From an optimization exercise on the open Yosys and OpenROAD flow, aimed at small area and a short achievable clock period; shortcuts taken in it are not production practice. Where RTL was checked, it was by simulation tests only, not by an equivalence proof against the original. The series may have gaps, and a smaller design here may also do less where the tests do not look. Only the layout flow was run in runs 5 to 8; the RTL was not checked for function there. Power figures rest on the tool's default switching activity, not on a simulated workload.

$ cat run.sh
#!/bin/bash
# synth_recipe.tcl (not shown) runs the flow's synth.tcl, then flattens the netlist and writes it again
# the make line also repeats each setting of config.mk as NAME=value (left out here)
make -C /OpenROAD-flow-scripts/flow DESIGN_CONFIG=/design/flow/config.mk WORK_HOME=/design/flow/orfs CLKGATE_MAP_FILE= SYNTH_SCRIPT=/design/flow/synth_recipe.tcl finish
$ cat config.mk
export PLATFORM = sky130hd
export DESIGN_NAME = cpu_top_level
export DESIGN_NICKNAME = cpu_top_level
export VERILOG_FILES = /design/flow/design.v
export SDC_FILE = /design/flow/constraint.sdc
export NUM_CORES = 4
export LEC_CHECK = 0
export CAP_MARGIN = 20
export CORE_MARGIN = 2
export CORE_UTILIZATION = 40
export PLACE_DENSITY = 0.6
export SLEW_MARGIN = 20
$ cat constraint.sdc
create_clock -name core_clock -period 7.0 [get_ports {clk}]
set_input_delay 1.4000 -clock core_clock [delete_from_list [all_inputs] [get_ports {clk}]]
set_output_delay 1.4000 -clock core_clock [all_outputs]
set_load 0.01 [all_outputs]
$ cat design.v
module adder (A, B, out);
  input [15:0] A, B;
  output [15:0] out;
  assign out = A + B;
endmodule  
module sign_extend (IR_in,extended_out);
  input [15:0] IR_in;
  output [15:0] extended_out;
  wire [3:0] opcode;
  assign opcode = IR_in[15:12];
  reg [15:0] extend;
  assign extended_out = extend;
  always @(*) begin
       if((opcode == 4'b0000) || (opcode == 4'b0100) || (opcode == 4'b0101) || (opcode == 4'b1000) || (opcode == 4'b1001) || (opcode == 4'b1010))
            extend <= (IR_in[5] == 1) ? {10'b1111111111, IR_in[5:0]} : {10'b0000000000, IR_in[5:0]};
       else if((opcode == 4'b1100) || (opcode == 4'b1111))
            extend <= (IR_in[8] == 1) ? {7'b1111111, IR_in[8:0]} : {7'b0000000, IR_in[8:0]};
		 else
				extend <= 0;
  end
endmodule  
module alu(A,B,alu_out,carryin,alu_ctrl,carryout,zeroout);
    input [15:0] A,B;
    input carryin;
    input [2:0] alu_ctrl;
    output [15:0] alu_out;
    output zeroout,carryout;
    reg [16:0] result;
    always @(*) begin
        case(alu_ctrl)
            3'b000: result <= A + B;
            3'b001: result <= A + ~B;
            3'b010: result <= A + B + carryin;
            3'b011: result <= A + ~B + carryin;
            3'b100: result <= ~(A & B);
            3'b101: result <= ~(A & ~B);          
            3'b110: result <= A - B;
            default: result <= 17'b0;  
        endcase
    end
    assign alu_out = result[15:0];
    assign carryout = result[16];
    assign zeroout =  ~(alu_out[0] | alu_out[1] | alu_out[2] | alu_out[3] | alu_out[4] | alu_out[5] | alu_out[6] | alu_out[7] | 
                   alu_out[8] | alu_out[9] | alu_out[10] | alu_out[11] | alu_out[12] | alu_out[13] | alu_out[14] | alu_out[15]);
endmodule    
module flag_register(
    input clk,rst,
    input carry_in,
    input zero_in,
    input carry_wr,
    input zero_wr,
    output carry_flag_status,
    output zero_flag_status
);
    reg carry;
    reg zero;
    assign carry_flag_status = carry;
    assign zero_flag_status = zero;
    always @(posedge clk) begin
        if(rst) begin
            carry <= 0;
            zero <= 0;
        end
        else begin
            if(carry_wr) begin
                carry <= carry_in;
            end
            if(zero_wr) begin
                zero <= zero_in;
            end
        end
    end
endmodule
module reg_file(
    input clk, rst,wr_en, pc_write,
    input [2:0] A1, A2, A3,
    input [15:0] Data_in, pc_in,
    output [15:0] D1, D2, pc_out,
	 output [15:0] r0,r1,r2,r3,r4,r5,r6,r7
);
    reg [15:0] regfile [7:0];  
    assign D1 = regfile[A1];   
    assign D2 = regfile[A2];   
    assign pc_out = regfile[0];   
	 assign r0 = regfile[0];
	 assign r1 = regfile[1];
	 assign r2 = regfile[2];
	 assign r3 = regfile[3];
	 assign r4 = regfile[4];
	 assign r5 = regfile[5];
	 assign r6 = regfile[6];
	 assign r7 = regfile[7];
    always @(posedge clk) begin
		if (rst) begin
        regfile[0] <= 16'b0000000000000000;
        regfile[1] <= 16'b0000000000000000;
        regfile[2] <= 16'b0000000000000000;
        regfile[3] <= 16'b0000000000000000;
        regfile[4] <= 16'b0000000000000000;
        regfile[5] <= 16'b0000000000000000;
        regfile[6] <= 16'b0000000000000000;
        regfile[7] <= 16'b0000000000000000;
		end 
		else begin
			if (wr_en) begin
				regfile[A3] <= Data_in;
			end 
			if (pc_write) begin
				regfile[0] <= pc_in;
			end
		end 	
end
endmodule
module IF_stage(clk,rst,br_taken,pc_update_mux_signal,pc_plus_imm,regb
                ,rega_plus_imm,pc_in,IR,pc_2,pc_updated,pc_write,freeze,imem_addr,imem_data);
    input clk,rst;
    input br_taken,freeze;
    input [1:0] pc_update_mux_signal;
    input [15:0] pc_in,pc_plus_imm,regb,rega_plus_imm;
    output reg [15:0] pc_updated;
	output [15:0] IR,pc_2;	 
    output pc_write;
    output [15:0] imem_addr;
    input [15:0] imem_data;
    assign imem_addr = pc_in;
    assign IR = imem_data;
    adder add_2(.A(pc_in), .B(16'b0000000000000010), .out(pc_2));
    assign pc_write = (freeze) ? 1'b0 : 1'b1;
    always @(*) begin
        case(pc_update_mux_signal)
            2'b00: pc_updated <= pc_2;
            2'b01: pc_updated <= pc_plus_imm;
            2'b10: pc_updated <= regb;
            2'b11: pc_updated <= rega_plus_imm;
        endcase
    end
endmodule    
module IF_ID (clk, rst, br_taken, pc_in, pc2_in, IR_in, pc_out,pc2_out,IR_out,freeze);
  input clk, rst, br_taken;
  input [15:0] pc_in, pc2_in, IR_in;
  input freeze;
  output reg [15:0] pc_out, pc2_out, IR_out;
  always @ (posedge clk) begin    
        if(rst) begin         
          {pc_out,IR_out,pc2_out,IR_out} <= 0;
        end
		else begin
			if(freeze==0) begin
			  if (br_taken) begin
				 IR_out <= 0;
				 pc2_out <= pc2_in;
				 pc_out <= pc_in;           
			  end
			  else begin
				 IR_out <= IR_in;
				 pc2_out <= pc2_in;
				 pc_out <= pc_in; 
			  end
			end
			else begin
				IR_out <= IR_out;
				pc2_out <= pc2_out;
				pc_out <= pc_out; 
			end
		  end  
  end
endmodule  
module ID_stage(clk,pc_in,pc2_in,IR_in,alu_ctrl,reg_wr_en,mem_wr_en);
    input clk;
    input [15:0] pc_in,pc2_in,IR_in;
    output reg [2:0] alu_ctrl ;
    output reg reg_wr_en,mem_wr_en;
    wire [3:0] opcode;   
    assign opcode = IR_in[15:12]; 
    always @(*) begin
        alu_ctrl <= 3'b000;
        reg_wr_en <= 1'b0;
        mem_wr_en <= 1'b0;
        if(IR_in != 16'b0000000000000000) begin
            if(opcode == 4'b0000) begin
                alu_ctrl <= 3'b000;
                reg_wr_en <= 1'b1;
                mem_wr_en <=  1'b0;
            end
            else if(opcode == 4'b0001) begin
                reg_wr_en <= 1'b1;
                mem_wr_en <= 1'b0;
                if((IR_in[2:0] == 3'b000) || (IR_in[2:0] == 3'b010) || (IR_in[2:0] == 3'b001)) 
                    alu_ctrl <= 3'b000;
                else if((IR_in[2:0] == 3'b011))
                    alu_ctrl <= 3'b010;
                else if((IR_in[2:0] == 3'b100) || (IR_in[2:0] == 3'b110) || (IR_in[2:0] == 3'b101)) 
                    alu_ctrl <= 3'b001;
                else if((IR_in[2:0] == 3'b111))
                    alu_ctrl <= 3'b011;        
            end
            else if(opcode == 4'b0100) begin
                alu_ctrl <= 3'b000;
                reg_wr_en <= 1'b1;
                mem_wr_en <=  1'b0;
            end
            else if(opcode == 4'b0011) begin  
                alu_ctrl <= 3'b000;
                reg_wr_en <= 1'b1;
                mem_wr_en <=  1'b0;
            end
            else if(opcode == 4'b0101) begin
                alu_ctrl <= 3'b000;
                reg_wr_en <= 1'b0;
                mem_wr_en <=  1'b1;
            end
            else if((opcode == 4'b1000) || (opcode == 4'b1001) || (opcode == 4'b1010) ) begin
                alu_ctrl <= 3'b110;
                reg_wr_en <= 1'b0;
                mem_wr_en <=  1'b0;
            end
            else if((opcode == 4'b1100) || (opcode == 4'b1101)) begin
                alu_ctrl <= 3'b000;  
                reg_wr_en <= 1'b1;
                mem_wr_en <=  1'b0;
            end
            else if(opcode == 4'b1111) begin
                alu_ctrl <= 3'b000;  
                reg_wr_en <= 1'b0;
                mem_wr_en <=  1'b0;
            end
            else if(opcode == 4'b0010) begin
                reg_wr_en <= 1'b1;
                mem_wr_en <= 1'b0;
                if((IR_in[2:0] == 3'b000) || (IR_in[2:0] == 3'b010) || (IR_in[2:0] == 3'b001)) 
                    alu_ctrl <= 3'b000;
                else if((IR_in[2:0] == 3'b100) || (IR_in[2:0] == 3'b110) || (IR_in[2:0] == 3'b101)) 
                    alu_ctrl <= 3'b101;
            else begin
                alu_ctrl <= 3'b000;  
                reg_wr_en <= 1'b0;
                mem_wr_en <=  1'b0;
            end        
            end
        end    
        else begin
            alu_ctrl <= 3'b000;  
            reg_wr_en <= 1'b0;
            mem_wr_en <=  1'b0;
        end
    end
endmodule
module ID_RR (clk, rst, br_taken, pc_in, pc2_in, IR_in, pc_out,
              pc2_out,IR_out,alu_ctrl_in,reg_wr_en_in,mem_wr_en_in,
              alu_ctrl_out,reg_wr_en_out,mem_wr_en_out,freeze);
  input clk, rst, br_taken,mem_wr_en_in,reg_wr_en_in;
  input [15:0] pc_in, pc2_in, IR_in;
  input [2:0] alu_ctrl_in;
  input freeze;
  output reg [2:0] alu_ctrl_out;
  output reg mem_wr_en_out,reg_wr_en_out;
  output reg [15:0] pc_out, pc2_out, IR_out;
  always @ (posedge clk) begin 
        if(rst) begin
          IR_out <= 0; 
          pc2_out <= 0;
          pc_out <= 0; 
          alu_ctrl_out <= 0;
          mem_wr_en_out <= 0; 
          reg_wr_en_out <= 0;  
        end
        else begin
          if(freeze==0) begin  
            if (br_taken) begin
              mem_wr_en_out <= 1'b0;  
              reg_wr_en_out <= 1'b0;     
            end
            else begin
              mem_wr_en_out <= mem_wr_en_in; 
              reg_wr_en_out <= reg_wr_en_in;          
            end
              IR_out <= IR_in; 
              pc2_out <= pc2_in;
              pc_out <= pc_in; 
              alu_ctrl_out <= alu_ctrl_in;
          end
          else begin
            IR_out <= IR_out; 
            pc2_out <= pc2_out;
            pc_out <= pc_out; 
            alu_ctrl_out <= alu_ctrl_out;
            mem_wr_en_out <= mem_wr_en_out; 
            reg_wr_en_out <= reg_wr_en_out; 
          end
        end
  end
endmodule  
module RR_stage(clk,rst,IR_in,dest_add,data_in,write_signal,
D1_out,D2_out,pc,pc_update,pc_write,r0,r1,r2,r3,r4,r5,r6,r7);
    input clk, rst,write_signal, pc_write;
    input [2:0] dest_add;
    input [15:0] IR_in,data_in,pc_update;
    output [15:0] D1_out,D2_out,pc;
	output [15:0] r0,r1,r2,r3,r4,r5,r6,r7;
    wire [2:0] Ra,Rb;
    assign Ra = IR_in[11:9];
    assign Rb = IR_in[8:6];
    reg_file regfile(.clk(clk),.rst(rst),.A1(Ra),.A2(Rb),.A3(dest_add),.D1(D1_out)
                    ,.D2(D2_out),.Data_in(data_in),.wr_en(write_signal),.pc_out(pc),.pc_in(pc_update),.pc_write(pc_write),
						  .r0(r0),.r1(r1),.r2(r2),.r3(r3),.r4(r4),.r5(r5),.r6(r6),.r7(r7));
endmodule
module RR_EX (clk, rst, br_taken, pc_in, pc2_in, IR_in, pc_out,pc2_out,
              IR_out,alu_ctrl_in,reg_wr_en_in,mem_wr_en_in,alu_ctrl_out,
              reg_wr_en_out,mem_wr_en_out,D1_in,D2_in,D1_out,D2_out,D1_forward,
              D1_forward_en,D2_forward,D2_forward_en,freeze);
  input clk, rst, br_taken,mem_wr_en_in,reg_wr_en_in;
  input [15:0] pc_in, pc2_in, IR_in,D1_in,D2_in;
  input [2:0] alu_ctrl_in;
  input [15:0] D1_forward,D2_forward;
  input D1_forward_en,D2_forward_en;
  input freeze;
  output reg [2:0] alu_ctrl_out;
  output reg mem_wr_en_out,reg_wr_en_out;
  output reg [15:0] pc_out, pc2_out, IR_out,D1_out,D2_out;
  always @ (posedge clk) begin 
        if (rst) begin
          IR_out <= 0; 
          pc2_out <= 0;
          pc_out <= 0; 
          alu_ctrl_out <= 0;
          D1_out <= 0;
          D2_out <= 0;
          mem_wr_en_out <= 1'b0; 
          reg_wr_en_out <= 1'b0;
        end
        else begin
          if(freeze==0) begin 
            if (br_taken) begin
              mem_wr_en_out <= 1'b0;  
              reg_wr_en_out <= 1'b0;     
            end
            else begin
              mem_wr_en_out <= mem_wr_en_in; 
              reg_wr_en_out <= reg_wr_en_in;          
            end          
            IR_out <= IR_in; 
            pc2_out <= pc2_in;
            pc_out <= pc_in; 
            alu_ctrl_out <= alu_ctrl_in;
            if(D1_forward_en)
                D1_out <= D1_forward;
            else 
                D1_out <= D1_in;
            if(D2_forward_en) 
                D2_out <= D2_forward;   
            else       
                D2_out <= D2_in;
          end
          else begin
                IR_out <= 0; 
                pc2_out <= 0;
                pc_out <= 0; 
                alu_ctrl_out <= 0;
                D1_out <= 0;
                D2_out <= 0;
                mem_wr_en_out <= 0; 
                reg_wr_en_out <= 0;
          end
        end
  end
endmodule  
module EX_stage(clk,IR_in,D1_in,D2_in,alu_ctrl_in,
                carryin,alu_out,carryout,zeroout);
    input clk,carryin;
    input [2:0] alu_ctrl_in;
    input [15:0] IR_in,D1_in,D2_in;
    output [15:0] alu_out;
    output carryout,zeroout;
    reg [15:0] Ain,Bin;
    wire [3:0] opcode;
    assign opcode = IR_in[15:12];
    wire [15:0] extended_out;
    alu alu(.A(Ain),.B(Bin),.alu_out(alu_out),.carryin(carryin),.alu_ctrl(alu_ctrl_in),
                .carryout(carryout),.zeroout(zeroout));
    sign_extend sign_extend (.IR_in(IR_in),.extended_out(extended_out));     
    always @(*) begin
        if((opcode == 4'b0001) || (opcode == 4'b0010) || (opcode == 4'b1000) || (opcode == 4'b1001) || (opcode == 4'b1010)) begin
            Ain <= D1_in;
            Bin <= D2_in;
        end
        else if(opcode == 4'b0000)begin
            Ain <= D1_in;
            Bin <= extended_out;
        end
        else if((opcode == 4'b0100) || (opcode == 4'b0101))begin
            Ain <= extended_out;
            Bin <= D2_in;
        end
        else if(opcode == 4'b1111)begin
            Ain <= D1_in;
            Bin <= extended_out<<1;
        end
        else begin
            Ain <= D1_in;
            Bin <= D2_in;
        end
    end      
endmodule
module EX_MEM (clk, rst, pc_in, pc2_in, IR_in, pc_out,pc2_out,IR_out,reg_wr_en_in,mem_wr_en_in,reg_wr_en_out,mem_wr_en_out,D1_in,D1_out,alu_out_in,alu_out_out,carryin,carryout,zeroin,zeroout);
  input clk, rst, mem_wr_en_in,reg_wr_en_in,carryin,zeroin;
  input [15:0] pc_in, pc2_in, IR_in,D1_in,alu_out_in;  
  output reg carryout,zeroout;
  output reg mem_wr_en_out,reg_wr_en_out;
  output reg [15:0] pc_out, pc2_out, IR_out,D1_out,alu_out_out;
  always @ (posedge clk) begin    
        if(rst) begin
          mem_wr_en_out <= 0; 
          reg_wr_en_out <= 0;         
          IR_out <= 0; 
          pc2_out <= 0;
          pc_out <= 0;        
          D1_out <= 0;
          carryout <= 0;
          zeroout <= 0;
          alu_out_out <= 0;
        end
        else begin
          mem_wr_en_out <= mem_wr_en_in; 
          reg_wr_en_out <= reg_wr_en_in;         
          IR_out <= IR_in; 
          pc2_out <= pc2_in;
          pc_out <= pc_in;        
          D1_out <= D1_in;
          carryout <= carryin;
          zeroout <= zeroin;
          alu_out_out <= alu_out_in;
        end    
  end
endmodule  
module MEM_stage(clk,rst,data_in,mem_wr_en_in,alu_out_in,mem_read_val,
                 dmem_addr,dmem_wdata,dmem_we,dmem_rdata);
    input clk,mem_wr_en_in,rst;
    input [15:0] data_in,alu_out_in;
    output [15:0] mem_read_val;
    output [15:0] dmem_addr,dmem_wdata;
    output dmem_we;
    input [15:0] dmem_rdata;
    assign dmem_addr = alu_out_in;
    assign dmem_wdata = data_in;
    assign dmem_we = mem_wr_en_in;
    assign mem_read_val = dmem_rdata;         
endmodule
module MEM_WB (clk, rst, pc_in, pc2_in, IR_in, pc_out,pc2_out,IR_out,reg_wr_en_in,reg_wr_en_out,alu_out_in,alu_out_out,carryin,carryout,zeroin,zeroout,mem_read_val_in,mem_read_val_out);
  input clk, rst, reg_wr_en_in, carryin, zeroin;
  input [15:0] pc_in, pc2_in, IR_in, alu_out_in, mem_read_val_in;  
  output reg carryout, zeroout;
  output reg reg_wr_en_out;
  output reg [15:0] pc_out, pc2_out, IR_out, alu_out_out, mem_read_val_out;
  always @ (posedge clk) begin    
        if(rst) begin
            reg_wr_en_out <= 0;         
            IR_out <= 0; 
            pc2_out <= 0;
            pc_out <= 0;        
            mem_read_val_out <= 0;
            alu_out_out <= 0;
            carryout <= 0;
            zeroout <= 0;
        end
        else begin
          reg_wr_en_out <= reg_wr_en_in;         
          IR_out <= IR_in; 
          pc2_out <= pc2_in;
          pc_out <= pc_in;        
          mem_read_val_out <= mem_read_val_in;
          alu_out_out <= alu_out_in;
          carryout <= carryin;
          zeroout <= zeroin;
        end
  end
endmodule  
module WB_stage(clk,IR_in,alu_out,mem_read_val, pc_in,pc2_in, carryin,zeroin,carryout,zeroout,data_to_reg,dest_add,carry_wr,zero_wr,reg_wr_en_in,reg_wr_en_out,carry_flag_status,zero_flag_status);
    input clk,carryin,zeroin,carry_flag_status,zero_flag_status,reg_wr_en_in;
    input [15:0] IR_in,alu_out,mem_read_val,pc_in,pc2_in;
    output reg [15:0] data_to_reg;
    output reg reg_wr_en_out;
    output reg [2:0] dest_add;
    output reg carryout,zeroout;
    output reg carry_wr,zero_wr;
    wire [3:0] opcode;
    wire [2:0] last_3bits;
    assign opcode = IR_in[15:12];
    assign last_3bits = IR_in[2:0];
    wire [15:0] extended_out;
    sign_extend signExtend (.IR_in(IR_in),.extended_out(extended_out));         
    always @(*) begin
        if((opcode == 4'b0001) || (opcode == 4'b0010)) begin
            data_to_reg <= alu_out;
            dest_add <= IR_in[5:3];
        end
        else if(opcode == 4'b0000)begin
            data_to_reg <= alu_out;
            dest_add <= IR_in[8:6];
        end
        else if((opcode == 4'b0100) )begin
            data_to_reg <= mem_read_val;
            dest_add <= IR_in[11:9];
        end
        else if((opcode == 4'b0011) )begin
            data_to_reg <= {7'b0000000,IR_in[8:0]};
            dest_add <= IR_in[11:9];
        end
        else if((opcode == 4'b1100) || (opcode == 4'b1101) )begin
            data_to_reg <= pc2_in;
            dest_add <= IR_in[11:9];
        end
        else begin  
            data_to_reg <= 0;
            dest_add <= 0;
        end
	 end
    always @(*) begin
        if((opcode == 4'b0001)) begin
            carry_wr <= 1'b1;
            zero_wr <= 1'b1;
            carryout <= carryin;
            zeroout <= zeroin;
        end
        else if(opcode == 4'b0000)begin
            carry_wr <= 1'b1;
            zero_wr <= 1'b1;
            carryout <= carryin;
            zeroout <= zeroin;
        end
        else if(opcode == 4'b0010)begin
            carry_wr <= 1'b0;
            zero_wr <= 1'b1;
            carryout <= carryin;
            zeroout <= zeroin;
        end
        else if((opcode == 4'b0100) )begin
            carry_wr <= 1'b0;
            zero_wr <= 1'b1;
            carryout <= carryin;
            zeroout <=  ~(mem_read_val[0] | mem_read_val[1] | mem_read_val[2] | mem_read_val[3] | mem_read_val[4] | mem_read_val[5] | mem_read_val[6] | mem_read_val[7] | 
                   mem_read_val[8] | mem_read_val[9] | mem_read_val[10] | mem_read_val[11] | mem_read_val[12] | mem_read_val[13] | mem_read_val[14] | mem_read_val[15]);
        end
        else begin
            carry_wr <= 1'b0;
            zero_wr <= 1'b0;
            carryout <= carryin;
            zeroout <= zeroin;
        end
    end      
    always @(*) begin
        reg_wr_en_out <= reg_wr_en_in;  
        if((opcode == 4'b0001) ) begin
            if((last_3bits == 3'b000) || (last_3bits == 3'b011) || (last_3bits == 3'b100) || (last_3bits == 3'b111))
                reg_wr_en_out <= reg_wr_en_in;
            else if((last_3bits == 3'b010) || (last_3bits == 3'b110))
                reg_wr_en_out <= (carry_flag_status) ? reg_wr_en_in : 1'b0 ;
            else if((last_3bits == 3'b001) || (last_3bits == 3'b101))
                reg_wr_en_out <= (zero_flag_status) ? reg_wr_en_in : 1'b0 ;
        end
        else if ((opcode == 4'b0010)) begin
            if((last_3bits == 3'b000) ||  (last_3bits == 3'b100))
                reg_wr_en_out <= reg_wr_en_in;
            else if((last_3bits == 3'b010) || (last_3bits == 3'b110))
                reg_wr_en_out <= (carry_flag_status) ? reg_wr_en_in : 1'b0 ;
            else if((last_3bits == 3'b001) || (last_3bits == 3'b101))
                reg_wr_en_out <= (zero_flag_status) ? reg_wr_en_in : 1'b0 ;
        end 
        else begin  
            reg_wr_en_out <= reg_wr_en_in;
        end
    end  
endmodule
module branch_handler(IR_in_from_EX_stage,pc_update_mux_signal,flush);
    input [15:0] IR_in_from_EX_stage;    
    output reg flush;
    output reg [1:0] pc_update_mux_signal;
    wire [3:0] opcode;
    assign opcode = IR_in_from_EX_stage[15:12];
    always @(*) begin
        if((opcode == 4'b1000) || (opcode == 4'b1001) || (opcode == 4'b1010)) begin
            flush <= 1'b1;
            pc_update_mux_signal <= 2'b01;
        end
        else if(opcode == 4'b1100) begin
            flush <= 1'b1;
            pc_update_mux_signal <= 2'b01;
        end
        else if(opcode == 4'b1101) begin
            flush <= 1'b1;
            pc_update_mux_signal <= 2'b10;
        end
        else if(opcode == 4'b1111) begin
            flush <= 1'b1;
            pc_update_mux_signal <= 2'b11;
        end
        else begin
            flush <= 1'b0;
            pc_update_mux_signal <= 2'b00;
        end
    end
endmodule
module forwarding_unit(IR_RR,IR_EX,IR_MEM,IR_WB,alu_out_EX,alu_out_MEM,alu_out_WB,pc2_EX,
                        pc2_MEM,pc2_WB,mem_read_val_MEM,mem_read_val_WB,D1_forward,D1_forward_en,
                        D2_forward,D2_forward_en,
                        freeze,
                        reg_wr_en_EX,reg_wr_en_MEM,reg_wr_en_WB);
    input [15:0] IR_RR,IR_EX,IR_MEM,IR_WB,alu_out_EX,alu_out_MEM,alu_out_WB,pc2_EX,pc2_MEM,pc2_WB;
    input [15:0] mem_read_val_MEM,mem_read_val_WB;
    input reg_wr_en_EX,reg_wr_en_MEM,reg_wr_en_WB;
    output reg [15:0] D1_forward,D2_forward;
    output reg D1_forward_en,D2_forward_en;
    output freeze;
    wire [3:0] opcode_RR = IR_RR[15:12];
    wire [3:0] opcode_EX = IR_EX[15:12];
    wire [3:0] opcode_MEM = IR_MEM[15:12];
    wire [3:0] opcode_WB = IR_WB[15:12];
    reg freeze1,freeze2;
    assign freeze = freeze1 || freeze2;
    always @(*) begin
        if(((opcode_EX == 4'b0001) || (opcode_EX == 4'b0010)) && (IR_EX[5:3] == IR_RR[11:9]) && (reg_wr_en_EX == 1'b1)) begin             
                D1_forward <= alu_out_EX;
                D1_forward_en <= 1'b1; 
                freeze1 <= 1'b0;
        end
        else if((opcode_EX == 4'b0000) && (IR_EX[8:6] == IR_RR[11:9]) && (reg_wr_en_EX == 1'b1)) begin
                D1_forward <= alu_out_EX;
                D1_forward_en <= 1'b1; 
                freeze1 <= 1'b0;
        end
        else if(((opcode_EX == 4'b1100) || (opcode_EX == 4'b1101)) && (IR_EX[11:9] == IR_RR[11:9])  && (reg_wr_en_EX == 1'b1)) begin
                D1_forward <= pc2_EX;
                D1_forward_en <= 1'b1;
                freeze1 <= 1'b0;       
        end
        else if((opcode_EX == 4'b0100) && (IR_EX[11:9] == IR_RR[11:9]) && (reg_wr_en_EX == 1'b1) ) begin
                D1_forward <= 0;
                D1_forward_en <= 1'b0; 
                freeze1 <= 1'b1;
        end
        else if(((opcode_MEM == 4'b0001) || (opcode_MEM == 4'b0010)) && (IR_MEM[5:3] == IR_RR[11:9]) && (reg_wr_en_MEM == 1'b1)) begin    
                D1_forward <= alu_out_MEM;
                D1_forward_en <= 1'b1; 
                freeze1 <= 1'b0; 
        end
        else if((opcode_MEM == 4'b0000) && (IR_MEM[8:6] == IR_RR[11:9])&& (reg_wr_en_MEM == 1'b1)) begin
                D1_forward <= alu_out_MEM;
                D1_forward_en <= 1'b1; 
                freeze1 <= 1'b0; 
        end
        else if(((opcode_MEM == 4'b1100) || (opcode_MEM == 4'b1101)) && (IR_MEM[11:9] == IR_RR[11:9]) && (reg_wr_en_MEM == 1'b1)) begin
                D1_forward <= pc2_MEM;
                D1_forward_en <= 1'b1; 
                freeze1 <= 1'b0; 
        end
        else if((opcode_MEM == 4'b0100) && (IR_MEM[11:9] == IR_RR[11:9]) && (reg_wr_en_MEM == 1'b1) ) begin
                D1_forward <= mem_read_val_MEM;
                D1_forward_en <= 1'b1;
                freeze1 <= 1'b0; 
        end
        else if(((opcode_WB == 4'b0001) || (opcode_WB == 4'b0010)) && (IR_WB[5:3] == IR_RR[11:9]) && (reg_wr_en_WB == 1'b1)) begin    
                D1_forward <= alu_out_WB;
                D1_forward_en <= 1'b1;
                freeze1 <= 1'b0; 
        end
        else if((opcode_WB == 4'b0000) && (IR_WB[8:6] == IR_RR[11:9]) && (reg_wr_en_WB == 1'b1)) begin
                D1_forward <= alu_out_WB;
                D1_forward_en <= 1'b1; 
                freeze1 <= 1'b0;
        end
        else if((opcode_WB == 4'b0100) && (IR_WB[11:9] == IR_RR[11:9])&& (reg_wr_en_WB == 1'b1)) begin
                D1_forward <= mem_read_val_WB;
                D1_forward_en <= 1'b1; 
                freeze1 <= 1'b0;
        end
        else if(((opcode_WB == 4'b1100) || (opcode_WB == 4'b1101)) && (IR_WB[11:9] == IR_RR[11:9]) && (reg_wr_en_WB == 1'b1)) begin
                D1_forward <= pc2_WB;
                D1_forward_en <= 1'b1; 
                freeze1 <= 1'b0;
        end
        else begin
               D1_forward <= 0;
               D1_forward_en <= 1'b0; 
               freeze1 <= 1'b0;
        end
    end
    always @(*) begin  
        if(((opcode_EX == 4'b0001) || (opcode_EX == 4'b0010)) && (IR_EX[5:3] == IR_RR[8:6])&& (reg_wr_en_EX == 1'b1)) begin    
                D2_forward <= alu_out_EX;
                D2_forward_en <= 1'b1; 
                freeze2 <= 1'b0;
        end
        else if((opcode_EX == 4'b0000) && (IR_EX[8:6] == IR_RR[8:6]) && (reg_wr_en_EX == 1'b1)) begin
                D2_forward <= alu_out_EX;
                D2_forward_en <= 1'b1; 
                freeze2 <= 1'b0;
        end
        else if((opcode_EX == 4'b0100) && (IR_EX[11:9] == IR_RR[8:6]) && (reg_wr_en_EX == 1'b1) ) begin
                D2_forward <= 0;
                D2_forward_en <= 0; 
                freeze2 <= 1'b1;
        end
        else if(((opcode_EX == 4'b1100) || (opcode_EX == 4'b1101)) && (IR_EX[11:9] == IR_RR[8:6]) && (reg_wr_en_EX == 1'b1)) begin
                D2_forward <= pc2_EX;
                D2_forward_en <= 1'b1; 
                freeze2 <= 1'b0;
        end
        else if(((opcode_MEM == 4'b0001) || (opcode_MEM == 4'b0010)) && (IR_MEM[5:3] == IR_RR[8:6]) && (reg_wr_en_MEM == 1'b1)) begin    
                D2_forward <= alu_out_MEM;
                D2_forward_en <= 1'b1; 
                freeze2 <= 1'b0; 
        end
        else if((opcode_MEM == 4'b0000) && (IR_MEM[8:6] == IR_RR[8:6]) && (reg_wr_en_MEM == 1'b1)) begin
                D2_forward <= alu_out_MEM;
                D2_forward_en <= 1'b1; 
                freeze2 <= 1'b0; 
        end
        else if((opcode_MEM == 4'b0100) && (IR_MEM[11:9] == IR_RR[8:6]) && (reg_wr_en_MEM == 1'b1)) begin
                D2_forward <= mem_read_val_MEM;
                D2_forward_en <= 1'b1;
                freeze2 <= 1'b0; 
        end
        else if(((opcode_MEM == 4'b1100) || (opcode_MEM == 4'b1101)) && (IR_MEM[11:9] == IR_RR[8:6]) && (reg_wr_en_MEM == 1'b1)) begin
                D2_forward <= pc2_MEM;
                D2_forward_en <= 1'b1; 
                freeze2 <= 1'b0;
        end
        else if(((opcode_WB == 4'b0001) || (opcode_WB == 4'b0010)) && (IR_WB[5:3] == IR_RR[8:6]) && (reg_wr_en_WB == 1'b1) ) begin    
                D2_forward <= alu_out_WB;
                D2_forward_en <= 1'b1; 
                freeze2 <= 1'b0;
        end
        else if((opcode_WB == 4'b0000) && (IR_WB[8:6] == IR_RR[8:6]) && (reg_wr_en_WB == 1'b1)  ) begin
                D2_forward <= alu_out_WB;
                D2_forward_en <= 1'b1; 
                freeze2 <= 1'b0;
        end
        else if((opcode_WB == 4'b0100) && (IR_WB[11:9] == IR_RR[8:6]) && (reg_wr_en_WB == 1'b1) ) begin
                D2_forward <= mem_read_val_WB;
                D2_forward_en <= 1'b1; 
                freeze2 <= 1'b0;
        end
        else if(((opcode_WB == 4'b1100) || (opcode_WB == 4'b1101)) && (IR_WB[11:9] == IR_RR[8:6]) && (reg_wr_en_WB == 1'b1) ) begin
                D2_forward <= pc2_WB;
                D2_forward_en <= 1'b1; 
                freeze2 <= 1'b0;
        end
        else begin
                D2_forward <= 0;
                D2_forward_en <= 1'b0;
                freeze2 <= 1'b0;
        end
   end
endmodule
module cpu_top_level(clk,rst,r0,r1,r2,r3,r4,r5,r6,r7,
                     imem_addr,imem_data,dmem_addr,dmem_wdata,dmem_we,dmem_rdata);
    input clk,rst;
	output [15:0] r0,r1,r2,r3,r4,r5,r6,r7;
    output [15:0] imem_addr;
    input [15:0] imem_data;
    output [15:0] dmem_addr,dmem_wdata;
    output dmem_we;
    input [15:0] dmem_rdata;
    wire [15:0] pc_IF,pc_ID,pc_RR,pc_EX,pc_MEM,pc_WB;
    wire [15:0] pc2_IF,pc2_ID,pc2_RR,pc2_EX,pc2_MEM,pc2_WB;
    wire [15:0] IR_IF,IR_ID,IR_RR,IR_EX,IR_MEM,IR_WB;
    wire [15:0] pc_updated;
    wire [1:0] pc_mux_signal;
    wire [15:0] pc_plus_imm;
    wire reg_wr_en_ID,mem_wr_en_ID,reg_wr_en_RR,mem_wr_en_RR,reg_wr_en_EX,mem_wr_en_EX;
    wire reg_wr_en_MEM,mem_wr_en_MEM,reg_wr_en_WB;
    wire [2:0] alu_ctrl_ID,alu_ctrl_RR,alu_ctrl_EX;
    wire pc_write;
    wire write_signal_to_reg;
    wire [15:0] data_in_to_reg;
    wire [15:0] D1_val,D2_val,D1_EX,D2_EX,D1_MEM;
    wire [15:0] alu_out_EX,alu_out_MEM,alu_out_WB;
    wire [15:0] mem_read_val_MEM,mem_read_val_WB;
    wire carry_EX,zero_EX,carry_MEM,zero_MEM,carry_WB,zero_WB;
    wire carry_wr,zero_wr;
    reg carry_flag_status,zero_flag_status;
    wire [2:0] dest_add_to_reg;
    wire flush;
	wire carryout_WB,zeroout_WB;
    wire [15:0] Imm_16 ;
	wire [15:0] Imm_16_left_shifted;
    wire [15:0] D1_forward,D2_forward ;
    wire D1_forward_en,D2_forward_en;
    wire freeze;
    IF_stage IF_stage(.clk(clk),.rst(rst),.br_taken(flush),
                        .pc_update_mux_signal(pc_mux_signal),
                        .pc_plus_imm(pc_plus_imm),
                        .regb(D2_EX),
                        .rega_plus_imm(alu_out_EX),
                        .pc_in(pc_IF),
                        .IR(IR_IF),
                        .pc_2(pc2_IF),
                        .pc_updated(pc_updated),
                        .pc_write(pc_write),
                        .freeze(freeze),
                        .imem_addr(imem_addr),
                        .imem_data(imem_data));
    IF_ID IF_ID(.clk(clk), .rst(rst), .br_taken(flush), .pc_in(pc_IF),
                     .pc2_in(pc2_IF), .IR_in(IR_IF), .pc_out(pc_ID)
                     ,.pc2_out(pc2_ID),.IR_out(IR_ID),.freeze(freeze));
    ID_stage ID_stage(.clk(clk),.pc_in(pc_ID),.pc2_in(pc2_ID),.IR_in(IR_ID),
                        .alu_ctrl(alu_ctrl_ID),.reg_wr_en(reg_wr_en_ID),.mem_wr_en(mem_wr_en_ID));
    ID_RR ID_RR(.clk(clk), .rst(rst), .br_taken(flush), .pc_in(pc_ID), .pc2_in(pc2_ID),
                     .IR_in(IR_ID), .pc_out(pc_RR),.pc2_out(pc2_RR),.IR_out(IR_RR),
                     .alu_ctrl_in(alu_ctrl_ID),
                     .reg_wr_en_in(reg_wr_en_ID),.mem_wr_en_in(mem_wr_en_ID),.alu_ctrl_out(alu_ctrl_RR),
                     .reg_wr_en_out(reg_wr_en_RR),.mem_wr_en_out(mem_wr_en_RR),.freeze(freeze));
    RR_stage  RR_stage(.clk(clk),.rst(rst),.IR_in(IR_RR),.dest_add(dest_add_to_reg),.data_in(data_in_to_reg),
                        .write_signal(write_signal_to_reg),
                        .D1_out(D1_val),
                        .D2_out(D2_val),
                        .pc(pc_IF),
                        .pc_update(pc_updated),
                        .pc_write(pc_write),
								.r0(r0),.r1(r1),.r2(r2),.r3(r3),.r4(r4),.r5(r5),.r6(r6),.r7(r7)
								);
    RR_EX RR_EX(.clk(clk), .rst(rst), .br_taken(flush),
                     .pc_in(pc_RR), .pc2_in(pc2_RR), 
                    .IR_in(IR_RR), .pc_out(pc_EX),.pc2_out(pc2_EX),.IR_out(IR_EX),
                    .alu_ctrl_in(alu_ctrl_RR),
                    .reg_wr_en_in(reg_wr_en_RR),
                    .mem_wr_en_in(mem_wr_en_RR),
                    .alu_ctrl_out(alu_ctrl_EX),
                    .reg_wr_en_out(reg_wr_en_EX),
                    .mem_wr_en_out(mem_wr_en_EX),
                    .D1_in(D1_val),
                    .D2_in(D2_val),
                    .D1_out(D1_EX),
                    .D2_out(D2_EX),
                    .D1_forward(D1_forward),
                    .D1_forward_en(D1_forward_en),
                    .D2_forward(D2_forward),
                    .D2_forward_en(D2_forward_en),
                    .freeze(freeze));
    EX_stage EX_stage(.clk(clk),.IR_in(IR_EX),.D1_in(D1_EX),.D2_in(D2_EX),
                      .alu_ctrl_in(alu_ctrl_EX),
                      .carryin(carry_MEM),.alu_out(alu_out_EX),.carryout(carry_EX),.zeroout(zero_EX));
    EX_MEM EX_MEM(.clk(clk), .rst(rst), .pc_in(pc_EX), .pc2_in(pc2_EX), .IR_in(IR_EX),
                         .pc_out(pc_MEM),.pc2_out(pc2_MEM),
                         .IR_out(IR_MEM),
                         .reg_wr_en_in(reg_wr_en_EX),
                         . mem_wr_en_in(mem_wr_en_EX),
                         .reg_wr_en_out(reg_wr_en_MEM),.mem_wr_en_out(mem_wr_en_MEM),
                        .D1_in(D1_EX),.D1_out(D1_MEM),.alu_out_in(alu_out_EX),
                        .alu_out_out(alu_out_MEM),.carryin(carry_EX)
                        ,.carryout(carry_MEM),
                        .zeroin(zero_EX),
                        .zeroout(zero_MEM));
    MEM_stage MEM_stage(.clk(clk),.rst(rst),.data_in(D1_MEM),.mem_wr_en_in(mem_wr_en_MEM),
                        .alu_out_in(alu_out_MEM),.mem_read_val(mem_read_val_MEM),
                        .dmem_addr(dmem_addr),.dmem_wdata(dmem_wdata),
                        .dmem_we(dmem_we),.dmem_rdata(dmem_rdata)
                           );
    MEM_WB MEM_WB(.clk(clk), .rst(rst), .pc_in(pc_MEM), .pc2_in(pc2_MEM),
                       .IR_in(IR_MEM),  
                       .pc_out(pc_WB),.pc2_out(pc2_WB),.IR_out(IR_WB),
                       .reg_wr_en_in(reg_wr_en_MEM),
                       .reg_wr_en_out(reg_wr_en_WB),
                       .alu_out_in(alu_out_MEM),
                       .alu_out_out(alu_out_WB),
                       .carryin(carry_MEM),
                       .carryout(carry_WB),
                       .zeroin(zero_MEM),
                       .zeroout(zero_WB),
                       .mem_read_val_in(mem_read_val_MEM),
                       .mem_read_val_out(mem_read_val_WB));
    WB_stage WB_stage(.clk(clk),.IR_in(IR_WB),
                      .alu_out(alu_out_WB),
                      .mem_read_val(mem_read_val_WB),
                      .pc_in(pc_WB),
                      .pc2_in(pc2_WB),
                      .carryin(carry_WB),
                      .zeroin(zero_WB),
                      .carryout(carryout_WB),
                      .zeroout(zeroout_WB),
                      .data_to_reg(data_in_to_reg),
                      .dest_add(dest_add_to_reg),
                      .carry_wr(carry_wr),
                      .zero_wr(zero_wr),
                      .reg_wr_en_in(reg_wr_en_WB),
                      .reg_wr_en_out(write_signal_to_reg),
                      .carry_flag_status(carry_flag_status),
                      .zero_flag_status(zero_flag_status));    
    flag_register flag_reg(
                             .clk(clk),.rst(rst),
                             .carry_in(carryout_WB),
                             .zero_in(zeroout_WB),
                             .carry_wr(carry_wr),
                             .zero_wr(zero_wr),
                             .carry_flag_status(carry_flag_status),
                             .zero_flag_status(zero_flag_status));
    branch_handler branch_handler(.IR_in_from_EX_stage(IR_EX),
                                  .pc_update_mux_signal(pc_mux_signal),
                                  .flush(flush));    
    adder pc_branching(.A(pc_EX), .B(Imm_16_left_shifted), .out(pc_plus_imm));
	forwarding_unit forwarding_unit(.IR_RR(IR_RR),.IR_EX(IR_EX),.IR_MEM(IR_MEM),.IR_WB(IR_WB),
									.alu_out_EX(alu_out_EX),.alu_out_MEM(alu_out_MEM),
                                    .alu_out_WB(alu_out_WB),
									.pc2_EX(pc2_EX),
									.pc2_MEM(pc2_MEM),
									.pc2_WB(pc2_WB),
                                    .mem_read_val_MEM(mem_read_val_MEM),
                                    .mem_read_val_WB(mem_read_val_WB),
									.D1_forward(D1_forward),
									.D1_forward_en(D1_forward_en),
									.D2_forward(D2_forward),
									.D2_forward_en(D2_forward_en),
                           .freeze(freeze),
                           .reg_wr_en_EX(reg_wr_en_EX),.reg_wr_en_MEM(reg_wr_en_MEM)
                           ,.reg_wr_en_WB(reg_wr_en_WB)
                                    );
	 assign Imm_16_left_shifted = Imm_16<<1;
    sign_extend nine_to_sixteen(.IR_in(IR_EX),.extended_out(Imm_16));  
endmodule
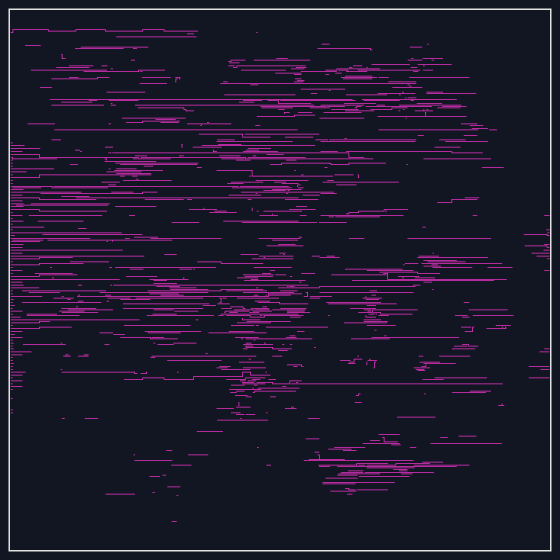
run_1/met3.png
481 nets have wire on it. The longest straight run is 141 um.

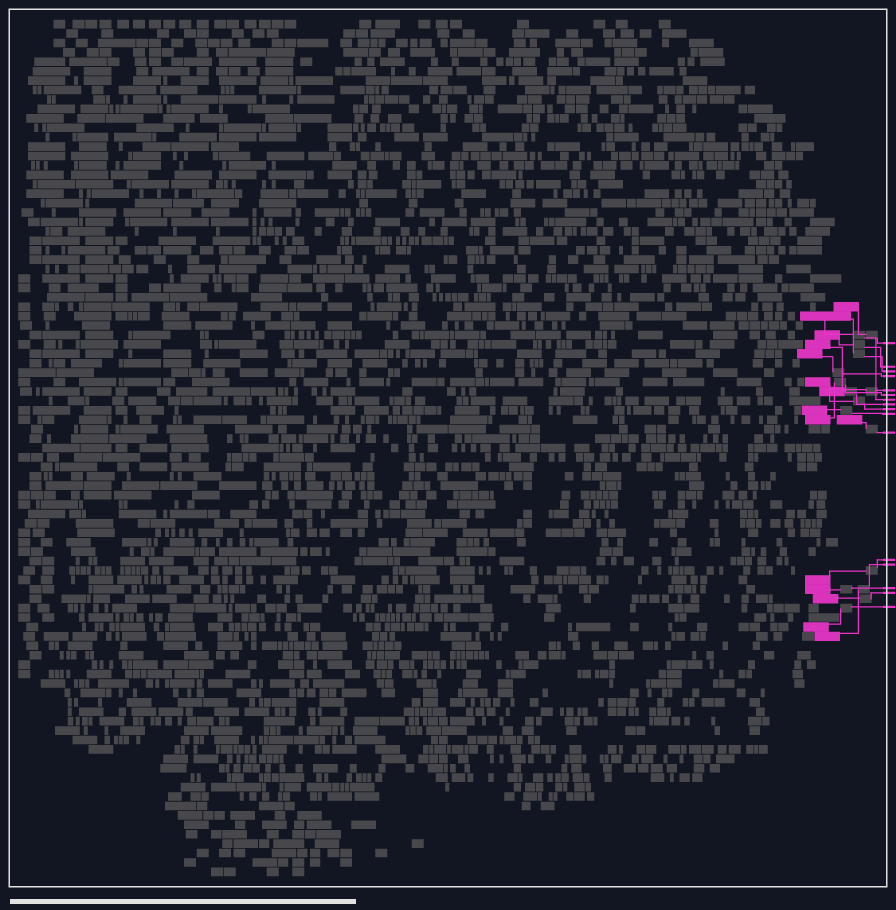
run_1/port_nets.png
Scale bar: 100 um.
dmem_wdata: drawn in magenta, bits 16, direction output, edge right, end cells 16, buffers 16, wire 299 um.

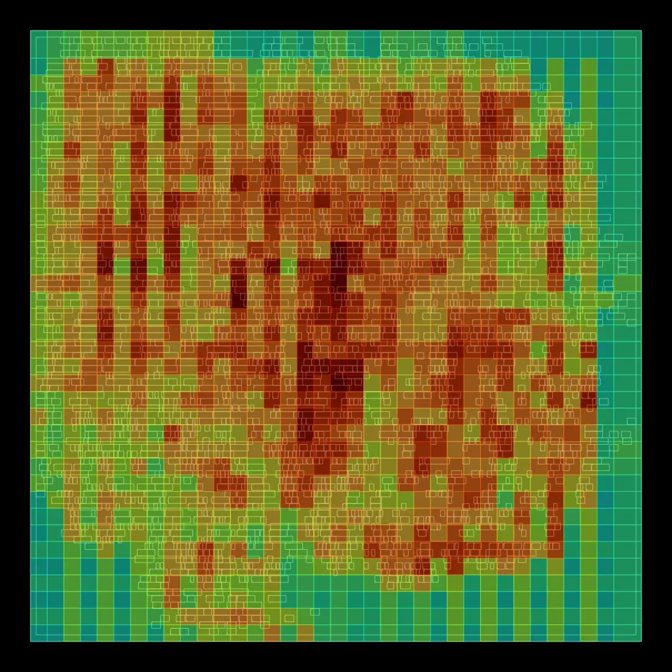
run_1/final_congestion.png
Total GRT Usage: 31.3%
busiest layer in global routing: met2

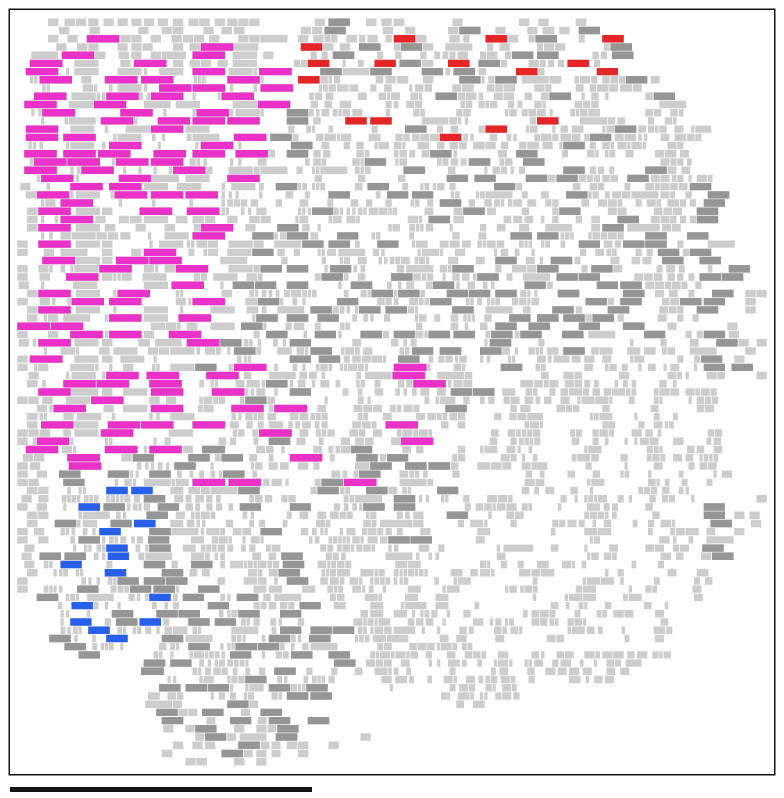
run_1/registers.png
Scale bar: 100 um. Other sequential cells in the stronger gray, the rest of the logic in the fainter gray.
RR_stage.regfile.regfile: drawn in magenta, placed flops 128. MEM_WB.alu_out_out: drawn in red, placed flops 16. ID_RR.pc_out: drawn in blue, placed flops 15, where lower left.

## run 1: cell type report
class	count	area [um2]
Fill cell	5845	32300
Multi-Input combinational cell	1949	13400
Sequential cell	454	10400
Timing Repair Buffer	272	2570
Clock buffer	69	1420
Tap cell	790	988
Clock inverter	25	210
Inverter	45	169
## run 1: state kept, by name (all words and copies together) (netlist names), 3 cells and up, named ones only
name,count
MEM_WB.IR_out,16
RR_EX.D1_out,16
IF_ID.pc_out,15
ID_RR.pc2_out,16
IF_ID.IR_out,16
RR_EX.pc_out,15
MEM_WB.alu_out_out,16
EX_MEM.pc2_out,16
ID_RR.IR_out,16
ID_RR.pc_out,15
RR_stage.regfile.regfile,128
RR_EX.D2_out,16
RR_EX.alu_ctrl_out,3
MEM_WB.pc2_out,16
RR_EX.IR_out,16
EX_MEM.D1_out,16
ID_RR.alu_ctrl_out,3
IF_ID.pc2_out,16
RR_EX.pc2_out,16
EX_MEM.IR_out,16
MEM_WB.mem_read_val_out,16
EX_MEM.alu_out_out,16
## run 1: tightest hold or removal path, delay by kind of cell (launching register included)
kind	cells	cell delay, ps
AOI/OAI and AO/OA	1	50
and+or+nand+nor	1	60
DFF	1	320
==> qor.csv, run 1 <==
metric,value,unit
insertion_delay,630,ps
finalPower,6.93,mW
global_route.overflow_total,0,
r2r_cells,17,
synth_simple_gate_area_share,18.7,%
die_area,64000,um2
synthTopCellsByArea,"dfxtp_1 26%, edfxtp_1 16%, mux4_2 5.8%, nor2_1 4.4%, a21oi_1 3.9%",
pg_comb,1.33,mW
combinationalPowerShare,19.3,%
viasPerCell,6.31,
post-route-period-util,92.2,%
syn-cell-area,24800,um2
synth_top_family_by_area,compound AO/OA/AOI/OAI gates,
cts_buffers,50,
synthCells,2655,
power_leader,registers,
post-place-ws,729,ps
vias,22700,
switching_power,2.15,mW
status,timing/DRC/antenna clean,
crit_arrival,6840,ps
synth_compound_area_share,19.5,%
design_area,29200,um2
dpl_cell_area,27500,um2
die_h,253,um
layout.cells.non_filler,3604,
grt_max_degree,73,
clock_sinks,454,
p_leak,10.7,nW
path_class,reg -> reg,
io_pins,211,
die_w,253,um
dp.cells,3509,
top_layer,met4,
swShare,31.0,%
yosysTopAreaCellShare,26.3,%
crit_required,7390,ps
whs,444,ps
drv_cap,0,
grt_util_met1,43.3,%
run_1/metal_stack.png
Scale bar: 100 um.
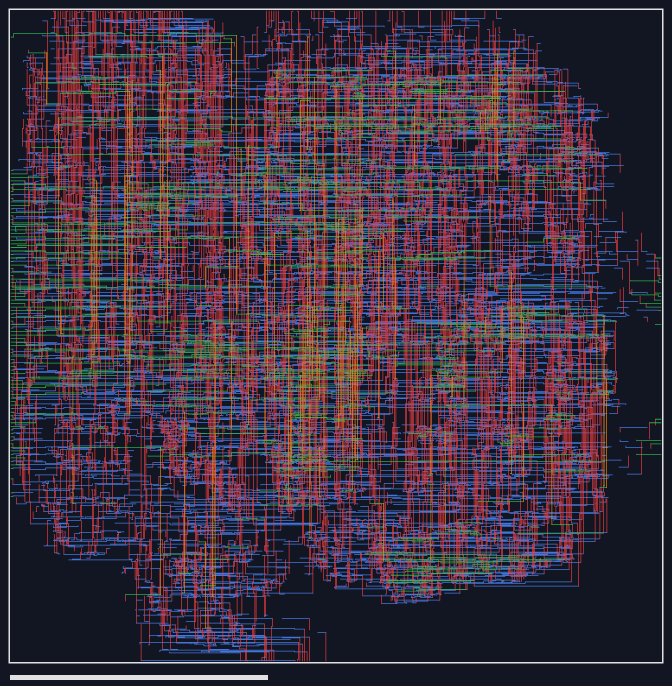

==> run 2: a larger rewrite; changed files in full <==
removed: run.sh
==> design.v <==
module cpu_top_level(clk,rst,r0,r1,r2,r3,r4,r5,r6,r7,
                     imem_addr,imem_data,dmem_addr,dmem_wdata,dmem_we,dmem_rdata);
    input clk,rst;
    output [15:0] r0,r1,r2,r3,r4,r5,r6,r7;
    output [15:0] imem_addr;
    input [15:0] imem_data;
    output [15:0] dmem_addr,dmem_wdata;
    output dmem_we;
    input [15:0] dmem_rdata;
    reg [15:0] pc;                        
    reg [15:0] rf1,rf2,rf3,rf4,rf5,rf6,rf7;
    reg        cflag, zflag;
    reg [15:0] ir_id, pc2_id;
    reg [15:0] ir_rr, pc2_rr;
    reg        cancel_rr;
    reg [3:0]  op_ex;
    reg [2:0]  dest_ex;
    reg [8:0]  imm_ex;
    reg [15:0] pc2_ex, a_ex, b_ex;
    reg        wr_ex, we_ex, memop_ex, invb_ex, usec_ex, cin1_ex, nand_ex;
    reg [15:0] res_mem, sd_mem;
    reg        carry_mem;
    reg [2:0]  dest_mem;
    reg        wr_mem, fwd_mem, we_mem, lw_mem, cwr_mem, zwr_mem, cc_mem, zc_mem;
    reg [15:0] res_wb;
    reg        carry_wb;
    reg [2:0]  dest_wb;
    reg        wr_wb, fwd_wb, cwr_wb, zwr_wb, cc_wb, zc_wb;
    assign r0 = pc; assign r1 = rf1; assign r2 = rf2; assign r3 = rf3;
    assign r4 = rf4; assign r5 = rf5; assign r6 = rf6; assign r7 = rf7;
    assign imem_addr = pc;
    wire ex_br   = (op_ex == 4'b1000) | (op_ex == 4'b1001) | (op_ex == 4'b1010);
    wire ex_jal  = (op_ex == 4'b1100);
    wire ex_jlr  = (op_ex == 4'b1101);
    wire ex_jri  = (op_ex == 4'b1111);
    wire ex_lli  = (op_ex == 4'b0011);
    wire ex_lw   = (op_ex == 4'b0100);
    wire flush   = ex_br | ex_jal | ex_jlr | ex_jri;
    wire [15:0] ain = memop_ex ? {{10{imm_ex[5]}}, imm_ex[5:0]} : a_ex;
    wire [15:0] bx  = b_ex ^ {16{invb_ex}};
    wire        cin = usec_ex ? carry_mem : cin1_ex;
    wire [16:0] sum = {1'b0, ain} + {1'b0, bx} + {16'b0, cin};
    wire [15:0] alu = nand_ex ? ~(ain & ~b_ex) : sum[15:0];
    wire        carry_ex = nand_ex | (sum[16] ^ invb_ex);
    wire [15:0] res_ex = (ex_jal | ex_jlr) ? pc2_ex :
                         ex_lli ? {7'b0, imm_ex} : alu;
    wire [14:0] off = ex_jal ? {{6{imm_ex[8]}}, imm_ex} : {{9{imm_ex[5]}}, imm_ex[5:0]};
    wire [14:0] tgt_hi = pc2_ex[15:1] + off - 15'd1;
    wire [15:0] target = (ex_br | ex_jal) ? {tgt_hi, pc2_ex[0]} :
                         ex_jlr ? b_ex : alu;
    wire [3:0] op_rr = ir_rr[15:12];
    wire [2:0] fn_rr = ir_rr[2:0];
    wire [2:0] ra = ir_rr[11:9];
    wire [2:0] rb = ir_rr[8:6];
    wire rr_nz   = |ir_rr;
    wire rr_add  = (op_rr == 4'b0001);
    wire rr_nand = (op_rr == 4'b0010);
    wire rr_br   = (op_rr == 4'b1000) | (op_rr == 4'b1001) | (op_rr == 4'b1010);
    wire rr_dwr  = ((op_rr == 4'b0000) & rr_nz) | rr_add | (op_rr == 4'b0100) |
                   (op_rr == 4'b0011) | (op_rr == 4'b1100) | (op_rr == 4'b1101) |
                   (rr_nand & (fn_rr[1:0] != 2'b11));
    wire rr_dwe  = (op_rr == 4'b0101);
    wire [2:0] dest_rr = (rr_add | rr_nand) ? ir_rr[5:3] :
                         (op_rr == 4'b0000) ? ir_rr[8:6] : ir_rr[11:9];
    wire ex_fwd  = wr_ex & ~ex_lli;
    wire freeze  = wr_ex & ex_lw & ((dest_ex == ra) | (dest_ex == rb));
    wire [15:0] mem_val = lw_mem ? dmem_rdata : res_mem;
    reg [15:0] rf_a, rf_b;
    always @(*) begin
        case (ra)
            3'd0: rf_a = pc;  3'd1: rf_a = rf1; 3'd2: rf_a = rf2; 3'd3: rf_a = rf3;
            3'd4: rf_a = rf4; 3'd5: rf_a = rf5; 3'd6: rf_a = rf6; default: rf_a = rf7;
        endcase
        case (rb)
            3'd0: rf_b = pc;  3'd1: rf_b = rf1; 3'd2: rf_b = rf2; 3'd3: rf_b = rf3;
            3'd4: rf_b = rf4; 3'd5: rf_b = rf5; 3'd6: rf_b = rf6; default: rf_b = rf7;
        endcase
    end
    wire [15:0] a_old = (fwd_mem & (dest_mem == ra)) ? mem_val :
                        (fwd_wb  & (dest_wb  == ra)) ? res_wb : rf_a;
    wire [15:0] b_old = (fwd_mem & (dest_mem == rb)) ? mem_val :
                        (fwd_wb  & (dest_wb  == rb)) ? res_wb : rf_b;
    wire hit_a = ex_fwd & (dest_ex == ra);
    wire hit_b = ex_fwd & (dest_ex == rb);
    wire b_imm6 = (op_rr == 4'b0000);
    wire b_imm9 = (op_rr == 4'b1111);
    wire [15:0] a_next = hit_a ? res_ex : a_old;
    wire [15:0] b_next = b_imm6 ? {{10{ir_rr[5]}}, ir_rr[5:0]} :
                         b_imm9 ? {{6{ir_rr[8]}}, ir_rr[8:0], 1'b0} :
                         hit_b ? res_ex : b_old;
    wire wb_wr = wr_wb & (~cc_wb | cflag) & (~zc_wb | zflag);
    wire [15:0] pc2_if = {pc[15:1] + 15'd1, pc[0]};
    wire clr_ex = rst | freeze;
    always @(posedge clk) begin
        if (rst) pc <= 16'd0;
        else if (!freeze) pc <= flush ? target : pc2_if;
        else if (wb_wr && dest_wb == 3'd0) pc <= res_wb;
        if (rst) rf1 <= 16'd0; else if (wb_wr && dest_wb == 3'd1) rf1 <= res_wb;
        if (rst) rf2 <= 16'd0; else if (wb_wr && dest_wb == 3'd2) rf2 <= res_wb;
        if (rst) rf3 <= 16'd0; else if (wb_wr && dest_wb == 3'd3) rf3 <= res_wb;
        if (rst) rf4 <= 16'd0; else if (wb_wr && dest_wb == 3'd4) rf4 <= res_wb;
        if (rst) rf5 <= 16'd0; else if (wb_wr && dest_wb == 3'd5) rf5 <= res_wb;
        if (rst) rf6 <= 16'd0; else if (wb_wr && dest_wb == 3'd6) rf6 <= res_wb;
        if (rst) rf7 <= 16'd0; else if (wb_wr && dest_wb == 3'd7) rf7 <= res_wb;
        if (cwr_wb) cflag <= carry_wb;
        if (zwr_wb) zflag <= ~|res_wb;
        if (rst) ir_id <= 16'd0;
        else if (!freeze) ir_id <= flush ? 16'd0 : imem_data;
        if (!freeze) pc2_id <= pc2_if;
        if (rst) ir_rr <= 16'd0;
        else if (!freeze) ir_rr <= ir_id;
        if (!freeze) begin
            pc2_rr <= pc2_id;
            cancel_rr <= flush;
        end
        if (clr_ex) begin
            op_ex <= 4'd0; wr_ex <= 1'b0; we_ex <= 1'b0; memop_ex <= 1'b0;
            invb_ex <= 1'b0; usec_ex <= 1'b0; cin1_ex <= 1'b0; nand_ex <= 1'b0;
            a_ex <= 16'd0; b_ex <= 16'd0;
        end else begin
            op_ex <= op_rr;
            wr_ex <= rr_dwr & ~cancel_rr & ~flush;
            we_ex <= rr_dwe & ~cancel_rr & ~flush;
            memop_ex <= (op_rr == 4'b0100) | (op_rr == 4'b0101);
            invb_ex <= (rr_add & fn_rr[2]) | rr_br;
            usec_ex <= rr_add & (fn_rr[1:0] == 2'b11);
            cin1_ex <= rr_br;
            nand_ex <= rr_nand & fn_rr[2] & (fn_rr[1:0] != 2'b11);
            a_ex <= a_next;
            b_ex <= b_next;
        end
        dest_ex <= dest_rr;
        imm_ex <= ir_rr[8:0];
        pc2_ex <= pc2_rr;
        res_mem <= res_ex;
        sd_mem <= a_ex;
        carry_mem <= carry_ex;
        dest_mem <= dest_ex;
        lw_mem <= ex_lw;
        cwr_mem <= (op_ex == 4'b0000) | (op_ex == 4'b0001);
        zwr_mem <= (op_ex == 4'b0000) | (op_ex == 4'b0001) | (op_ex == 4'b0010) | ex_lw;
        cc_mem <= ((op_ex == 4'b0001) | (op_ex == 4'b0010)) & (imm_ex[1:0] == 2'b10);
        zc_mem <= ((op_ex == 4'b0001) | (op_ex == 4'b0010)) & (imm_ex[1:0] == 2'b01);
        if (rst) begin
            wr_mem <= 1'b0; fwd_mem <= 1'b0; we_mem <= 1'b0;
        end else begin
            wr_mem <= wr_ex; fwd_mem <= ex_fwd; we_mem <= we_ex;
        end
        res_wb <= mem_val;
        carry_wb <= carry_mem;
        dest_wb <= dest_mem;
        cwr_wb <= cwr_mem; zwr_wb <= zwr_mem; cc_wb <= cc_mem; zc_wb <= zc_mem;
        if (rst) begin
            wr_wb <= 1'b0; fwd_wb <= 1'b0;
        end else begin
            wr_wb <= wr_mem; fwd_wb <= fwd_mem;
        end
    end
    assign dmem_addr = res_mem;
    assign dmem_wdata = sd_mem;
    assign dmem_we = we_mem;
endmodule
==> flow/run.sh <==
#!/bin/bash
# Standard ORFS layout, with the smallest buffer cell on the ports.
set -euo pipefail
bash standard.sh "BUFFER_PORTS_ARGS=-buffer_cell sky130_fd_sc_hd__buf_1" finish > standard.log 2>&1
==> standard.sh <==
#!/bin/bash
# synth_recipe.tcl (not shown) runs the flow's synth.tcl, then flattens the netlist and writes it again
# the make line also repeats each setting of config.mk as NAME=value (left out here)
make -C /OpenROAD-flow-scripts/flow DESIGN_CONFIG=/design/flow/config.mk WORK_HOME=/design/flow/orfs CLKGATE_MAP_FILE= SYNTH_SCRIPT=/design/flow/synth_recipe.tcl "${@:-finish}"
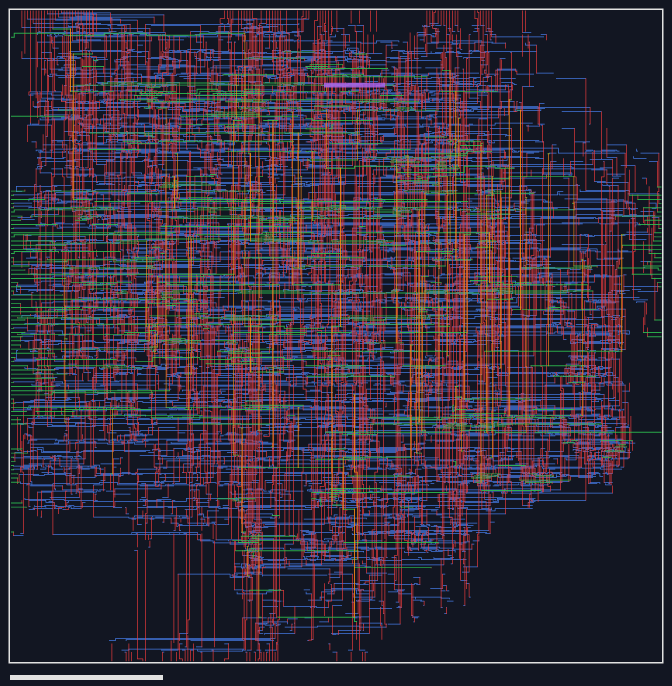
run_2/metal_stack.png
Scale bar: 50 um.
met2: drawn in red, wire length 30.3 mm. met4: drawn in orange, wire length 2910 um. met5: drawn in purple, wire length 18.4 um. met3: drawn in green, wire length 6350 um. met1: drawn in blue, wire length 29.1 mm.

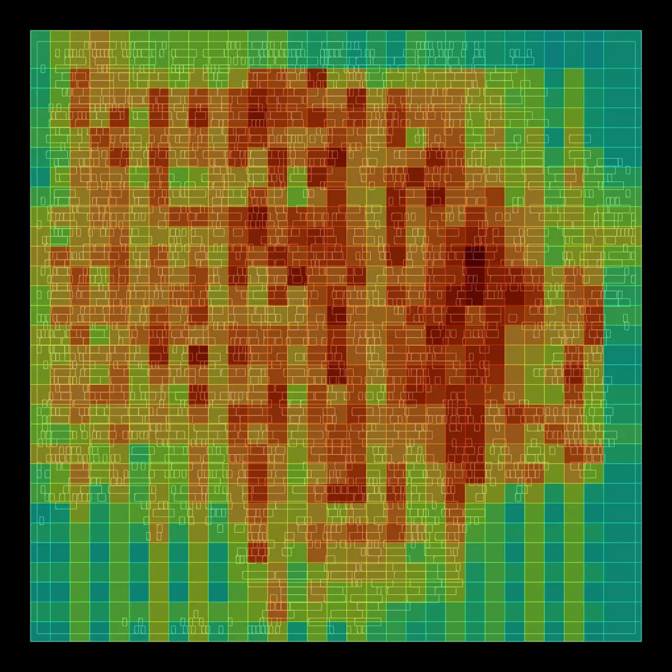
run_2/final_congestion.png
met3 usage: 6.02%
Total GRT Usage: 29.8%
Layout Utilization: 45.8%

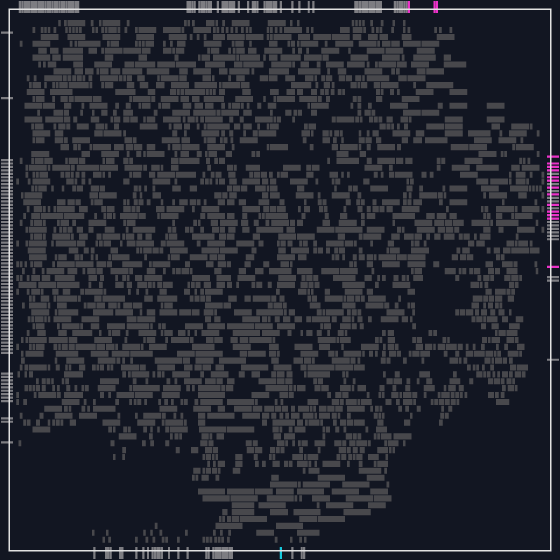
run_2/pins.png
Pins as bars across the die edge, other pins in gray.
dmem_we: drawn in cyan, pins 1, direction output, edge bottom. dmem_wdata: drawn in magenta, pins 16, direction output, edge 13 right, 3 top.
All pins by edge: 80 top, 71 left, 32 bottom, 28 right.

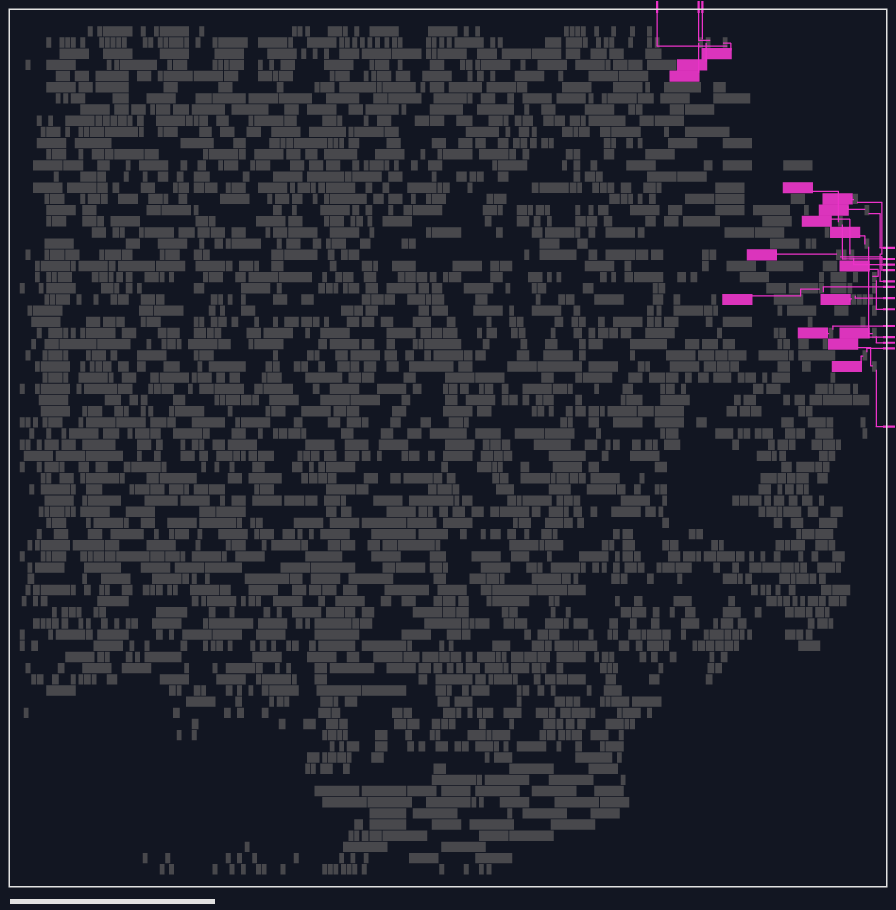
run_2/port_nets.png
Scale bar: 50 um.
dmem_wdata: drawn in magenta, bits 16, direction output, edge 13 right, 3 top, end cells 16, buffers 16, wire 325 um.

==> run 2 against run 1 <==
  * Worst hold slack worse by 120 ps
  * Sequential cell count down 118
  * Routed wire length shrank 33%
  * Setup slack gained 2500 ps
  * Synthesized area shrank 29%
  * Largest cell class unchanged
  * Highest routed layer is now met5
  * Critical path depth fell by 6
  * Sequential share of layout area grew 0.28 points
  * Combinational power shrank 32%
  * Largest power group unchanged
==> qor.csv, run 2 <==
metric,value,unit,change
status,timing/DRC/antenna clean,,
p_leak,7.55,nW,-29%
clock_sinks,336,,-26%
drive_gt1_share,8.56,%,
synth_compound_area_share,16.8,%,-2.7 points
max_stage_delay,770,ps,
worstSetupPathDepth,11,,
whs,326,ps,-118 ps
clk_path_buf_depth,3,,
die_area,45500,um2,-29%
cts_buffers,39,,-22%
drv_cap,0,,unchanged
crit_required,7450,ps,+60 ps
top_usage_layer,met2,,
synth_simple_gate_area_share,14.2,%,-4.5 points
insertion_delay,560,ps,-70 ps
synth_xor_area_share,3.29,%,
drv_slew,0,,
worstSetupEndpointType,register,,
crit_arrival,4410,ps,-2430 ps
io_pins,211,,unchanged
synthTopCellsByArea,"dfxtp_1 34%, mux2i_1 9.4%, edfxtp_1 6.0%, nor2_1 4.3%, a21oi_1 3.9%",,
post-route-period-util,56.5,%,-36 points
cts_resized,0,,
postCtsHoldBufs,0,,
gp_congestion,0.965,,
syn-cell-area,17500,um2,-29%
yosysMostFrequentCell,dfxtp_1,,
fin_nets,2106,,
power.density,268,nW/um2,
die_h,213,um,-16%
critical_path.cell_chain,"mux2_2, fa_1, inv_1, fa_1, nor2b_1, o31ai_1, a21boi_1, nor2_1, xnor2_1, o21ai_0, a221oi_1",,
path_class,reg -> reg,,
period_minus_slack,3950,ps,
die_w,213,um,-16%
ir_drop,0.142,mV,
viasPerCell,5.99,,-5.1%
r2r_cells,11,,-6
synthCells,1925,,-27%
cp-start-kind,register,,
crit_end,pc[10]$_SDFFE_PP0P_,,
grt_util_met1,41.4,%,-1.9 points
cts-root-buf,clkbuf_16,,
vias,15800,,-30%
tns,0,ps,
synth_top_family_by_area,compound AO/OA/AOI/OAI gates,,
yosysTopAreaCellShare,34.4,%,+8.1 points
place_hpwl,49500,um,
global_route.overflow_total,0,,unchanged
grt_max_degree,90,,+23%
-- run 2: report_power, final --
group / leakage (nW) / total, mW / internal [mW] / switching [mW]
sequential: 2.87 / 2.31 / 2.08 / 0.232
combinational: 4.04 / 0.899 / 0.332 / 0.567
clock: 0.644 / 2.09 / 1.24 / 0.848
-- run 2: metrics by stage --
| step | util (%) | setup WS (ps) | instance area [um2] | total power, mW | cells |
|---|---|---|---|---|---|
| final | 45.8 | 3050 | 19800 | 5.30 | 2643 |
| after global routing | 45.8 | 2870 | 19800 | 5.49 | 2640 |
| after CTS | 45.7 | 2910 | 19700 | 5.29 | 2640 |
| after detailed placement | 42.7 | 2970 | 18400 | 3.21 | 2570 |
| after global placement | 42.7 | 2950 | 18400 | 3.21 | 2570 |
| after floorplan | - | 3670 | 17500 | 2.85 | 1925 |
-- run 2: metal layers --
layer,share of wire (%),vias up
li1,-,7104
met2,44,868
met5,0.026,-
met3,9.2,146
met1,42,7709
met4,4.2,2
-- run 2: cell type report --
class                   instances  area [um2]
inverters                      83         312
clock buffers                  56        1170
repair buffers                233         965
well taps                     585         732
fillers                      4340       23400
multi-input cells            1333        9360
clock inverters                14         134
flip-flops and latches        336        7080
diodes                          3        7.51
run_2/met3.png
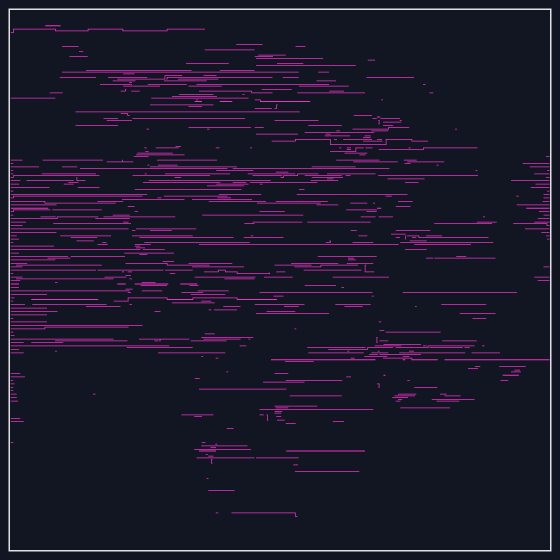

==> run 2 -> run 3 <==
--- a/config.mk
+++ b/config.mk
@@ -11,2 +11,3 @@
 export PLACE_DENSITY = 0.6
+export SETUP_SLACK_MARGIN = 4
 export SLEW_MARGIN = 20
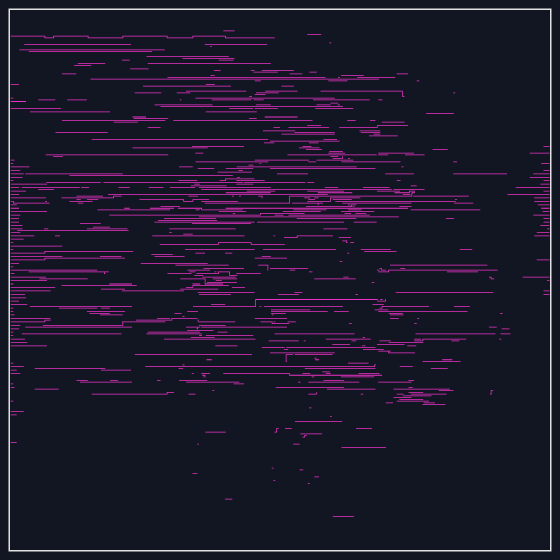
run_3/met3.png
The layer holds 9.9% of the routed length. The longest straight run is 114 um. The layer carries 6890 um of wire. The wires run mostly horizontal.

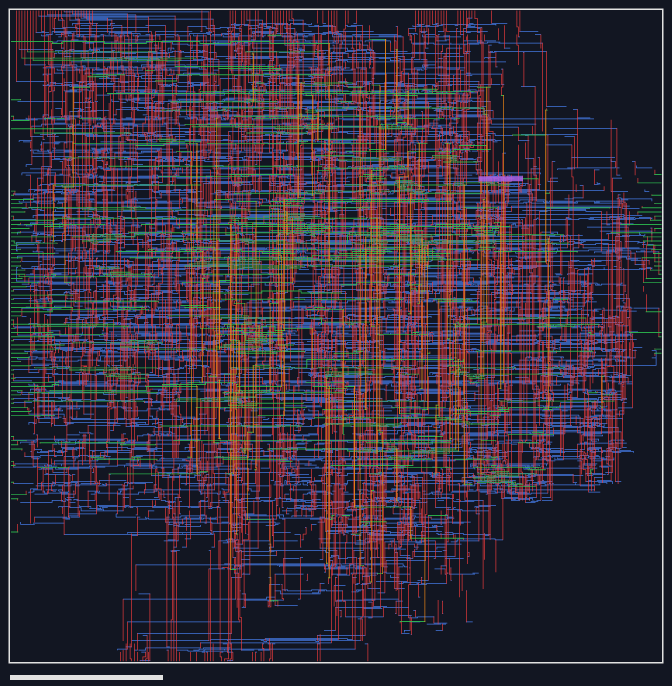
run_3/metal_stack.png
Scale bar: 50 um.
met4: drawn in orange, wire length 3390 um. met3: drawn in green, wire length 6890 um. met2: drawn in red, wire length 30.2 mm. met1: drawn in blue, wire length 29.2 mm. met5: drawn in purple, wire length 12.9 um.

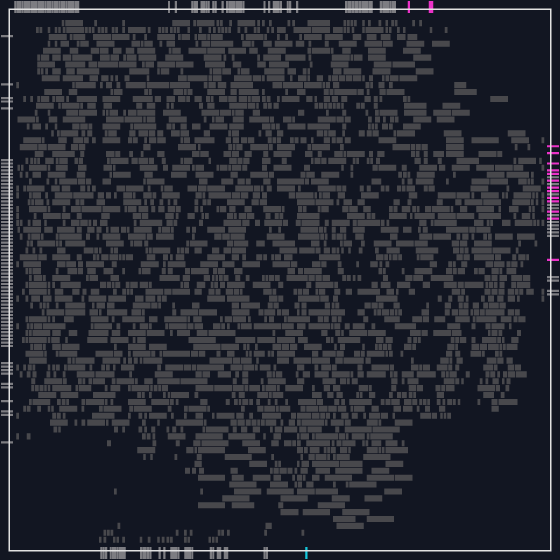
run_3/pins.png
Pins as bars across the die edge, other pins in gray.
dmem_wdata: drawn in magenta, pins 16, direction output, edge 13 right, 3 top. dmem_we: drawn in cyan, pins 1, direction output, edge bottom.
All pins by edge: 79 top, 70 left, 34 bottom, 28 right.
port bufs: 210
die width: 213 um
Die Y: 213 um

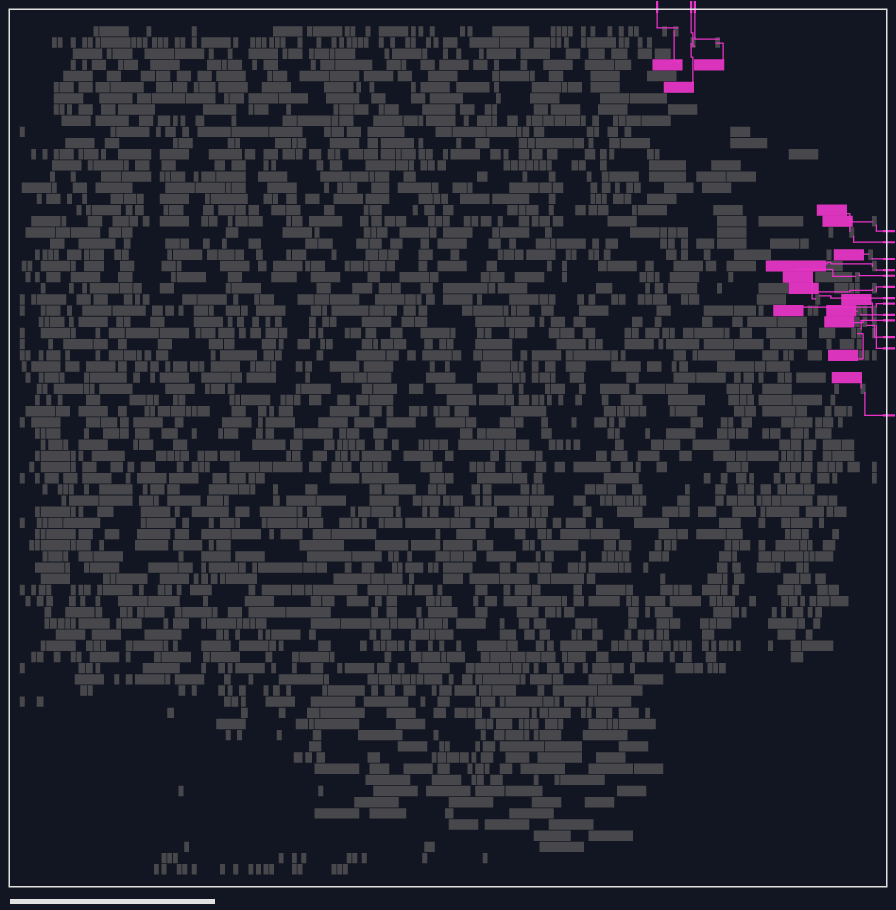
run_3/port_nets.png
Scale bar: 50 um.
dmem_wdata: drawn in magenta, bits 16, direction output, edge 13 right, 3 top, end cells 16, buffers 16, wire 243 um.
Boundary Pins: 211

==> run 3 against run 2 <==
  * Still clean
  * Setup slack gained 890 ps
  * Clock skew grew 0.68 ps
  * Die area unchanged
  * First-iteration DRC count increased by 8.8%
  * Clock power shrank 5%
  * Core utilization up 2.3 points
  * Critical path depth is 3 lower
  * Combinational power is 15% higher
  * Register-to-register slack improved by 890 ps
  * Non-clock buffer count up 44
  * Critical path type unchanged
==> qor.csv, run 3 <==
metric,value,unit,change
insertion_delay,560,ps,about the same
grt_util_met1,40.6,%,-0.73 points
cts-root-buf,clkbuf_16,,
worstSetupEndpointType,register,,
synthTopCellsByArea,"dfxtp_1 34%, mux2i_1 9.4%, edfxtp_1 6.0%, nor2_1 4.3%, a21oi_1 3.9%",,
yosysTopAreaCellShare,34.4,%,unchanged
crit_end,b_ex[14]$_SDFF_PP0_,,
postCtsHoldBufs,0,,unchanged
whs,329,ps,+2.79 ps
drt-met1-wl,29200,um,+0.19%
status,timing/DRC/antenna clean,,
cp-start-kind,register,,
dpl_cell_area,18500,um2,about the same
met2_length,30200,um,-0.33%
synth_simple_gate_area_share,14.2,%,unchanged
path_class,reg -> reg,,
drv_slew,0,,unchanged
global_route.overflow_total,0,,unchanged
layout.cells.non_filler,2684,,+1.6%
die_area,45500,um2,unchanged
crit_arrival,3480,ps,-930 ps
drv_cap,0,,unchanged
critical_path.cell_chain,"buf_4, nor4b_4, o211a_4, inv_2, nand2b_4, or3_1, nor3_1, or4_1",,
viasPerCell,6.03,,+0.68%
seq_area,7110,um2,+0.42%
clock_sinks,336,,unchanged
gp_congestion,0.966,,+0.18%
grt_max_degree,72,,-20%
dp.cells,2570,,unchanged
diodes,0,,-3
crit_required,7420,ps,-30 ps
synthCells,1925,,unchanged
worstSetupPathDepth,8,,-3
multi_input_area,9960,um2,+6.5%
run 3: changes by cell type in the layout (fill, tap and decap cells not counted), moves of 7 or more:
cell	before	now
buf_6	0	7
dfxtp_4	0	7
dfxtp_1	297	287
buf_4	23	52
ha_4	0	9
a21oi_1	137	126
ha_1	43	29
clkbuf_8	7	15
a21oi_2	0	9
run 3: area by class of cell:
cell class | instances | share of cell area, %
repair buffers | 277 | 6.74
multi-input cells | 1336 | 48.0
well taps | 585 | 3.53
clock buffers | 59 | 5.69
flip-flops and latches | 336 | 34.3
inverters | 83 | 1.50
clock inverters | 8 | 0.253
run 3: power by group:
group	internal, mW	switching, mW
registers	2.08	0.242
logic	0.416	0.610
clock network	1.16	0.832
run 3: what timing repair did:
| item | CTS | global route |
|---|---|---|
| resized for setup | 73 | 81 |
| gates cloned | 2 | 1 |
| pin swaps | 24 | 33 |
| setup endpoints to repair | 84 | 97 |
| buffers inserted | 27 | 17 |
run 3: logic make-up after synthesis:
kind of cell | count (synthesis)
xor gates and xnor gates | 65
muxes | 229
and+or+nand+nor | 536
adders and majority gates | 47
DFF | 336
buffers and inverters | 256
AOI/OAI and AO/OA | 456
run_3/final_congestion.png
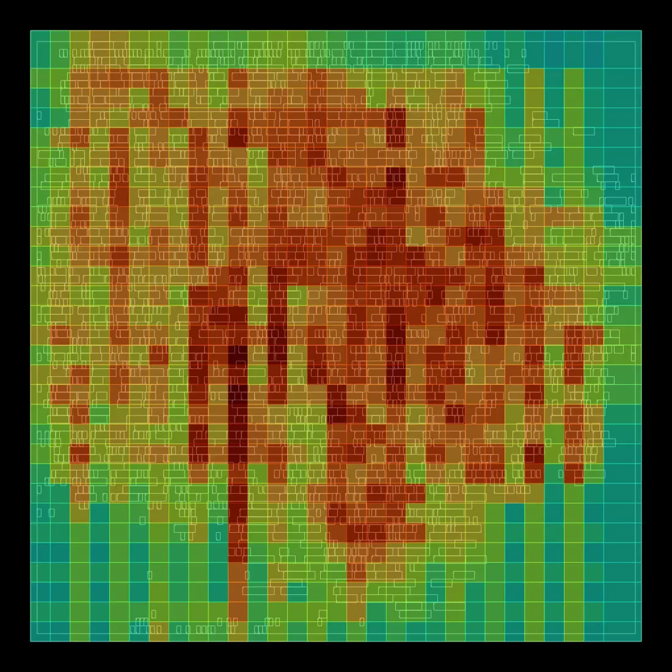

==> run 3 -> run 4 <==
==> run.sh (new file) <==
#!/bin/bash
# synth_recipe.tcl (not shown) runs the flow's synth.tcl, then flattens the netlist and writes it again
# the make line also repeats each setting of config.mk as NAME=value (left out here)
make -C /OpenROAD-flow-scripts/flow DESIGN_CONFIG=/design/flow/config.mk WORK_HOME=/design/flow/orfs CLKGATE_MAP_FILE= SYNTH_SCRIPT=/design/flow/synth_recipe.tcl finish
--- a/config.mk
+++ b/config.mk
@@ -11,3 +11,2 @@
 export PLACE_DENSITY = 0.6
-export SETUP_SLACK_MARGIN = 4
 export SLEW_MARGIN = 20
removed: flow/run.sh
removed: standard.sh
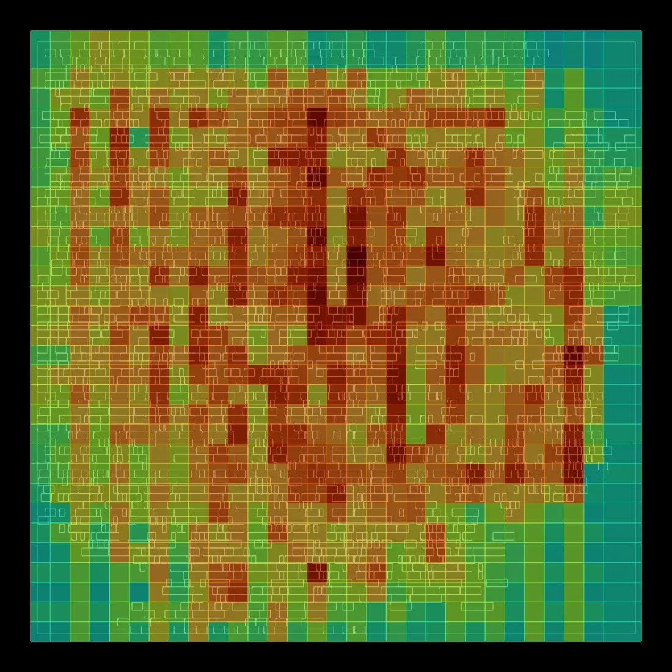
run_4/final_congestion.png
Total GRT Usage: 30.6%
M2 GR Usage: 45.7%
Layout Utilization: 48.4%

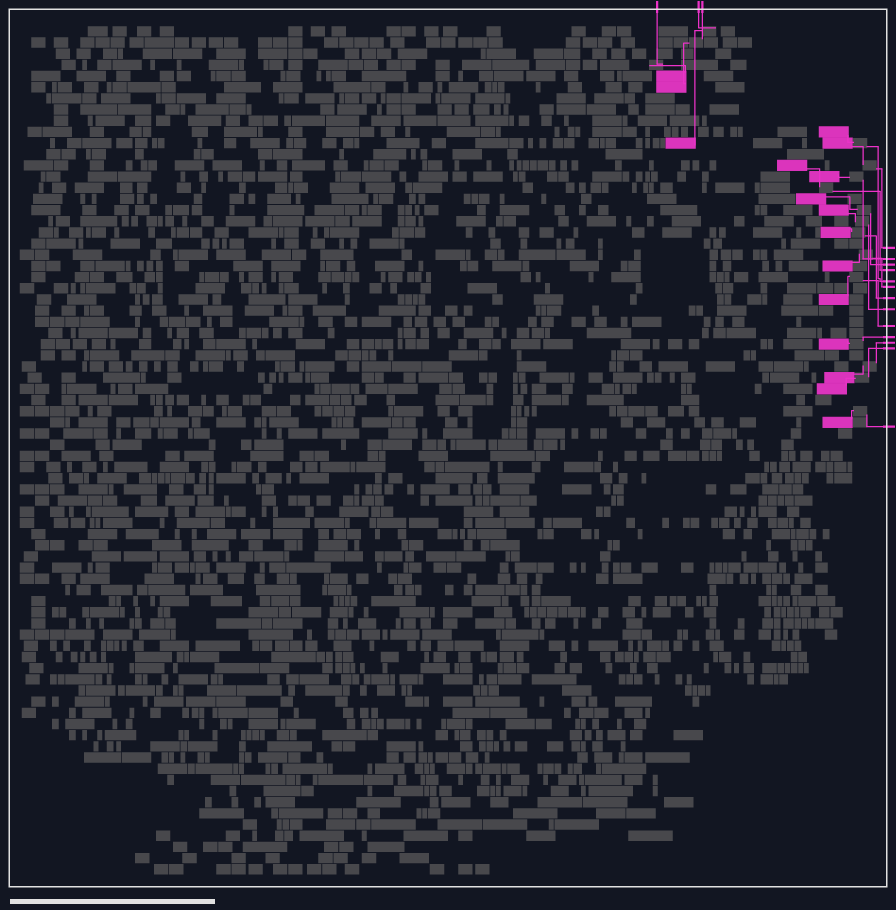
run_4/port_nets.png
Scale bar: 50 um.
dmem_wdata: drawn in magenta, bits 16, direction output, edge 13 right, 3 top, end cells 16, buffers 16, wire 372 um.

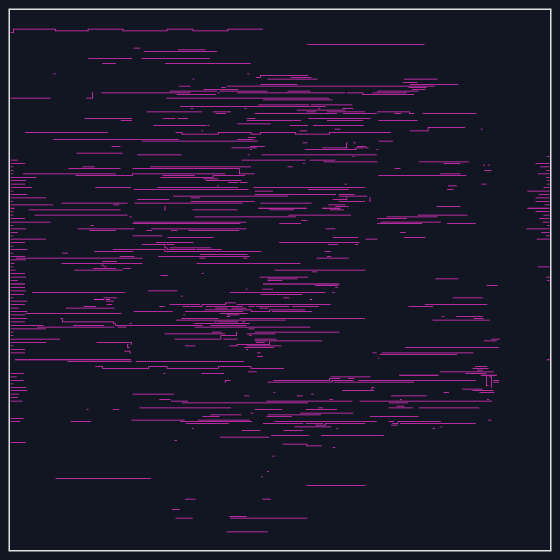
run_4/met3.png
The longest straight run is 81.9 um. The layer carries 6430 um of wire. 338 nets have wire on it. The wires run mostly horizontal. The layer holds 9.2% of the routed length.

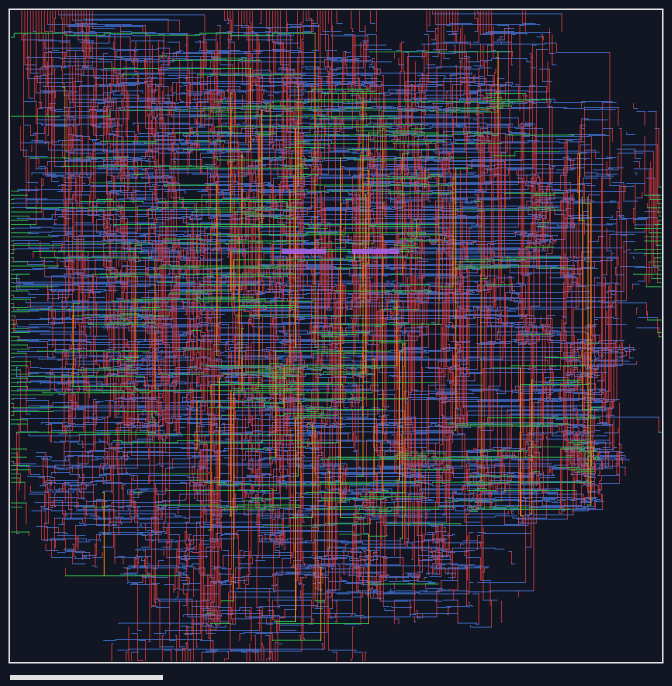
run_4/metal_stack.png
Scale bar: 50 um.
met4: drawn in orange, wire length 2800 um. met2: drawn in red, wire length 30.7 mm. met5: drawn in purple, wire length 26.7 um. met1: drawn in blue, wire length 30.3 mm. met3: drawn in green, wire length 6430 um.
via count: 15.8k
Post-Route WL: 70200 um
Avg WL per Cell: 26.6 um

==> run 4 against run 3 <==
  * Routed wire length up 0.79%
  * Power is 3.0% lower
  * Register-to-register slack worse by 1000 ps
  * Largest cell class unchanged
  * Cell count decreased by 1.8%
  * Non-clock buffer count decreased by 43
  * Global-route usage grew 0.75 points
  * Worst hold slack worse by 20 ps
  * Critical endpoint is now pc[13]$_SDFFE_PP0P_
  * Setup slack got worse by 1000 ps
==> qor.csv, run 4 <==
metric,value,unit,change
viasPerCell,5.98,,-0.86%
post-route-period-util,58.3,%,
pg_seq,2.32,mW,about the same
p_seq_share,44.8,%,+1.3 points
status,timing/DRC/antenna clean,,
drt-met1-wl,30300,um,+3.7%
cp-start-kind,register,,
whs,309,ps,-19.8 ps
powerClk,1.91,mW,-4%
synth.distinct_cells,85,,
yosysTopAreaCellShare,34.4,%,unchanged
synth_simple_gate_area_share,14.2,%,unchanged
postCtsHoldBufs,0,,unchanged
place_hpwl,50900,um,
cts-root-buf,clkbuf_16,,
path_class,reg -> reg,,
met2_length,30700,um,+1.7%
dpl_cell_area,19800,um2,+7.1%
synth_area_per_cell,9.10,um2,
cts_resized,0,,-100%
global_route.overflow_total,0,,unchanged
layout.cells.non_filler,2637,,-1.8%
worstSetupEndpointType,register,,
clock_sinks,336,,unchanged
slew_headroom,24.4,%,
die_area,45500,um2,unchanged
grt_util_met1,43.4,%,+2.7 points
dp.cells,2571,,+0.039%
swShare,31.2,%,-0.31 points
die_h,213,um,unchanged
die_w,213,um,unchanged
io_buffers,210,,unchanged
postCtsSetupRepairBufs,0,,-100%
grt_max_degree,112,,+56%
critical_path.cell_chain,"nand2_1, o21ai_0, ha_1, o211ai_1, nand2b_1, a31oi_2, nor4_1, a311oi_1, a221oi_1, a211oi_1",,
crit_arrival,4540,ps,+1060 ps
synthCells,1925,,unchanged
combinationalPowerShare,18.4,%,-0.8 points
crit_required,7460,ps,+40 ps
pg_comb,0.952,mW,-8%
yosysTopAreaCell,dfxtp_1,,
gp_congestion,0.924,,-4.4%
switching_power,1.62,mW,-4.0%
max_freq,245,MHz,
p_clk_share,36.8,%,-0.5 points
drv_slew,0,,unchanged
power_leader,registers,,
io_pins,211,,unchanged
cts_buffers,37,,
synthTopCellsByArea,"dfxtp_1 34%, mux2i_1 9.4%, edfxtp_1 6.0%, nor2_1 4.3%, a21oi_1 3.9%",,
p_leak,7.96,nW,
==> run 4: worst paths after layout <==
path | from | to | slack, ps | depth (start not counted)
worst max-delay path | memop_ex$_SDFF_PP0_ | pc[13]$_SDFFE_PP0P_ | 2920 | 10
worst min-delay path | zc_mem$_DFF_P_ | zc_wb$_DFF_P_ | 310 | 0
worst max register to register | memop_ex$_SDFF_PP0_ | pc[13]$_SDFFE_PP0P_ | 2920 | 10
worst min register to register | zc_mem$_DFF_P_ | zc_wb$_DFF_P_ | 310 | 0
==> run 4: per-stage QoR <==
step	power [mW]	setup slack [ps]
final	5.18	2920
after CTS	5.18	2980
after floorplan	2.85	3670
after global placement	3.28	3060
after detailed placement	3.28	3010
after global routing	5.36	2650
==> run 4: cell type report <==
| class | count | area, um2 |
|---|---|---|
| Clock buffer | 54 | 1010 |
| Sequential cell | 336 | 7080 |
| Inverter | 83 | 312 |
| Timing Repair Buffer | 234 | 2290 |
| Antenna cell | 1 | 2.50 |
| Tap cell | 585 | 732 |
| Clock inverter | 11 | 136 |
| Fill cell | 4160 | 22300 |
| Multi-Input combinational cell | 1333 | 9350 |
run_4/pins.png
Pins as bars across the die edge, other pins in gray.
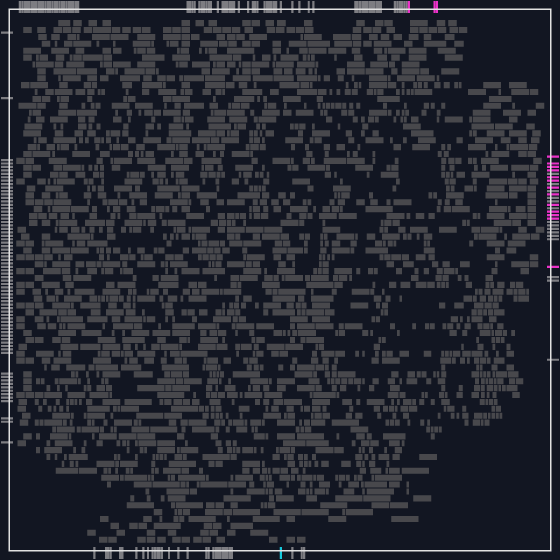

==> run 4 -> run 5 <==
--- a/design.v
+++ b/design.v
@@ -19,3 +19,3 @@
     reg [15:0] pc2_ex, a_ex, b_ex;
-    reg        wr_ex, we_ex, memop_ex, invb_ex, usec_ex, cin1_ex, nand_ex;
+    reg        wr_ex, we_ex, memop_ex, invb_ex, usec_ex, cin1_ex, nand_ex, kill_ex;
     reg [15:0] res_mem, sd_mem;
@@ -43,4 +43,4 @@
     wire [15:0] alu = nand_ex ? ~(ain & ~b_ex) : sum[15:0];
-    wire        carry_ex = nand_ex | (sum[16] ^ invb_ex);
-    wire [15:0] res_ex = (ex_jal | ex_jlr) ? pc2_ex :
+    wire        carry_ex = ~kill_ex & (nand_ex | (sum[16] ^ invb_ex));
+    wire [15:0] res_ex = kill_ex ? 16'd0 : (ex_jal | ex_jlr) ? pc2_ex :
                          ex_lli ? {7'b0, imm_ex} : alu;
@@ -91,2 +91,4 @@
     wire wb_wr = wr_wb & (~cc_wb | cflag) & (~zc_wb | zflag);
+    wire [15:0] rf_wd = res_wb & {16{~rst}};
+    wire [7:0]  rf_we = {8{rst}} | ({8{wb_wr}} & (8'd1 << dest_wb));
     wire [15:0] pc2_if = {pc[15:1] + 15'd1, pc[0]};
@@ -97,9 +99,9 @@
         else if (wb_wr && dest_wb == 3'd0) pc <= res_wb;
-        if (rst) rf1 <= 16'd0; else if (wb_wr && dest_wb == 3'd1) rf1 <= res_wb;
-        if (rst) rf2 <= 16'd0; else if (wb_wr && dest_wb == 3'd2) rf2 <= res_wb;
-        if (rst) rf3 <= 16'd0; else if (wb_wr && dest_wb == 3'd3) rf3 <= res_wb;
-        if (rst) rf4 <= 16'd0; else if (wb_wr && dest_wb == 3'd4) rf4 <= res_wb;
-        if (rst) rf5 <= 16'd0; else if (wb_wr && dest_wb == 3'd5) rf5 <= res_wb;
-        if (rst) rf6 <= 16'd0; else if (wb_wr && dest_wb == 3'd6) rf6 <= res_wb;
-        if (rst) rf7 <= 16'd0; else if (wb_wr && dest_wb == 3'd7) rf7 <= res_wb;
+        if (rf_we[1]) rf1 <= rf_wd;
+        if (rf_we[2]) rf2 <= rf_wd;
+        if (rf_we[3]) rf3 <= rf_wd;
+        if (rf_we[4]) rf4 <= rf_wd;
+        if (rf_we[5]) rf5 <= rf_wd;
+        if (rf_we[6]) rf6 <= rf_wd;
+        if (rf_we[7]) rf7 <= rf_wd;
         if (cwr_wb) cflag <= carry_wb;
@@ -115,6 +117,5 @@
         end
+        kill_ex <= clr_ex;
         if (clr_ex) begin
-            op_ex <= 4'd0; wr_ex <= 1'b0; we_ex <= 1'b0; memop_ex <= 1'b0;
-            invb_ex <= 1'b0; usec_ex <= 1'b0; cin1_ex <= 1'b0; nand_ex <= 1'b0;
-            a_ex <= 16'd0; b_ex <= 16'd0;
+            op_ex <= 4'd0; wr_ex <= 1'b0; we_ex <= 1'b0;
         end else begin
@@ -123,2 +124,4 @@
             we_ex <= rr_dwe & ~cancel_rr & ~flush;
+        end
+        begin
             memop_ex <= (op_rr == 4'b0100) | (op_rr == 4'b0101);
==> flow/run.sh (new file) <==
#!/bin/bash
# Standard ORFS layout, with the smallest buffer cell on the ports.
set -euo pipefail
bash standard.sh "BUFFER_PORTS_ARGS=-buffer_cell sky130_fd_sc_hd__buf_1" finish > standard.log 2>&1
==> standard.sh (new file) <==
#!/bin/bash
# synth_recipe.tcl (not shown) runs the flow's synth.tcl, then flattens the netlist and writes it again
# the make line also repeats each setting of config.mk as NAME=value (left out here)
make -C /OpenROAD-flow-scripts/flow DESIGN_CONFIG=/design/flow/config.mk WORK_HOME=/design/flow/orfs CLKGATE_MAP_FILE= SYNTH_SCRIPT=/design/flow/synth_recipe.tcl "${@:-finish}"
--- a/config.mk
+++ b/config.mk
@@ -11,2 +11,3 @@
 export PLACE_DENSITY = 0.6
+export SETUP_SLACK_MARGIN = 4
 export SLEW_MARGIN = 20
removed: run.sh
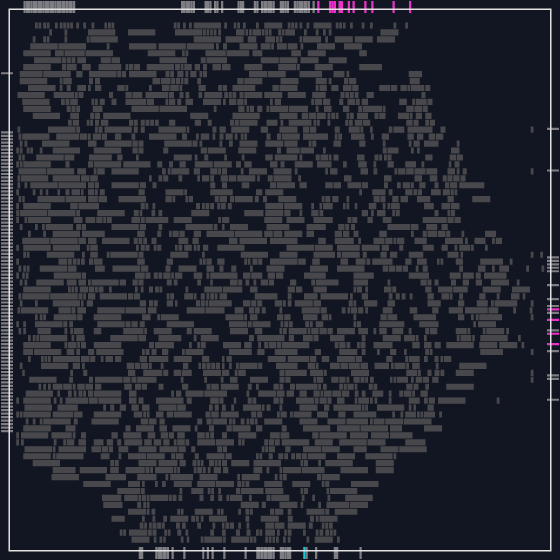
run_5/pins.png
Pins as bars across the die edge, other pins in gray.
dmem_wdata: drawn in magenta, pins 16, direction output, edge 12 top, 4 right. dmem_we: drawn in cyan, pins 1, direction output, edge bottom.
All pins by edge: 88 left, 69 top, 34 bottom, 20 right.

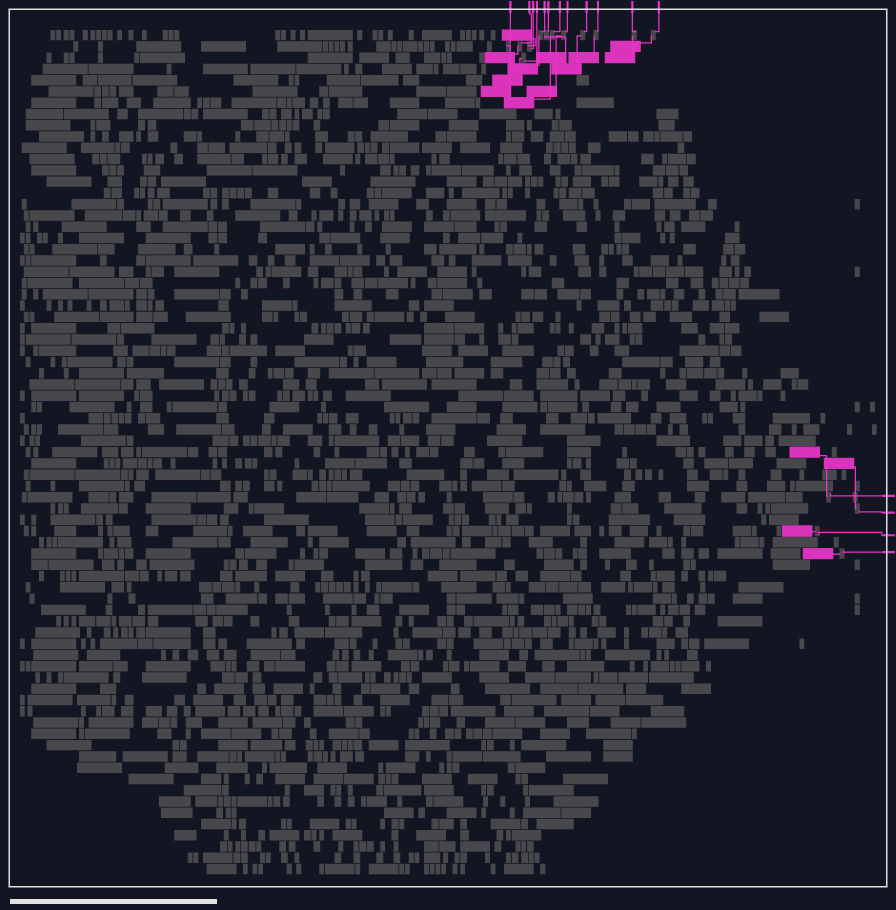
run_5/port_nets.png
Scale bar: 50 um.
dmem_wdata: drawn in magenta, bits 16, direction output, edge 12 top, 4 right, end cells 16, buffers 16, wire 261 um.

==> run 5 against run 4 <==
  * Combinational power grew 96%
  * Clock skew is 7.7 ps lower
  * Sequential power up 19%
  * Global-route usage is 1.8 points lower
  * Highest routed layer unchanged
  * Maximum frequency grew 34%
  * Still clean on timing, DRC and antenna
  * Critical endpoint is now pc[12]$_SDFFE_PP0P_
  * First-iteration DRC count decreased by 8.0%
  * Setup slack improved by 1000 ps
  * Routed wire length decreased by 6.4%
==> qor.csv, run 5 <==
metric,value,unit,change
crit_required,7440,ps,-20 ps
synth_simple_gate_area_share,12.9,%,-1.4 points
slew_headroom,32.6,%,+8.2 points
die_w,211,um,-0.87%
viasPerCell,6.16,,+3.0%
place_hpwl,48000,um,-5.7%
io_pins,211,,unchanged
layout.cells.non_filler,2446,,-7.2%
pg_comb,1.87,mW,+96%
worstSetupEndpointType,register,,
yosysTopAreaCell,edfxtp_1,,
crit_start,op_ex[1]$_SDFF_PP0_,,
die_area,44700,um2,-1.7%
min_delay_worst_endpoint,cwr_wb$_DFF_P_,,
yosysTopAreaCellShare,25.6,%,-8.7 points
combinationalPowerShare,28.6,%,+10 points
status,timing/DRC/antenna clean,,
synthCells,1723,,-10%
pg_seq,2.75,mW,+19%
fin_ws,3950,ps,+1030 ps
grt_max_degree,78,,-30%
crit_arrival,3490,ps,-1050 ps
drt-met1-wl,27300,um,-9.6%
p_clk_share,29.2,%,-7.6 points
post-route-period-util,43.6,%,-15 points
cts-root-buf,clkbuf_16,,
swShare,35.7,%,+4.5 points
p_leak,7.39,nW,-7.2%
hp-start,cwr_mem$_DFF_P_,,
path_class,reg -> reg,,
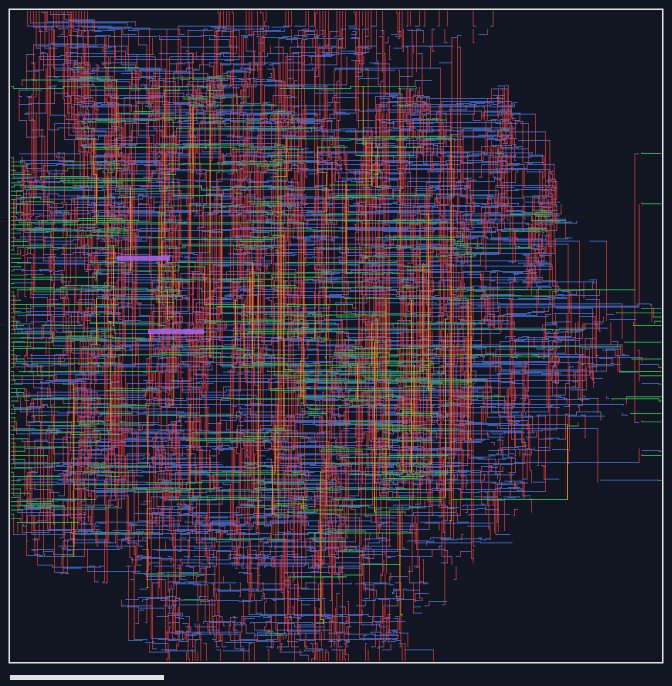
run_5/metal_stack.png
Scale bar: 50 um.
met3: drawn in green, wire length 6420 um. met2: drawn in red, wire length 29.6 mm. met1: drawn in blue, wire length 27.3 mm. met4: drawn in orange, wire length 2350 um. met5: drawn in purple, wire length 32.2 um.
Total GRT Usage: 28.8%
Post-Route WL: 65800 um
Avg WL per Cell: 26.9 um
via count: 15.1k

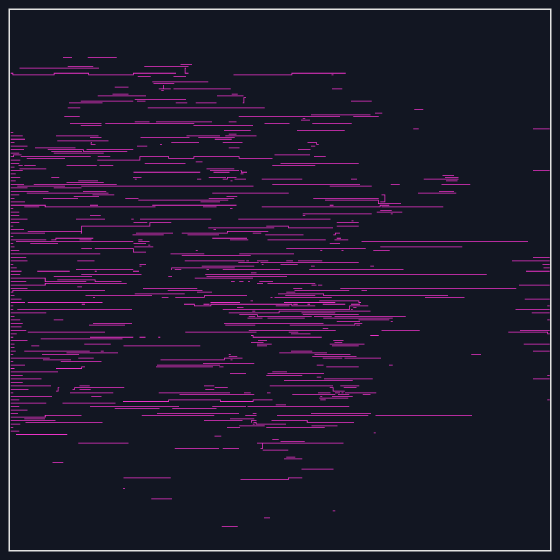
run_5/met3.png
The layer carries 6420 um of wire. The longest straight run is 110 um.

run 5: logic make-up after synthesis:
group / Yosys count
AOI/OAI and AO/OA: 497
and+or+nand+nor: 453
DFF: 337
buffers and inverters: 225
muxes: 94
xor gates and xnor gates: 70
adders and majority gates: 47
run 5: area by class of cell:
cell class,instances,area [um2]
Clock buffer,49,1020
Fill cell,4017,22200
Antenna cell,2,5.00
Tap cell,539,674
Clock inverter,15,130
Inverter,93,350
Multi-Input combinational cell,1161,8420
Timing Repair Buffer,250,1200
Sequential cell,337,8260
run 5: worst max-delay path, stage by stage (launching register included):
cell and delay [ps]:
dfxtp_4 360, nor2_4 160, buf_12 130, a41oi_4 170, ha_1 320, inv_1 40
ha_1 230, or4_1 560, o21ai_2 100, a31oi_4 70, a22o_1 250, a211oi_1 200
o21ai_1 110, o31a_1 240
run 5: what timing repair did:
item	in CTS	in global routing
setup endpoints to repair	125	48
buffers inserted	16	4
gates resized for setup	66	65
pin swaps	11	31
hold buffers	0	0
run_5/final_congestion.png
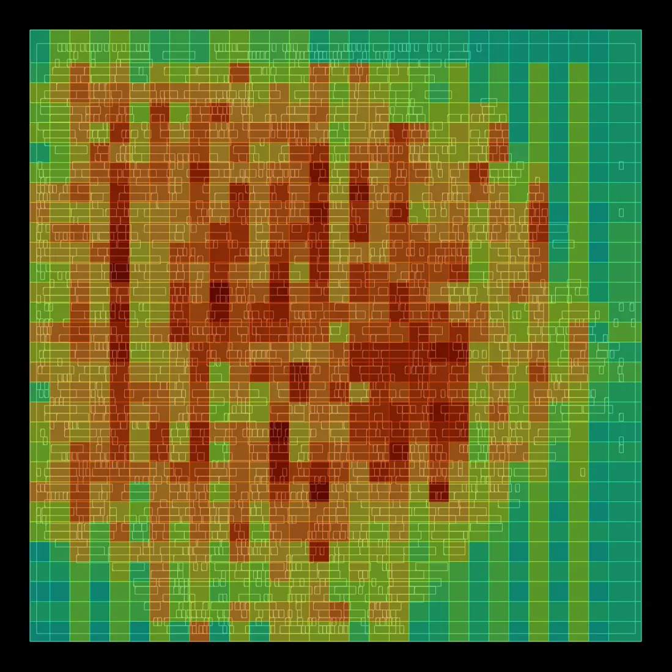

==> run 5 -> run 6 <==
--- a/config.mk
+++ b/config.mk
@@ -11,3 +11,3 @@
 export PLACE_DENSITY = 0.6
-export SETUP_SLACK_MARGIN = 4
+export SETUP_SLACK_MARGIN = 4.3
 export SLEW_MARGIN = 20
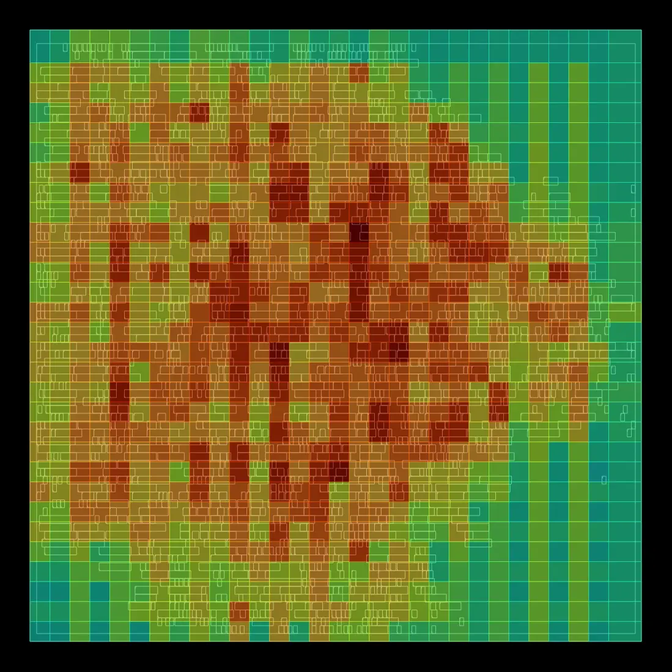
run_6/final_congestion.png
Total GRT Usage: 29.2%
met1 Use GR: 40.6%

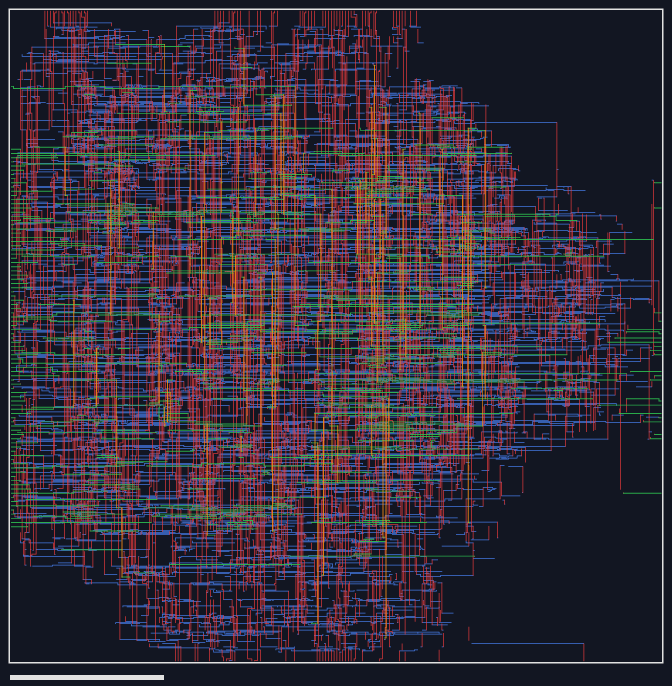
run_6/metal_stack.png
Scale bar: 50 um.
met3: drawn in green, wire length 7010 um. met4: drawn in orange, wire length 2690 um. met1: drawn in blue, wire length 27.6 mm. met2: drawn in red, wire length 29.9 mm.
via count: 15.6k
Post-Route WL: 67200 um

==> run 6 against run 5 <==
  * Global-route usage rose by 0.48 points
  * Routed wire length is 2.1% higher
  * Largest cell class unchanged
  * Non-clock buffer count is 49 higher
  * Sequential cell count unchanged
  * Synthesized area did not move
  * Power up 10%
==> qor.csv, run 6 <==
metric,value,unit,change
status,timing/DRC/antenna clean,,
crit_required,7410,ps,-30 ps
place_hpwl,47700,um,-0.56%
postCtsSetupRepairBufs,32,,+16
path_class,reg -> reg,,
fill_cells,3761,,-6.4%
clock_area_share,6.52,%,+0.77 points
viasPerCell,6.22,,+1.0%
cts-root-buf,clkbuf_16,,
multi_input_area_share,42.6,%,+0.58 points
crit_arrival,3510,ps,+20 ps
buffers_excl_clock,299,,+20%
drt-met1-wl,27600,um,+0.94%
synth_simple_gate_area_share,12.9,%,unchanged
sh_seq_area,38.4,%,-2.8 points
slew_headroom,32.1,%,-0.50 points
synthCells,1723,,unchanged
taps,539,,unchanged
yosysTopAreaCell,edfxtp_1,,
combinationalPowerShare,31.3,%,+2.7 points
post-route-period-util,44.3,%,+0.68 points
pg_comb,2.25,mW,+20%
wl_per_cell,26.8,um,-0.16%
swShare,35.2,%,-0.48 points
crit_start,op_ex[0]$_SDFF_PP0_,,
worstSetupEndpointType,register,,
p_clk_share,30.4,%,+1.2 points
area_dominant_class,multi-input combinational cells,,
hp-start,cc_mem$_DFF_P_,,
buf_share,7.74,%,+1.8 points
seq_cells,337,,unchanged
multi_input_area,9200,um2,+9.2%
yosysTopAreaCellShare,25.6,%,unchanged
grt_max_degree,67,,-14%
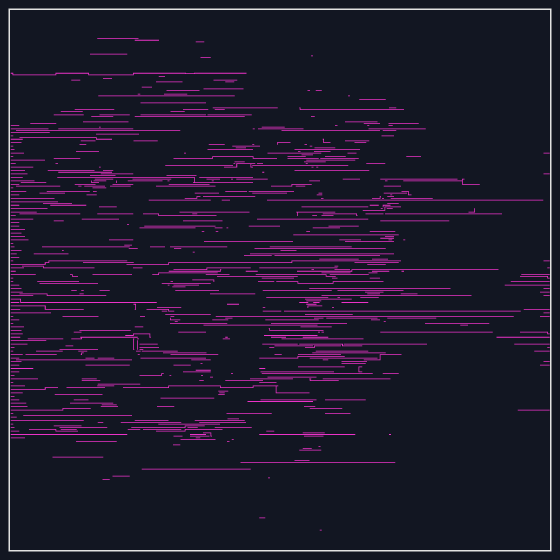
run_6/met3.png
391 nets have wire on it. The layer carries 7010 um of wire.
met3 usage: 6.14%

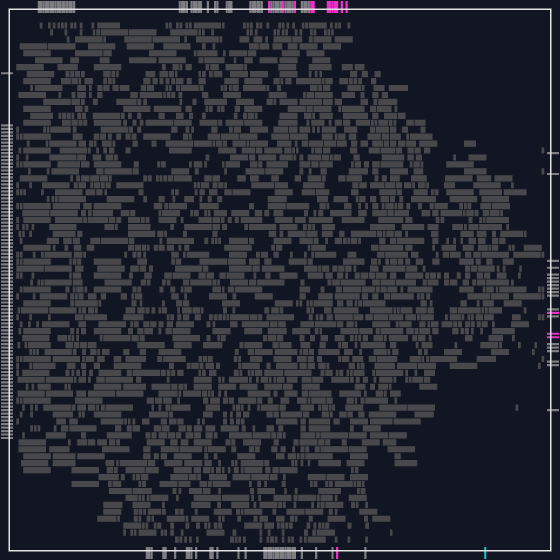
run_6/pins.png
Pins as bars across the die edge, other pins in gray.
dmem_wdata: drawn in magenta, pins 16, direction output, edge 12 top, 3 right, 1 bottom. dmem_we: drawn in cyan, pins 1, direction output, edge bottom.
Die Y: 211 um
die width: 211 um

## run 6: changes by cell type in the layout (fill, tap and decap cells not counted), moves of 10 or more
cell,previous run,this run
o21ai_0,90,79
o21ai_2,4,15
buf_6,6,16
ha_1,32,22
dfxtp_1,171,158
buf_4,25,58
## run 6: metrics by stage
step	instances	setup WS [ps]	total power, mW	hold WS (ps)	util, %
floorplan	1723	4110	3.74	310	-
global placement	2357	3270	4.41	312	43.3
detailed placement	2360	3220	4.42	313	43.4
CTS	2463	3890	6.79	328	48.5
global route	2501	3840	7.42	337	51.2
finish	2502	3900	7.18	327	51.2
## run 6: critical path, stage by stage (launching register included)
cell and delay (ps):
dfxtp_4 360, nor2_4 170, a31oi_4 150, a41oi_4 280, ha_4 250, inv_2 60
ha_4 190, or4_4 490, o21ai_4 90, a31oi_4 70, buf_6 160, buf_6 110
xor2_2 150, a221oi_2 310, a221oi_1 130
## run 6: metal layers
metal / global-route usage [%] / up-vias
met5: 0 / -
met4: 11.0 / 0
met3: 6.14 / 172
met2: 44.8 / 985
met1: 40.6 / 7667
li1: - / 6745
run_6/port_nets.png
Scale bar: 50 um.
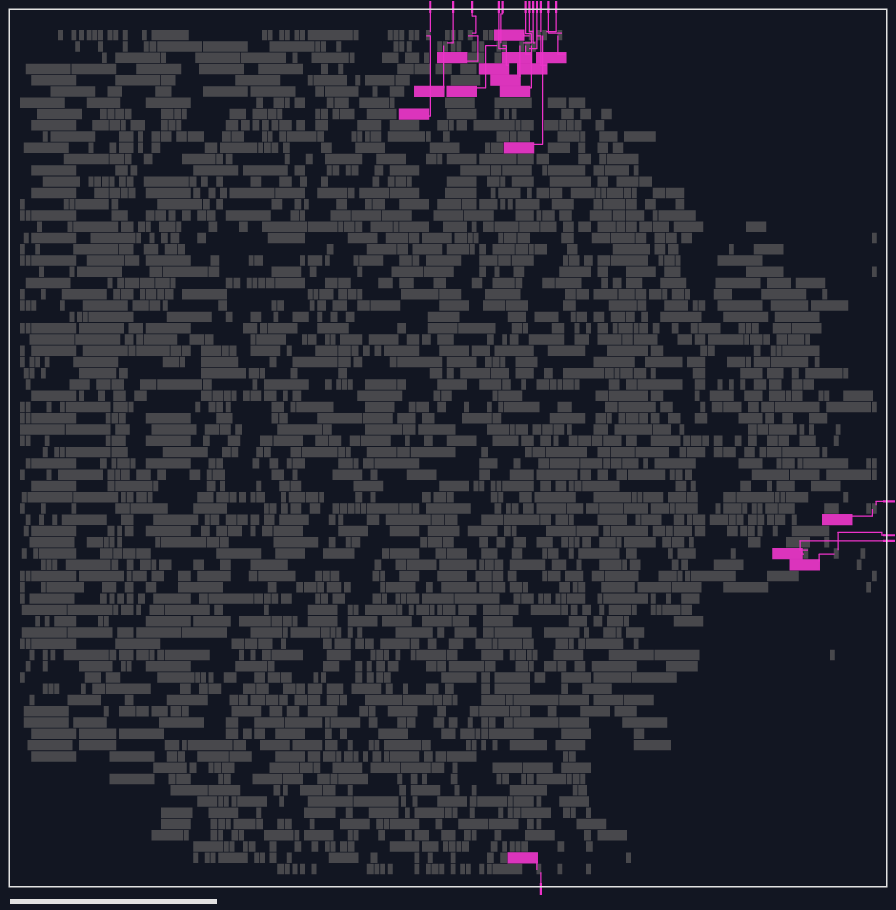

==> run 6 -> run 7 <==
--- a/config.mk
+++ b/config.mk
@@ -11,3 +11,3 @@
 export PLACE_DENSITY = 0.6
-export SETUP_SLACK_MARGIN = 4.3
+export SETUP_SLACK_MARGIN = 4.6
 export SLEW_MARGIN = 20
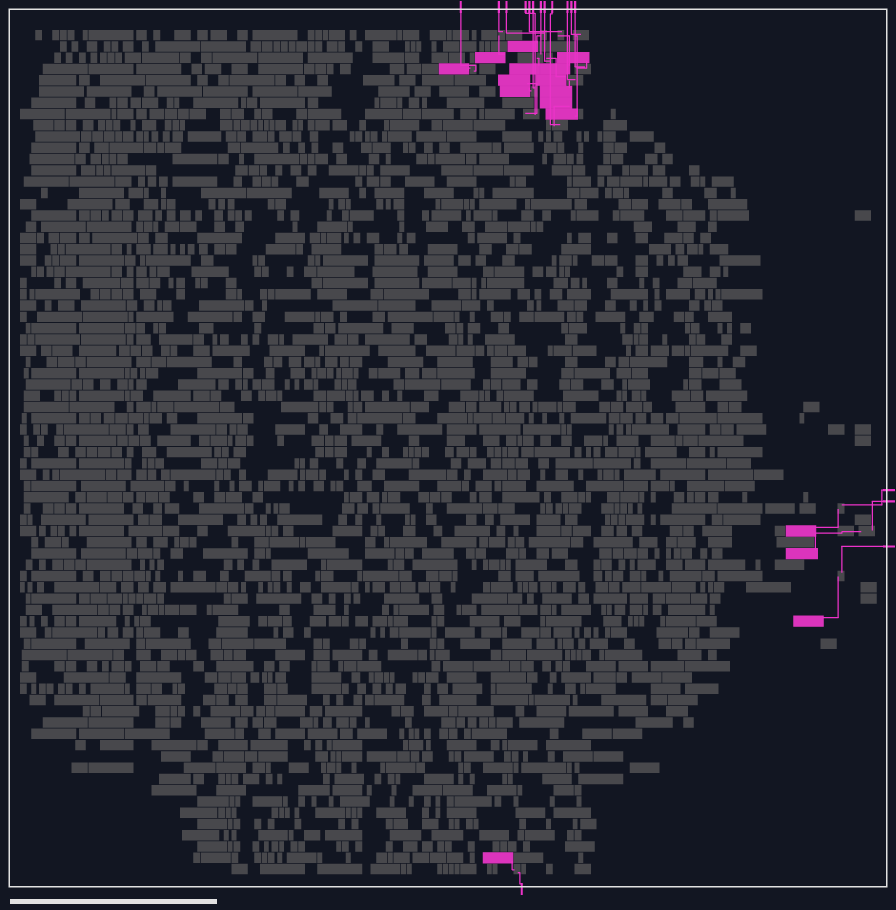
run_7/port_nets.png
Scale bar: 50 um.
dmem_wdata: drawn in magenta, bits 16, direction output, edge 12 top, 3 right, 1 bottom, end cells 16, buffers 16, wire 358 um.

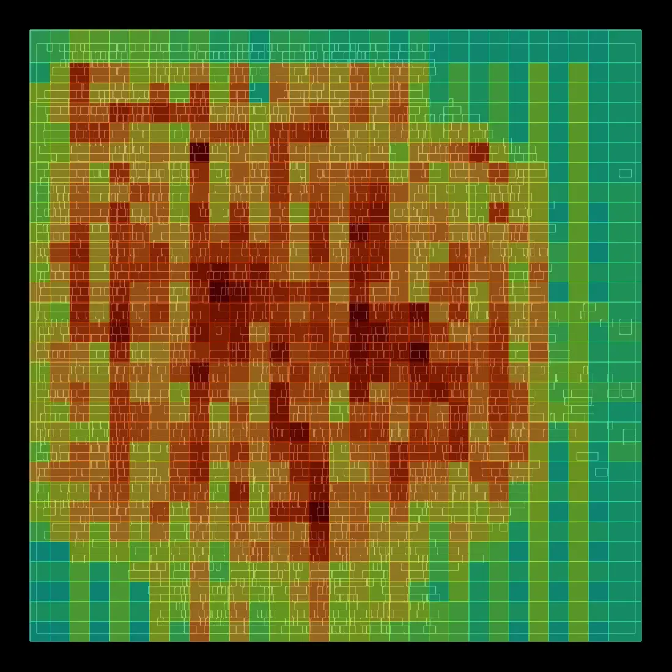
run_7/final_congestion.png
Avg WL per Cell: 26.1 um
met3 usage: 5.95%
met1 Use GR: 39.9%
Layout Utilization: 54.7%
Total GRT Usage: 29.6%

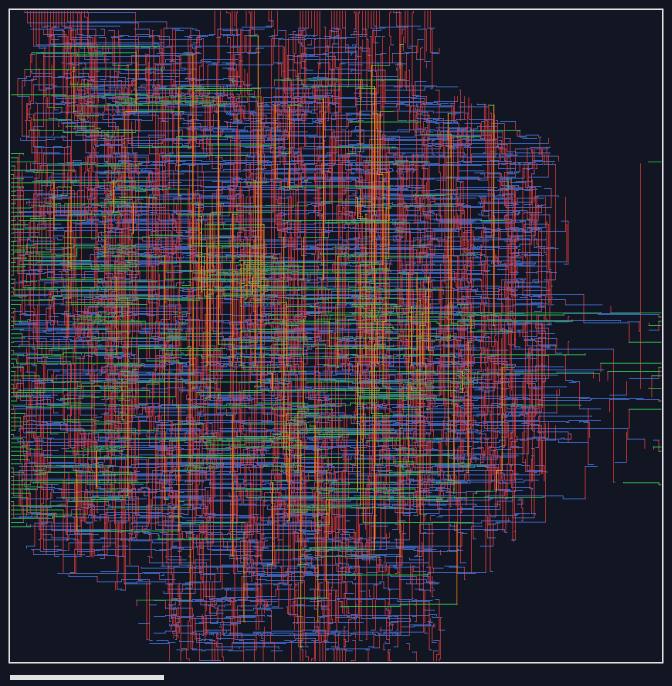
run_7/metal_stack.png
Scale bar: 50 um.
met3: drawn in green, wire length 7140 um. met1: drawn in blue, wire length 27.7 mm. met2: drawn in red, wire length 31.0 mm. met4: drawn in orange, wire length 3320 um.
via count: 16.2k
Post-Route WL: 69200 um

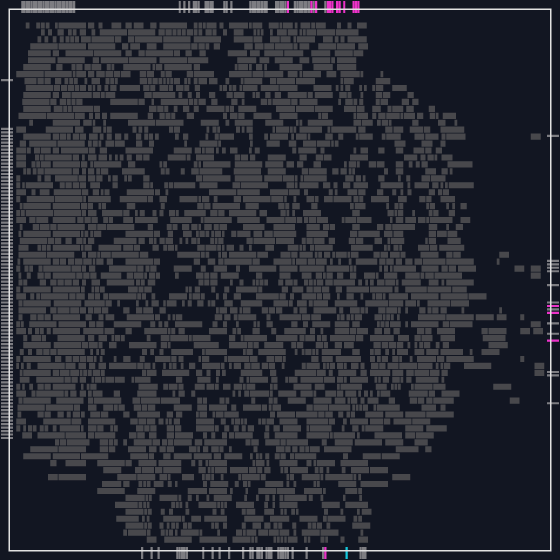
run_7/pins.png
Pins as bars across the die edge, other pins in gray.
dmem_wdata: drawn in magenta, pins 16, direction output, edge 12 top, 3 right, 1 bottom. dmem_we: drawn in cyan, pins 1, direction output, edge bottom.
All pins by edge: 91 left, 70 top, 34 bottom, 16 right.

==> run 7 against run 6 <==
  * Clock skew decreased by 6.9 ps
  * Clock power decreased by 9.2%
  * Combinational power increased by 16%
  * First-iteration DRC count decreased by 0.68%
  * Critical path depth decreased by 3
  * Global-route usage increased by 0.36 points
  * Setup slack improved by 88 ps
  * Maximum frequency increased by 2.9%
  * Worst hold slack about the same
  * Non-clock buffer count increased by 155
  * Via count increased by 3.8%
  * Register-to-register slack improved by 90 ps
  * Critical endpoint is now b_ex[15]$_DFF_P_
  * Largest power group unchanged
  * Highest routed layer unchanged
==> qor.csv, run 7 <==
metric,value,unit,change
yosysTopAreaCellShare,25.6,%,unchanged
whs,327,ps,-0.137 ps
multi_input_area,9050,um2,-1.6%
critical_path.cell_chain,"buf_4, mux2_2, ha_4, o21ai_2, o21ai_2, a41oi_2, buf_4, mux2_4, o41ai_4, nor2_1, o21ai_1",,
worstSetupEndpointType,register,,
post-place-ws,3140,ps,-76.7 ps
crit_required,7490,ps,+80 ps
post-route-period-util,43.0,%,-1.3 points
yosysTopAreaCell,edfxtp_1,,
synthCells,1723,,unchanged
critPathSlowestCell,dfxtp_4,,
die_h,211,um,unchanged
critPathTopFamily,compound AO/OA/AOI/OAI gates,,
grt_max_degree,66,,-1.5%
crit_arrival,3500,ps,about the same
postCtsSetupRepairBufs,165,,+420%
viasPerCell,6.10,,-2.0%
slew_headroom,27.3,%,-4.8 points
dp.cells,2358,,-0.085%
cts-root-buf,clkbuf_16,,
synth_simple_gate_area_share,12.9,%,unchanged
top_usage_layer,met2,,
grt_use_met2,46.1,%,+1.3 points
crit_buf_inv,2,,-1
place_hpwl,46800,um,-1.9%
drt-met1-wl,27700,um,+0.46%
layout.cells.non_filler,2651,,+6.0%
finalSetupViolCount,0,,
path_class,reg -> reg,,
fill_cells,3644,,-3.1%
status,timing/DRC/antenna clean,,
==> run 7: cell counts after synthesis <==
Identical to the previous run, type by type.
==> run 7: worst min path at each step <==
| stage | start | end | slack [ps] |
|---|---|---|---|
| finish | cwr_mem$_DFF_P_ | cwr_wb$_DFF_P_ | 330 |
| floorplan | cc_mem$_DFF_P_ | cc_wb$_DFF_P_ | 310 |
| CTS | cwr_mem$_DFF_P_ | cwr_wb$_DFF_P_ | 330 |
| global placement | cc_mem$_DFF_P_ | cc_wb$_DFF_P_ | 310 |
| global route | cc_mem$_DFF_P_ | cc_wb$_DFF_P_ | 340 |
| detailed placement | cwr_mem$_DFF_P_ | cwr_wb$_DFF_P_ | 310 |
==> run 7: area by class of cell <==
class	instances	area share, %
inverters	93	1.54
repair buffers	454	15.0
clock buffers	53	4.89
flip-flops and latches	337	36.2
well taps	539	2.92
diodes	1	0.0108
clock inverters	13	0.346
multi-input cells	1161	39.2
==> run 7: power by group <==
part | switching (mW) | total [mW] | internal (mW)
logic | 1.40 | 2.60 | 1.19
clock network | 0.846 | 1.98 | 1.13
registers | 0.313 | 2.72 | 2.40
run_7/met3.png
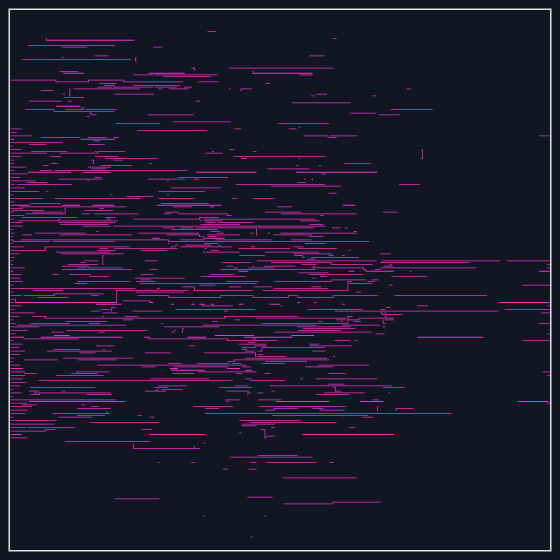

==> run 7 -> run 8 <==
--- a/config.mk
+++ b/config.mk
@@ -10,4 +10,5 @@
 export CORE_UTILIZATION = 40
+export CTS_BUF_LIST = sky130_fd_sc_hd__clkbuf_8
 export PLACE_DENSITY = 0.6
-export SETUP_SLACK_MARGIN = 4.6
+export SETUP_SLACK_MARGIN = 4
 export SLEW_MARGIN = 20
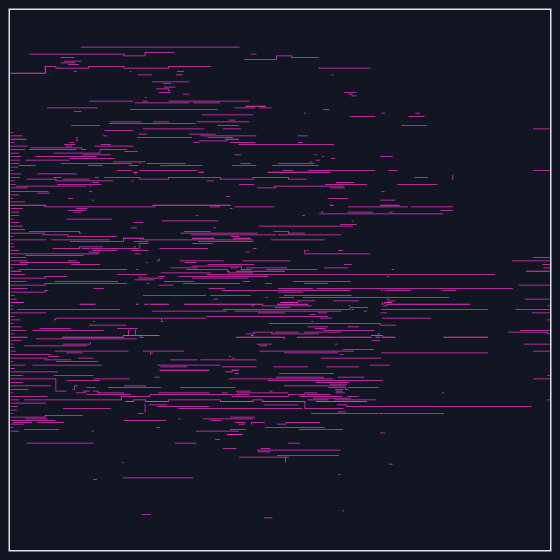
run_8/met3.png
The longest straight run is 113 um. 368 nets have wire on it.
via count: 15.2k
Post-Route WL: 65800 um
met3 usage: 6.10%

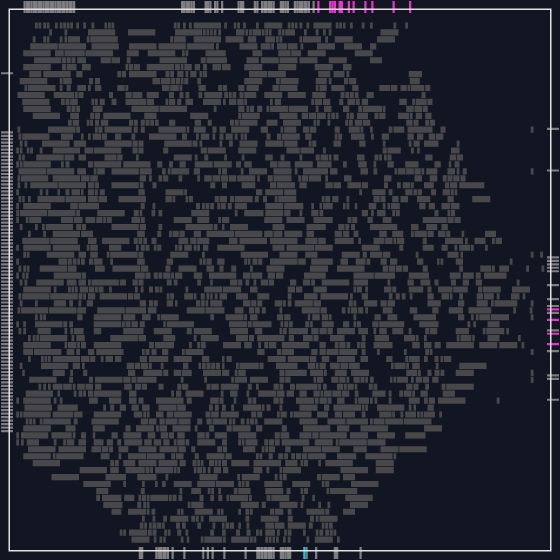
run_8/pins.png
Pins as bars across the die edge, other pins in gray.
dmem_we: drawn in cyan, pins 1, direction output, edge bottom. dmem_wdata: drawn in magenta, pins 16, direction output, edge 12 top, 4 right.

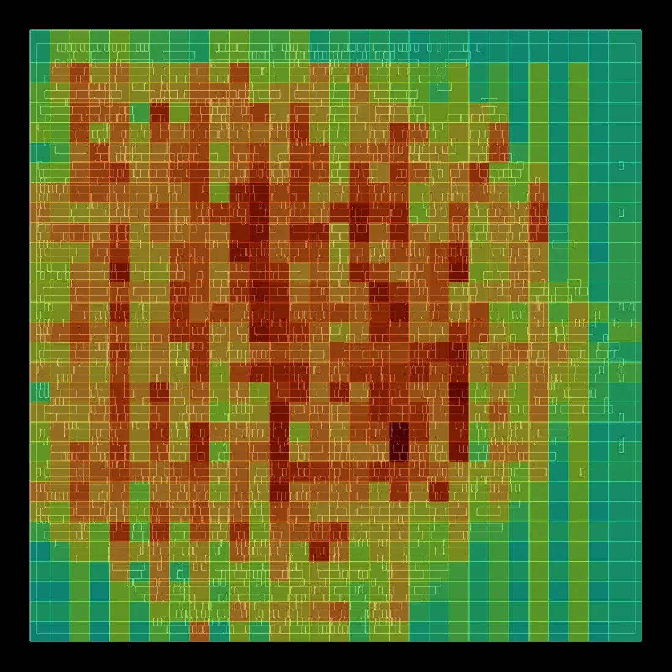
run_8/final_congestion.png
Total GRT Usage: 28.9%
Avg WL per Cell: 26.5 um
Layout Utilization: 47.3%
M2 GR Usage: 44.7%
met1 Use GR: 39.7%

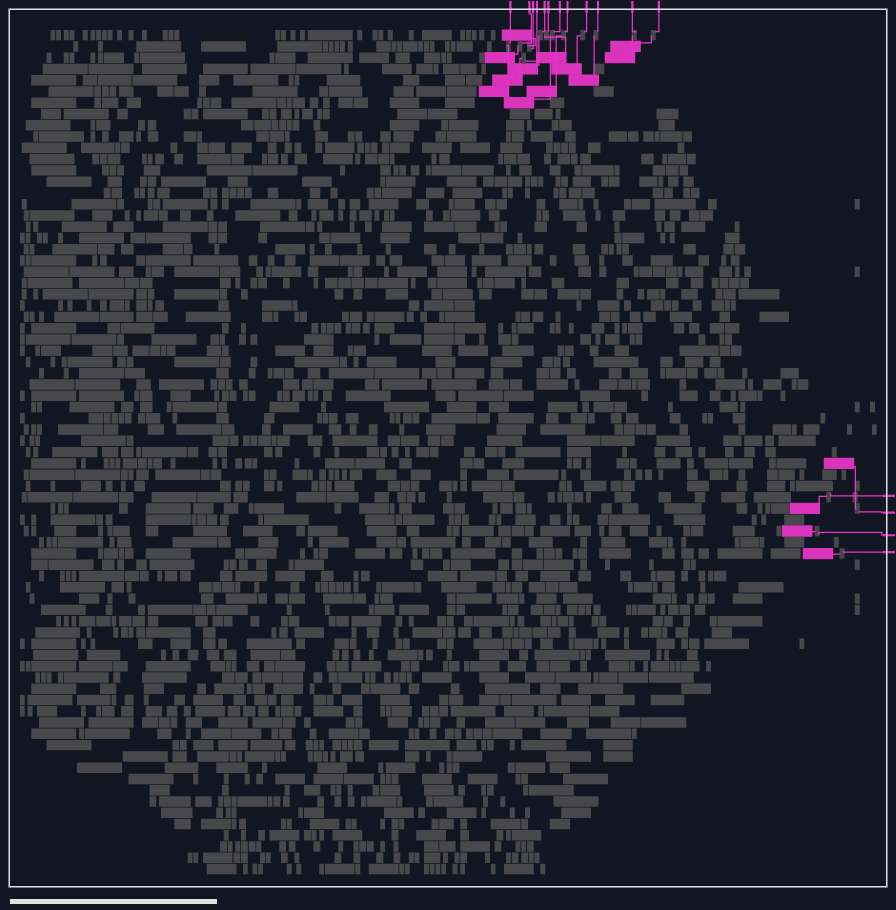
run_8/port_nets.png
Scale bar: 50 um.
dmem_wdata: drawn in magenta, bits 16, direction output, edge 12 top, 4 right, end cells 16, buffers 16, wire 258 um.

==> run 8 against run 7 <==
  * Register-to-register slack about the same
  * First-iteration DRC count increased by 0.74%
  * Sequential cell count unchanged
  * Non-clock buffer count decreased by 200
  * Setup slack got worse by 1.3 ps
  * Clock skew increased by 0.91 ps
  * Synthesized cell count unchanged
  * Synthesized area unchanged
  * Worst hold slack about the same
  * Cell count decreased by 6.2%
  * Die area unchanged
  * Combinational power decreased by 28%
==> qor.csv, run 8 <==
metric,value,unit,change
clock_area_share,5.60,%,+0.36 points
post-route-period-util,43.1,%,about the same
pg_comb,1.86,mW,-28%
path_class,reg -> reg,,
diodes,1,,unchanged
pg_seq,2.75,mW,about the same
critPathSlowestCell,or4_1,,
critical_path.cell_chain,"nor2_4, buf_4, a41oi_4, ha_1, inv_1, ha_2, or4_1, o21ai_2, a31oi_4, a22o_1, a211oi_1, o21ai_1, o31a_1",,
buffers_excl_clock,254,,-44%
nClkBuffers,67,,+26%
yosysTopAreaCellShare,25.6,%,unchanged
swShare,36.7,%,+1.5 points
multi_input_gates,1161,,unchanged
switching_power,2.33,mW,-9.0%
post-place-ws,2860,ps,-287 ps
finalSetupViolCount,0,,unchanged
p_clk_share,27.5,%,+0.4 points
place_hpwl,48000,um,+2.5%
slew_headroom,34.2,%,+7.0 points
taps,539,,unchanged
layout.cells.non_filler,2486,,-6.2%
yosysTopAreaCell,edfxtp_1,,
seq_cells,337,,unchanged
crit_arrival,3530,ps,+30 ps
status,timing/DRC/antenna clean,,
dp.cells,2360,,+0.085%
multi_input_area_share,41.9,%,+2.8 points
inverters,93,,unchanged
top_usage_layer,met2,,
combinationalPowerShare,29.2,%,-6.5 points
internal_power,4.03,mW,-15%
whs,327,ps,-0.202 ps
p_seq_share,43.3,%,+6.1 points
synthCells,1723,,unchanged
viasPerCell,6.11,,+0.20%
buf_share,5.95,%,-9.0 points
fill_cells,4090,,+12%
power_leader,registers,,
sh_seq_area,41.4,%,+5.2 points
area_dominant_class,multi-input combinational cells,,
crit_required,7510,ps,+20 ps
-- run 8: final timing paths --
check	from	to	slack, ps
setup / recovery	op_ex[1]$_SDFF_PP0_	pc[12]$_SDFFE_PP0P_	3990
hold / removal	cwr_mem$_DFF_P_	cwr_wb$_DFF_P_	330
setup reg to reg	op_ex[1]$_SDFF_PP0_	pc[12]$_SDFFE_PP0P_	3990
hold reg to reg	cwr_mem$_DFF_P_	cwr_wb$_DFF_P_	330
-- run 8: what timing repair did --
action	CTS	global route
gates resized for setup	66	58
pin swaps	16	21
buffers inserted	17	7
hold buffers	0	0
endpoints found under the setup margin	92	52
-- run 8: logic make-up (layout without fill, tap and decap cells) --
family                   count (synthesis)  in the layout  share of synthesized area (%)
AO/OA/AOI/OAI                          497            497                           19.6
XOR/XNOR                                70             70                           3.56
adder cells (fa/ha/maj)                 47             47                           3.54
buffers and inverters                  225            448                           6.01
flip-flops                             337            337                           47.7
multiplexers                            94             94                           6.70
other                                    0              1                              0
AND/OR/NAND/NOR                        453            453                           12.9
-- run 8: worst max-delay path: cells and delay by family (launching register included) --
family / cells / cell delay, ps
simple gates: 2 / 670
compound gates: 7 / 1140
buf+inv: 2 / 200
flops: 1 / 370
fa+ha+maj: 2 / 510
run_8/metal_stack.png
Scale bar: 50 um.
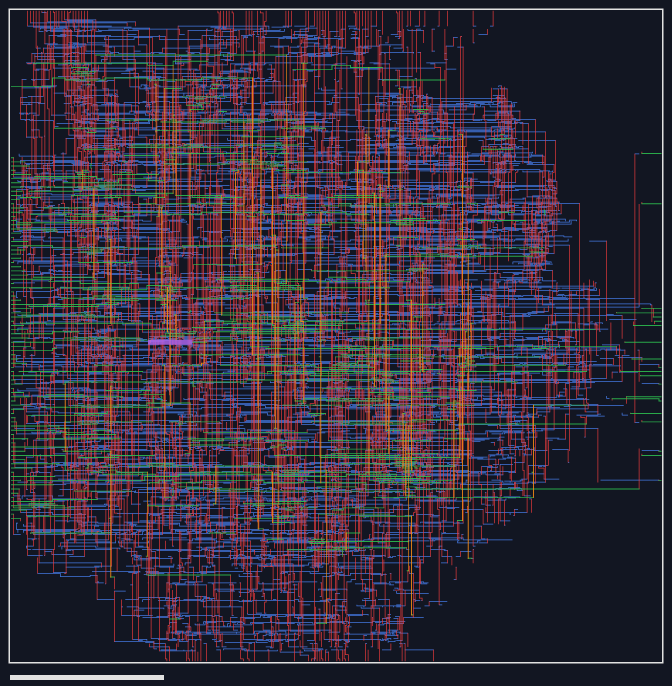

==> run 8 -> run 9 <==
--- a/design.v
+++ b/design.v
@@ -18,3 +18,3 @@
     reg [8:0]  imm_ex;
-    reg [15:0] pc2_ex, a_ex, b_ex;
+    reg [15:0] pc2_ex, a_ex, b_ex, tgt_ex;
     reg        wr_ex, we_ex, memop_ex, invb_ex, usec_ex, cin1_ex, nand_ex, kill_ex;
@@ -46,5 +46,3 @@
                          ex_lli ? {7'b0, imm_ex} : alu;
-    wire [14:0] off = ex_jal ? {{6{imm_ex[8]}}, imm_ex} : {{9{imm_ex[5]}}, imm_ex[5:0]};
-    wire [14:0] tgt_hi = pc2_ex[15:1] + off - 15'd1;
-    wire [15:0] target = (ex_br | ex_jal) ? {tgt_hi, pc2_ex[0]} :
+    wire [15:0] target = (ex_br | ex_jal) ? tgt_ex :
                          ex_jlr ? b_ex : alu;
@@ -84,2 +82,4 @@
     wire hit_b = ex_fwd & (dest_ex == rb);
+    wire [14:0] off_rr = (op_rr == 4'b1100) ? {{6{ir_rr[8]}}, ir_rr[8:0]} : {{9{ir_rr[5]}}, ir_rr[5:0]};
+    wire [14:0] tgt_hi = pc2_rr[15:1] + off_rr - 15'd1;
     wire b_imm6 = (op_rr == 4'b0000);
@@ -137,2 +137,3 @@
         pc2_ex <= pc2_rr;
+        tgt_ex <= {tgt_hi, pc2_rr[0]};
         res_mem <= res_ex;
--- a/config.mk
+++ b/config.mk
@@ -10,3 +10,2 @@
 export CORE_UTILIZATION = 40
-export CTS_BUF_LIST = sky130_fd_sc_hd__clkbuf_8
 export PLACE_DENSITY = 0.6
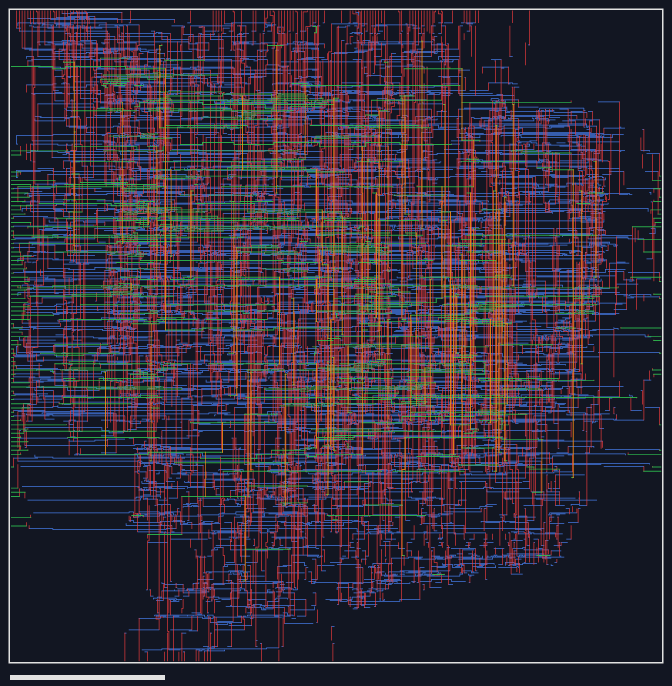
run_9/metal_stack.png
Scale bar: 50 um.
met2: drawn in red, wire length 27.9 mm. met1: drawn in blue, wire length 26.5 mm. met3: drawn in green, wire length 6490 um. met4: drawn in orange, wire length 3090 um.

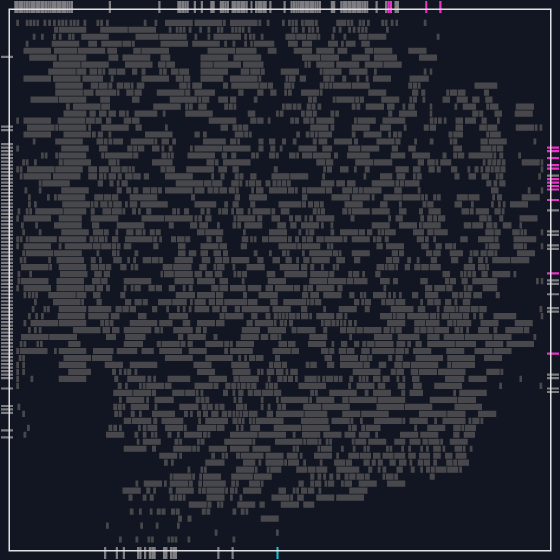
run_9/pins.png
Pins as bars across the die edge, other pins in gray.
dmem_wdata: drawn in magenta, pins 16, direction output, edge 12 right, 4 top. dmem_we: drawn in cyan, pins 1, direction output, edge bottom.

==> run 9 against run 8 <==
  * Synthesized cell count shrank 1.9%
  * Final area decreased by 0.19%
  * Critical path depth decreased by 12
  * Global-route usage decreased by 0.66 points
  * Die area is 1.0% lower
  * First-iteration DRC count is 6.4% higher
  * Clock power is 18% higher
  * Maximum frequency is 0.18% higher
  * Setup slack improved by 5.4 ps
==> qor.csv, run 9 <==
metric,value,unit,change
status,timing/DRC/antenna clean,,
yosysTopAreaCell,edfxtp_1,,
top_usage_layer,met2,,
synthCells,1691,,-1.9%
hp-start,cwr_mem$_DFF_P_,,
path_class,reg -> out,,
grt_use_met2,42.5,%,-2.2 points
postCtsHoldBufs,0,,unchanged
post-route-period-util,43.0,%,-0.078 points
critical_path.cell_chain,buf_1,,
r2r_slack,4050,ps,+60 ps
crit_start,pc[2]$_SDFFE_PP0P_,,
wl_per_cell,26.4,um,-0.21%
postCtsSetupRepairBufs,13,,-4
min_delay_worst_endpoint,cwr_wb$_DFF_P_,,
crit_arrival,1610,ps,-1920 ps
post-place-ws,3170,ps,+310 ps
yosysTopAreaCellShare,25.9,%,+0.27 points
critPathTopFamily,flip-flops,,
whs,326,ps,-0.980 ps
slew_headroom,22.3,%,-12 points
r2r_end,b_ex[14]$_DFF_P_,,
viasPerCell,6.04,,-1.2%
rr_startpoint,usec_ex$_DFF_P_,,
place_hpwl,47000,um,-1.9%
layout.cells.non_filler,2424,,-2.5%
crit_buf_inv,1,,-1
crit_required,5600,ps,-1910 ps
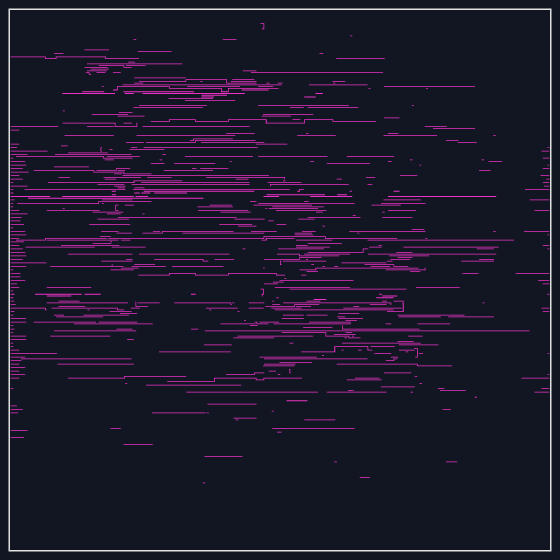
run_9/met3.png
The longest straight run is 126 um. The layer carries 6490 um of wire. The wires run mostly horizontal. The layer holds 10% of the routed length. 365 nets have wire on it.
Post-Route WL: 64000 um
met3 usage: 5.75%
via count: 14.6k

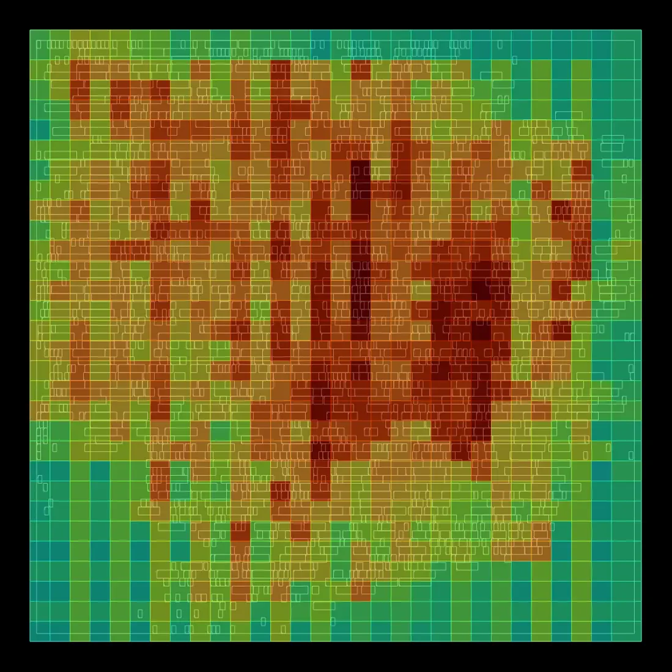
run_9/final_congestion.png
Layout Utilization: 47.5%
met1 Use GR: 39.5%

==> run 9: where the power goes <==
part | leakage [nW] | total, mW | switching (mW) | internal, mW
logic | 3.61 | 1.42 | 0.875 | 0.541
clock network | 0.645 | 2.07 | 0.865 | 1.20
registers | 3.27 | 2.82 | 0.342 | 2.48
==> run 9: logic make-up after synthesis <==
family | share of synthesized area, %
AOI/OAI and AO/OA | 18.7
and+or+nand+nor | 12.0
DFF | 50.0
buffers and inverters | 5.63
muxes | 6.54
xor gates and xnor gates | 3.60
adders and majority gates | 3.51
==> run 9: worst max path at each step <==
stage	endpoint	cells past startpoint	slack, ps
floorplan	b_ex[14]$_DFF_P_	12	3970
global placement	b_ex[4]$_DFF_P_	11	3190
detailed placement	b_ex[4]$_DFF_P_	11	3170
CTS	b_ex[14]$_DFF_P_	11	3990
global route	a_ex[15]$_DFF_P_	12	3890
finish	r0[2]	1	3990
==> run 9: cell type report <==
type                            instances  area, um2
Sequential cell                       352       8550
Clock inverter                         18        164
Inverter                              100        375
Fill cell                            3954      22000
Multi-Input combinational cell       1113       7930
Tap cell                              539        674
Antenna cell                            1       2.50
Timing Repair Buffer                  247       1130
Clock buffer                           54       1120
run_9/port_nets.png
Scale bar: 50 um.
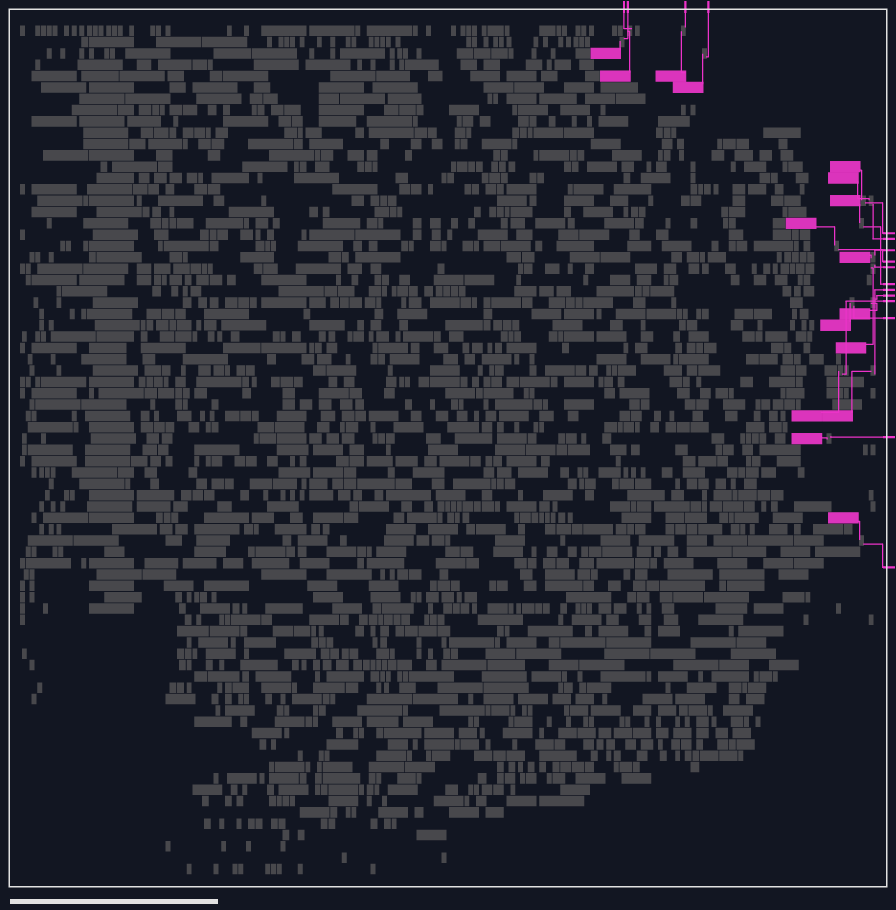

==> run 9 -> run 10 <==
==> flow/run.sh (replaced) <==
#!/bin/bash
# Standard ORFS layout, with the smallest buffer cell on the ports and a clock tree
# of fewer, larger leaf clusters.
set -euo pipefail
bash standard.sh "BUFFER_PORTS_ARGS=-buffer_cell sky130_fd_sc_hd__buf_1" \
  "CTS_ARGS=-sink_clustering_enable -repair_clock_nets -buf_list sky130_fd_sc_hd__clkbuf_16 -sink_clustering_size 30 -sink_clustering_max_diameter 100 -dont_use_dummy_load" \
  finish > standard.log 2>&1
--- a/config.mk
+++ b/config.mk
@@ -11,3 +11,3 @@
 export PLACE_DENSITY = 0.6
-export SETUP_SLACK_MARGIN = 4
+export SETUP_SLACK_MARGIN = 4.3
 export SLEW_MARGIN = 20
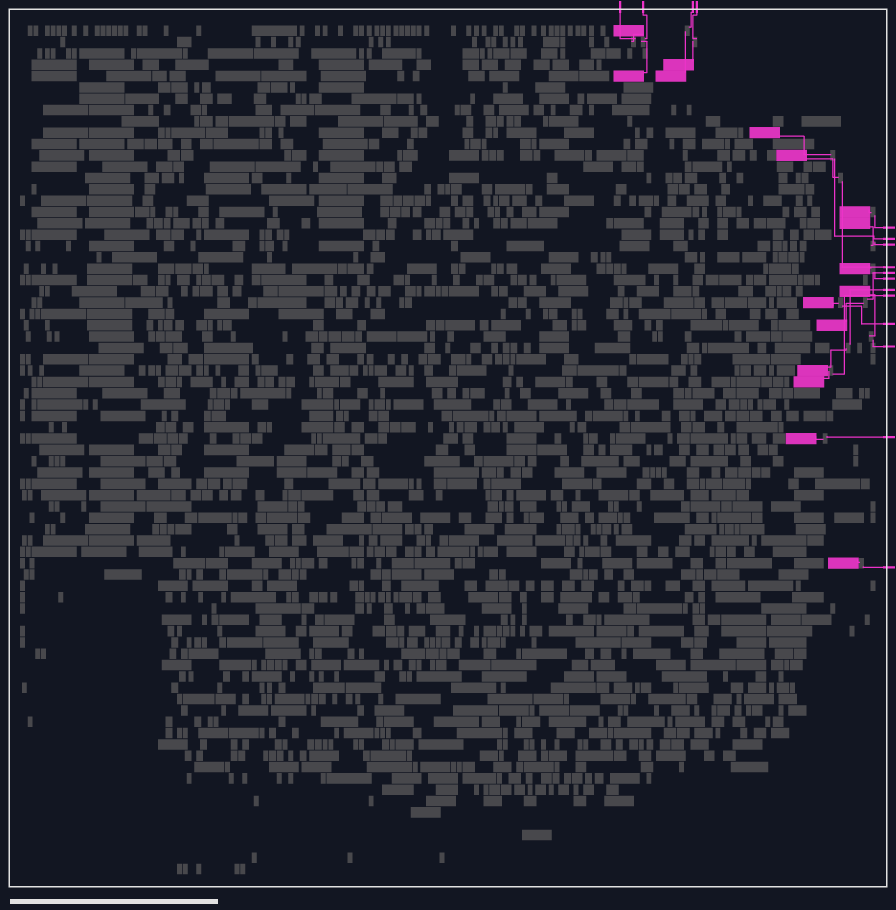
run_10/port_nets.png
Scale bar: 50 um.
dmem_wdata: drawn in magenta, bits 16, direction output, edge 12 right, 4 top, end cells 16, buffers 16, wire 311 um.

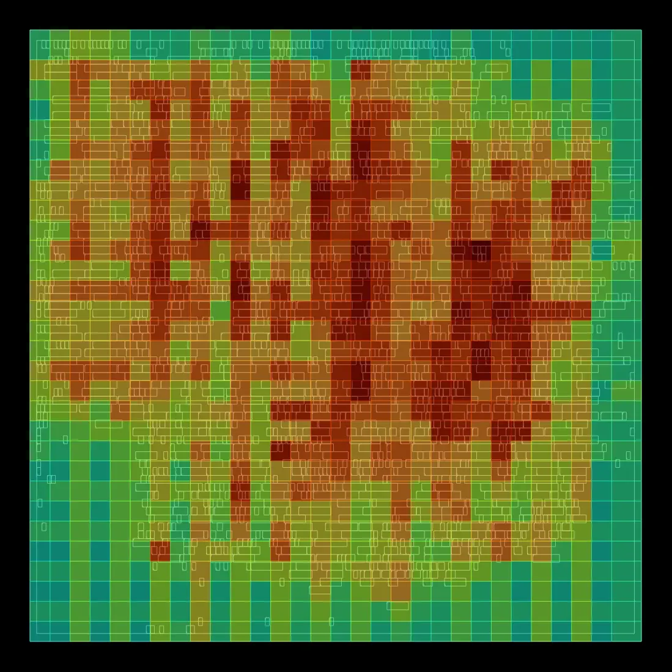
run_10/final_congestion.png
met3 usage: 5.14%
M2 GR Usage: 43.7%
Layout Utilization: 47.7%

==> run 10 against run 9 <==
  * Clock power is 49% lower
  * Combinational power is 15% higher
  * First-iteration DRC count is 4.9% higher
  * Core utilization is 0.19 points higher
  * Clock-buffer cell count is 38 lower
  * Critical path depth is 10 higher
  * Cell count is 0.83% lower
==> qor.csv, run 10 <==
metric,value,unit,change
synth_xor_area_share,3.60,%,unchanged
fill_cells,3892,,-1.6%
worst_pin_slew,1190,ps,
top_usage_layer,met2,,
worstSetupPathDepth,11,,+10
rr_startpoint,memop_ex$_DFF_P_,,
cts-root-buf,clkbuf_16,,
grt_util_met1,39.6,%,+0.098 points
post-route-period-util,43.8,%,+0.79 points
whs,338,ps,+12.1 ps
diodes,0,,-1
crit_arrival,3440,ps,+1830 ps
critPathTopFamily,compound AO/OA/AOI/OAI gates,,
synth_simple_gate_area_share,12.0,%,unchanged
r2r_end,b_ex[14]$_DFF_P_,,
min_delay_worst_endpoint,cwr_wb$_DFF_P_,,
worstSetupEndpointType,register,,
crit_end,b_ex[14]$_DFF_P_,,
vias,14900,,+1.9%
critical_path.cell_chain,"mux2_4, fa_2, inv_2, fa_2, nor2b_2, o21ai_2, a31o_4, a221oi_4, or4b_1, and3_4, a221o_1",,
drv_slew,0,,
path_class,reg -> reg,,
postCtsSetupRepairBufs,25,,+12
hp-start,cwr_mem$_DFF_P_,,
synth_compound_area_share,18.7,%,unchanged
drt_wl_total,65600,um,+2.5%
synth_top_family_by_area,compound AO/OA/AOI/OAI gates,,
yosysTopAreaCellShare,25.9,%,unchanged
crit_required,7380,ps,+1780 ps
viasPerCell,6.20,,+2.8%
crit_start,memop_ex$_DFF_P_,,
slew_headroom,20.8,%,-1.5 points
status,timing/DRC/antenna clean,,
r2r_slack,3940,ps,-110 ps
wl_per_cell,27.3,um,+3.4%
place_hpwl,47300,um,+0.54%
crit_buf_inv,1,,unchanged
synthAdderAreaFrac,3.51,%,unchanged
multi_input_area,8420,um2,+6.2%
seq_area,8620,um2,+0.82%
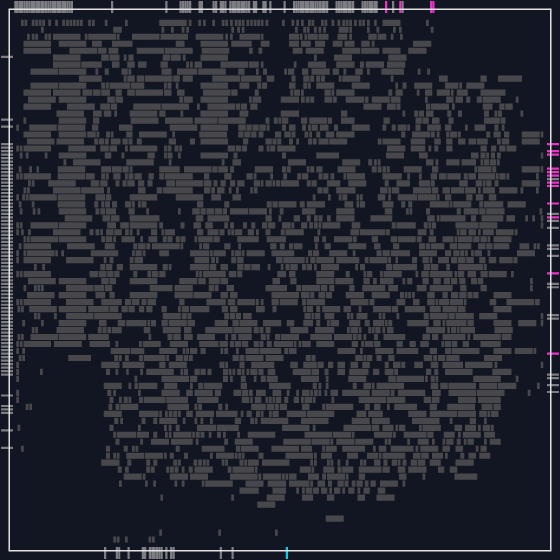
run_10/pins.png
Pins as bars across the die edge, other pins in gray.
dmem_wdata: drawn in magenta, pins 16, direction output, edge 12 right, 4 top. dmem_we: drawn in cyan, pins 1, direction output, edge bottom.
All pins by edge: 90 top, 76 left, 27 right, 18 bottom.
Die Y: 210 um
die width: 210 um

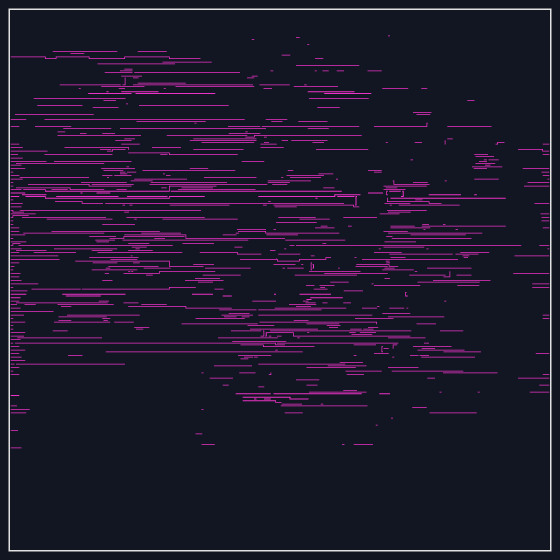
run_10/met3.png
393 nets have wire on it. The layer carries 6920 um of wire.

==> run 10: cell counts after synthesis <==
Identical to the previous run, type by type.
==> run 10: area by class of cell <==
cell class	instances	area share, %
tap	539	3.37
clock buffer	16	2.00
sequential	352	43.0
timing repair buffer	285	7.62
multi-input combinational	1112	42.0
inverter	100	1.94
==> run 10: report_power, final <==
part           total, mW  internal (mW)  switching [mW]  leakage, nW
combinational       1.63          0.664           0.964         3.88
sequential          2.83           2.47           0.355         3.29
clock               1.05          0.415           0.633        0.197
==> run 10: through the flow <==
step	instance area, um2	power (mW)	setup WS, ps	util [%]	cells
after global routing	20000	5.72	3880	47.7	2404
final	20000	5.50	3940	47.7	2404
after detailed placement	18200	4.15	3230	43.3	2331
after global placement	18200	4.15	3170	43.3	2331
after CTS	19200	5.26	3970	45.7	2374
after floorplan	17100	3.57	4040	-	1691
==> run 10: cell families (layout without fill, tap and decap cells) <==
group / Yosys count / count (layout)
AOI/OAI and AO/OA: 481 / 481
and+or+nand+nor: 425 / 425
DFF: 352 / 352
buffers and inverters: 227 / 401
muxes: 90 / 90
xor gates and xnor gates: 70 / 70
adders and majority gates: 46 / 46
run_10/metal_stack.png
Scale bar: 50 um.
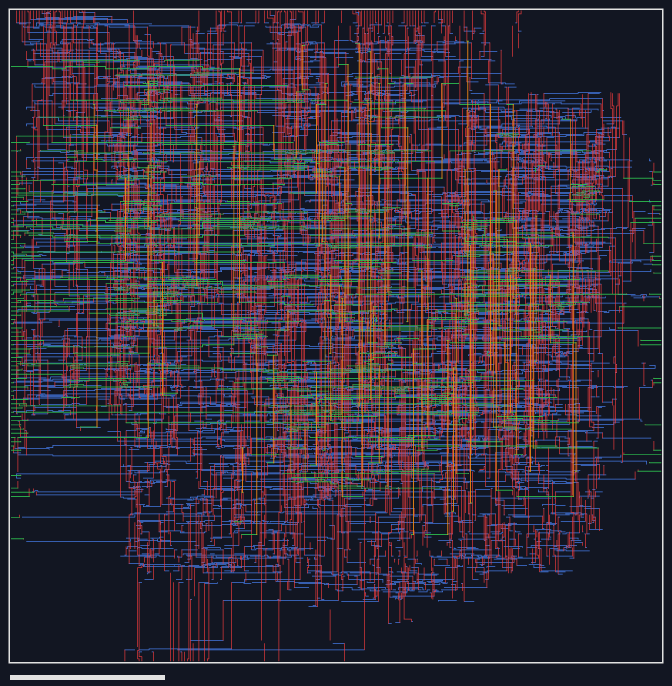

==> run 10 -> run 11 <==
--- a/config.mk
+++ b/config.mk
@@ -11,3 +11,3 @@
 export PLACE_DENSITY = 0.6
-export SETUP_SLACK_MARGIN = 4.3
+export SETUP_SLACK_MARGIN = 3.6
 export SLEW_MARGIN = 20
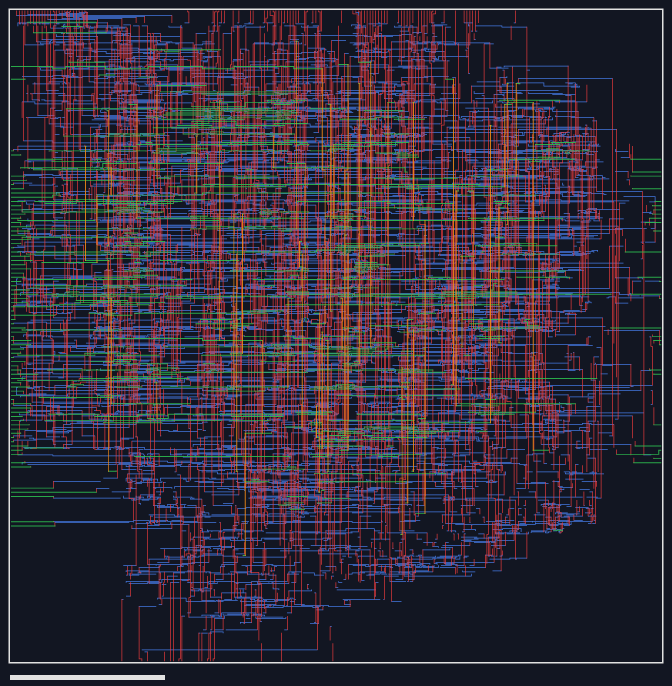
run_11/metal_stack.png
Scale bar: 50 um.
met1: drawn in blue, wire length 26.1 mm. met3: drawn in green, wire length 6400 um. met4: drawn in orange, wire length 2510 um. met2: drawn in red, wire length 27.9 mm.
Post-Route WL: 62900 um
via count: 14.5k

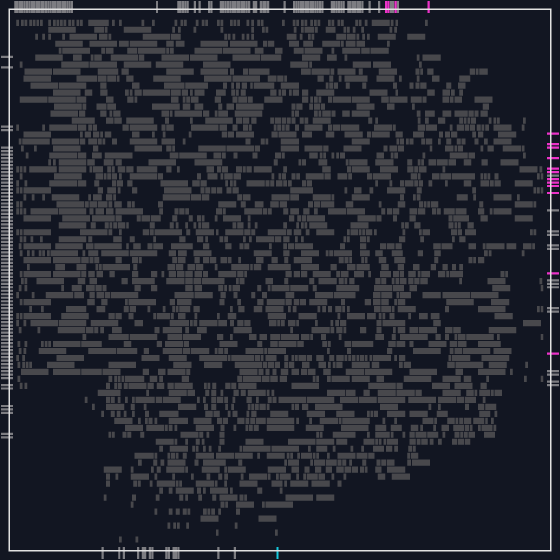
run_11/pins.png
Pins as bars across the die edge, other pins in gray.
dmem_wdata: drawn in magenta, pins 16, direction output, edge 12 right, 4 top. dmem_we: drawn in cyan, pins 1, direction output, edge bottom.
All pins by edge: 90 top, 78 left, 27 right, 16 bottom.

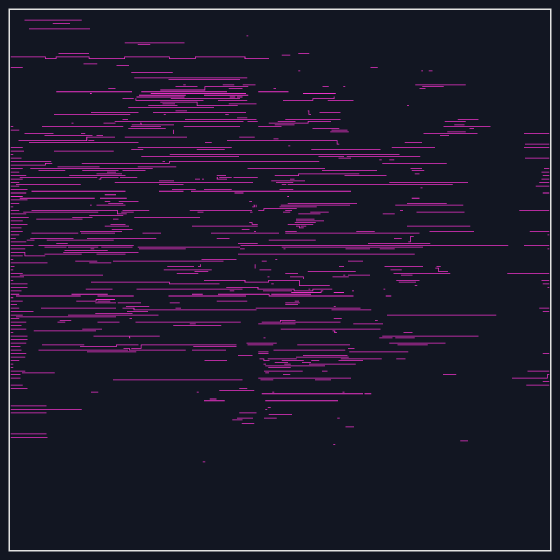
run_11/met3.png
The longest straight run is 104 um. The layer holds 10% of the routed length.
met3 usage: 3.74%

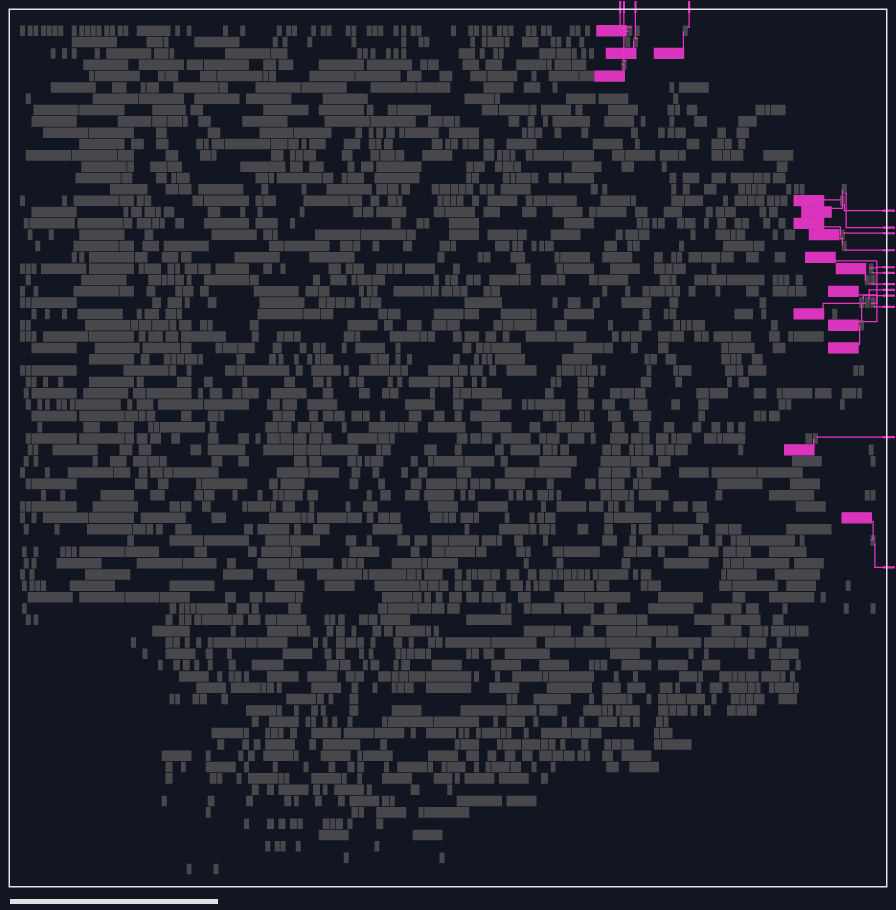
run_11/port_nets.png
Scale bar: 50 um.
dmem_wdata: drawn in magenta, bits 16, direction output, edge 12 right, 4 top, end cells 16, buffers 16, wire 225 um.

==> run 11 against run 10 <==
  * Still clean on timing, DRC and antenna
  * Critical path depth fell by 5
  * Register-to-register slack worse by 320 ps
  * Maximum frequency down 9.5%
  * Non-clock buffer count decreased by 42
==> qor.csv, run 11 <==
metric,value,unit,change
status,timing/DRC/antenna clean,,
critical_path.cell_chain,"nand4bb_1, nand3_1, inv_1, nor2_1, o211ai_1, o211ai_1",,
worst_pin_slew,1140,ps,-51.7 ps
crit_end,b_ex[5]$_DFF_P_,,
seq_area,8530,um2,-1.0%
design_area,18700,um2,-6.5%
die_h,210,um,unchanged
slew_headroom,24.2,%,+3.4 points
yosysTopAreaCellShare,25.9,%,unchanged
synth_xor_area_share,3.60,%,unchanged
finalPower,5.21,mW,-5.3%
place_hpwl,46700,um,-1.1%
synth_top_family_by_area,compound AO/OA/AOI/OAI gates,,
powerClk,1.05,mW,about the same
worstSetupPathDepth,6,,-5
switching_power,1.82,mW,-7.0%
crit_arrival,3840,ps,+400 ps
post-route-period-util,48.4,%,+4.6 points
grt_util_met1,40.0,%,+0.40 points
post-place-ws,3240,ps,+11.8 ps
combinationalPowerShare,25.9,%,-3.7 points
dpl_cell_area,18200,um2,about the same
power_leader,registers,,
pg_seq,2.80,mW,about the same
wl_per_cell,26.6,um,-2.4%
crit_required,7450,ps,+70 ps
r2r_end,b_ex[5]$_DFF_P_,,
die_w,210,um,unchanged
rr_startpoint,op_ex[1]$_SDFF_PP0_,,
drv_slew,0,,unchanged
synthAdderAreaFrac,3.51,%,unchanged
diodes,0,,unchanged
-- run 11: cell count changes in the layout (fill, tap and decap cells not counted), moves of 13 or more --
cell / before / now
dfxtp_1: 166 / 198
buf_4: 59 / 29
dfxtp_4: 21 / 2
a21oi_1: 118 / 135
ha_1: 26 / 43
a21oi_2: 16 / 0
o21ai_0: 54 / 69
dfxtp_2: 18 / 5
-- run 11: final cells by class --
class                      instances  share of cell area [%]
inverter                         100                    2.00
timing repair buffer             243                    5.66
sequential                       352                    45.6
clock buffer                      16                    2.14
multi-input combinational       1112                    41.0
tap                              539                    3.60
-- run 11: worst min path at each step --
stage | slack, ps | endpoint | cells past startpoint | from
2_1_floorplan | 310 | cc_wb$_DFF_P_ | 0 | cc_mem$_DFF_P_
3_3_place_gp | 310 | cc_wb$_DFF_P_ | 0 | cc_mem$_DFF_P_
3_5_place_dp | 310 | cwr_wb$_DFF_P_ | 0 | cwr_mem$_DFF_P_
4_1_cts | 350 | cc_wb$_DFF_P_ | 0 | cc_mem$_DFF_P_
5_1_grt | 350 | cc_wb$_DFF_P_ | 0 | cc_mem$_DFF_P_
6_report | 340 | cc_wb$_DFF_P_ | 0 | cc_mem$_DFF_P_
run_11/final_congestion.png
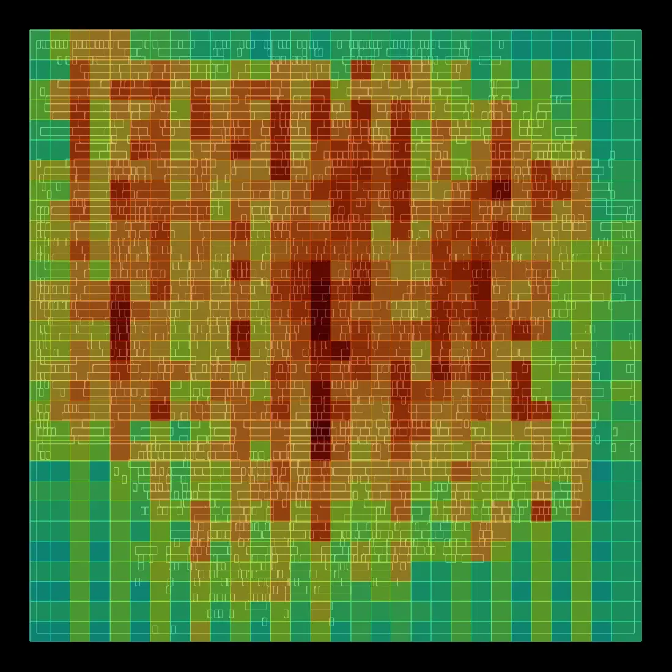

==> run 11 -> run 12 <==
--- a/config.mk
+++ b/config.mk
@@ -11,3 +11,3 @@
 export PLACE_DENSITY = 0.6
-export SETUP_SLACK_MARGIN = 3.6
+export SETUP_SLACK_MARGIN = 4
 export SLEW_MARGIN = 20
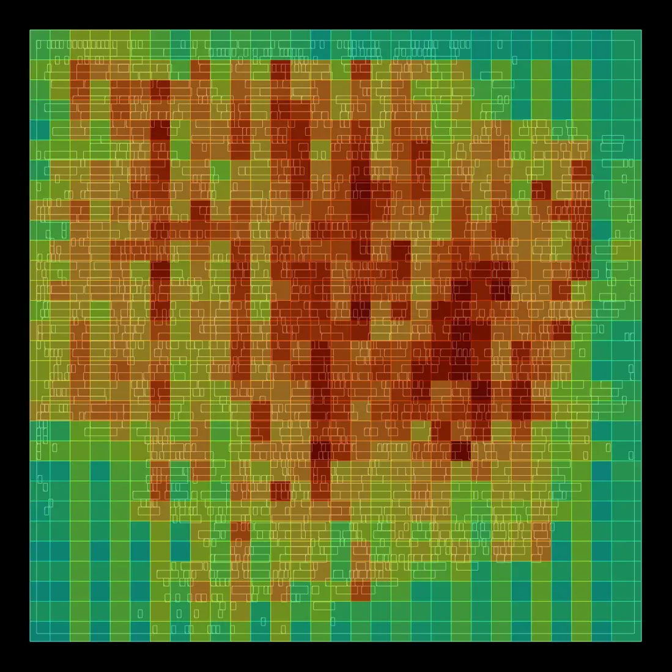
run_12/final_congestion.png
M2 GR Usage: 42.4%
Avg WL per Cell: 26.8 um
met3 usage: 4.65%
Layout Utilization: 45.4%
Total GRT Usage: 27.8%

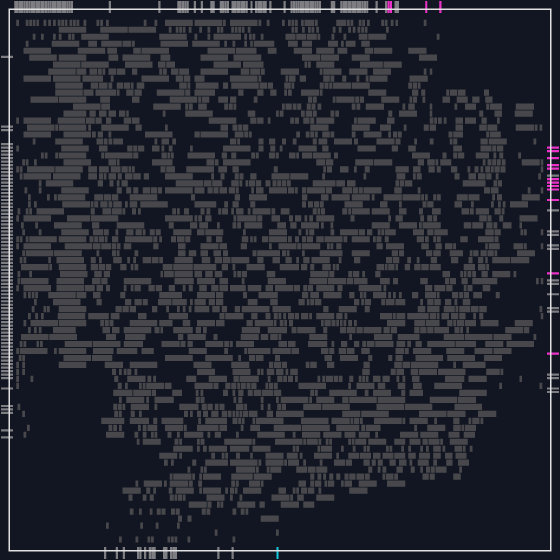
run_12/pins.png
Pins as bars across the die edge, other pins in gray.
dmem_we: drawn in cyan, pins 1, direction output, edge bottom. dmem_wdata: drawn in magenta, pins 16, direction output, edge 12 right, 4 top.
All pins by edge: 90 top, 77 left, 27 right, 17 bottom.

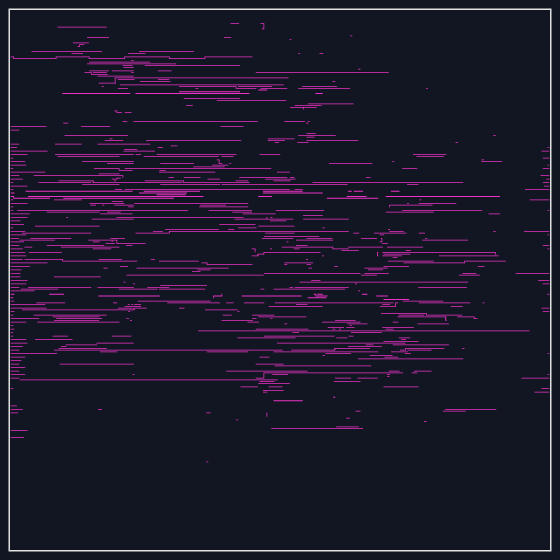
run_12/met3.png
364 nets have wire on it. The layer carries 6210 um of wire. The longest straight run is 129 um. The layer holds 9.8% of the routed length. The wires run mostly horizontal.
Post-Route WL: 63700 um
via count: 14.6k

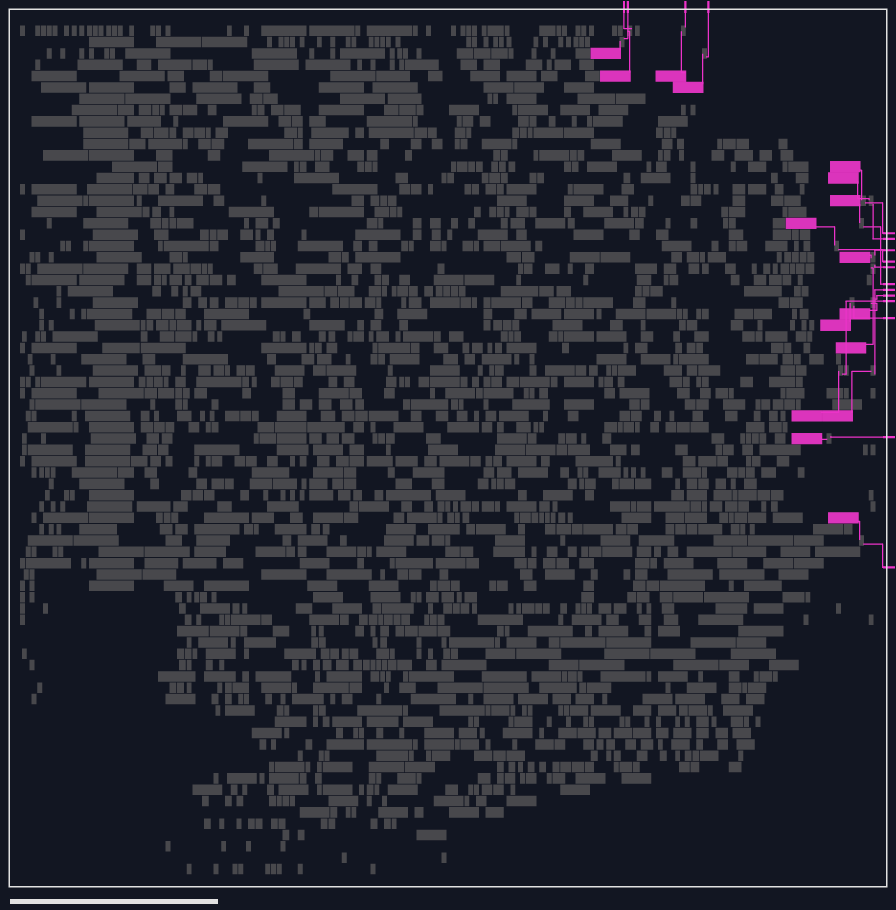
run_12/port_nets.png
Scale bar: 50 um.
dmem_wdata: drawn in magenta, bits 16, direction output, edge 12 right, 4 top, end cells 16, buffers 16, wire 303 um.

==> run 12 against run 11 <==
  * Still clean on timing, DRC and antenna
  * Via count grew 0.41%
  * Cell count grew 0.38%
  * Clock power barely moved
  * Core utilization increased by 0.78 points
  * Setup slack improved by 410 ps
  * Clock skew increased by 26 ps
  * Worst hold slack got worse by 5.4 ps
  * Critical path type unchanged
  * Largest cell class unchanged
==> qor.csv, run 12 <==
metric,value,unit,change
post-route-period-util,42.6,%,-5.8 points
drtIter0Drc,1909,,
grt_max_degree,71,,
drive_gt1_share,10.9,%,
initial_core_util,40.6,%,
yosys_warnings,1,,
critPathSlowestCell,ha_1,,
design_area,19100,um2,+1.8%
ys_seq_elements,352,,
crit_arrival,3380,ps,-460 ps
cts-root-buf,clkbuf_16,,
r2r_cells,11,,
cts_buffers,17,,
holdPathStages,0,,unchanged
worstSetupPathDepth,11,,+5
yosysTopAreaCellShare,25.9,%,unchanged
die_w,210,um,unchanged
post-place-ws,3170,ps,-77.4 ps
status,timing/DRC/antenna clean,,
synthAdderAreaFrac,3.51,%,unchanged
hp-start,cwr_mem$_DFF_P_,,
dpl_cell_area,18200,um2,about the same
row_count,75,,
place_hpwl,47000,um,+0.60%
top_layer,met4,,
slew_headroom,21.0,%,-3.3 points
rr_startpoint,invb_ex$_DFF_P_,,
die_h,210,um,unchanged
synth_top_family_by_area,compound AO/OA/AOI/OAI gates,,
layout_common_cells,"209 x buf_1, 183 x dfxtp_1, 153 x nand2_1, 147 x edfxtp_1, 129 x a21oi_1",,
finalPower,5.31,mW,+1.8%
critical_path.cell_chain,"buf_4, buf_4, xor2_1, ha_1, a21oi_1, o21ai_0, a221oi_1, o31ai_2, xor2_1, o221ai_1, o311ai_1",,
syn-cell-area,17000,um2,
synth_xor_area_share,3.60,%,unchanged
p_leak,7.07,nW,
drv_slew,0,,unchanged
crit_required,7400,ps,-50 ps
io_pins,211,,
worst_pin_slew,1180,ps,+46.5 ps
grt_util_met1,39.2,%,-0.83 points
[run 12: cell types whose count changed in the layout (fill, tap and decap cells not counted), moves of 4 or more]
cell	before	now
dfxtp_1	198	183
dfxtp_4	2	6
o21ai_1	13	20
o21ai_0	69	60
a21oi_1	135	129
dfxtp_2	5	16
a21oi_2	0	6
[run 12: final timing paths]
check                                      endpoint  slack [ps]
worst max register to register  pc[15]$_SDFFE_PP0P_        4020
worst min-delay path                 cwr_wb$_DFF_P_         340
worst max-delay path            pc[15]$_SDFFE_PP0P_        4020
worst min register to register       cwr_wb$_DFF_P_         340
[run 12: area by class of cell]
type	count	area, um2	share of cell area [%]
Antenna cell	2	5.00	0.0263
Clock buffer	17	425	2.23
Inverter	100	375	1.97
Multi-Input combinational cell	1113	7880	41.4
Sequential cell	352	8560	44.9
Tap cell	539	674	3.54
Timing Repair Buffer	248	1130	5.94
[run 12: power by group]
part / switching, mW / leakage (nW) / internal (mW)
Sequential: 0.341 / 3.27 / 2.47
Combinational: 0.877 / 3.59 / 0.536
Clock: 0.641 / 0.209 / 0.439
Total: 1.86 / 7.07 / 3.45
run_12/metal_stack.png
Scale bar: 50 um.
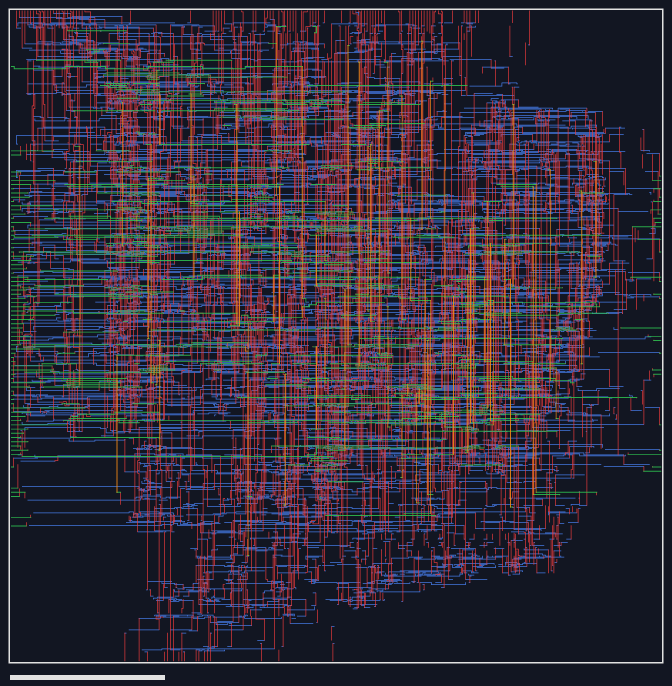

==> run 12 -> run 13 <==
==> flow/run.sh (replaced) <==
#!/bin/bash
# Standard ORFS layout, with the smallest buffer cell on the ports and a clock tree
# of fewer, larger leaf clusters.
set -euo pipefail
bash standard.sh "BUFFER_PORTS_ARGS=-buffer_cell sky130_fd_sc_hd__buf_1" \
  "CTS_ARGS=-sink_clustering_enable -repair_clock_nets -buf_list sky130_fd_sc_hd__clkbuf_16 -sink_clustering_size 24 -sink_clustering_max_diameter 100 -dont_use_dummy_load" \
  finish > standard.log 2>&1
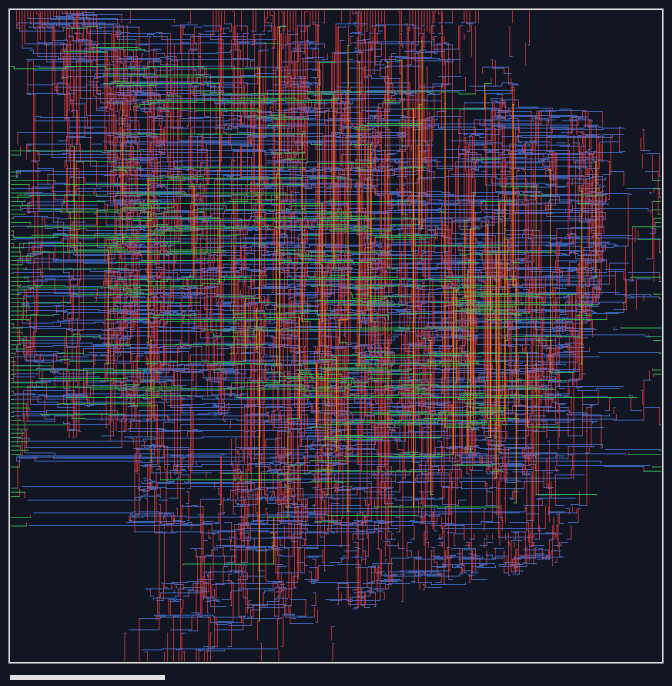
run_13/metal_stack.png
Scale bar: 50 um.
met1: drawn in blue, wire length 26.4 mm. met2: drawn in red, wire length 27.8 mm. met4: drawn in orange, wire length 3180 um. met3: drawn in green, wire length 6140 um.
Total GRT Usage: 27.8%
Post-Route WL: 63500 um
Avg WL per Cell: 26.7 um
via count: 14.5k

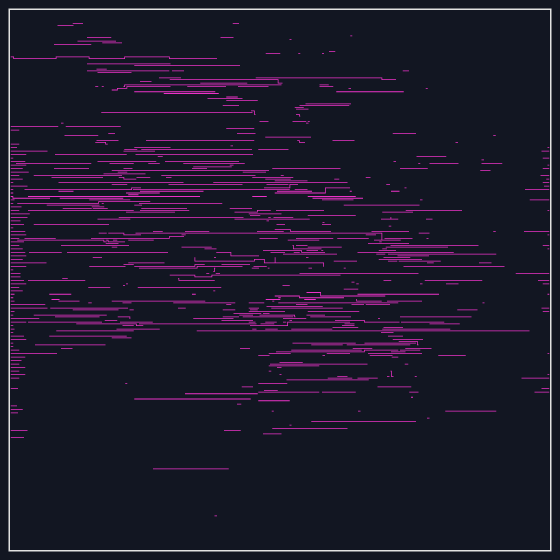
run_13/met3.png
346 nets have wire on it. The longest straight run is 129 um. The layer carries 6140 um of wire.
met3 usage: 4.62%

==> run 13 against run 12 <==
  * Still clean
  * Non-clock buffer count rose by 3
  * Maximum frequency is 1.5% lower
  * Global-route usage about the same
  * Die area unchanged
  * Critical path type is now reg -> out
==> qor.csv, run 13 <==
metric,value,unit,change
cts_buffers,19,,+2
multi_input_area,7940,um2,+0.76%
cts-root-buf,clkbuf_16,,
area_dominant_class,flip-flops and latches,,
min_delay_worst_endpoint,cwr_wb$_DFF_P_,,
layout_common_cells,"209 x buf_1, 187 x dfxtp_1, 153 x nand2_1, 147 x edfxtp_1, 129 x a21oi_1",,
p_seq_share,52.1,%,-0.9 points
finalPower,5.41,mW,+1.9%
antenna_left,0,,
internal_power,3.51,mW,+1.8%
r2r_slack,4010,ps,about the same
crit_required,5600,ps,-1800 ps
crit_end,r0[2],,
combinationalPowerShare,26.6,%,about the same
initial_core_util,40.6,%,unchanged
fin_nets,1917,,
pg_comb,1.44,mW,about the same
power_leader,registers,,
worst_pin_slew,1180,ps,-2.38 ps
rr_startpoint,memop_ex$_DFF_P_,,
taps,539,,unchanged
die_w,210,um,unchanged
hp-start,cwr_mem$_DFF_P_,,
seq_cells,352,,unchanged
place_hpwl,47000,um,unchanged
drive_gt1_share,11.5,%,+0.57 points
p_clk_share,21.3,%,+1.0 points
finalHoldViolCount,0,,
p_leak,7.13,nW,+0.87%
syn-cell-area,17000,um2,unchanged
critical_path.cell_chain,buf_1,,
grt_max_degree,71,,unchanged
multi_input_area_share,41.4,%,about the same
critPathSlowestCell,dfxtp_1,,
nClkBuffers,19,,+2
io_pins,211,,unchanged
post-place-ws,3170,ps,unchanged
r2r_cells,11,,unchanged
sh_seq_area,44.6,%,-0.35 points
yosys_warnings,1,,unchanged
holdPathStages,0,,unchanged
dpl_cell_area,18200,um2,unchanged
buffers_excl_clock,251,,+1.2%
clock_area_share,2.48,%,+0.25 points
switching_power,1.89,mW,+1.9%
slew_headroom,21.1,%,+0.16 points
design_area,19200,um2,+0.68%
diodes,1,,-1
r2r_end,b_ex[14]$_DFF_P_,,
status,timing/DRC/antenna clean,,
buf_share,6.07,%,+0.12 points
drtIter0Drc,1930,,+1.1%
top_layer,met4,,
mostFrequentLayoutCell,buf_1,,
drv_slew,0,,unchanged
crit_arrival,1630,ps,-1750 ps
ys_seq_elements,352,,unchanged
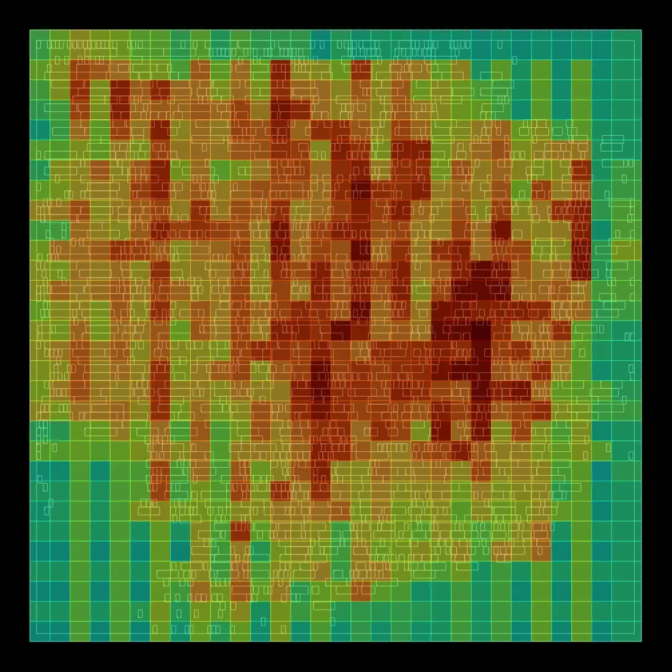
run_13/final_congestion.png
Layout Utilization: 45.7%
met1 Use GR: 39.2%
M2 GR Usage: 42.2%

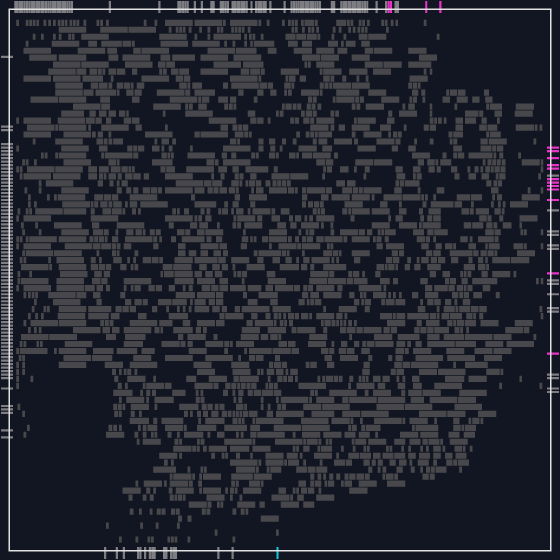
run_13/pins.png
Pins as bars across the die edge, other pins in gray.
dmem_we: drawn in cyan, pins 1, direction output, edge bottom. dmem_wdata: drawn in magenta, pins 16, direction output, edge 12 right, 4 top.

## run 13: cell types whose count changed in the layout (fill, tap and decap cells not counted), sizes merged
cell    change
buf         +4
clkbuf      +1
diode       -1
## run 13: kinds of logic (layout without fill, tap and decap cells)
| logic type | count (synthesis) | in the layout | share of synthesized area, % |
|---|---|---|---|
| AO/OA/AOI/OAI | 481 | 482 | 18.7 |
| XOR/XNOR | 70 | 70 | 3.60 |
| adder cells (fa/ha/maj) | 46 | 46 | 3.51 |
| buffers and inverters | 227 | 370 | 5.63 |
| flip-flops | 352 | 352 | 50.0 |
| multiplexers | 90 | 90 | 6.54 |
| other | 0 | 1 | 0 |
| AND/OR/NAND/NOR | 425 | 425 | 12.0 |
## run 13: repair_timing
action | in CTS | in global routing
gates resized for setup | 33 | 78
hold endpoints to repair | 0 | 0
pin swaps | 4 | 12
cloned | 0 | 1
setup buffers | 12 | 8
endpoints found under the setup margin | 120 | 44
## run 13: layer usage
layer  GRT usage [%]  vias up
met5               0        -
met4            12.0        0
li1                -     6448
met1            39.2     7006
met2            42.2      871
met3            4.62      135
run_13/port_nets.png
Scale bar: 50 um.
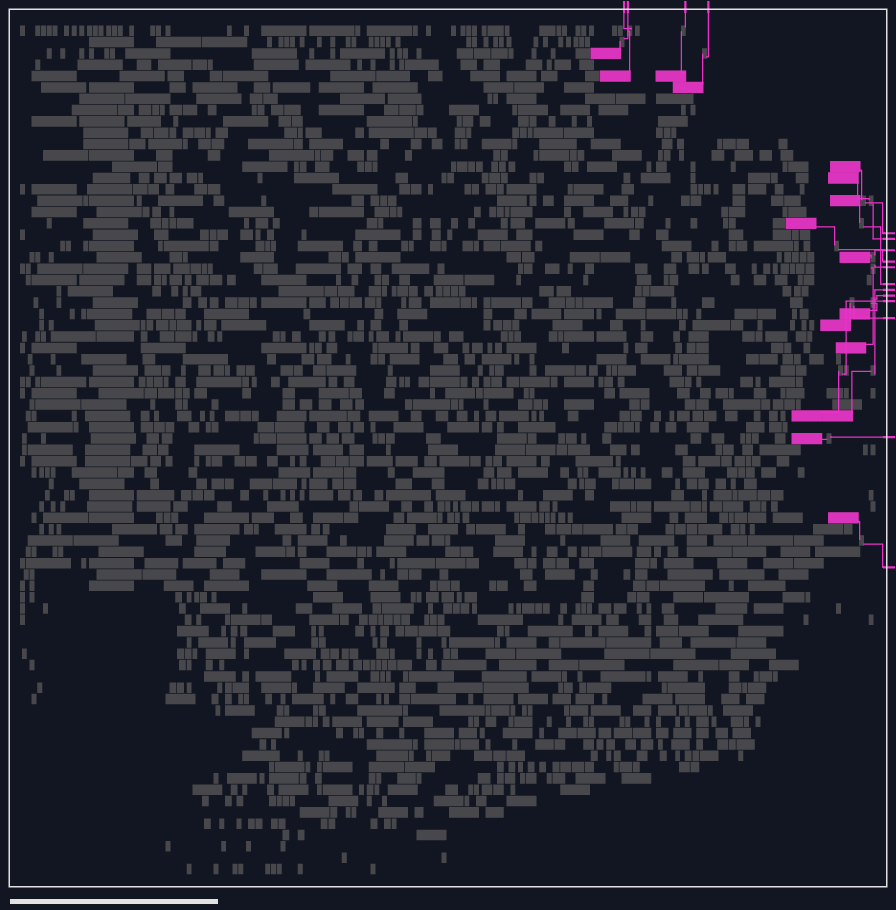

==> run 13 -> run 14 <==
--- a/config.mk
+++ b/config.mk
@@ -13 +13,2 @@
 export SLEW_MARGIN = 20
+export TNS_END_PERCENT = 20
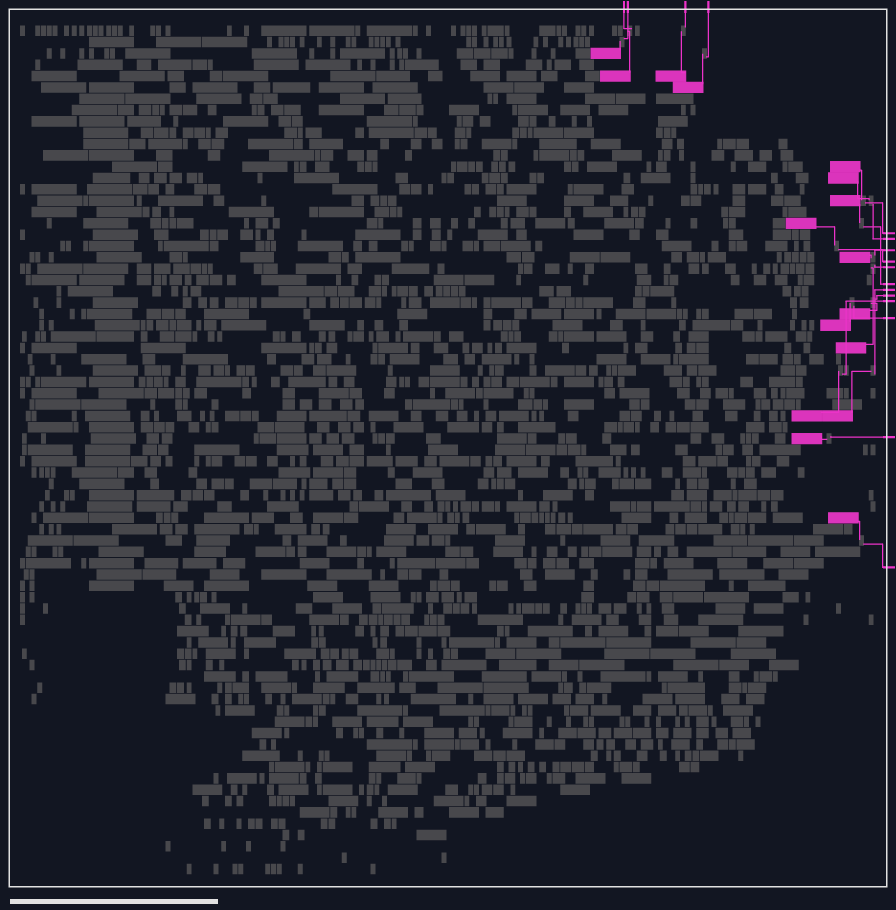
run_14/port_nets.png
Scale bar: 50 um.
dmem_wdata: drawn in magenta, bits 16, direction output, edge 12 right, 4 top, end cells 16, buffers 16, wire 303 um.

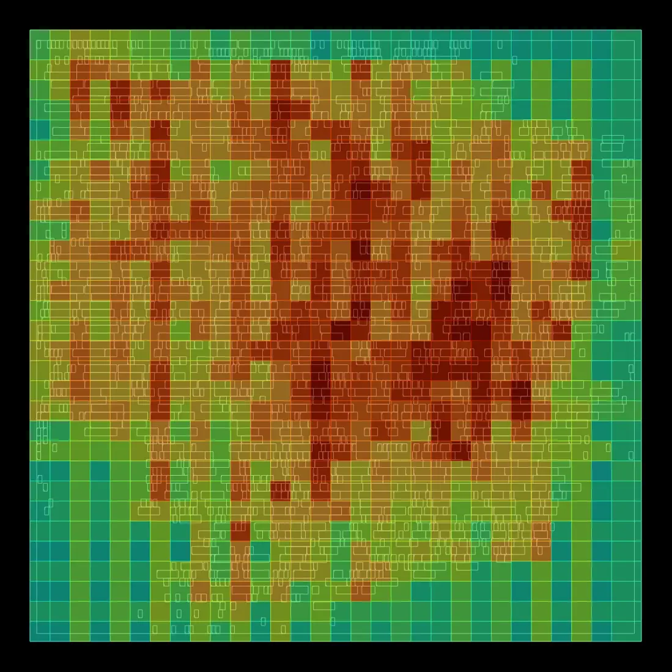
run_14/final_congestion.png
Avg WL per Cell: 26.8 um
Layout Utilization: 45.3%

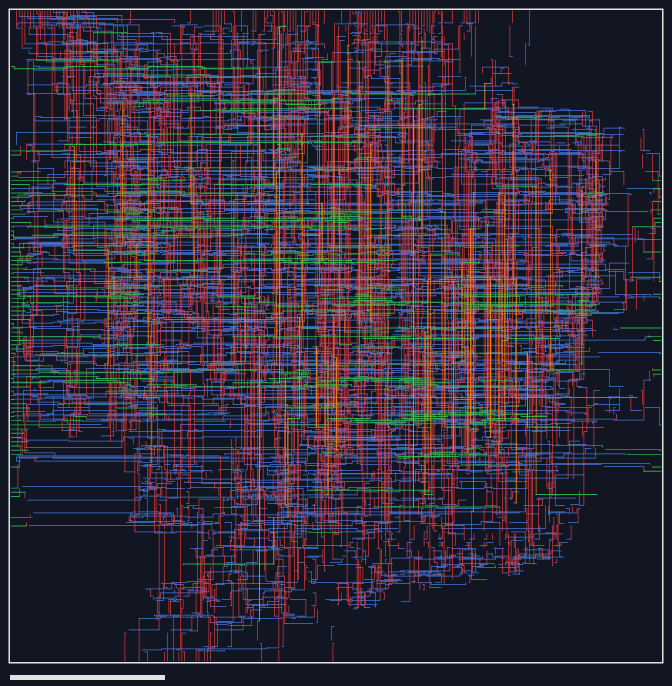
run_14/metal_stack.png
Scale bar: 50 um.
met2: drawn in red, wire length 27.5 mm. met4: drawn in orange, wire length 3340 um. met1: drawn in blue, wire length 26.8 mm. met3: drawn in green, wire length 5820 um.
Post-Route WL: 63400 um
via count: 14.5k

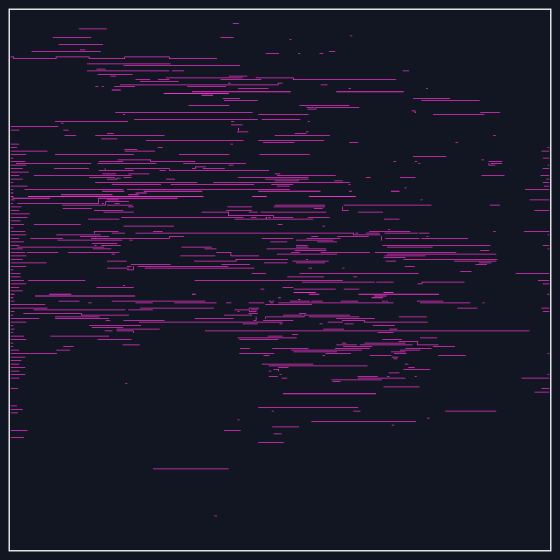
run_14/met3.png
The layer holds 9.2% of the routed length. The wires run mostly horizontal. The layer carries 5820 um of wire.

==> run 14 against run 13 <==
  * Worst hold slack got worse by 0.92 ps
  * Register-to-register slack got worse by 70 ps
  * Core utilization fell by 0.39 points
  * Synthesized area unchanged
  * First-iteration DRC count increased by 3.8%
  * Clock skew down 3.1 ps
  * Final area shrank 0.86%
  * Maximum frequency is 1.2% lower
  * Global-route usage did not move
  * Die area unchanged
  * Non-clock buffer count is 8 lower
  * Routed wire length decreased by 0.15%
  * Critical path type is now reg -> reg
  * Highest routed layer unchanged
==> qor.csv, run 14 <==
metric,value,unit,change
grt_util_met1,39.2,%,unchanged
top_layer,met4,,
finalHoldViolCount,0,,unchanged
diodes,2,,+1
multi_input_area,7850,um2,-1.2%
p_leak,7.06,nW,-1.0%
hold_path_class,reg -> reg,,
grt_use_met2,42.2,%,unchanged
nClkBuffers,19,,unchanged
taps,539,,unchanged
seq_cells,352,,unchanged
mostFrequentLayoutCell,buf_1,,
initial_core_util,40.6,%,unchanged
layout_common_cells,"209 x buf_1, 191 x dfxtp_1, 153 x nand2_1, 147 x edfxtp_1, 131 x a21oi_1",,
synth_common_cells,"205 x dfxtp_1, 155 x nand2_1, 147 x edfxtp_1",,
syn-cell-area,17000,um2,unchanged
cts_buffers,19,,unchanged
ys_seq_elements,352,,unchanged
drv_slew,0,,unchanged
skew,67.9,ps,
top_usage_layer,met2,,
fin_nets,1909,,-0.42%
buf_share,5.78,%,-0.28 points
drtIter0Drc,2003,,+3.8%
clock_area_share,2.50,%,+0.022 points
cts-root-buf,clkbuf_16,,
cts_resized,32,,-3.0%
antenna_left,0,,unchanged
status,timing/DRC/antenna clean,,
sh_seq_area,44.9,%,+0.33 points
crit_arrival,3470,ps,+1840 ps
multi_input_area_share,41.3,%,-0.13 points
use_met3,4.62,%,unchanged
critical_path.cell_chain,"buf_4, buf_4, o21ai_1, ha_1, a21oi_1, a31o_4, a221oi_2, or4b_1, and3_4, a221o_1",,
dr.pass1.iters,6,,
worst_pin_slew,1210,ps,+33.2 ps
drive_gt1_share,9.91,%,-1.6 points
buffers_excl_clock,243,,-3.2%
postCtsSetupRepairBufs,12,,unchanged
worstSetupEndpointType,register,,
die_w,210,um,unchanged
yosys_warnings,1,,unchanged
critPathSlowestCell,or4b_1,,
dr_wl_met3,5820,um,
area_dominant_class,flip-flops and latches,,
run 14: cells by family after synthesis:
group / share of synthesized area (%)
compound gates: 18.7
xor+xnor: 3.60
fa+ha+maj: 3.51
buf+inv: 5.63
flops: 50.0
mux: 6.54
simple gates: 12.0
run 14: final timing paths:
kind | slack [ps] | from | to | cells past startpoint
worst max-delay path | 3940 | memop_ex$_DFF_P_ | b_ex[14]$_DFF_P_ | 10
worst min-delay path | 330 | cwr_mem$_DFF_P_ | cwr_wb$_DFF_P_ | 0
worst max register to register | 3940 | memop_ex$_DFF_P_ | b_ex[14]$_DFF_P_ | 10
worst min register to register | 330 | cwr_mem$_DFF_P_ | cwr_wb$_DFF_P_ | 0
run 14: per-stage QoR:
stage                     setup WS [ps]  total power, mW  area [um2]  cells  utilization, %
after floorplan                    3970             3.56       17000   1691               -
after global placement             3190             4.14       18100   2332            43.2
after detailed placement           3170             4.14       18200   2334            43.3
after CTS                          3940             5.30       18800   2365            44.9
after global routing               3860             5.57       19000   2366            45.3
final                              3940             5.36       19000   2368            45.3
run 14: power by group:
part           leakage, nW  internal (mW)  switching [mW]
sequential            3.27           2.47           0.341
combinational         3.56          0.528           0.873
clock                0.234          0.487           0.659
run_14/pins.png
Pins as bars across the die edge, other pins in gray.
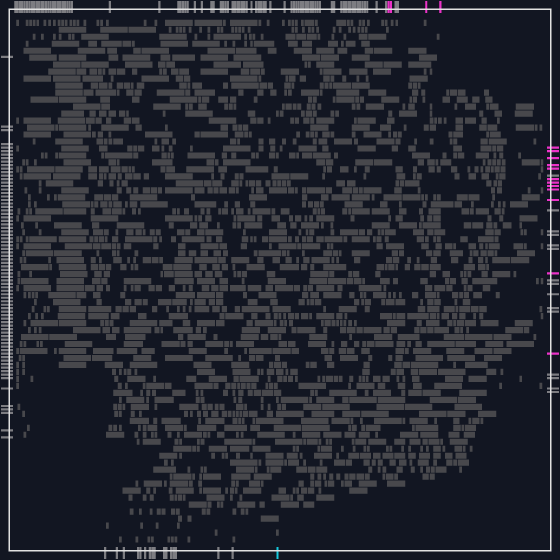

==> run 14 -> run 15 <==
--- a/config.mk
+++ b/config.mk
@@ -10,2 +10,3 @@
 export CORE_UTILIZATION = 40
+export GPL_TIMING_DRIVEN = 0
 export PLACE_DENSITY = 0.6
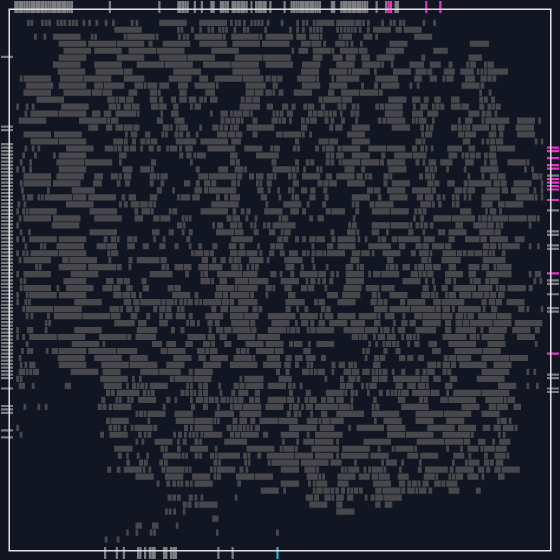
run_15/pins.png
Pins as bars across the die edge, other pins in gray.
dmem_we: drawn in cyan, pins 1, direction output, edge bottom. dmem_wdata: drawn in magenta, pins 16, direction output, edge 12 right, 4 top.
All pins by edge: 90 top, 77 left, 27 right, 17 bottom.

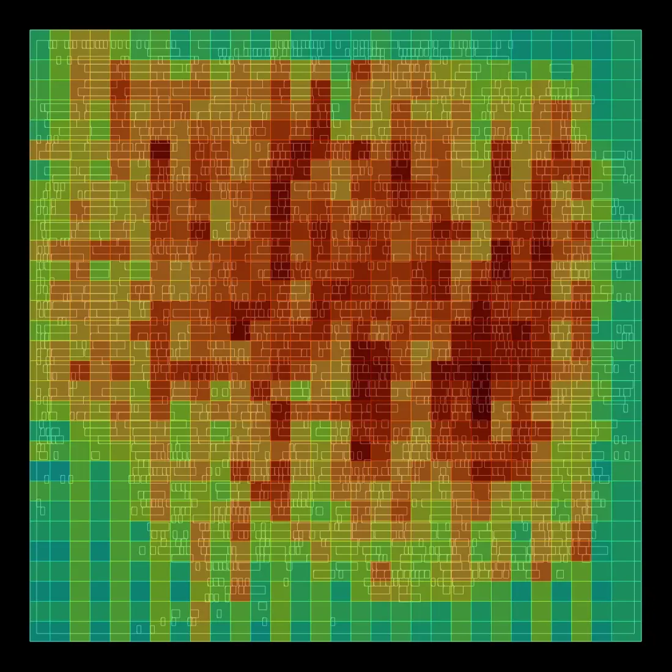
run_15/final_congestion.png
Total GRT Usage: 31.3%
M2 GR Usage: 48.4%
met1 Use GR: 42.9%
Avg WL per Cell: 28.5 um

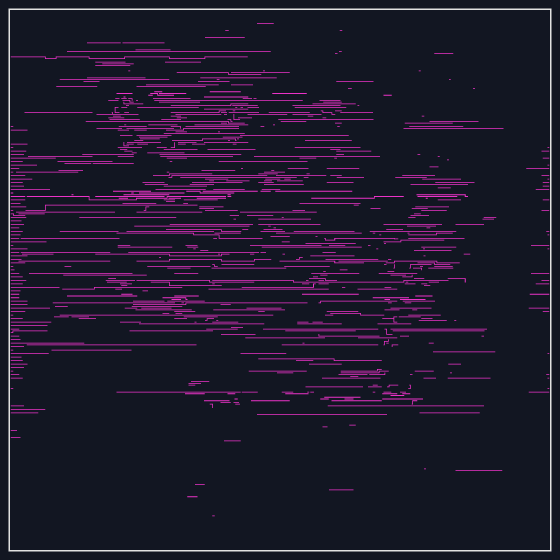
run_15/met3.png
The wires run mostly horizontal. The layer carries 7400 um of wire.
via count: 15.4k
Post-Route WL: 71300 um
met3 usage: 6.00%

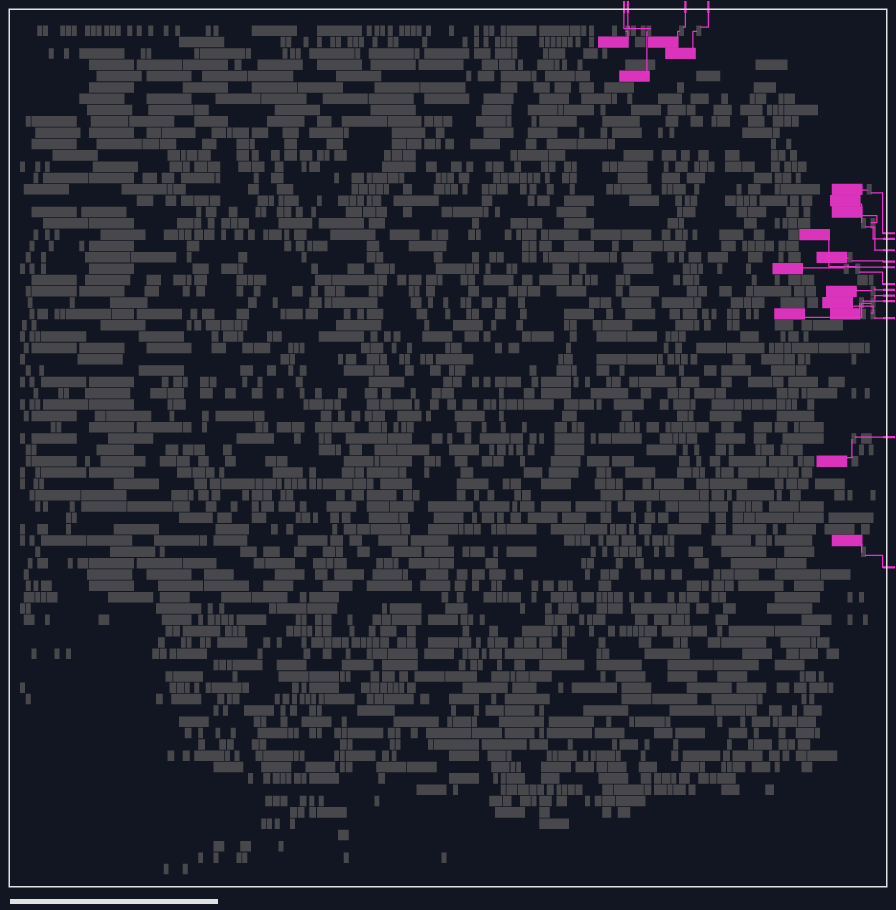
run_15/port_nets.png
Scale bar: 50 um.
dmem_wdata: drawn in magenta, bits 16, direction output, edge 12 right, 4 top, end cells 16, buffers 16, wire 209 um.
port bufs: 209

==> run 15 against run 14 <==
  * Critical endpoint is now r0[5]
  * Sequential power about the same
  * Critical path type is now reg -> out
  * Setup slack got worse by 75 ps
  * Largest power group unchanged
  * Combinational power increased by 16%
  * Maximum frequency decreased by 2.4%
  * Clock power about the same
  * Clock-buffer cell count unchanged
  * Still clean on timing, DRC and antenna
  * Highest routed layer is now met5
==> qor.csv, run 15 <==
metric,value,unit,change
hold_path_class,reg -> reg,,
r2r_slack,3870,ps,-70 ps
postCtsSetupRepairBufs,14,,+2
crit_start,pc[5]$_SDFFE_PP0P_,,
buf_share,9.40,%,+3.6 points
ys_seq_elements,352,,unchanged
clock_area_share,2.36,%,-0.14 points
dr_wl_met3,7400,um,+27%
finalPower,5.59,mW,+4.3%
internal_power,3.61,mW,+3.4%
skew,59.4,ps,-8.49 ps
synth_compound_area_share,18.7,%,unchanged
worst_pin_slew,1190,ps,-27.1 ps
taps,539,,unchanged
synth_top_family_by_area,compound AO/OA/AOI/OAI gates,,
design_area,20100,um2,+5.9%
crit_arrival,1740,ps,-1730 ps
yosys_warnings,1,,unchanged
p_seq_share,50.3,%,-2.2 points
worstSetupEndpointType,primary output,,
cts_buffers,19,,unchanged
drive_gt1_share,14.3,%,+4.4 points
status,timing/DRC/antenna clean,,
area_dominant_class,flip-flops and latches,,
dp.cells,2449,,+4.9%
cts-root-buf,clkbuf_16,,
multi_input_area_share,40.6,%,-0.61 points
[run 15: cell counts after synthesis]
Identical to the previous run, type by type.
[run 15: worst min path at each step]
| stage | startpoint | to | slack [ps] | cells after the start |
|---|---|---|---|---|
| after floorplan | cc_mem$_DFF_P_ | cc_wb$_DFF_P_ | 310 | 0 |
| after global placement | cc_mem$_DFF_P_ | cc_wb$_DFF_P_ | 310 | 0 |
| after detailed placement | cc_mem$_DFF_P_ | cc_wb$_DFF_P_ | 310 | 0 |
| after CTS | cc_mem$_DFF_P_ | cc_wb$_DFF_P_ | 340 | 0 |
| after global routing | zwr_mem$_DFF_P_ | zwr_wb$_DFF_P_ | 340 | 0 |
| final | cc_mem$_DFF_P_ | cc_wb$_DFF_P_ | 340 | 0 |
[run 15: power groups by stage]
stage | Combinational, mW | Sequential (mW) | Clock (mW)
3_5_place_dp | 1.36 | 2.84 | 0
2_1_floorplan | 0.834 | 2.73 | 0
6_report | 1.63 | 2.81 | 1.15
4_1_cts | 1.47 | 2.80 | 1.16
3_3_place_gp | 1.34 | 2.84 | 0
5_1_grt | 1.74 | 2.83 | 1.21
[run 15: critical path, stage by stage (launching register included)]
cell and delay, ps:
dfxtp_1 830, buf_4 220, buf_1 150
run_15/metal_stack.png
Scale bar: 50 um.
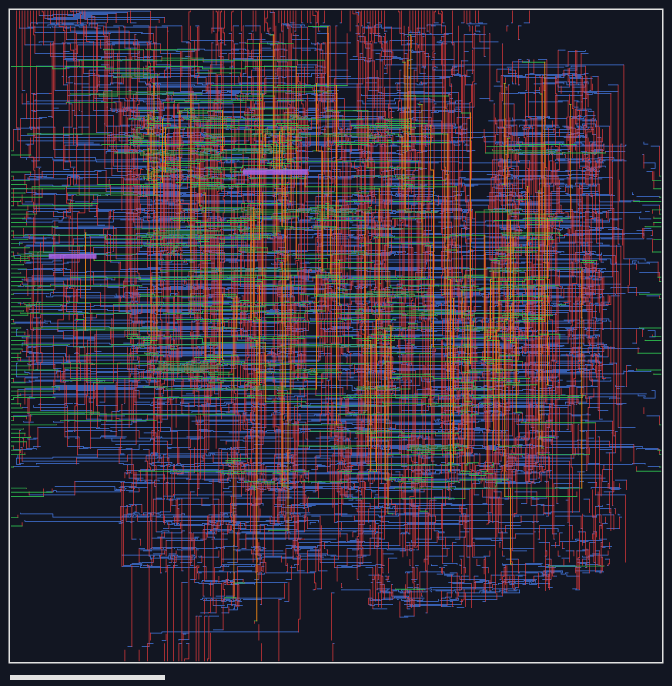

==> run 15 -> run 16 <==
--- a/config.mk
+++ b/config.mk
@@ -10,6 +10,4 @@
 export CORE_UTILIZATION = 40
-export GPL_TIMING_DRIVEN = 0
 export PLACE_DENSITY = 0.6
-export SETUP_SLACK_MARGIN = 4
+export SETUP_SLACK_MARGIN = 4.15
 export SLEW_MARGIN = 20
-export TNS_END_PERCENT = 20
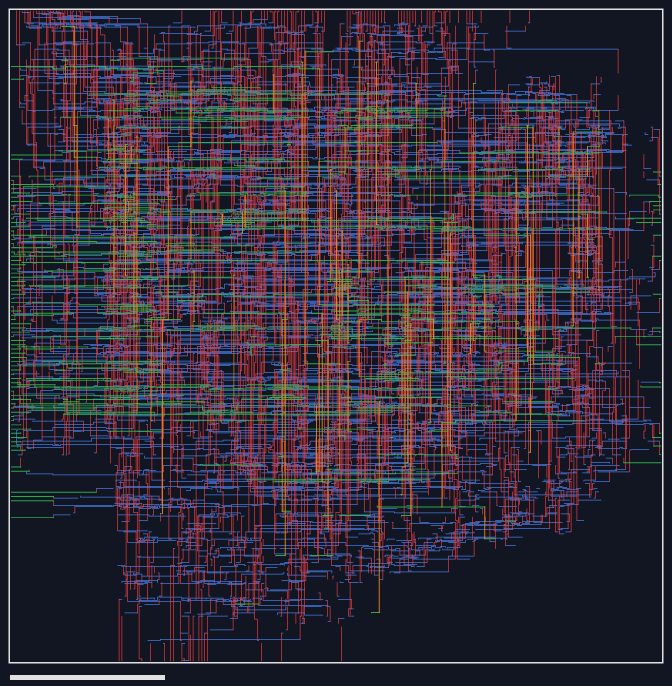
run_16/metal_stack.png
Scale bar: 50 um.
met2: drawn in red, wire length 29.0 mm. met4: drawn in orange, wire length 3010 um. met3: drawn in green, wire length 6670 um. met1: drawn in blue, wire length 26.5 mm.

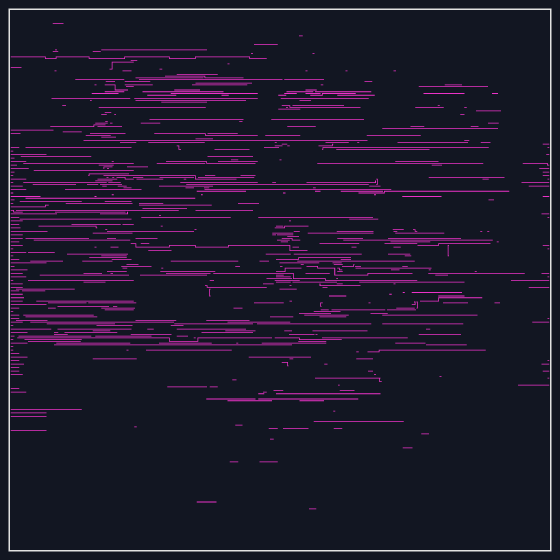
run_16/met3.png
The wires run mostly horizontal. The layer carries 6670 um of wire. 360 nets have wire on it.

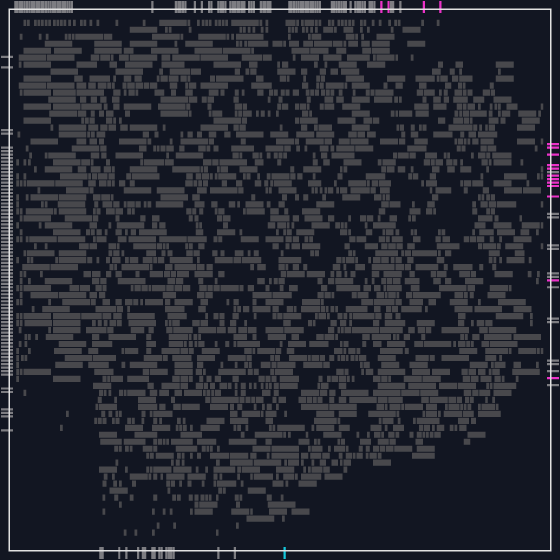
run_16/pins.png
Pins as bars across the die edge, other pins in gray.
dmem_wdata: drawn in magenta, pins 16, direction output, edge 12 right, 4 top. dmem_we: drawn in cyan, pins 1, direction output, edge bottom.
port bufs: 210

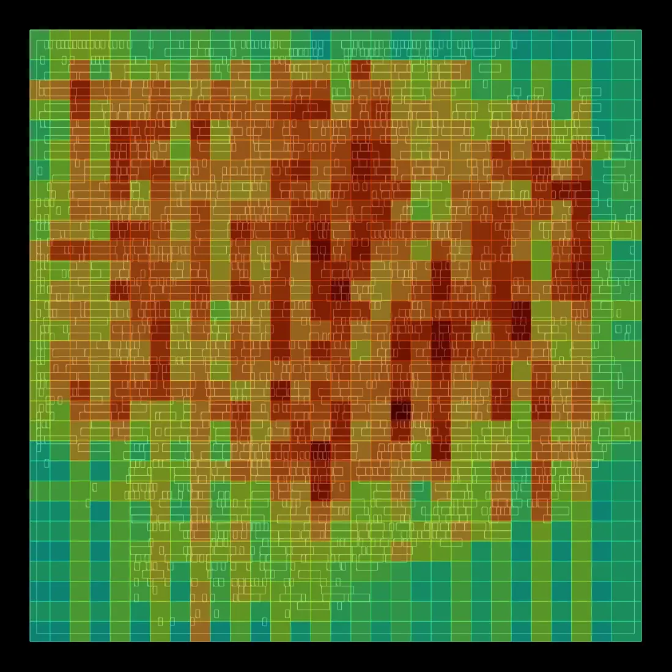
run_16/final_congestion.png
Avg WL per Cell: 27.3 um
met1 Use GR: 39.4%
Total GRT Usage: 28.4%

==> run 16 against run 15 <==
  * Power down 2.0%
  * Global-route usage down 2.9 points
  * Routed wire length down 8.5%
  * Clock skew up 8.0 ps
  * Largest cell class unchanged
  * Core utilization down 1.3 points
  * Worst hold slack worse by 1.5 ps
  * Final area down 2.6%
  * Critical endpoint is now b_ex[14]$_DFF_P_
  * Clock-buffer cell count unchanged
  * Cell count down 4.4%
==> qor.csv, run 16 <==
metric,value,unit,change
buf_share,6.87,%,-2.5 points
crit_arrival,3470,ps,+1730 ps
ys_seq_elements,352,,unchanged
finalPower,5.48,mW,-2.0%
dp.cells,2336,,-4.6%
worstSetupEndpointType,register,,
worst_pin_slew,1160,ps,-28.9 ps
top_layer,met4,,
drive_gt1_share,14.5,%,+0.20 points
dr_wl_met3,6670,um,-9.8%
grt_use_met2,44.5,%,-3.9 points
multi_input_area_share,41.6,%,+0.93 points
vias,14700,,-4.8%
insertion_delay,570,ps,
internal_power,3.56,mW,-1.3%
post-route-period-util,43.5,%,
synth_compound_area_share,18.7,%,unchanged
use_met3,5.01,%,-1.0 points
area_dominant_class,flip-flops and latches,,
p_seq_share,51.4,%,+1.1 points
design_area,19600,um2,-2.6%
cts_buffers,19,,unchanged
antenna_found_initial,0,,
postCtsSetupRepairBufs,17,,+3
hold_path_class,reg -> reg,,
skew,67.4,ps,+7.97 ps
drt_wl_total,65200,um,-8.5%
taps,539,,unchanged
status,timing/DRC/antenna clean,,
clk_path_buf_depth,3,,
synth_top_family_by_area,compound AO/OA/AOI/OAI gates,,
yosys_warnings,1,,unchanged
==> run 16: critical path, stage by stage (launching register included) <==
cell      delay, ps
dfxtp_4         420
mux2_4          330
fa_2            360
inv_2            70
fa_2            220
nor2b_2          70
o21ai_4         170
a31o_4          210
a221oi_4         70
or4b_1          480
and3_4          210
a221o_1         320
==> run 16: power by group through the flow <==
stage | registers, mW | logic, mW | clock network, mW
3_3_place_gp | 2.85 | 1.28 | 0
2_1_floorplan | 2.73 | 0.837 | 0
4_1_cts | 2.80 | 1.35 | 1.17
5_1_grt | 2.83 | 1.62 | 1.23
6_report | 2.82 | 1.50 | 1.16
3_5_place_dp | 2.85 | 1.28 | 0
==> run 16: path summary, 6_finish.rpt <==
check | startpoint | end | slack [ps] | depth (start not counted)
hold / removal | zc_mem$_DFF_P_ | zc_wb$_DFF_P_ | 330 | 0
setup reg to reg | memop_ex$_DFF_P_ | b_ex[14]$_DFF_P_ | 3960 | 11
setup / recovery | memop_ex$_DFF_P_ | b_ex[14]$_DFF_P_ | 3960 | 11
hold reg to reg | zc_mem$_DFF_P_ | zc_wb$_DFF_P_ | 330 | 0
run_16/port_nets.png
Scale bar: 50 um.
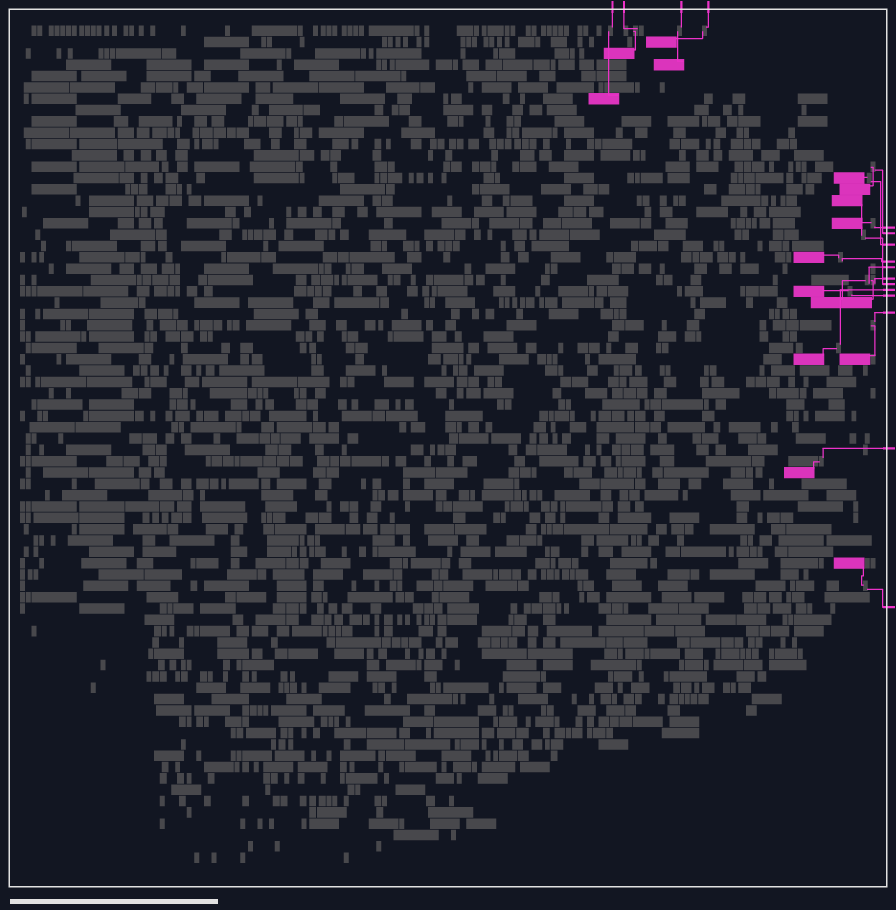

==> run 16 -> run 17 <==
--- a/flow/run.sh
+++ b/flow/run.sh
@@ -6,2 +6,2 @@
   "CTS_ARGS=-sink_clustering_enable -repair_clock_nets -buf_list sky130_fd_sc_hd__clkbuf_16 -sink_clustering_size 24 -sink_clustering_max_diameter 100 -dont_use_dummy_load" \
-  finish > standard.log 2>&1
+  "RECOVER_POWER=100" finish > standard.log 2>&1
--- a/config.mk
+++ b/config.mk
@@ -11,3 +11,3 @@
 export PLACE_DENSITY = 0.6
-export SETUP_SLACK_MARGIN = 4.15
+export SETUP_SLACK_MARGIN = 4
 export SLEW_MARGIN = 20
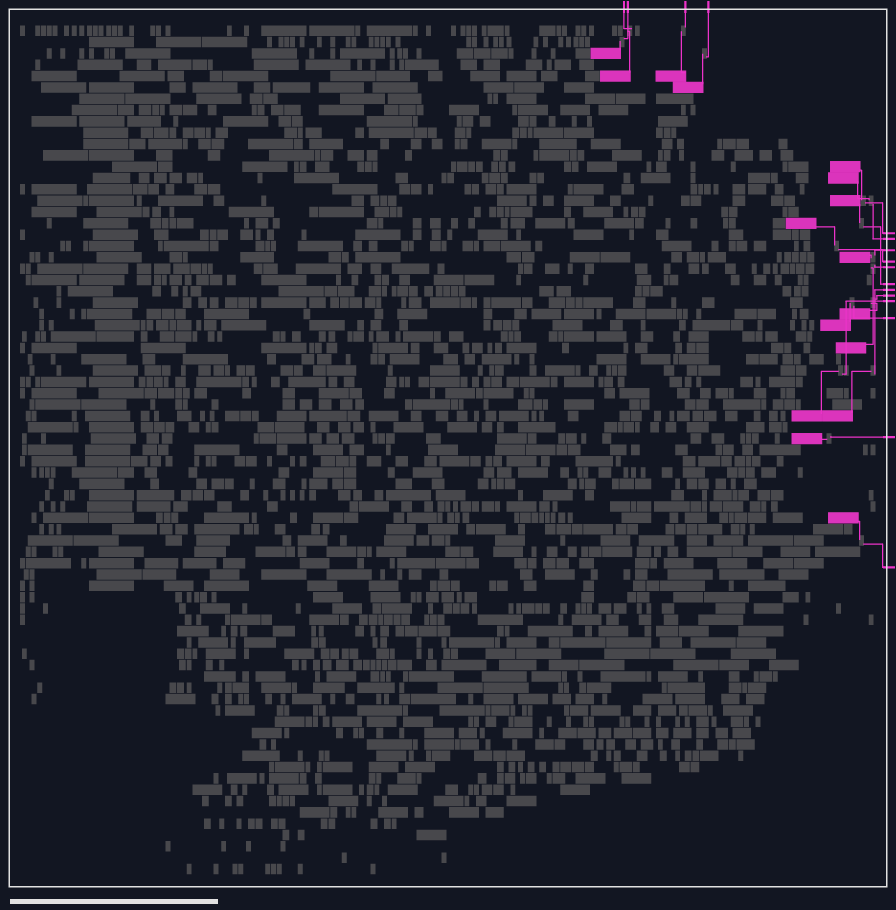
run_17/port_nets.png
Scale bar: 50 um.
dmem_wdata: drawn in magenta, bits 16, direction output, edge 12 right, 4 top, end cells 16, buffers 16, wire 303 um.

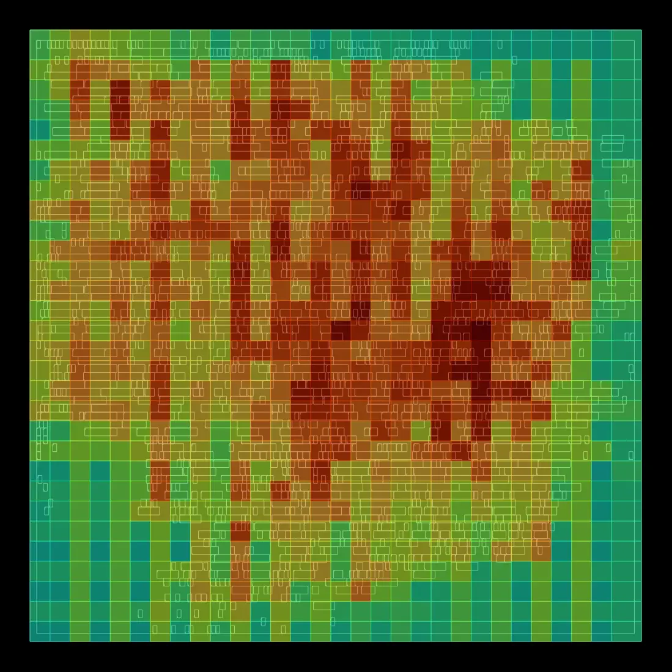
run_17/final_congestion.png
met1 Use GR: 39.2%
Layout Utilization: 45.0%
met3 usage: 4.62%
Total GRT Usage: 27.8%
M2 GR Usage: 42.2%

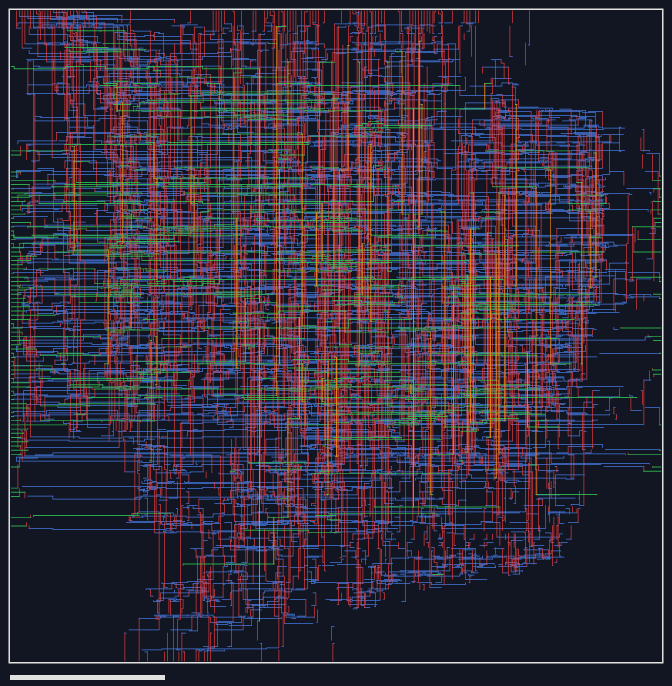
run_17/metal_stack.png
Scale bar: 50 um.
met1: drawn in blue, wire length 26.7 mm. met4: drawn in orange, wire length 3180 um. met3: drawn in green, wire length 6110 um. met2: drawn in red, wire length 27.8 mm.

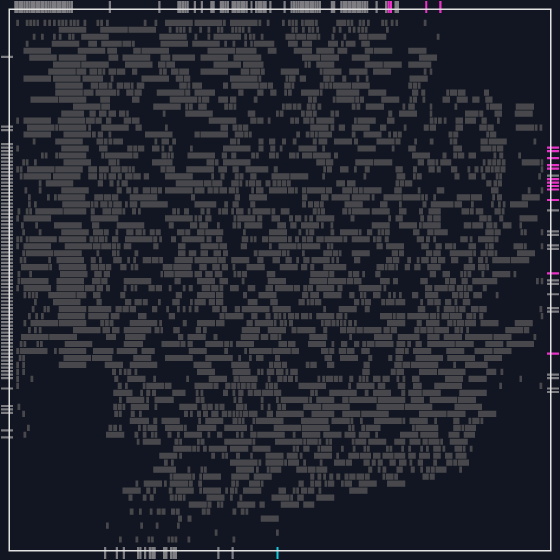
run_17/pins.png
Pins as bars across the die edge, other pins in gray.
dmem_wdata: drawn in magenta, pins 16, direction output, edge 12 right, 4 top. dmem_we: drawn in cyan, pins 1, direction output, edge bottom.
All pins by edge: 90 top, 77 left, 27 right, 17 bottom.

==> run 17 against run 16 <==
  * Now fails the layout checks on max-capacitance violations, max-slew violations
  * Clock-buffer cell count stayed put
  * Core utilization is 1.8 points lower
  * Synthesized area did not move
  * Clock power about the same
  * Via count shrank 0.92%
  * Die area unchanged
  * Cell count shrank 0.75%
  * Synthesized cell count unchanged
  * Maximum frequency fell by 35%
  * Setup slack lost 1600 ps
  * Critical path depth fell by 3
  * First-iteration DRC count fell by 8.9%
  * Critical endpoint is now b_ex[1]$_DFF_P_
  * Largest power group unchanged
  * Highest routed layer unchanged
==> qor.csv, run 17 <==
metric,value,unit,change
yosys_warnings,1,,unchanged
post-route-period-util,66.9,%,+23 points
rr_startpoint,ir_rr[8]$_SDFFE_PP0N_,,
holdPathStages,0,,unchanged
synth_compound_area_share,18.7,%,unchanged
r2r_end,b_ex[1]$_DFF_P_,,
internal_power,3.49,mW,-2.1%
drt_wl_total,63800,um,-2.2%
drv_slew,160,,
design_area,18900,um2,-3.8%
clk_path_buf_depth,3,,unchanged
insertion_delay,560,ps,about the same
status,finished with violations,,
io_buffers,210,,unchanged
r2r_cells,8,,-3
synth_area_per_cell,10.1,um2,
worstSetupEndpointType,register,,
power_leader,registers,,
finalPower,5.35,mW,-2.3%
min_delay_worst_endpoint,cwr_wb$_DFF_P_,,
wl_per_cell,26.9,um,-1.5%
pg_seq,2.81,mW,about the same
drive_gt1_share,7.57,%,-6.9 points
drv_cap,8,,
fill_cells,4061,,
skew,71.6,ps,+4.27 ps
crit_start,ir_rr[8]$_SDFFE_PP0N_,,
synthTopCellsByArea,"edfxtp_1 26%, dfxtp_1 24%, a21oi_1 4.0%, nand2_1 3.4%, ha_1 3.2%",,
hold_path_class,reg -> reg,,
ys_seq_elements,352,,unchanged
crit_end,b_ex[1]$_DFF_P_,,
synth_top_family_by_area,compound AO/OA/AOI/OAI gates,,
antenna_found_initial,0,,unchanged
pg_comb,1.39,mW,-7%
ys_seq_area_share,50.0,%,
crit_arrival,5110,ps,+1640 ps
violations,"max-capacitance violations, max-slew violations",,
powerClk,1.15,mW,about the same
dp.cells,2334,,-0.086%
r2r_slack,2320,ps,-1640 ps
hp-start,cwr_mem$_DFF_P_,,
p_seq_share,52.6,%,+1.2 points
## run 17: cell counts after synthesis
Identical to the previous run, type by type.
## run 17: final cells by class
class                      instances  area (um2)  share of cell area [%]
timing repair buffer             251        1100                    5.82
multi-input combinational       1113        7710                    40.9
inverter                         100         375                    1.99
tap                              539         674                    3.57
sequential                       352        8530                    45.2
clock buffer                      19         475                    2.52
## run 17: worst max-delay path, cell delays in order (launching register included)
cell and delay (ps):
dfxtp_1 1060, clkbuf_1 1620, nor2b_1 210, a221o_1 440, a221oi_1 410, o21ai_0 250, o211a_1 210, a211oi_1 240
o22ai_1 110
## run 17: metal layers
metal	routed length [um]	up-vias	share of wire [%]	GRT usage, %
met2	27800	858	44	42.2
met5	0	-	0	0
li1	-	6449	-	-
met1	26700	7079	42	39.2
met3	6110	150	9.6	4.62
met4	3180	0	5.0	12.0
## run 17: timing repair
| action | in CTS | in global routing |
|---|---|---|
| setup endpoints to repair | 120 | 44 |
| cloned | 0 | 1 |
| pin swaps | 4 | 12 |
| buffers inserted | 12 | 8 |
| resized for setup | 33 | 78 |
run_17/met3.png
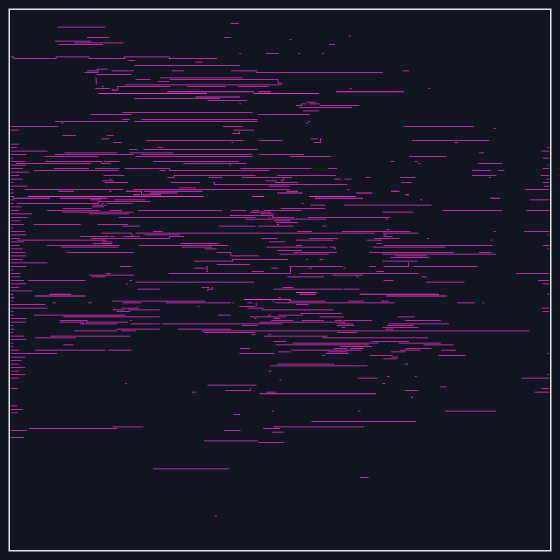

==> run 17 -> run 18 <==
--- a/flow/run.sh
+++ b/flow/run.sh
@@ -6,2 +6,2 @@
   "CTS_ARGS=-sink_clustering_enable -repair_clock_nets -buf_list sky130_fd_sc_hd__clkbuf_16 -sink_clustering_size 24 -sink_clustering_max_diameter 100 -dont_use_dummy_load" \
-  "RECOVER_POWER=100" finish > standard.log 2>&1
+  "MATCH_CELL_FOOTPRINT=0" finish > standard.log 2>&1
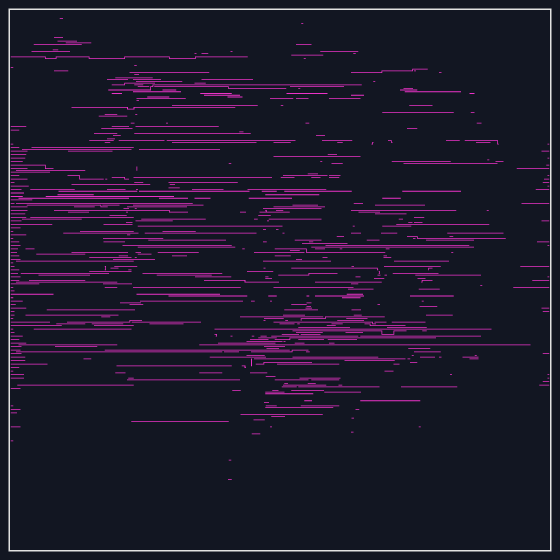
run_18/met3.png
356 nets have wire on it. The layer holds 10% of the routed length. The wires run mostly horizontal. The longest straight run is 129 um.

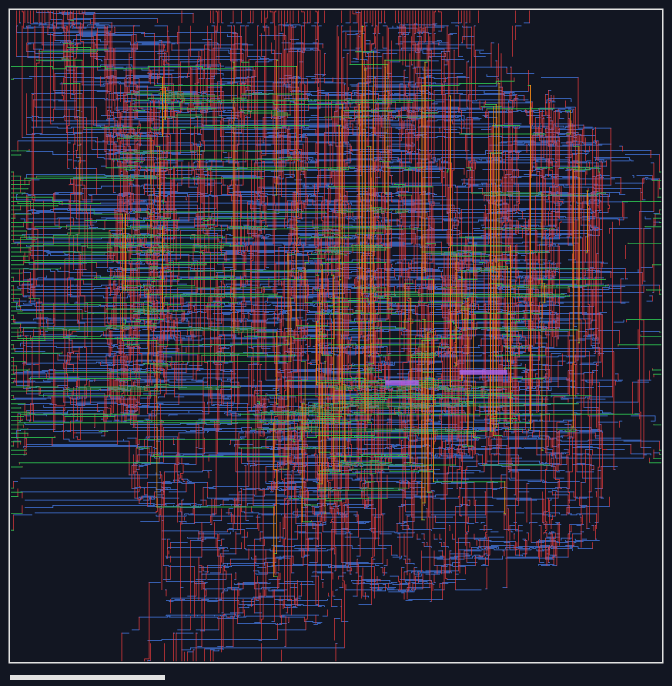
run_18/metal_stack.png
Scale bar: 50 um.
met4: drawn in orange, wire length 3390 um. met1: drawn in blue, wire length 26.5 mm. met3: drawn in green, wire length 6500 um. met5: drawn in purple, wire length 23.0 um. met2: drawn in red, wire length 27.9 mm.

==> run 18 against run 17 <==
  * Cell count unchanged
  * Synthesized area stayed put
  * Critical path depth stayed put
  * Critical endpoint is now b_ex[0]$_DFF_P_
  * Power up 0.40%
  * Worst hold slack gained 1.0 ps
  * Register-to-register slack improved by 1600 ps
  * Combinational power hardly changed
  * The run now finishes clean
  * Largest power group unchanged
  * Via count hardly changed
  * Core utilization rose by 0.74 points
  * Sequential cell count unchanged
  * Non-clock buffer count unchanged
==> qor.csv, run 18 <==
metric,value,unit,change
crit_start,memop_ex$_DFF_P_,,
multi_input_area,7910,um2,+2.5%
sh_seq_area,44.6,%,-0.57 points
holdPathStages,0,,unchanged
design_area,19200,um2,+1.6%
ys_seq_area_share,50.0,%,unchanged
critPathSlowestCell,a311oi_1,,
met2_length,27900,um,+0.13%
drt-met1-wl,26500,um,-0.53%
use_met3,5.15,%,+0.54 points
cpMostUsedCell,nand2_1,,
status,timing/DRC/antenna clean,,
max_stage_delay,890,ps,-730 ps
r2r_slack,3960,ps,+1640 ps
r2r_end,b_ex[0]$_DFF_P_,,
multi_input_area_share,41.2,%,+0.35 points
r2r_cells,8,,unchanged
yosys_warnings,1,,unchanged
wl_per_cell,27.1,um,+0.80%
ys_seq_elements,352,,unchanged
post-route-period-util,43.5,%,-23 points
drt_wl_total,64300,um,+0.80%
crit_arrival,3500,ps,-1610 ps
synthTopCellsByArea,"edfxtp_1 26%, dfxtp_1 24%, a21oi_1 4.0%, nand2_1 3.4%, ha_1 3.2%",,
io_buffers,210,,unchanged
buffers_excl_clock,251,,unchanged
finalPower,5.37,mW,+0.40%
area_dominant_class,flip-flops and latches,,
power_leader,registers,,
synth_area_per_cell,10.1,um2,unchanged
multi_input_gates,1113,,unchanged
drv_cap,0,,-8
clk_path_buf_depth,3,,unchanged
seq_cells,352,,unchanged
hp-start,cc_mem$_DFF_P_,,
top_layer,met5,,
top_usage_layer,met2,,
fill_cells,3995,,-1.6%
hold_path_class,reg -> reg,,
grtUsageTotal,28.3,%,+0.54 points
internal_power,3.50,mW,+0.35%
rr_startpoint,memop_ex$_DFF_P_,,
powerClk,1.16,mW,about the same
critical_path.cell_chain,"mux2_4, fa_2, nor2_1, a31oi_1, nand2_1, a311oi_1, a22oi_1, nand2_1",,
taps,539,,unchanged
drv_slew,0,,-100%
insertion_delay,550,ps,about the same
crit_end,b_ex[0]$_DFF_P_,,
min_delay_worst_endpoint,cc_wb$_DFF_P_,,
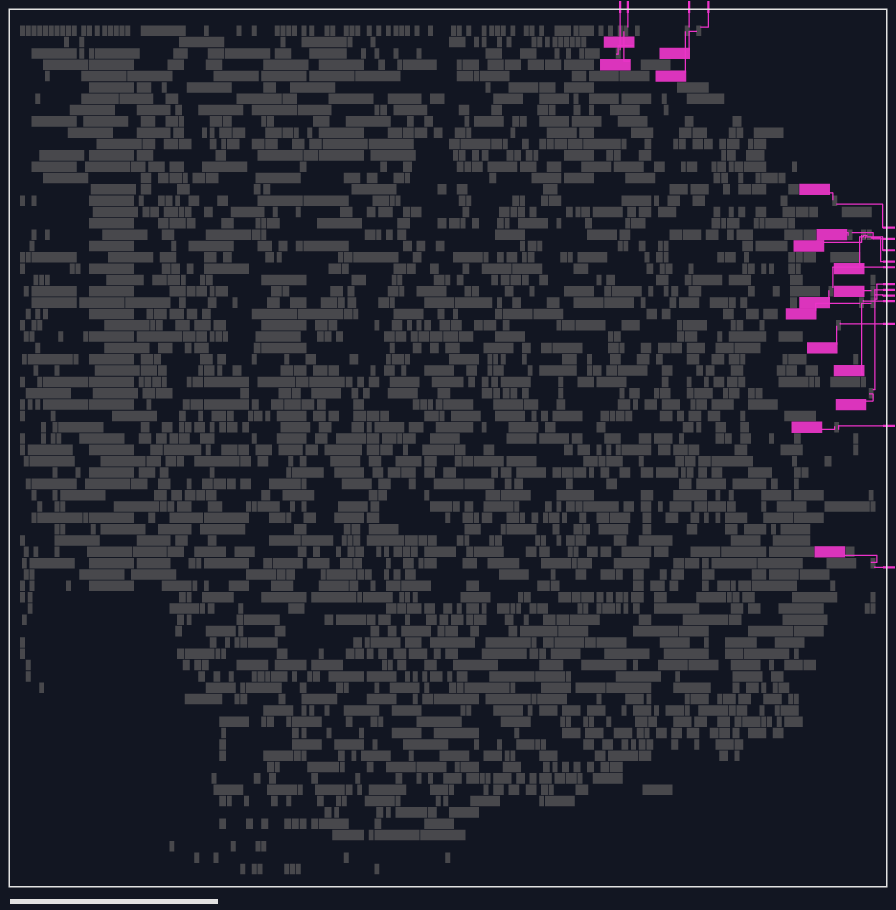
run_18/port_nets.png
Scale bar: 50 um.
dmem_wdata: drawn in magenta, bits 16, direction output, edge 12 right, 4 top, end cells 16, buffers 16, wire 264 um.

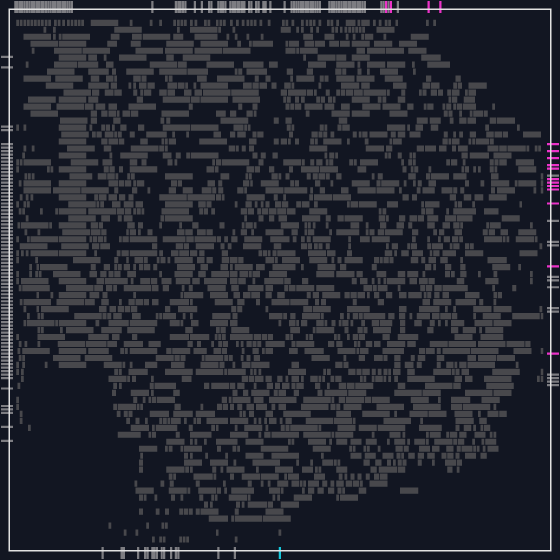
run_18/pins.png
Pins as bars across the die edge, other pins in gray.
dmem_we: drawn in cyan, pins 1, direction output, edge bottom. dmem_wdata: drawn in magenta, pins 16, direction output, edge 12 right, 4 top.
All pins by edge: 91 top, 78 left, 25 right, 17 bottom.

[run 18: cell types whose count changed in the layout (fill, tap and decap cells not counted), moves of 4 or more]
cell | before | now
buf_4 | 22 | 29
clkbuf_1 | 12 | 0
dfxtp_1 | 198 | 184
dfxtp_2 | 5 | 14
dfxtp_4 | 2 | 7
ha_1 | 36 | 40
mux2_1 | 14 | 1
mux2_2 | 25 | 37
o21ai_0 | 72 | 62
o21ai_1 | 9 | 19
o31ai_1 | 8 | 2
o31ai_4 | 0 | 6
[run 18: critical path, delay by kind of cell, from the launching register on]
| family | cells | cell delay (ps) |
|---|---|---|
| muxes | 1 | 320 |
| adders and majority gates | 1 | 520 |
| AOI/OAI and AO/OA | 3 | 1380 |
| and+or+nand+nor | 3 | 340 |
| DFF | 1 | 400 |
[run 18: repair_timing]
item                       in CTS  in global routing
setup endpoints to repair     124                 39
setup buffers                  12                  4
pin swaps                       4                 13
resized for setup              35                 60
gates cloned                    0                  1
[run 18: cells by family after synthesis]
logic type	share of synthesized area (%)
simple gates	12.0
xor+xnor	3.60
fa+ha+maj	3.51
buf+inv	5.63
compound gates	18.7
mux	6.54
flops	50.0
run_18/final_congestion.png
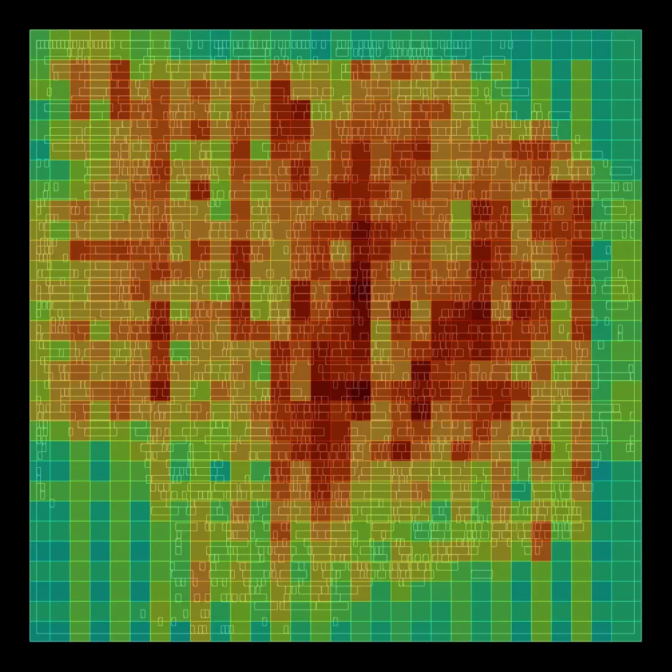

==> run 18 -> run 19 <==
--- a/config.mk
+++ b/config.mk
@@ -11,3 +11,3 @@
 export PLACE_DENSITY = 0.6
-export SETUP_SLACK_MARGIN = 4
+export SETUP_SLACK_MARGIN = 4.4
 export SLEW_MARGIN = 20
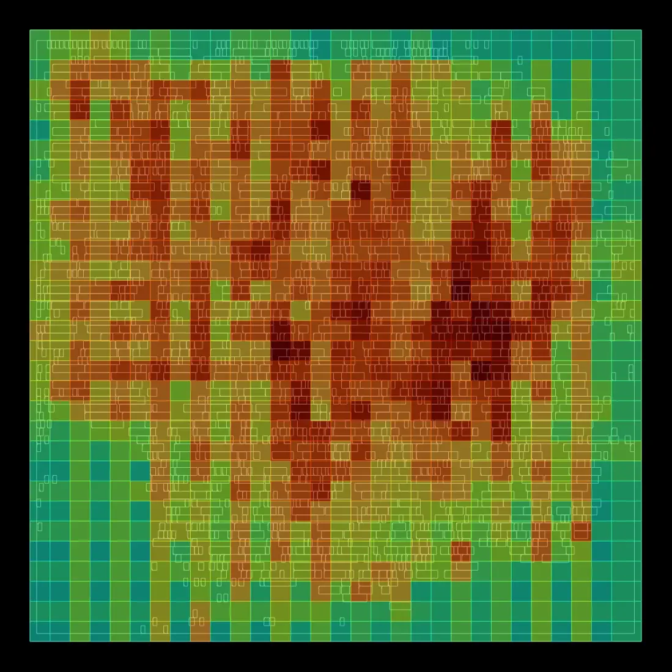
run_19/final_congestion.png
met3 usage: 5.96%
Avg WL per Cell: 27.0 um
met1 Use GR: 39.5%
Layout Utilization: 49.4%
Total GRT Usage: 28.8%

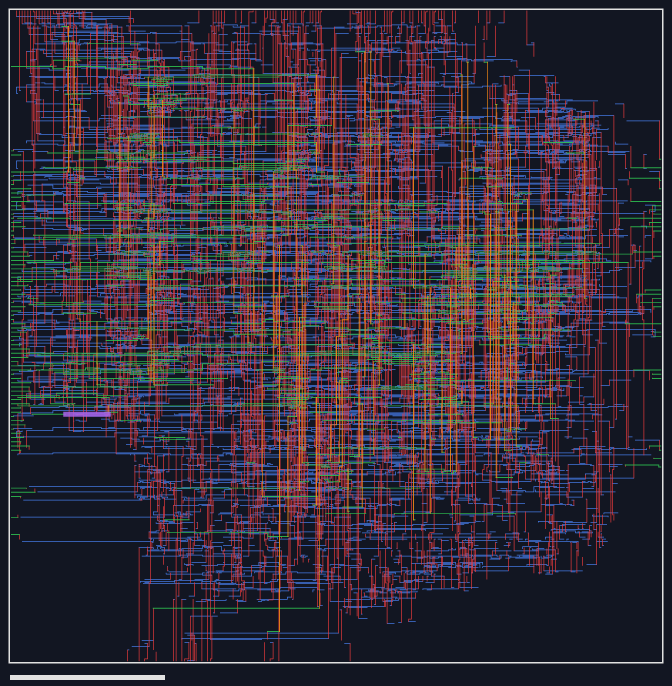
run_19/metal_stack.png
Scale bar: 50 um.
met2: drawn in red, wire length 29.2 mm. met3: drawn in green, wire length 6670 um. met5: drawn in purple, wire length 13.8 um. met1: drawn in blue, wire length 27.0 mm. met4: drawn in orange, wire length 3820 um.

==> run 19 against run 18 <==
  * Clock power is essentially flat
  * Cell count up 3.8%
  * Clock skew is 17 ps higher
  * Still clean
  * Clock-buffer cell count stayed put
  * Sequential power about the same
  * Final area increased by 8.1%
  * Critical endpoint is now b_ex[14]$_DFF_P_
  * Core utilization rose by 3.7 points
  * Synthesized cell count stayed put
  * First-iteration DRC count grew 14%
  * Synthesized area unchanged
  * Critical path type unchanged
==> qor.csv, run 19 <==
metric,value,unit,change
drv_cap,0,,unchanged
synthAdderAreaFrac,3.51,%,unchanged
r2r_end,b_ex[14]$_DFF_P_,,
synthMuxAreaShare,6.54,%,unchanged
ys_seq_elements,352,,unchanged
r2r_slack,3970,ps,+20 ps
finalHoldViolCount,0,,
yosys_warnings,1,,unchanged
top_usage_layer,met2,,
critical_path.cell_chain,"mux2_4, fa_2, inv_2, fa_2, nor2b_4, o21ai_4, a31o_4, a221oi_4, or4b_1, and3_4, a221o_1",,
synth_simple_gate_area_share,12.0,%,unchanged
min_delay_worst_endpoint,cc_wb$_DFF_P_,,
fill_cells,3857,,-3.5%
ys_seq_area_share,50.0,%,unchanged
synth_xor_area_share,3.60,%,unchanged
hp-start,cc_mem$_DFF_P_,,
internal_power,3.70,mW,+5.9%
post-route-period-util,43.3,%,-0.22 points
drv_slew,0,,unchanged
powerClk,1.15,mW,about the same
r2r_cells,11,,+3
max_stage_delay,480,ps,-410 ps
holdPathStages,0,,unchanged
cpMostUsedCell,fa_2,,
tns,0,ps,
crit_end,b_ex[14]$_DFF_P_,,
finalPower,5.70,mW,+6.2%
synth_top_family_by_area,compound AO/OA/AOI/OAI gates,,
rr_startpoint,memop_ex$_DFF_P_,,
critPathSlowestCell,or4b_1,,
status,timing/DRC/antenna clean,,
crit_start,memop_ex$_DFF_P_,,
finalSetupViolCount,0,,
insertion_delay,560,ps,about the same
drt_wl_total,66600,um,+3.7%
synthTopCellsByArea,"edfxtp_1 26%, dfxtp_1 24%, a21oi_1 4.0%, nand2_1 3.4%, ha_1 3.2%",,
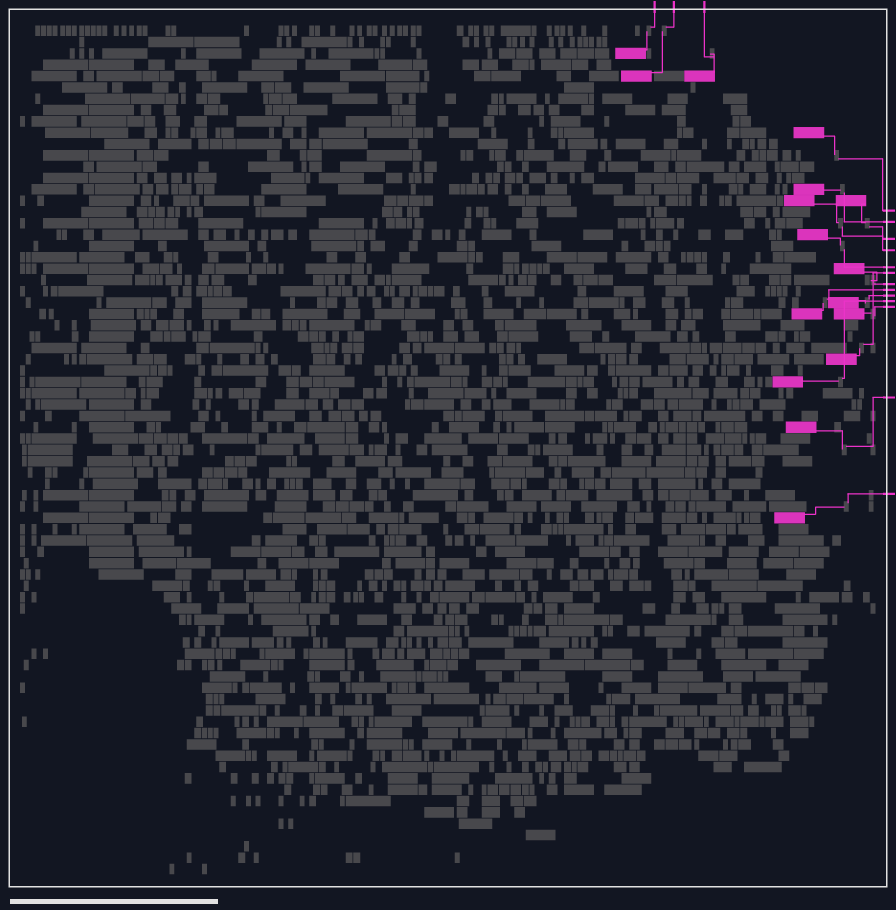
run_19/port_nets.png
Scale bar: 50 um.
dmem_wdata: drawn in magenta, bits 16, direction output, edge 13 right, 3 top, end cells 16, buffers 16, wire 314 um.

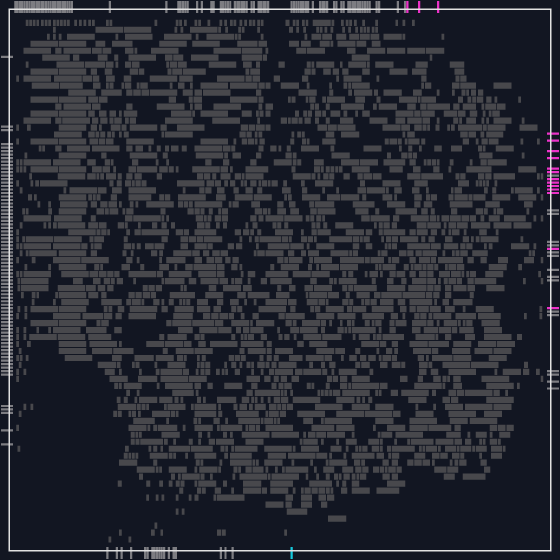
run_19/pins.png
Pins as bars across the die edge, other pins in gray.
dmem_we: drawn in cyan, pins 1, direction output, edge bottom. dmem_wdata: drawn in magenta, pins 16, direction output, edge 13 right, 3 top.
All pins by edge: 88 top, 75 left, 29 right, 19 bottom.

==> run 19: metal layers <==
layer | up-vias | part of all wire [%]
li1 | 6637 | -
met1 | 7393 | 40
met2 | 978 | 44
met3 | 183 | 10
met4 | 2 | 5.7
met5 | - | 0.020
==> run 19: worst max-delay path, delay by kind of cell, from the launching register on <==
kind / cells / cell delay (ps)
and+or+nand+nor: 3 / 740
AOI/OAI and AO/OA: 4 / 740
adders and majority gates: 2 / 640
DFF: 1 / 410
muxes: 1 / 330
buffers and inverters: 1 / 70
==> run 19: repair_timing <==
| item | in CTS | in global routing |
|---|---|---|
| endpoints found under the setup margin | 291 | 131 |
| buffers inserted | 57 | 55 |
| resized for setup | 152 | 130 |
| cloned | 1 | 1 |
| pin swaps | 50 | 87 |
==> run 19: final cells by class <==
cell class	instances	area, um2	share of cell area (%)
clock buffer	19	475	2.29
inverter	100	382	1.84
multi-input combinational	1112	8590	41.4
sequential	352	8640	41.7
tap	539	674	3.25
timing repair buffer	342	1980	9.55
run_19/met3.png
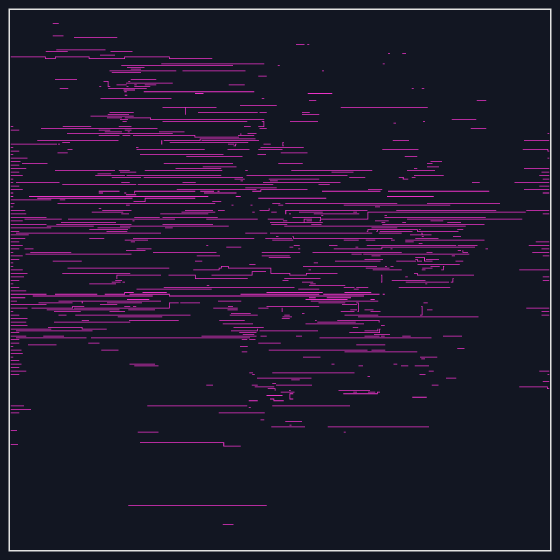

==> run 19 -> run 20 <==
--- a/flow/run.sh
+++ b/flow/run.sh
@@ -6,2 +6,2 @@
   "CTS_ARGS=-sink_clustering_enable -repair_clock_nets -buf_list sky130_fd_sc_hd__clkbuf_16 -sink_clustering_size 24 -sink_clustering_max_diameter 100 -dont_use_dummy_load" \
-  "MATCH_CELL_FOOTPRINT=0" finish > standard.log 2>&1
+  finish > standard.log 2>&1
--- a/config.mk
+++ b/config.mk
@@ -9,5 +9,5 @@
 export CORE_MARGIN = 2
-export CORE_UTILIZATION = 40
-export PLACE_DENSITY = 0.6
-export SETUP_SLACK_MARGIN = 4.4
+export CORE_UTILIZATION = 55
+export PLACE_DENSITY = 0.7
+export SETUP_SLACK_MARGIN = 4
 export SLEW_MARGIN = 20
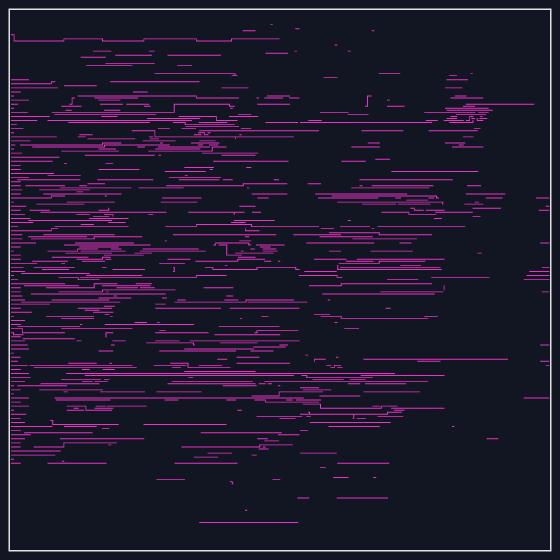
run_20/met3.png
The layer carries 6370 um of wire. The layer holds 11% of the routed length. The wires run mostly horizontal. 372 nets have wire on it.

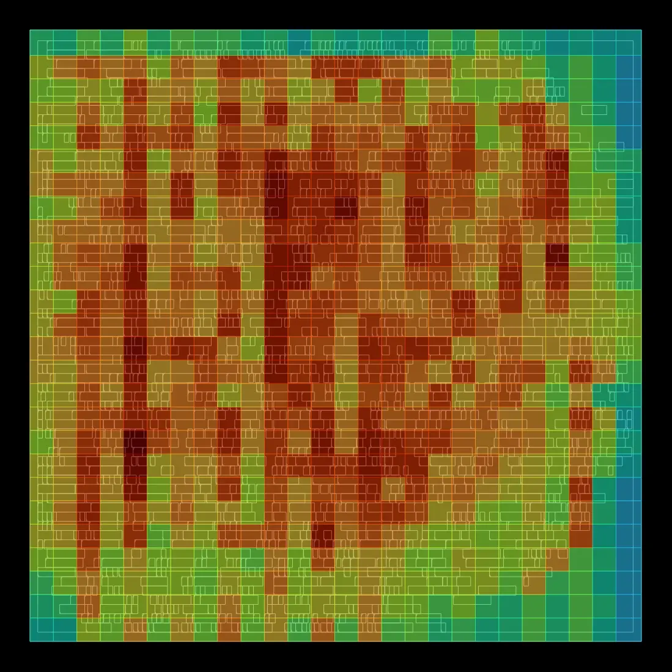
run_20/final_congestion.png
met3 usage: 5.88%
Avg WL per Cell: 26.3 um
met1 Use GR: 48.5%
Total GRT Usage: 35.2%

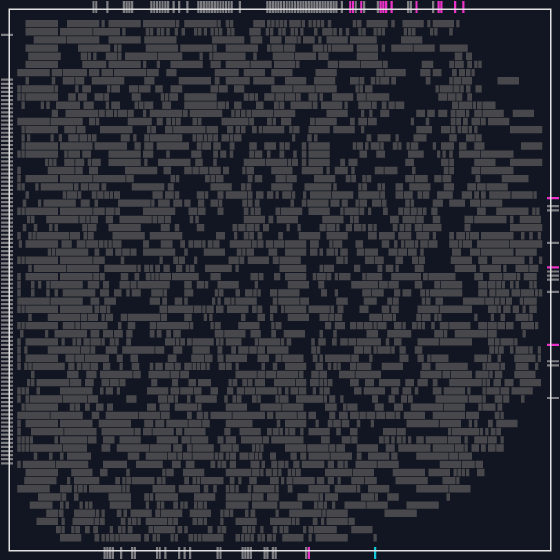
run_20/pins.png
Pins as bars across the die edge, other pins in gray.
dmem_wdata: drawn in magenta, pins 16, direction output, edge 12 top, 3 right, 1 bottom. dmem_we: drawn in cyan, pins 1, direction output, edge bottom.

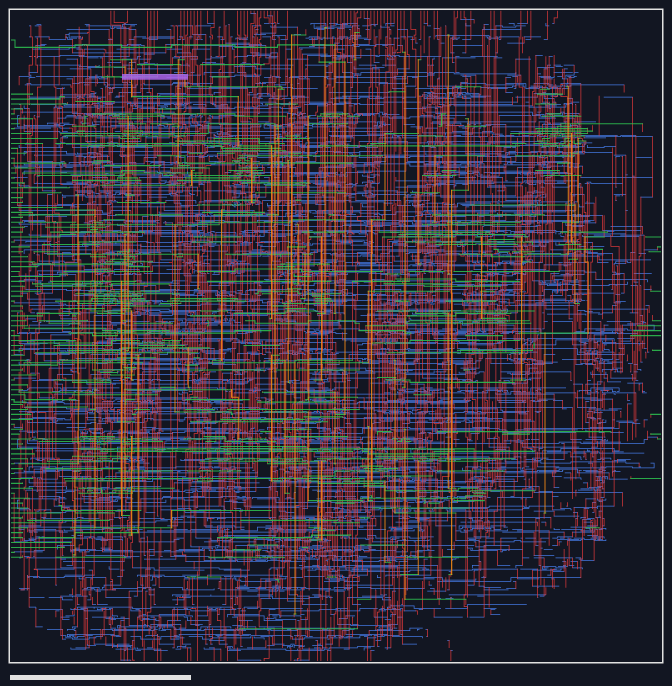
run_20/metal_stack.png
Scale bar: 50 um.
met2: drawn in red, wire length 26.3 mm. met3: drawn in green, wire length 6370 um. met1: drawn in blue, wire length 23.4 mm. met4: drawn in orange, wire length 2560 um. met5: drawn in purple, wire length 16.6 um.

==> run 20 against run 19 <==
  * Critical path depth is the same
  * Sequential share of layout area grew 3.8 points
  * Cell count shrank 9.5%
  * Largest cell class unchanged
  * Largest power group unchanged
==> qor.csv, run 20 <==
metric,value,unit,change
cpMostUsedCell,fa_2,,
hp-start,cwr_mem$_DFF_P_,,
critPathTopFamily,compound AO/OA/AOI/OAI gates,,
max_stage_delay,500,ps,+20 ps
min_delay_worst_endpoint,cwr_wb$_DFF_P_,,
mostFrequentLayoutCell,buf_1,,
finalHoldViolCount,0,,unchanged
viasPerCell,6.52,,
skew,31.6,ps,
insertion_delay,540,ps,-20 ps
ys_seq_elements,352,,unchanged
dr.pass1.iters,6,,
slew_headroom,35.1,%,
crit_buf_inv,1,,unchanged
post-route-period-util,43.4,%,+0.15 points
design_area,18800,um2,
crit_end,b_ex[14]$_DFF_P_,,
drt-met1-wl,23400,um,-13%
yosys_warnings,1,,unchanged
tns,0,ps,unchanged
crit_start,a_ex[0]$_DFF_P_,,
top_usage_layer,met2,,
powerClk,1.10,mW,-4%
worstSetupPathDepth,11,,unchanged
ys_seq_area_share,50.0,%,unchanged
global_route.overflow_total,0,,
area_growth,10.4,%,
finalSetupViolCount,0,,unchanged
internal_power,3.47,mW,-6.4%
finalPower,5.27,mW,-7.6%
drt_wl_total,58600,um,-12%
critPathSlowestCell,or4b_1,,
holdPathStages,0,,unchanged
r2r_slack,3960,ps,about the same
rr_startpoint,a_ex[0]$_DFF_P_,,
top_layer,met5,,
drv_slew,0,,unchanged
fill_cells,2553,,-34%
dr_wl_met3,6370,um,-4.5%
status,timing/DRC/antenna clean,,
r2r_cells,11,,unchanged
die_w,180,um,
-- run 20: changes by cell type in the layout (fill, tap and decap cells not counted), moves of 13 or more --
cell / before / now
buf_1: 194 / 209
buf_4: 109 / 33
clkbuf_2: 16 / 1
dfxtp_1: 166 / 187
dfxtp_4: 29 / 6
ha_1: 27 / 40
-- run 20: kinds of logic after synthesis --
| group | Yosys count | synth area share, % |
|---|---|---|
| adders and majority gates | 46 | 3.51 |
| and+or+nand+nor | 425 | 12.0 |
| buffers and inverters | 227 | 5.63 |
| xor gates and xnor gates | 70 | 3.60 |
| DFF | 352 | 50.0 |
| muxes | 90 | 6.54 |
| AOI/OAI and AO/OA | 481 | 18.7 |
-- run 20: cell type report --
cell class	count	area (um2)	share of cell area, %
Sequential cell	352	8560	45.5
Multi-Input combinational cell	1112	7800	41.5
Timing Repair Buffer	251	1130	6.01
Tap cell	396	495	2.63
Clock buffer	18	450	2.39
Inverter	100	378	2.01
-- run 20: timing repair --
item,CTS,global route
pin swaps,4,12
setup buffers,10,8
gates resized for setup,24,61
setup endpoints to repair,65,45
cloned,0,0
hold buffers,0,0

[port drivers added, routing unchanged]
The flow's constraints put no driver on any port. The routed layouts listed below were extracted and timed again, unchanged, in two steps.
Step 1, drivers: a clkbuf_16 drives clk and a buf_2 each remaining input, both assumed.
Step 2 times the ports against the registers' clock, not the clock port: input delays grow and output delays shrink by t, the midpoint of the rising clock arrivals with the driver on.
Three values: ideal, step 1, step 2; two values: the first two.
run | t, ns | setup slack, ns | worst setup path at the end
run 1 | 0.662 | 0.543 / 0.543 / 0.543 | register to register
run 2 | 0.613 | 3.048 / 3.048 / 3.048 | register to register
run 3 | 0.611 | 3.938 / 3.938 / 3.375 | input to register
run 4 | 0.616 | 2.918 / 2.918 / 2.918 | register to register
run 5 | 0.599 | 3.947 / 3.947 / 3.482 | input to register
run 6 | 0.614 | 3.899 / 3.899 / 3.819 | input to register
run 7 | 0.613 | 3.987 / 3.987 / 3.961 | input to register
run 8 | 0.672 | 3.986 / 3.967 / 3.521 | input to register
run 9 | 0.619 | 3.991 / 3.932 / 3.878 | input to register
run 10 | 0.572 | 3.936 / 3.936 / 3.807 | input to register
run 11 | 0.573 | 3.613 / 3.613 / 3.611 | input to register
run 12 | 0.573 | 4.020 / 3.997 / 3.914 | input to register
run 13 | 0.576 | 3.974 / 3.919 / 3.917 | input to register
run 14 | 0.574 | 3.938 / 3.938 / 3.922 | input to register
run 15 | 0.596 | 3.863 / 3.809 / 3.741 | input to register
run 16 | 0.595 | 3.958 / 3.958 / 3.590 | input to register
run 17 | 0.578 | 2.318 / 2.318 / 2.318 | register to register
run 18 | 0.592 | 3.957 / 3.957 / 3.507 | input to register
run 19 | 0.589 | 3.972 / 3.972 / 3.892 | input to register
run 20 | 0.575 | 3.962 / 3.949 / 3.936 | input to register
The setup slack of run 3, which loses most, moves by 0.000 ns with the drivers and by -0.563 ns with both steps.
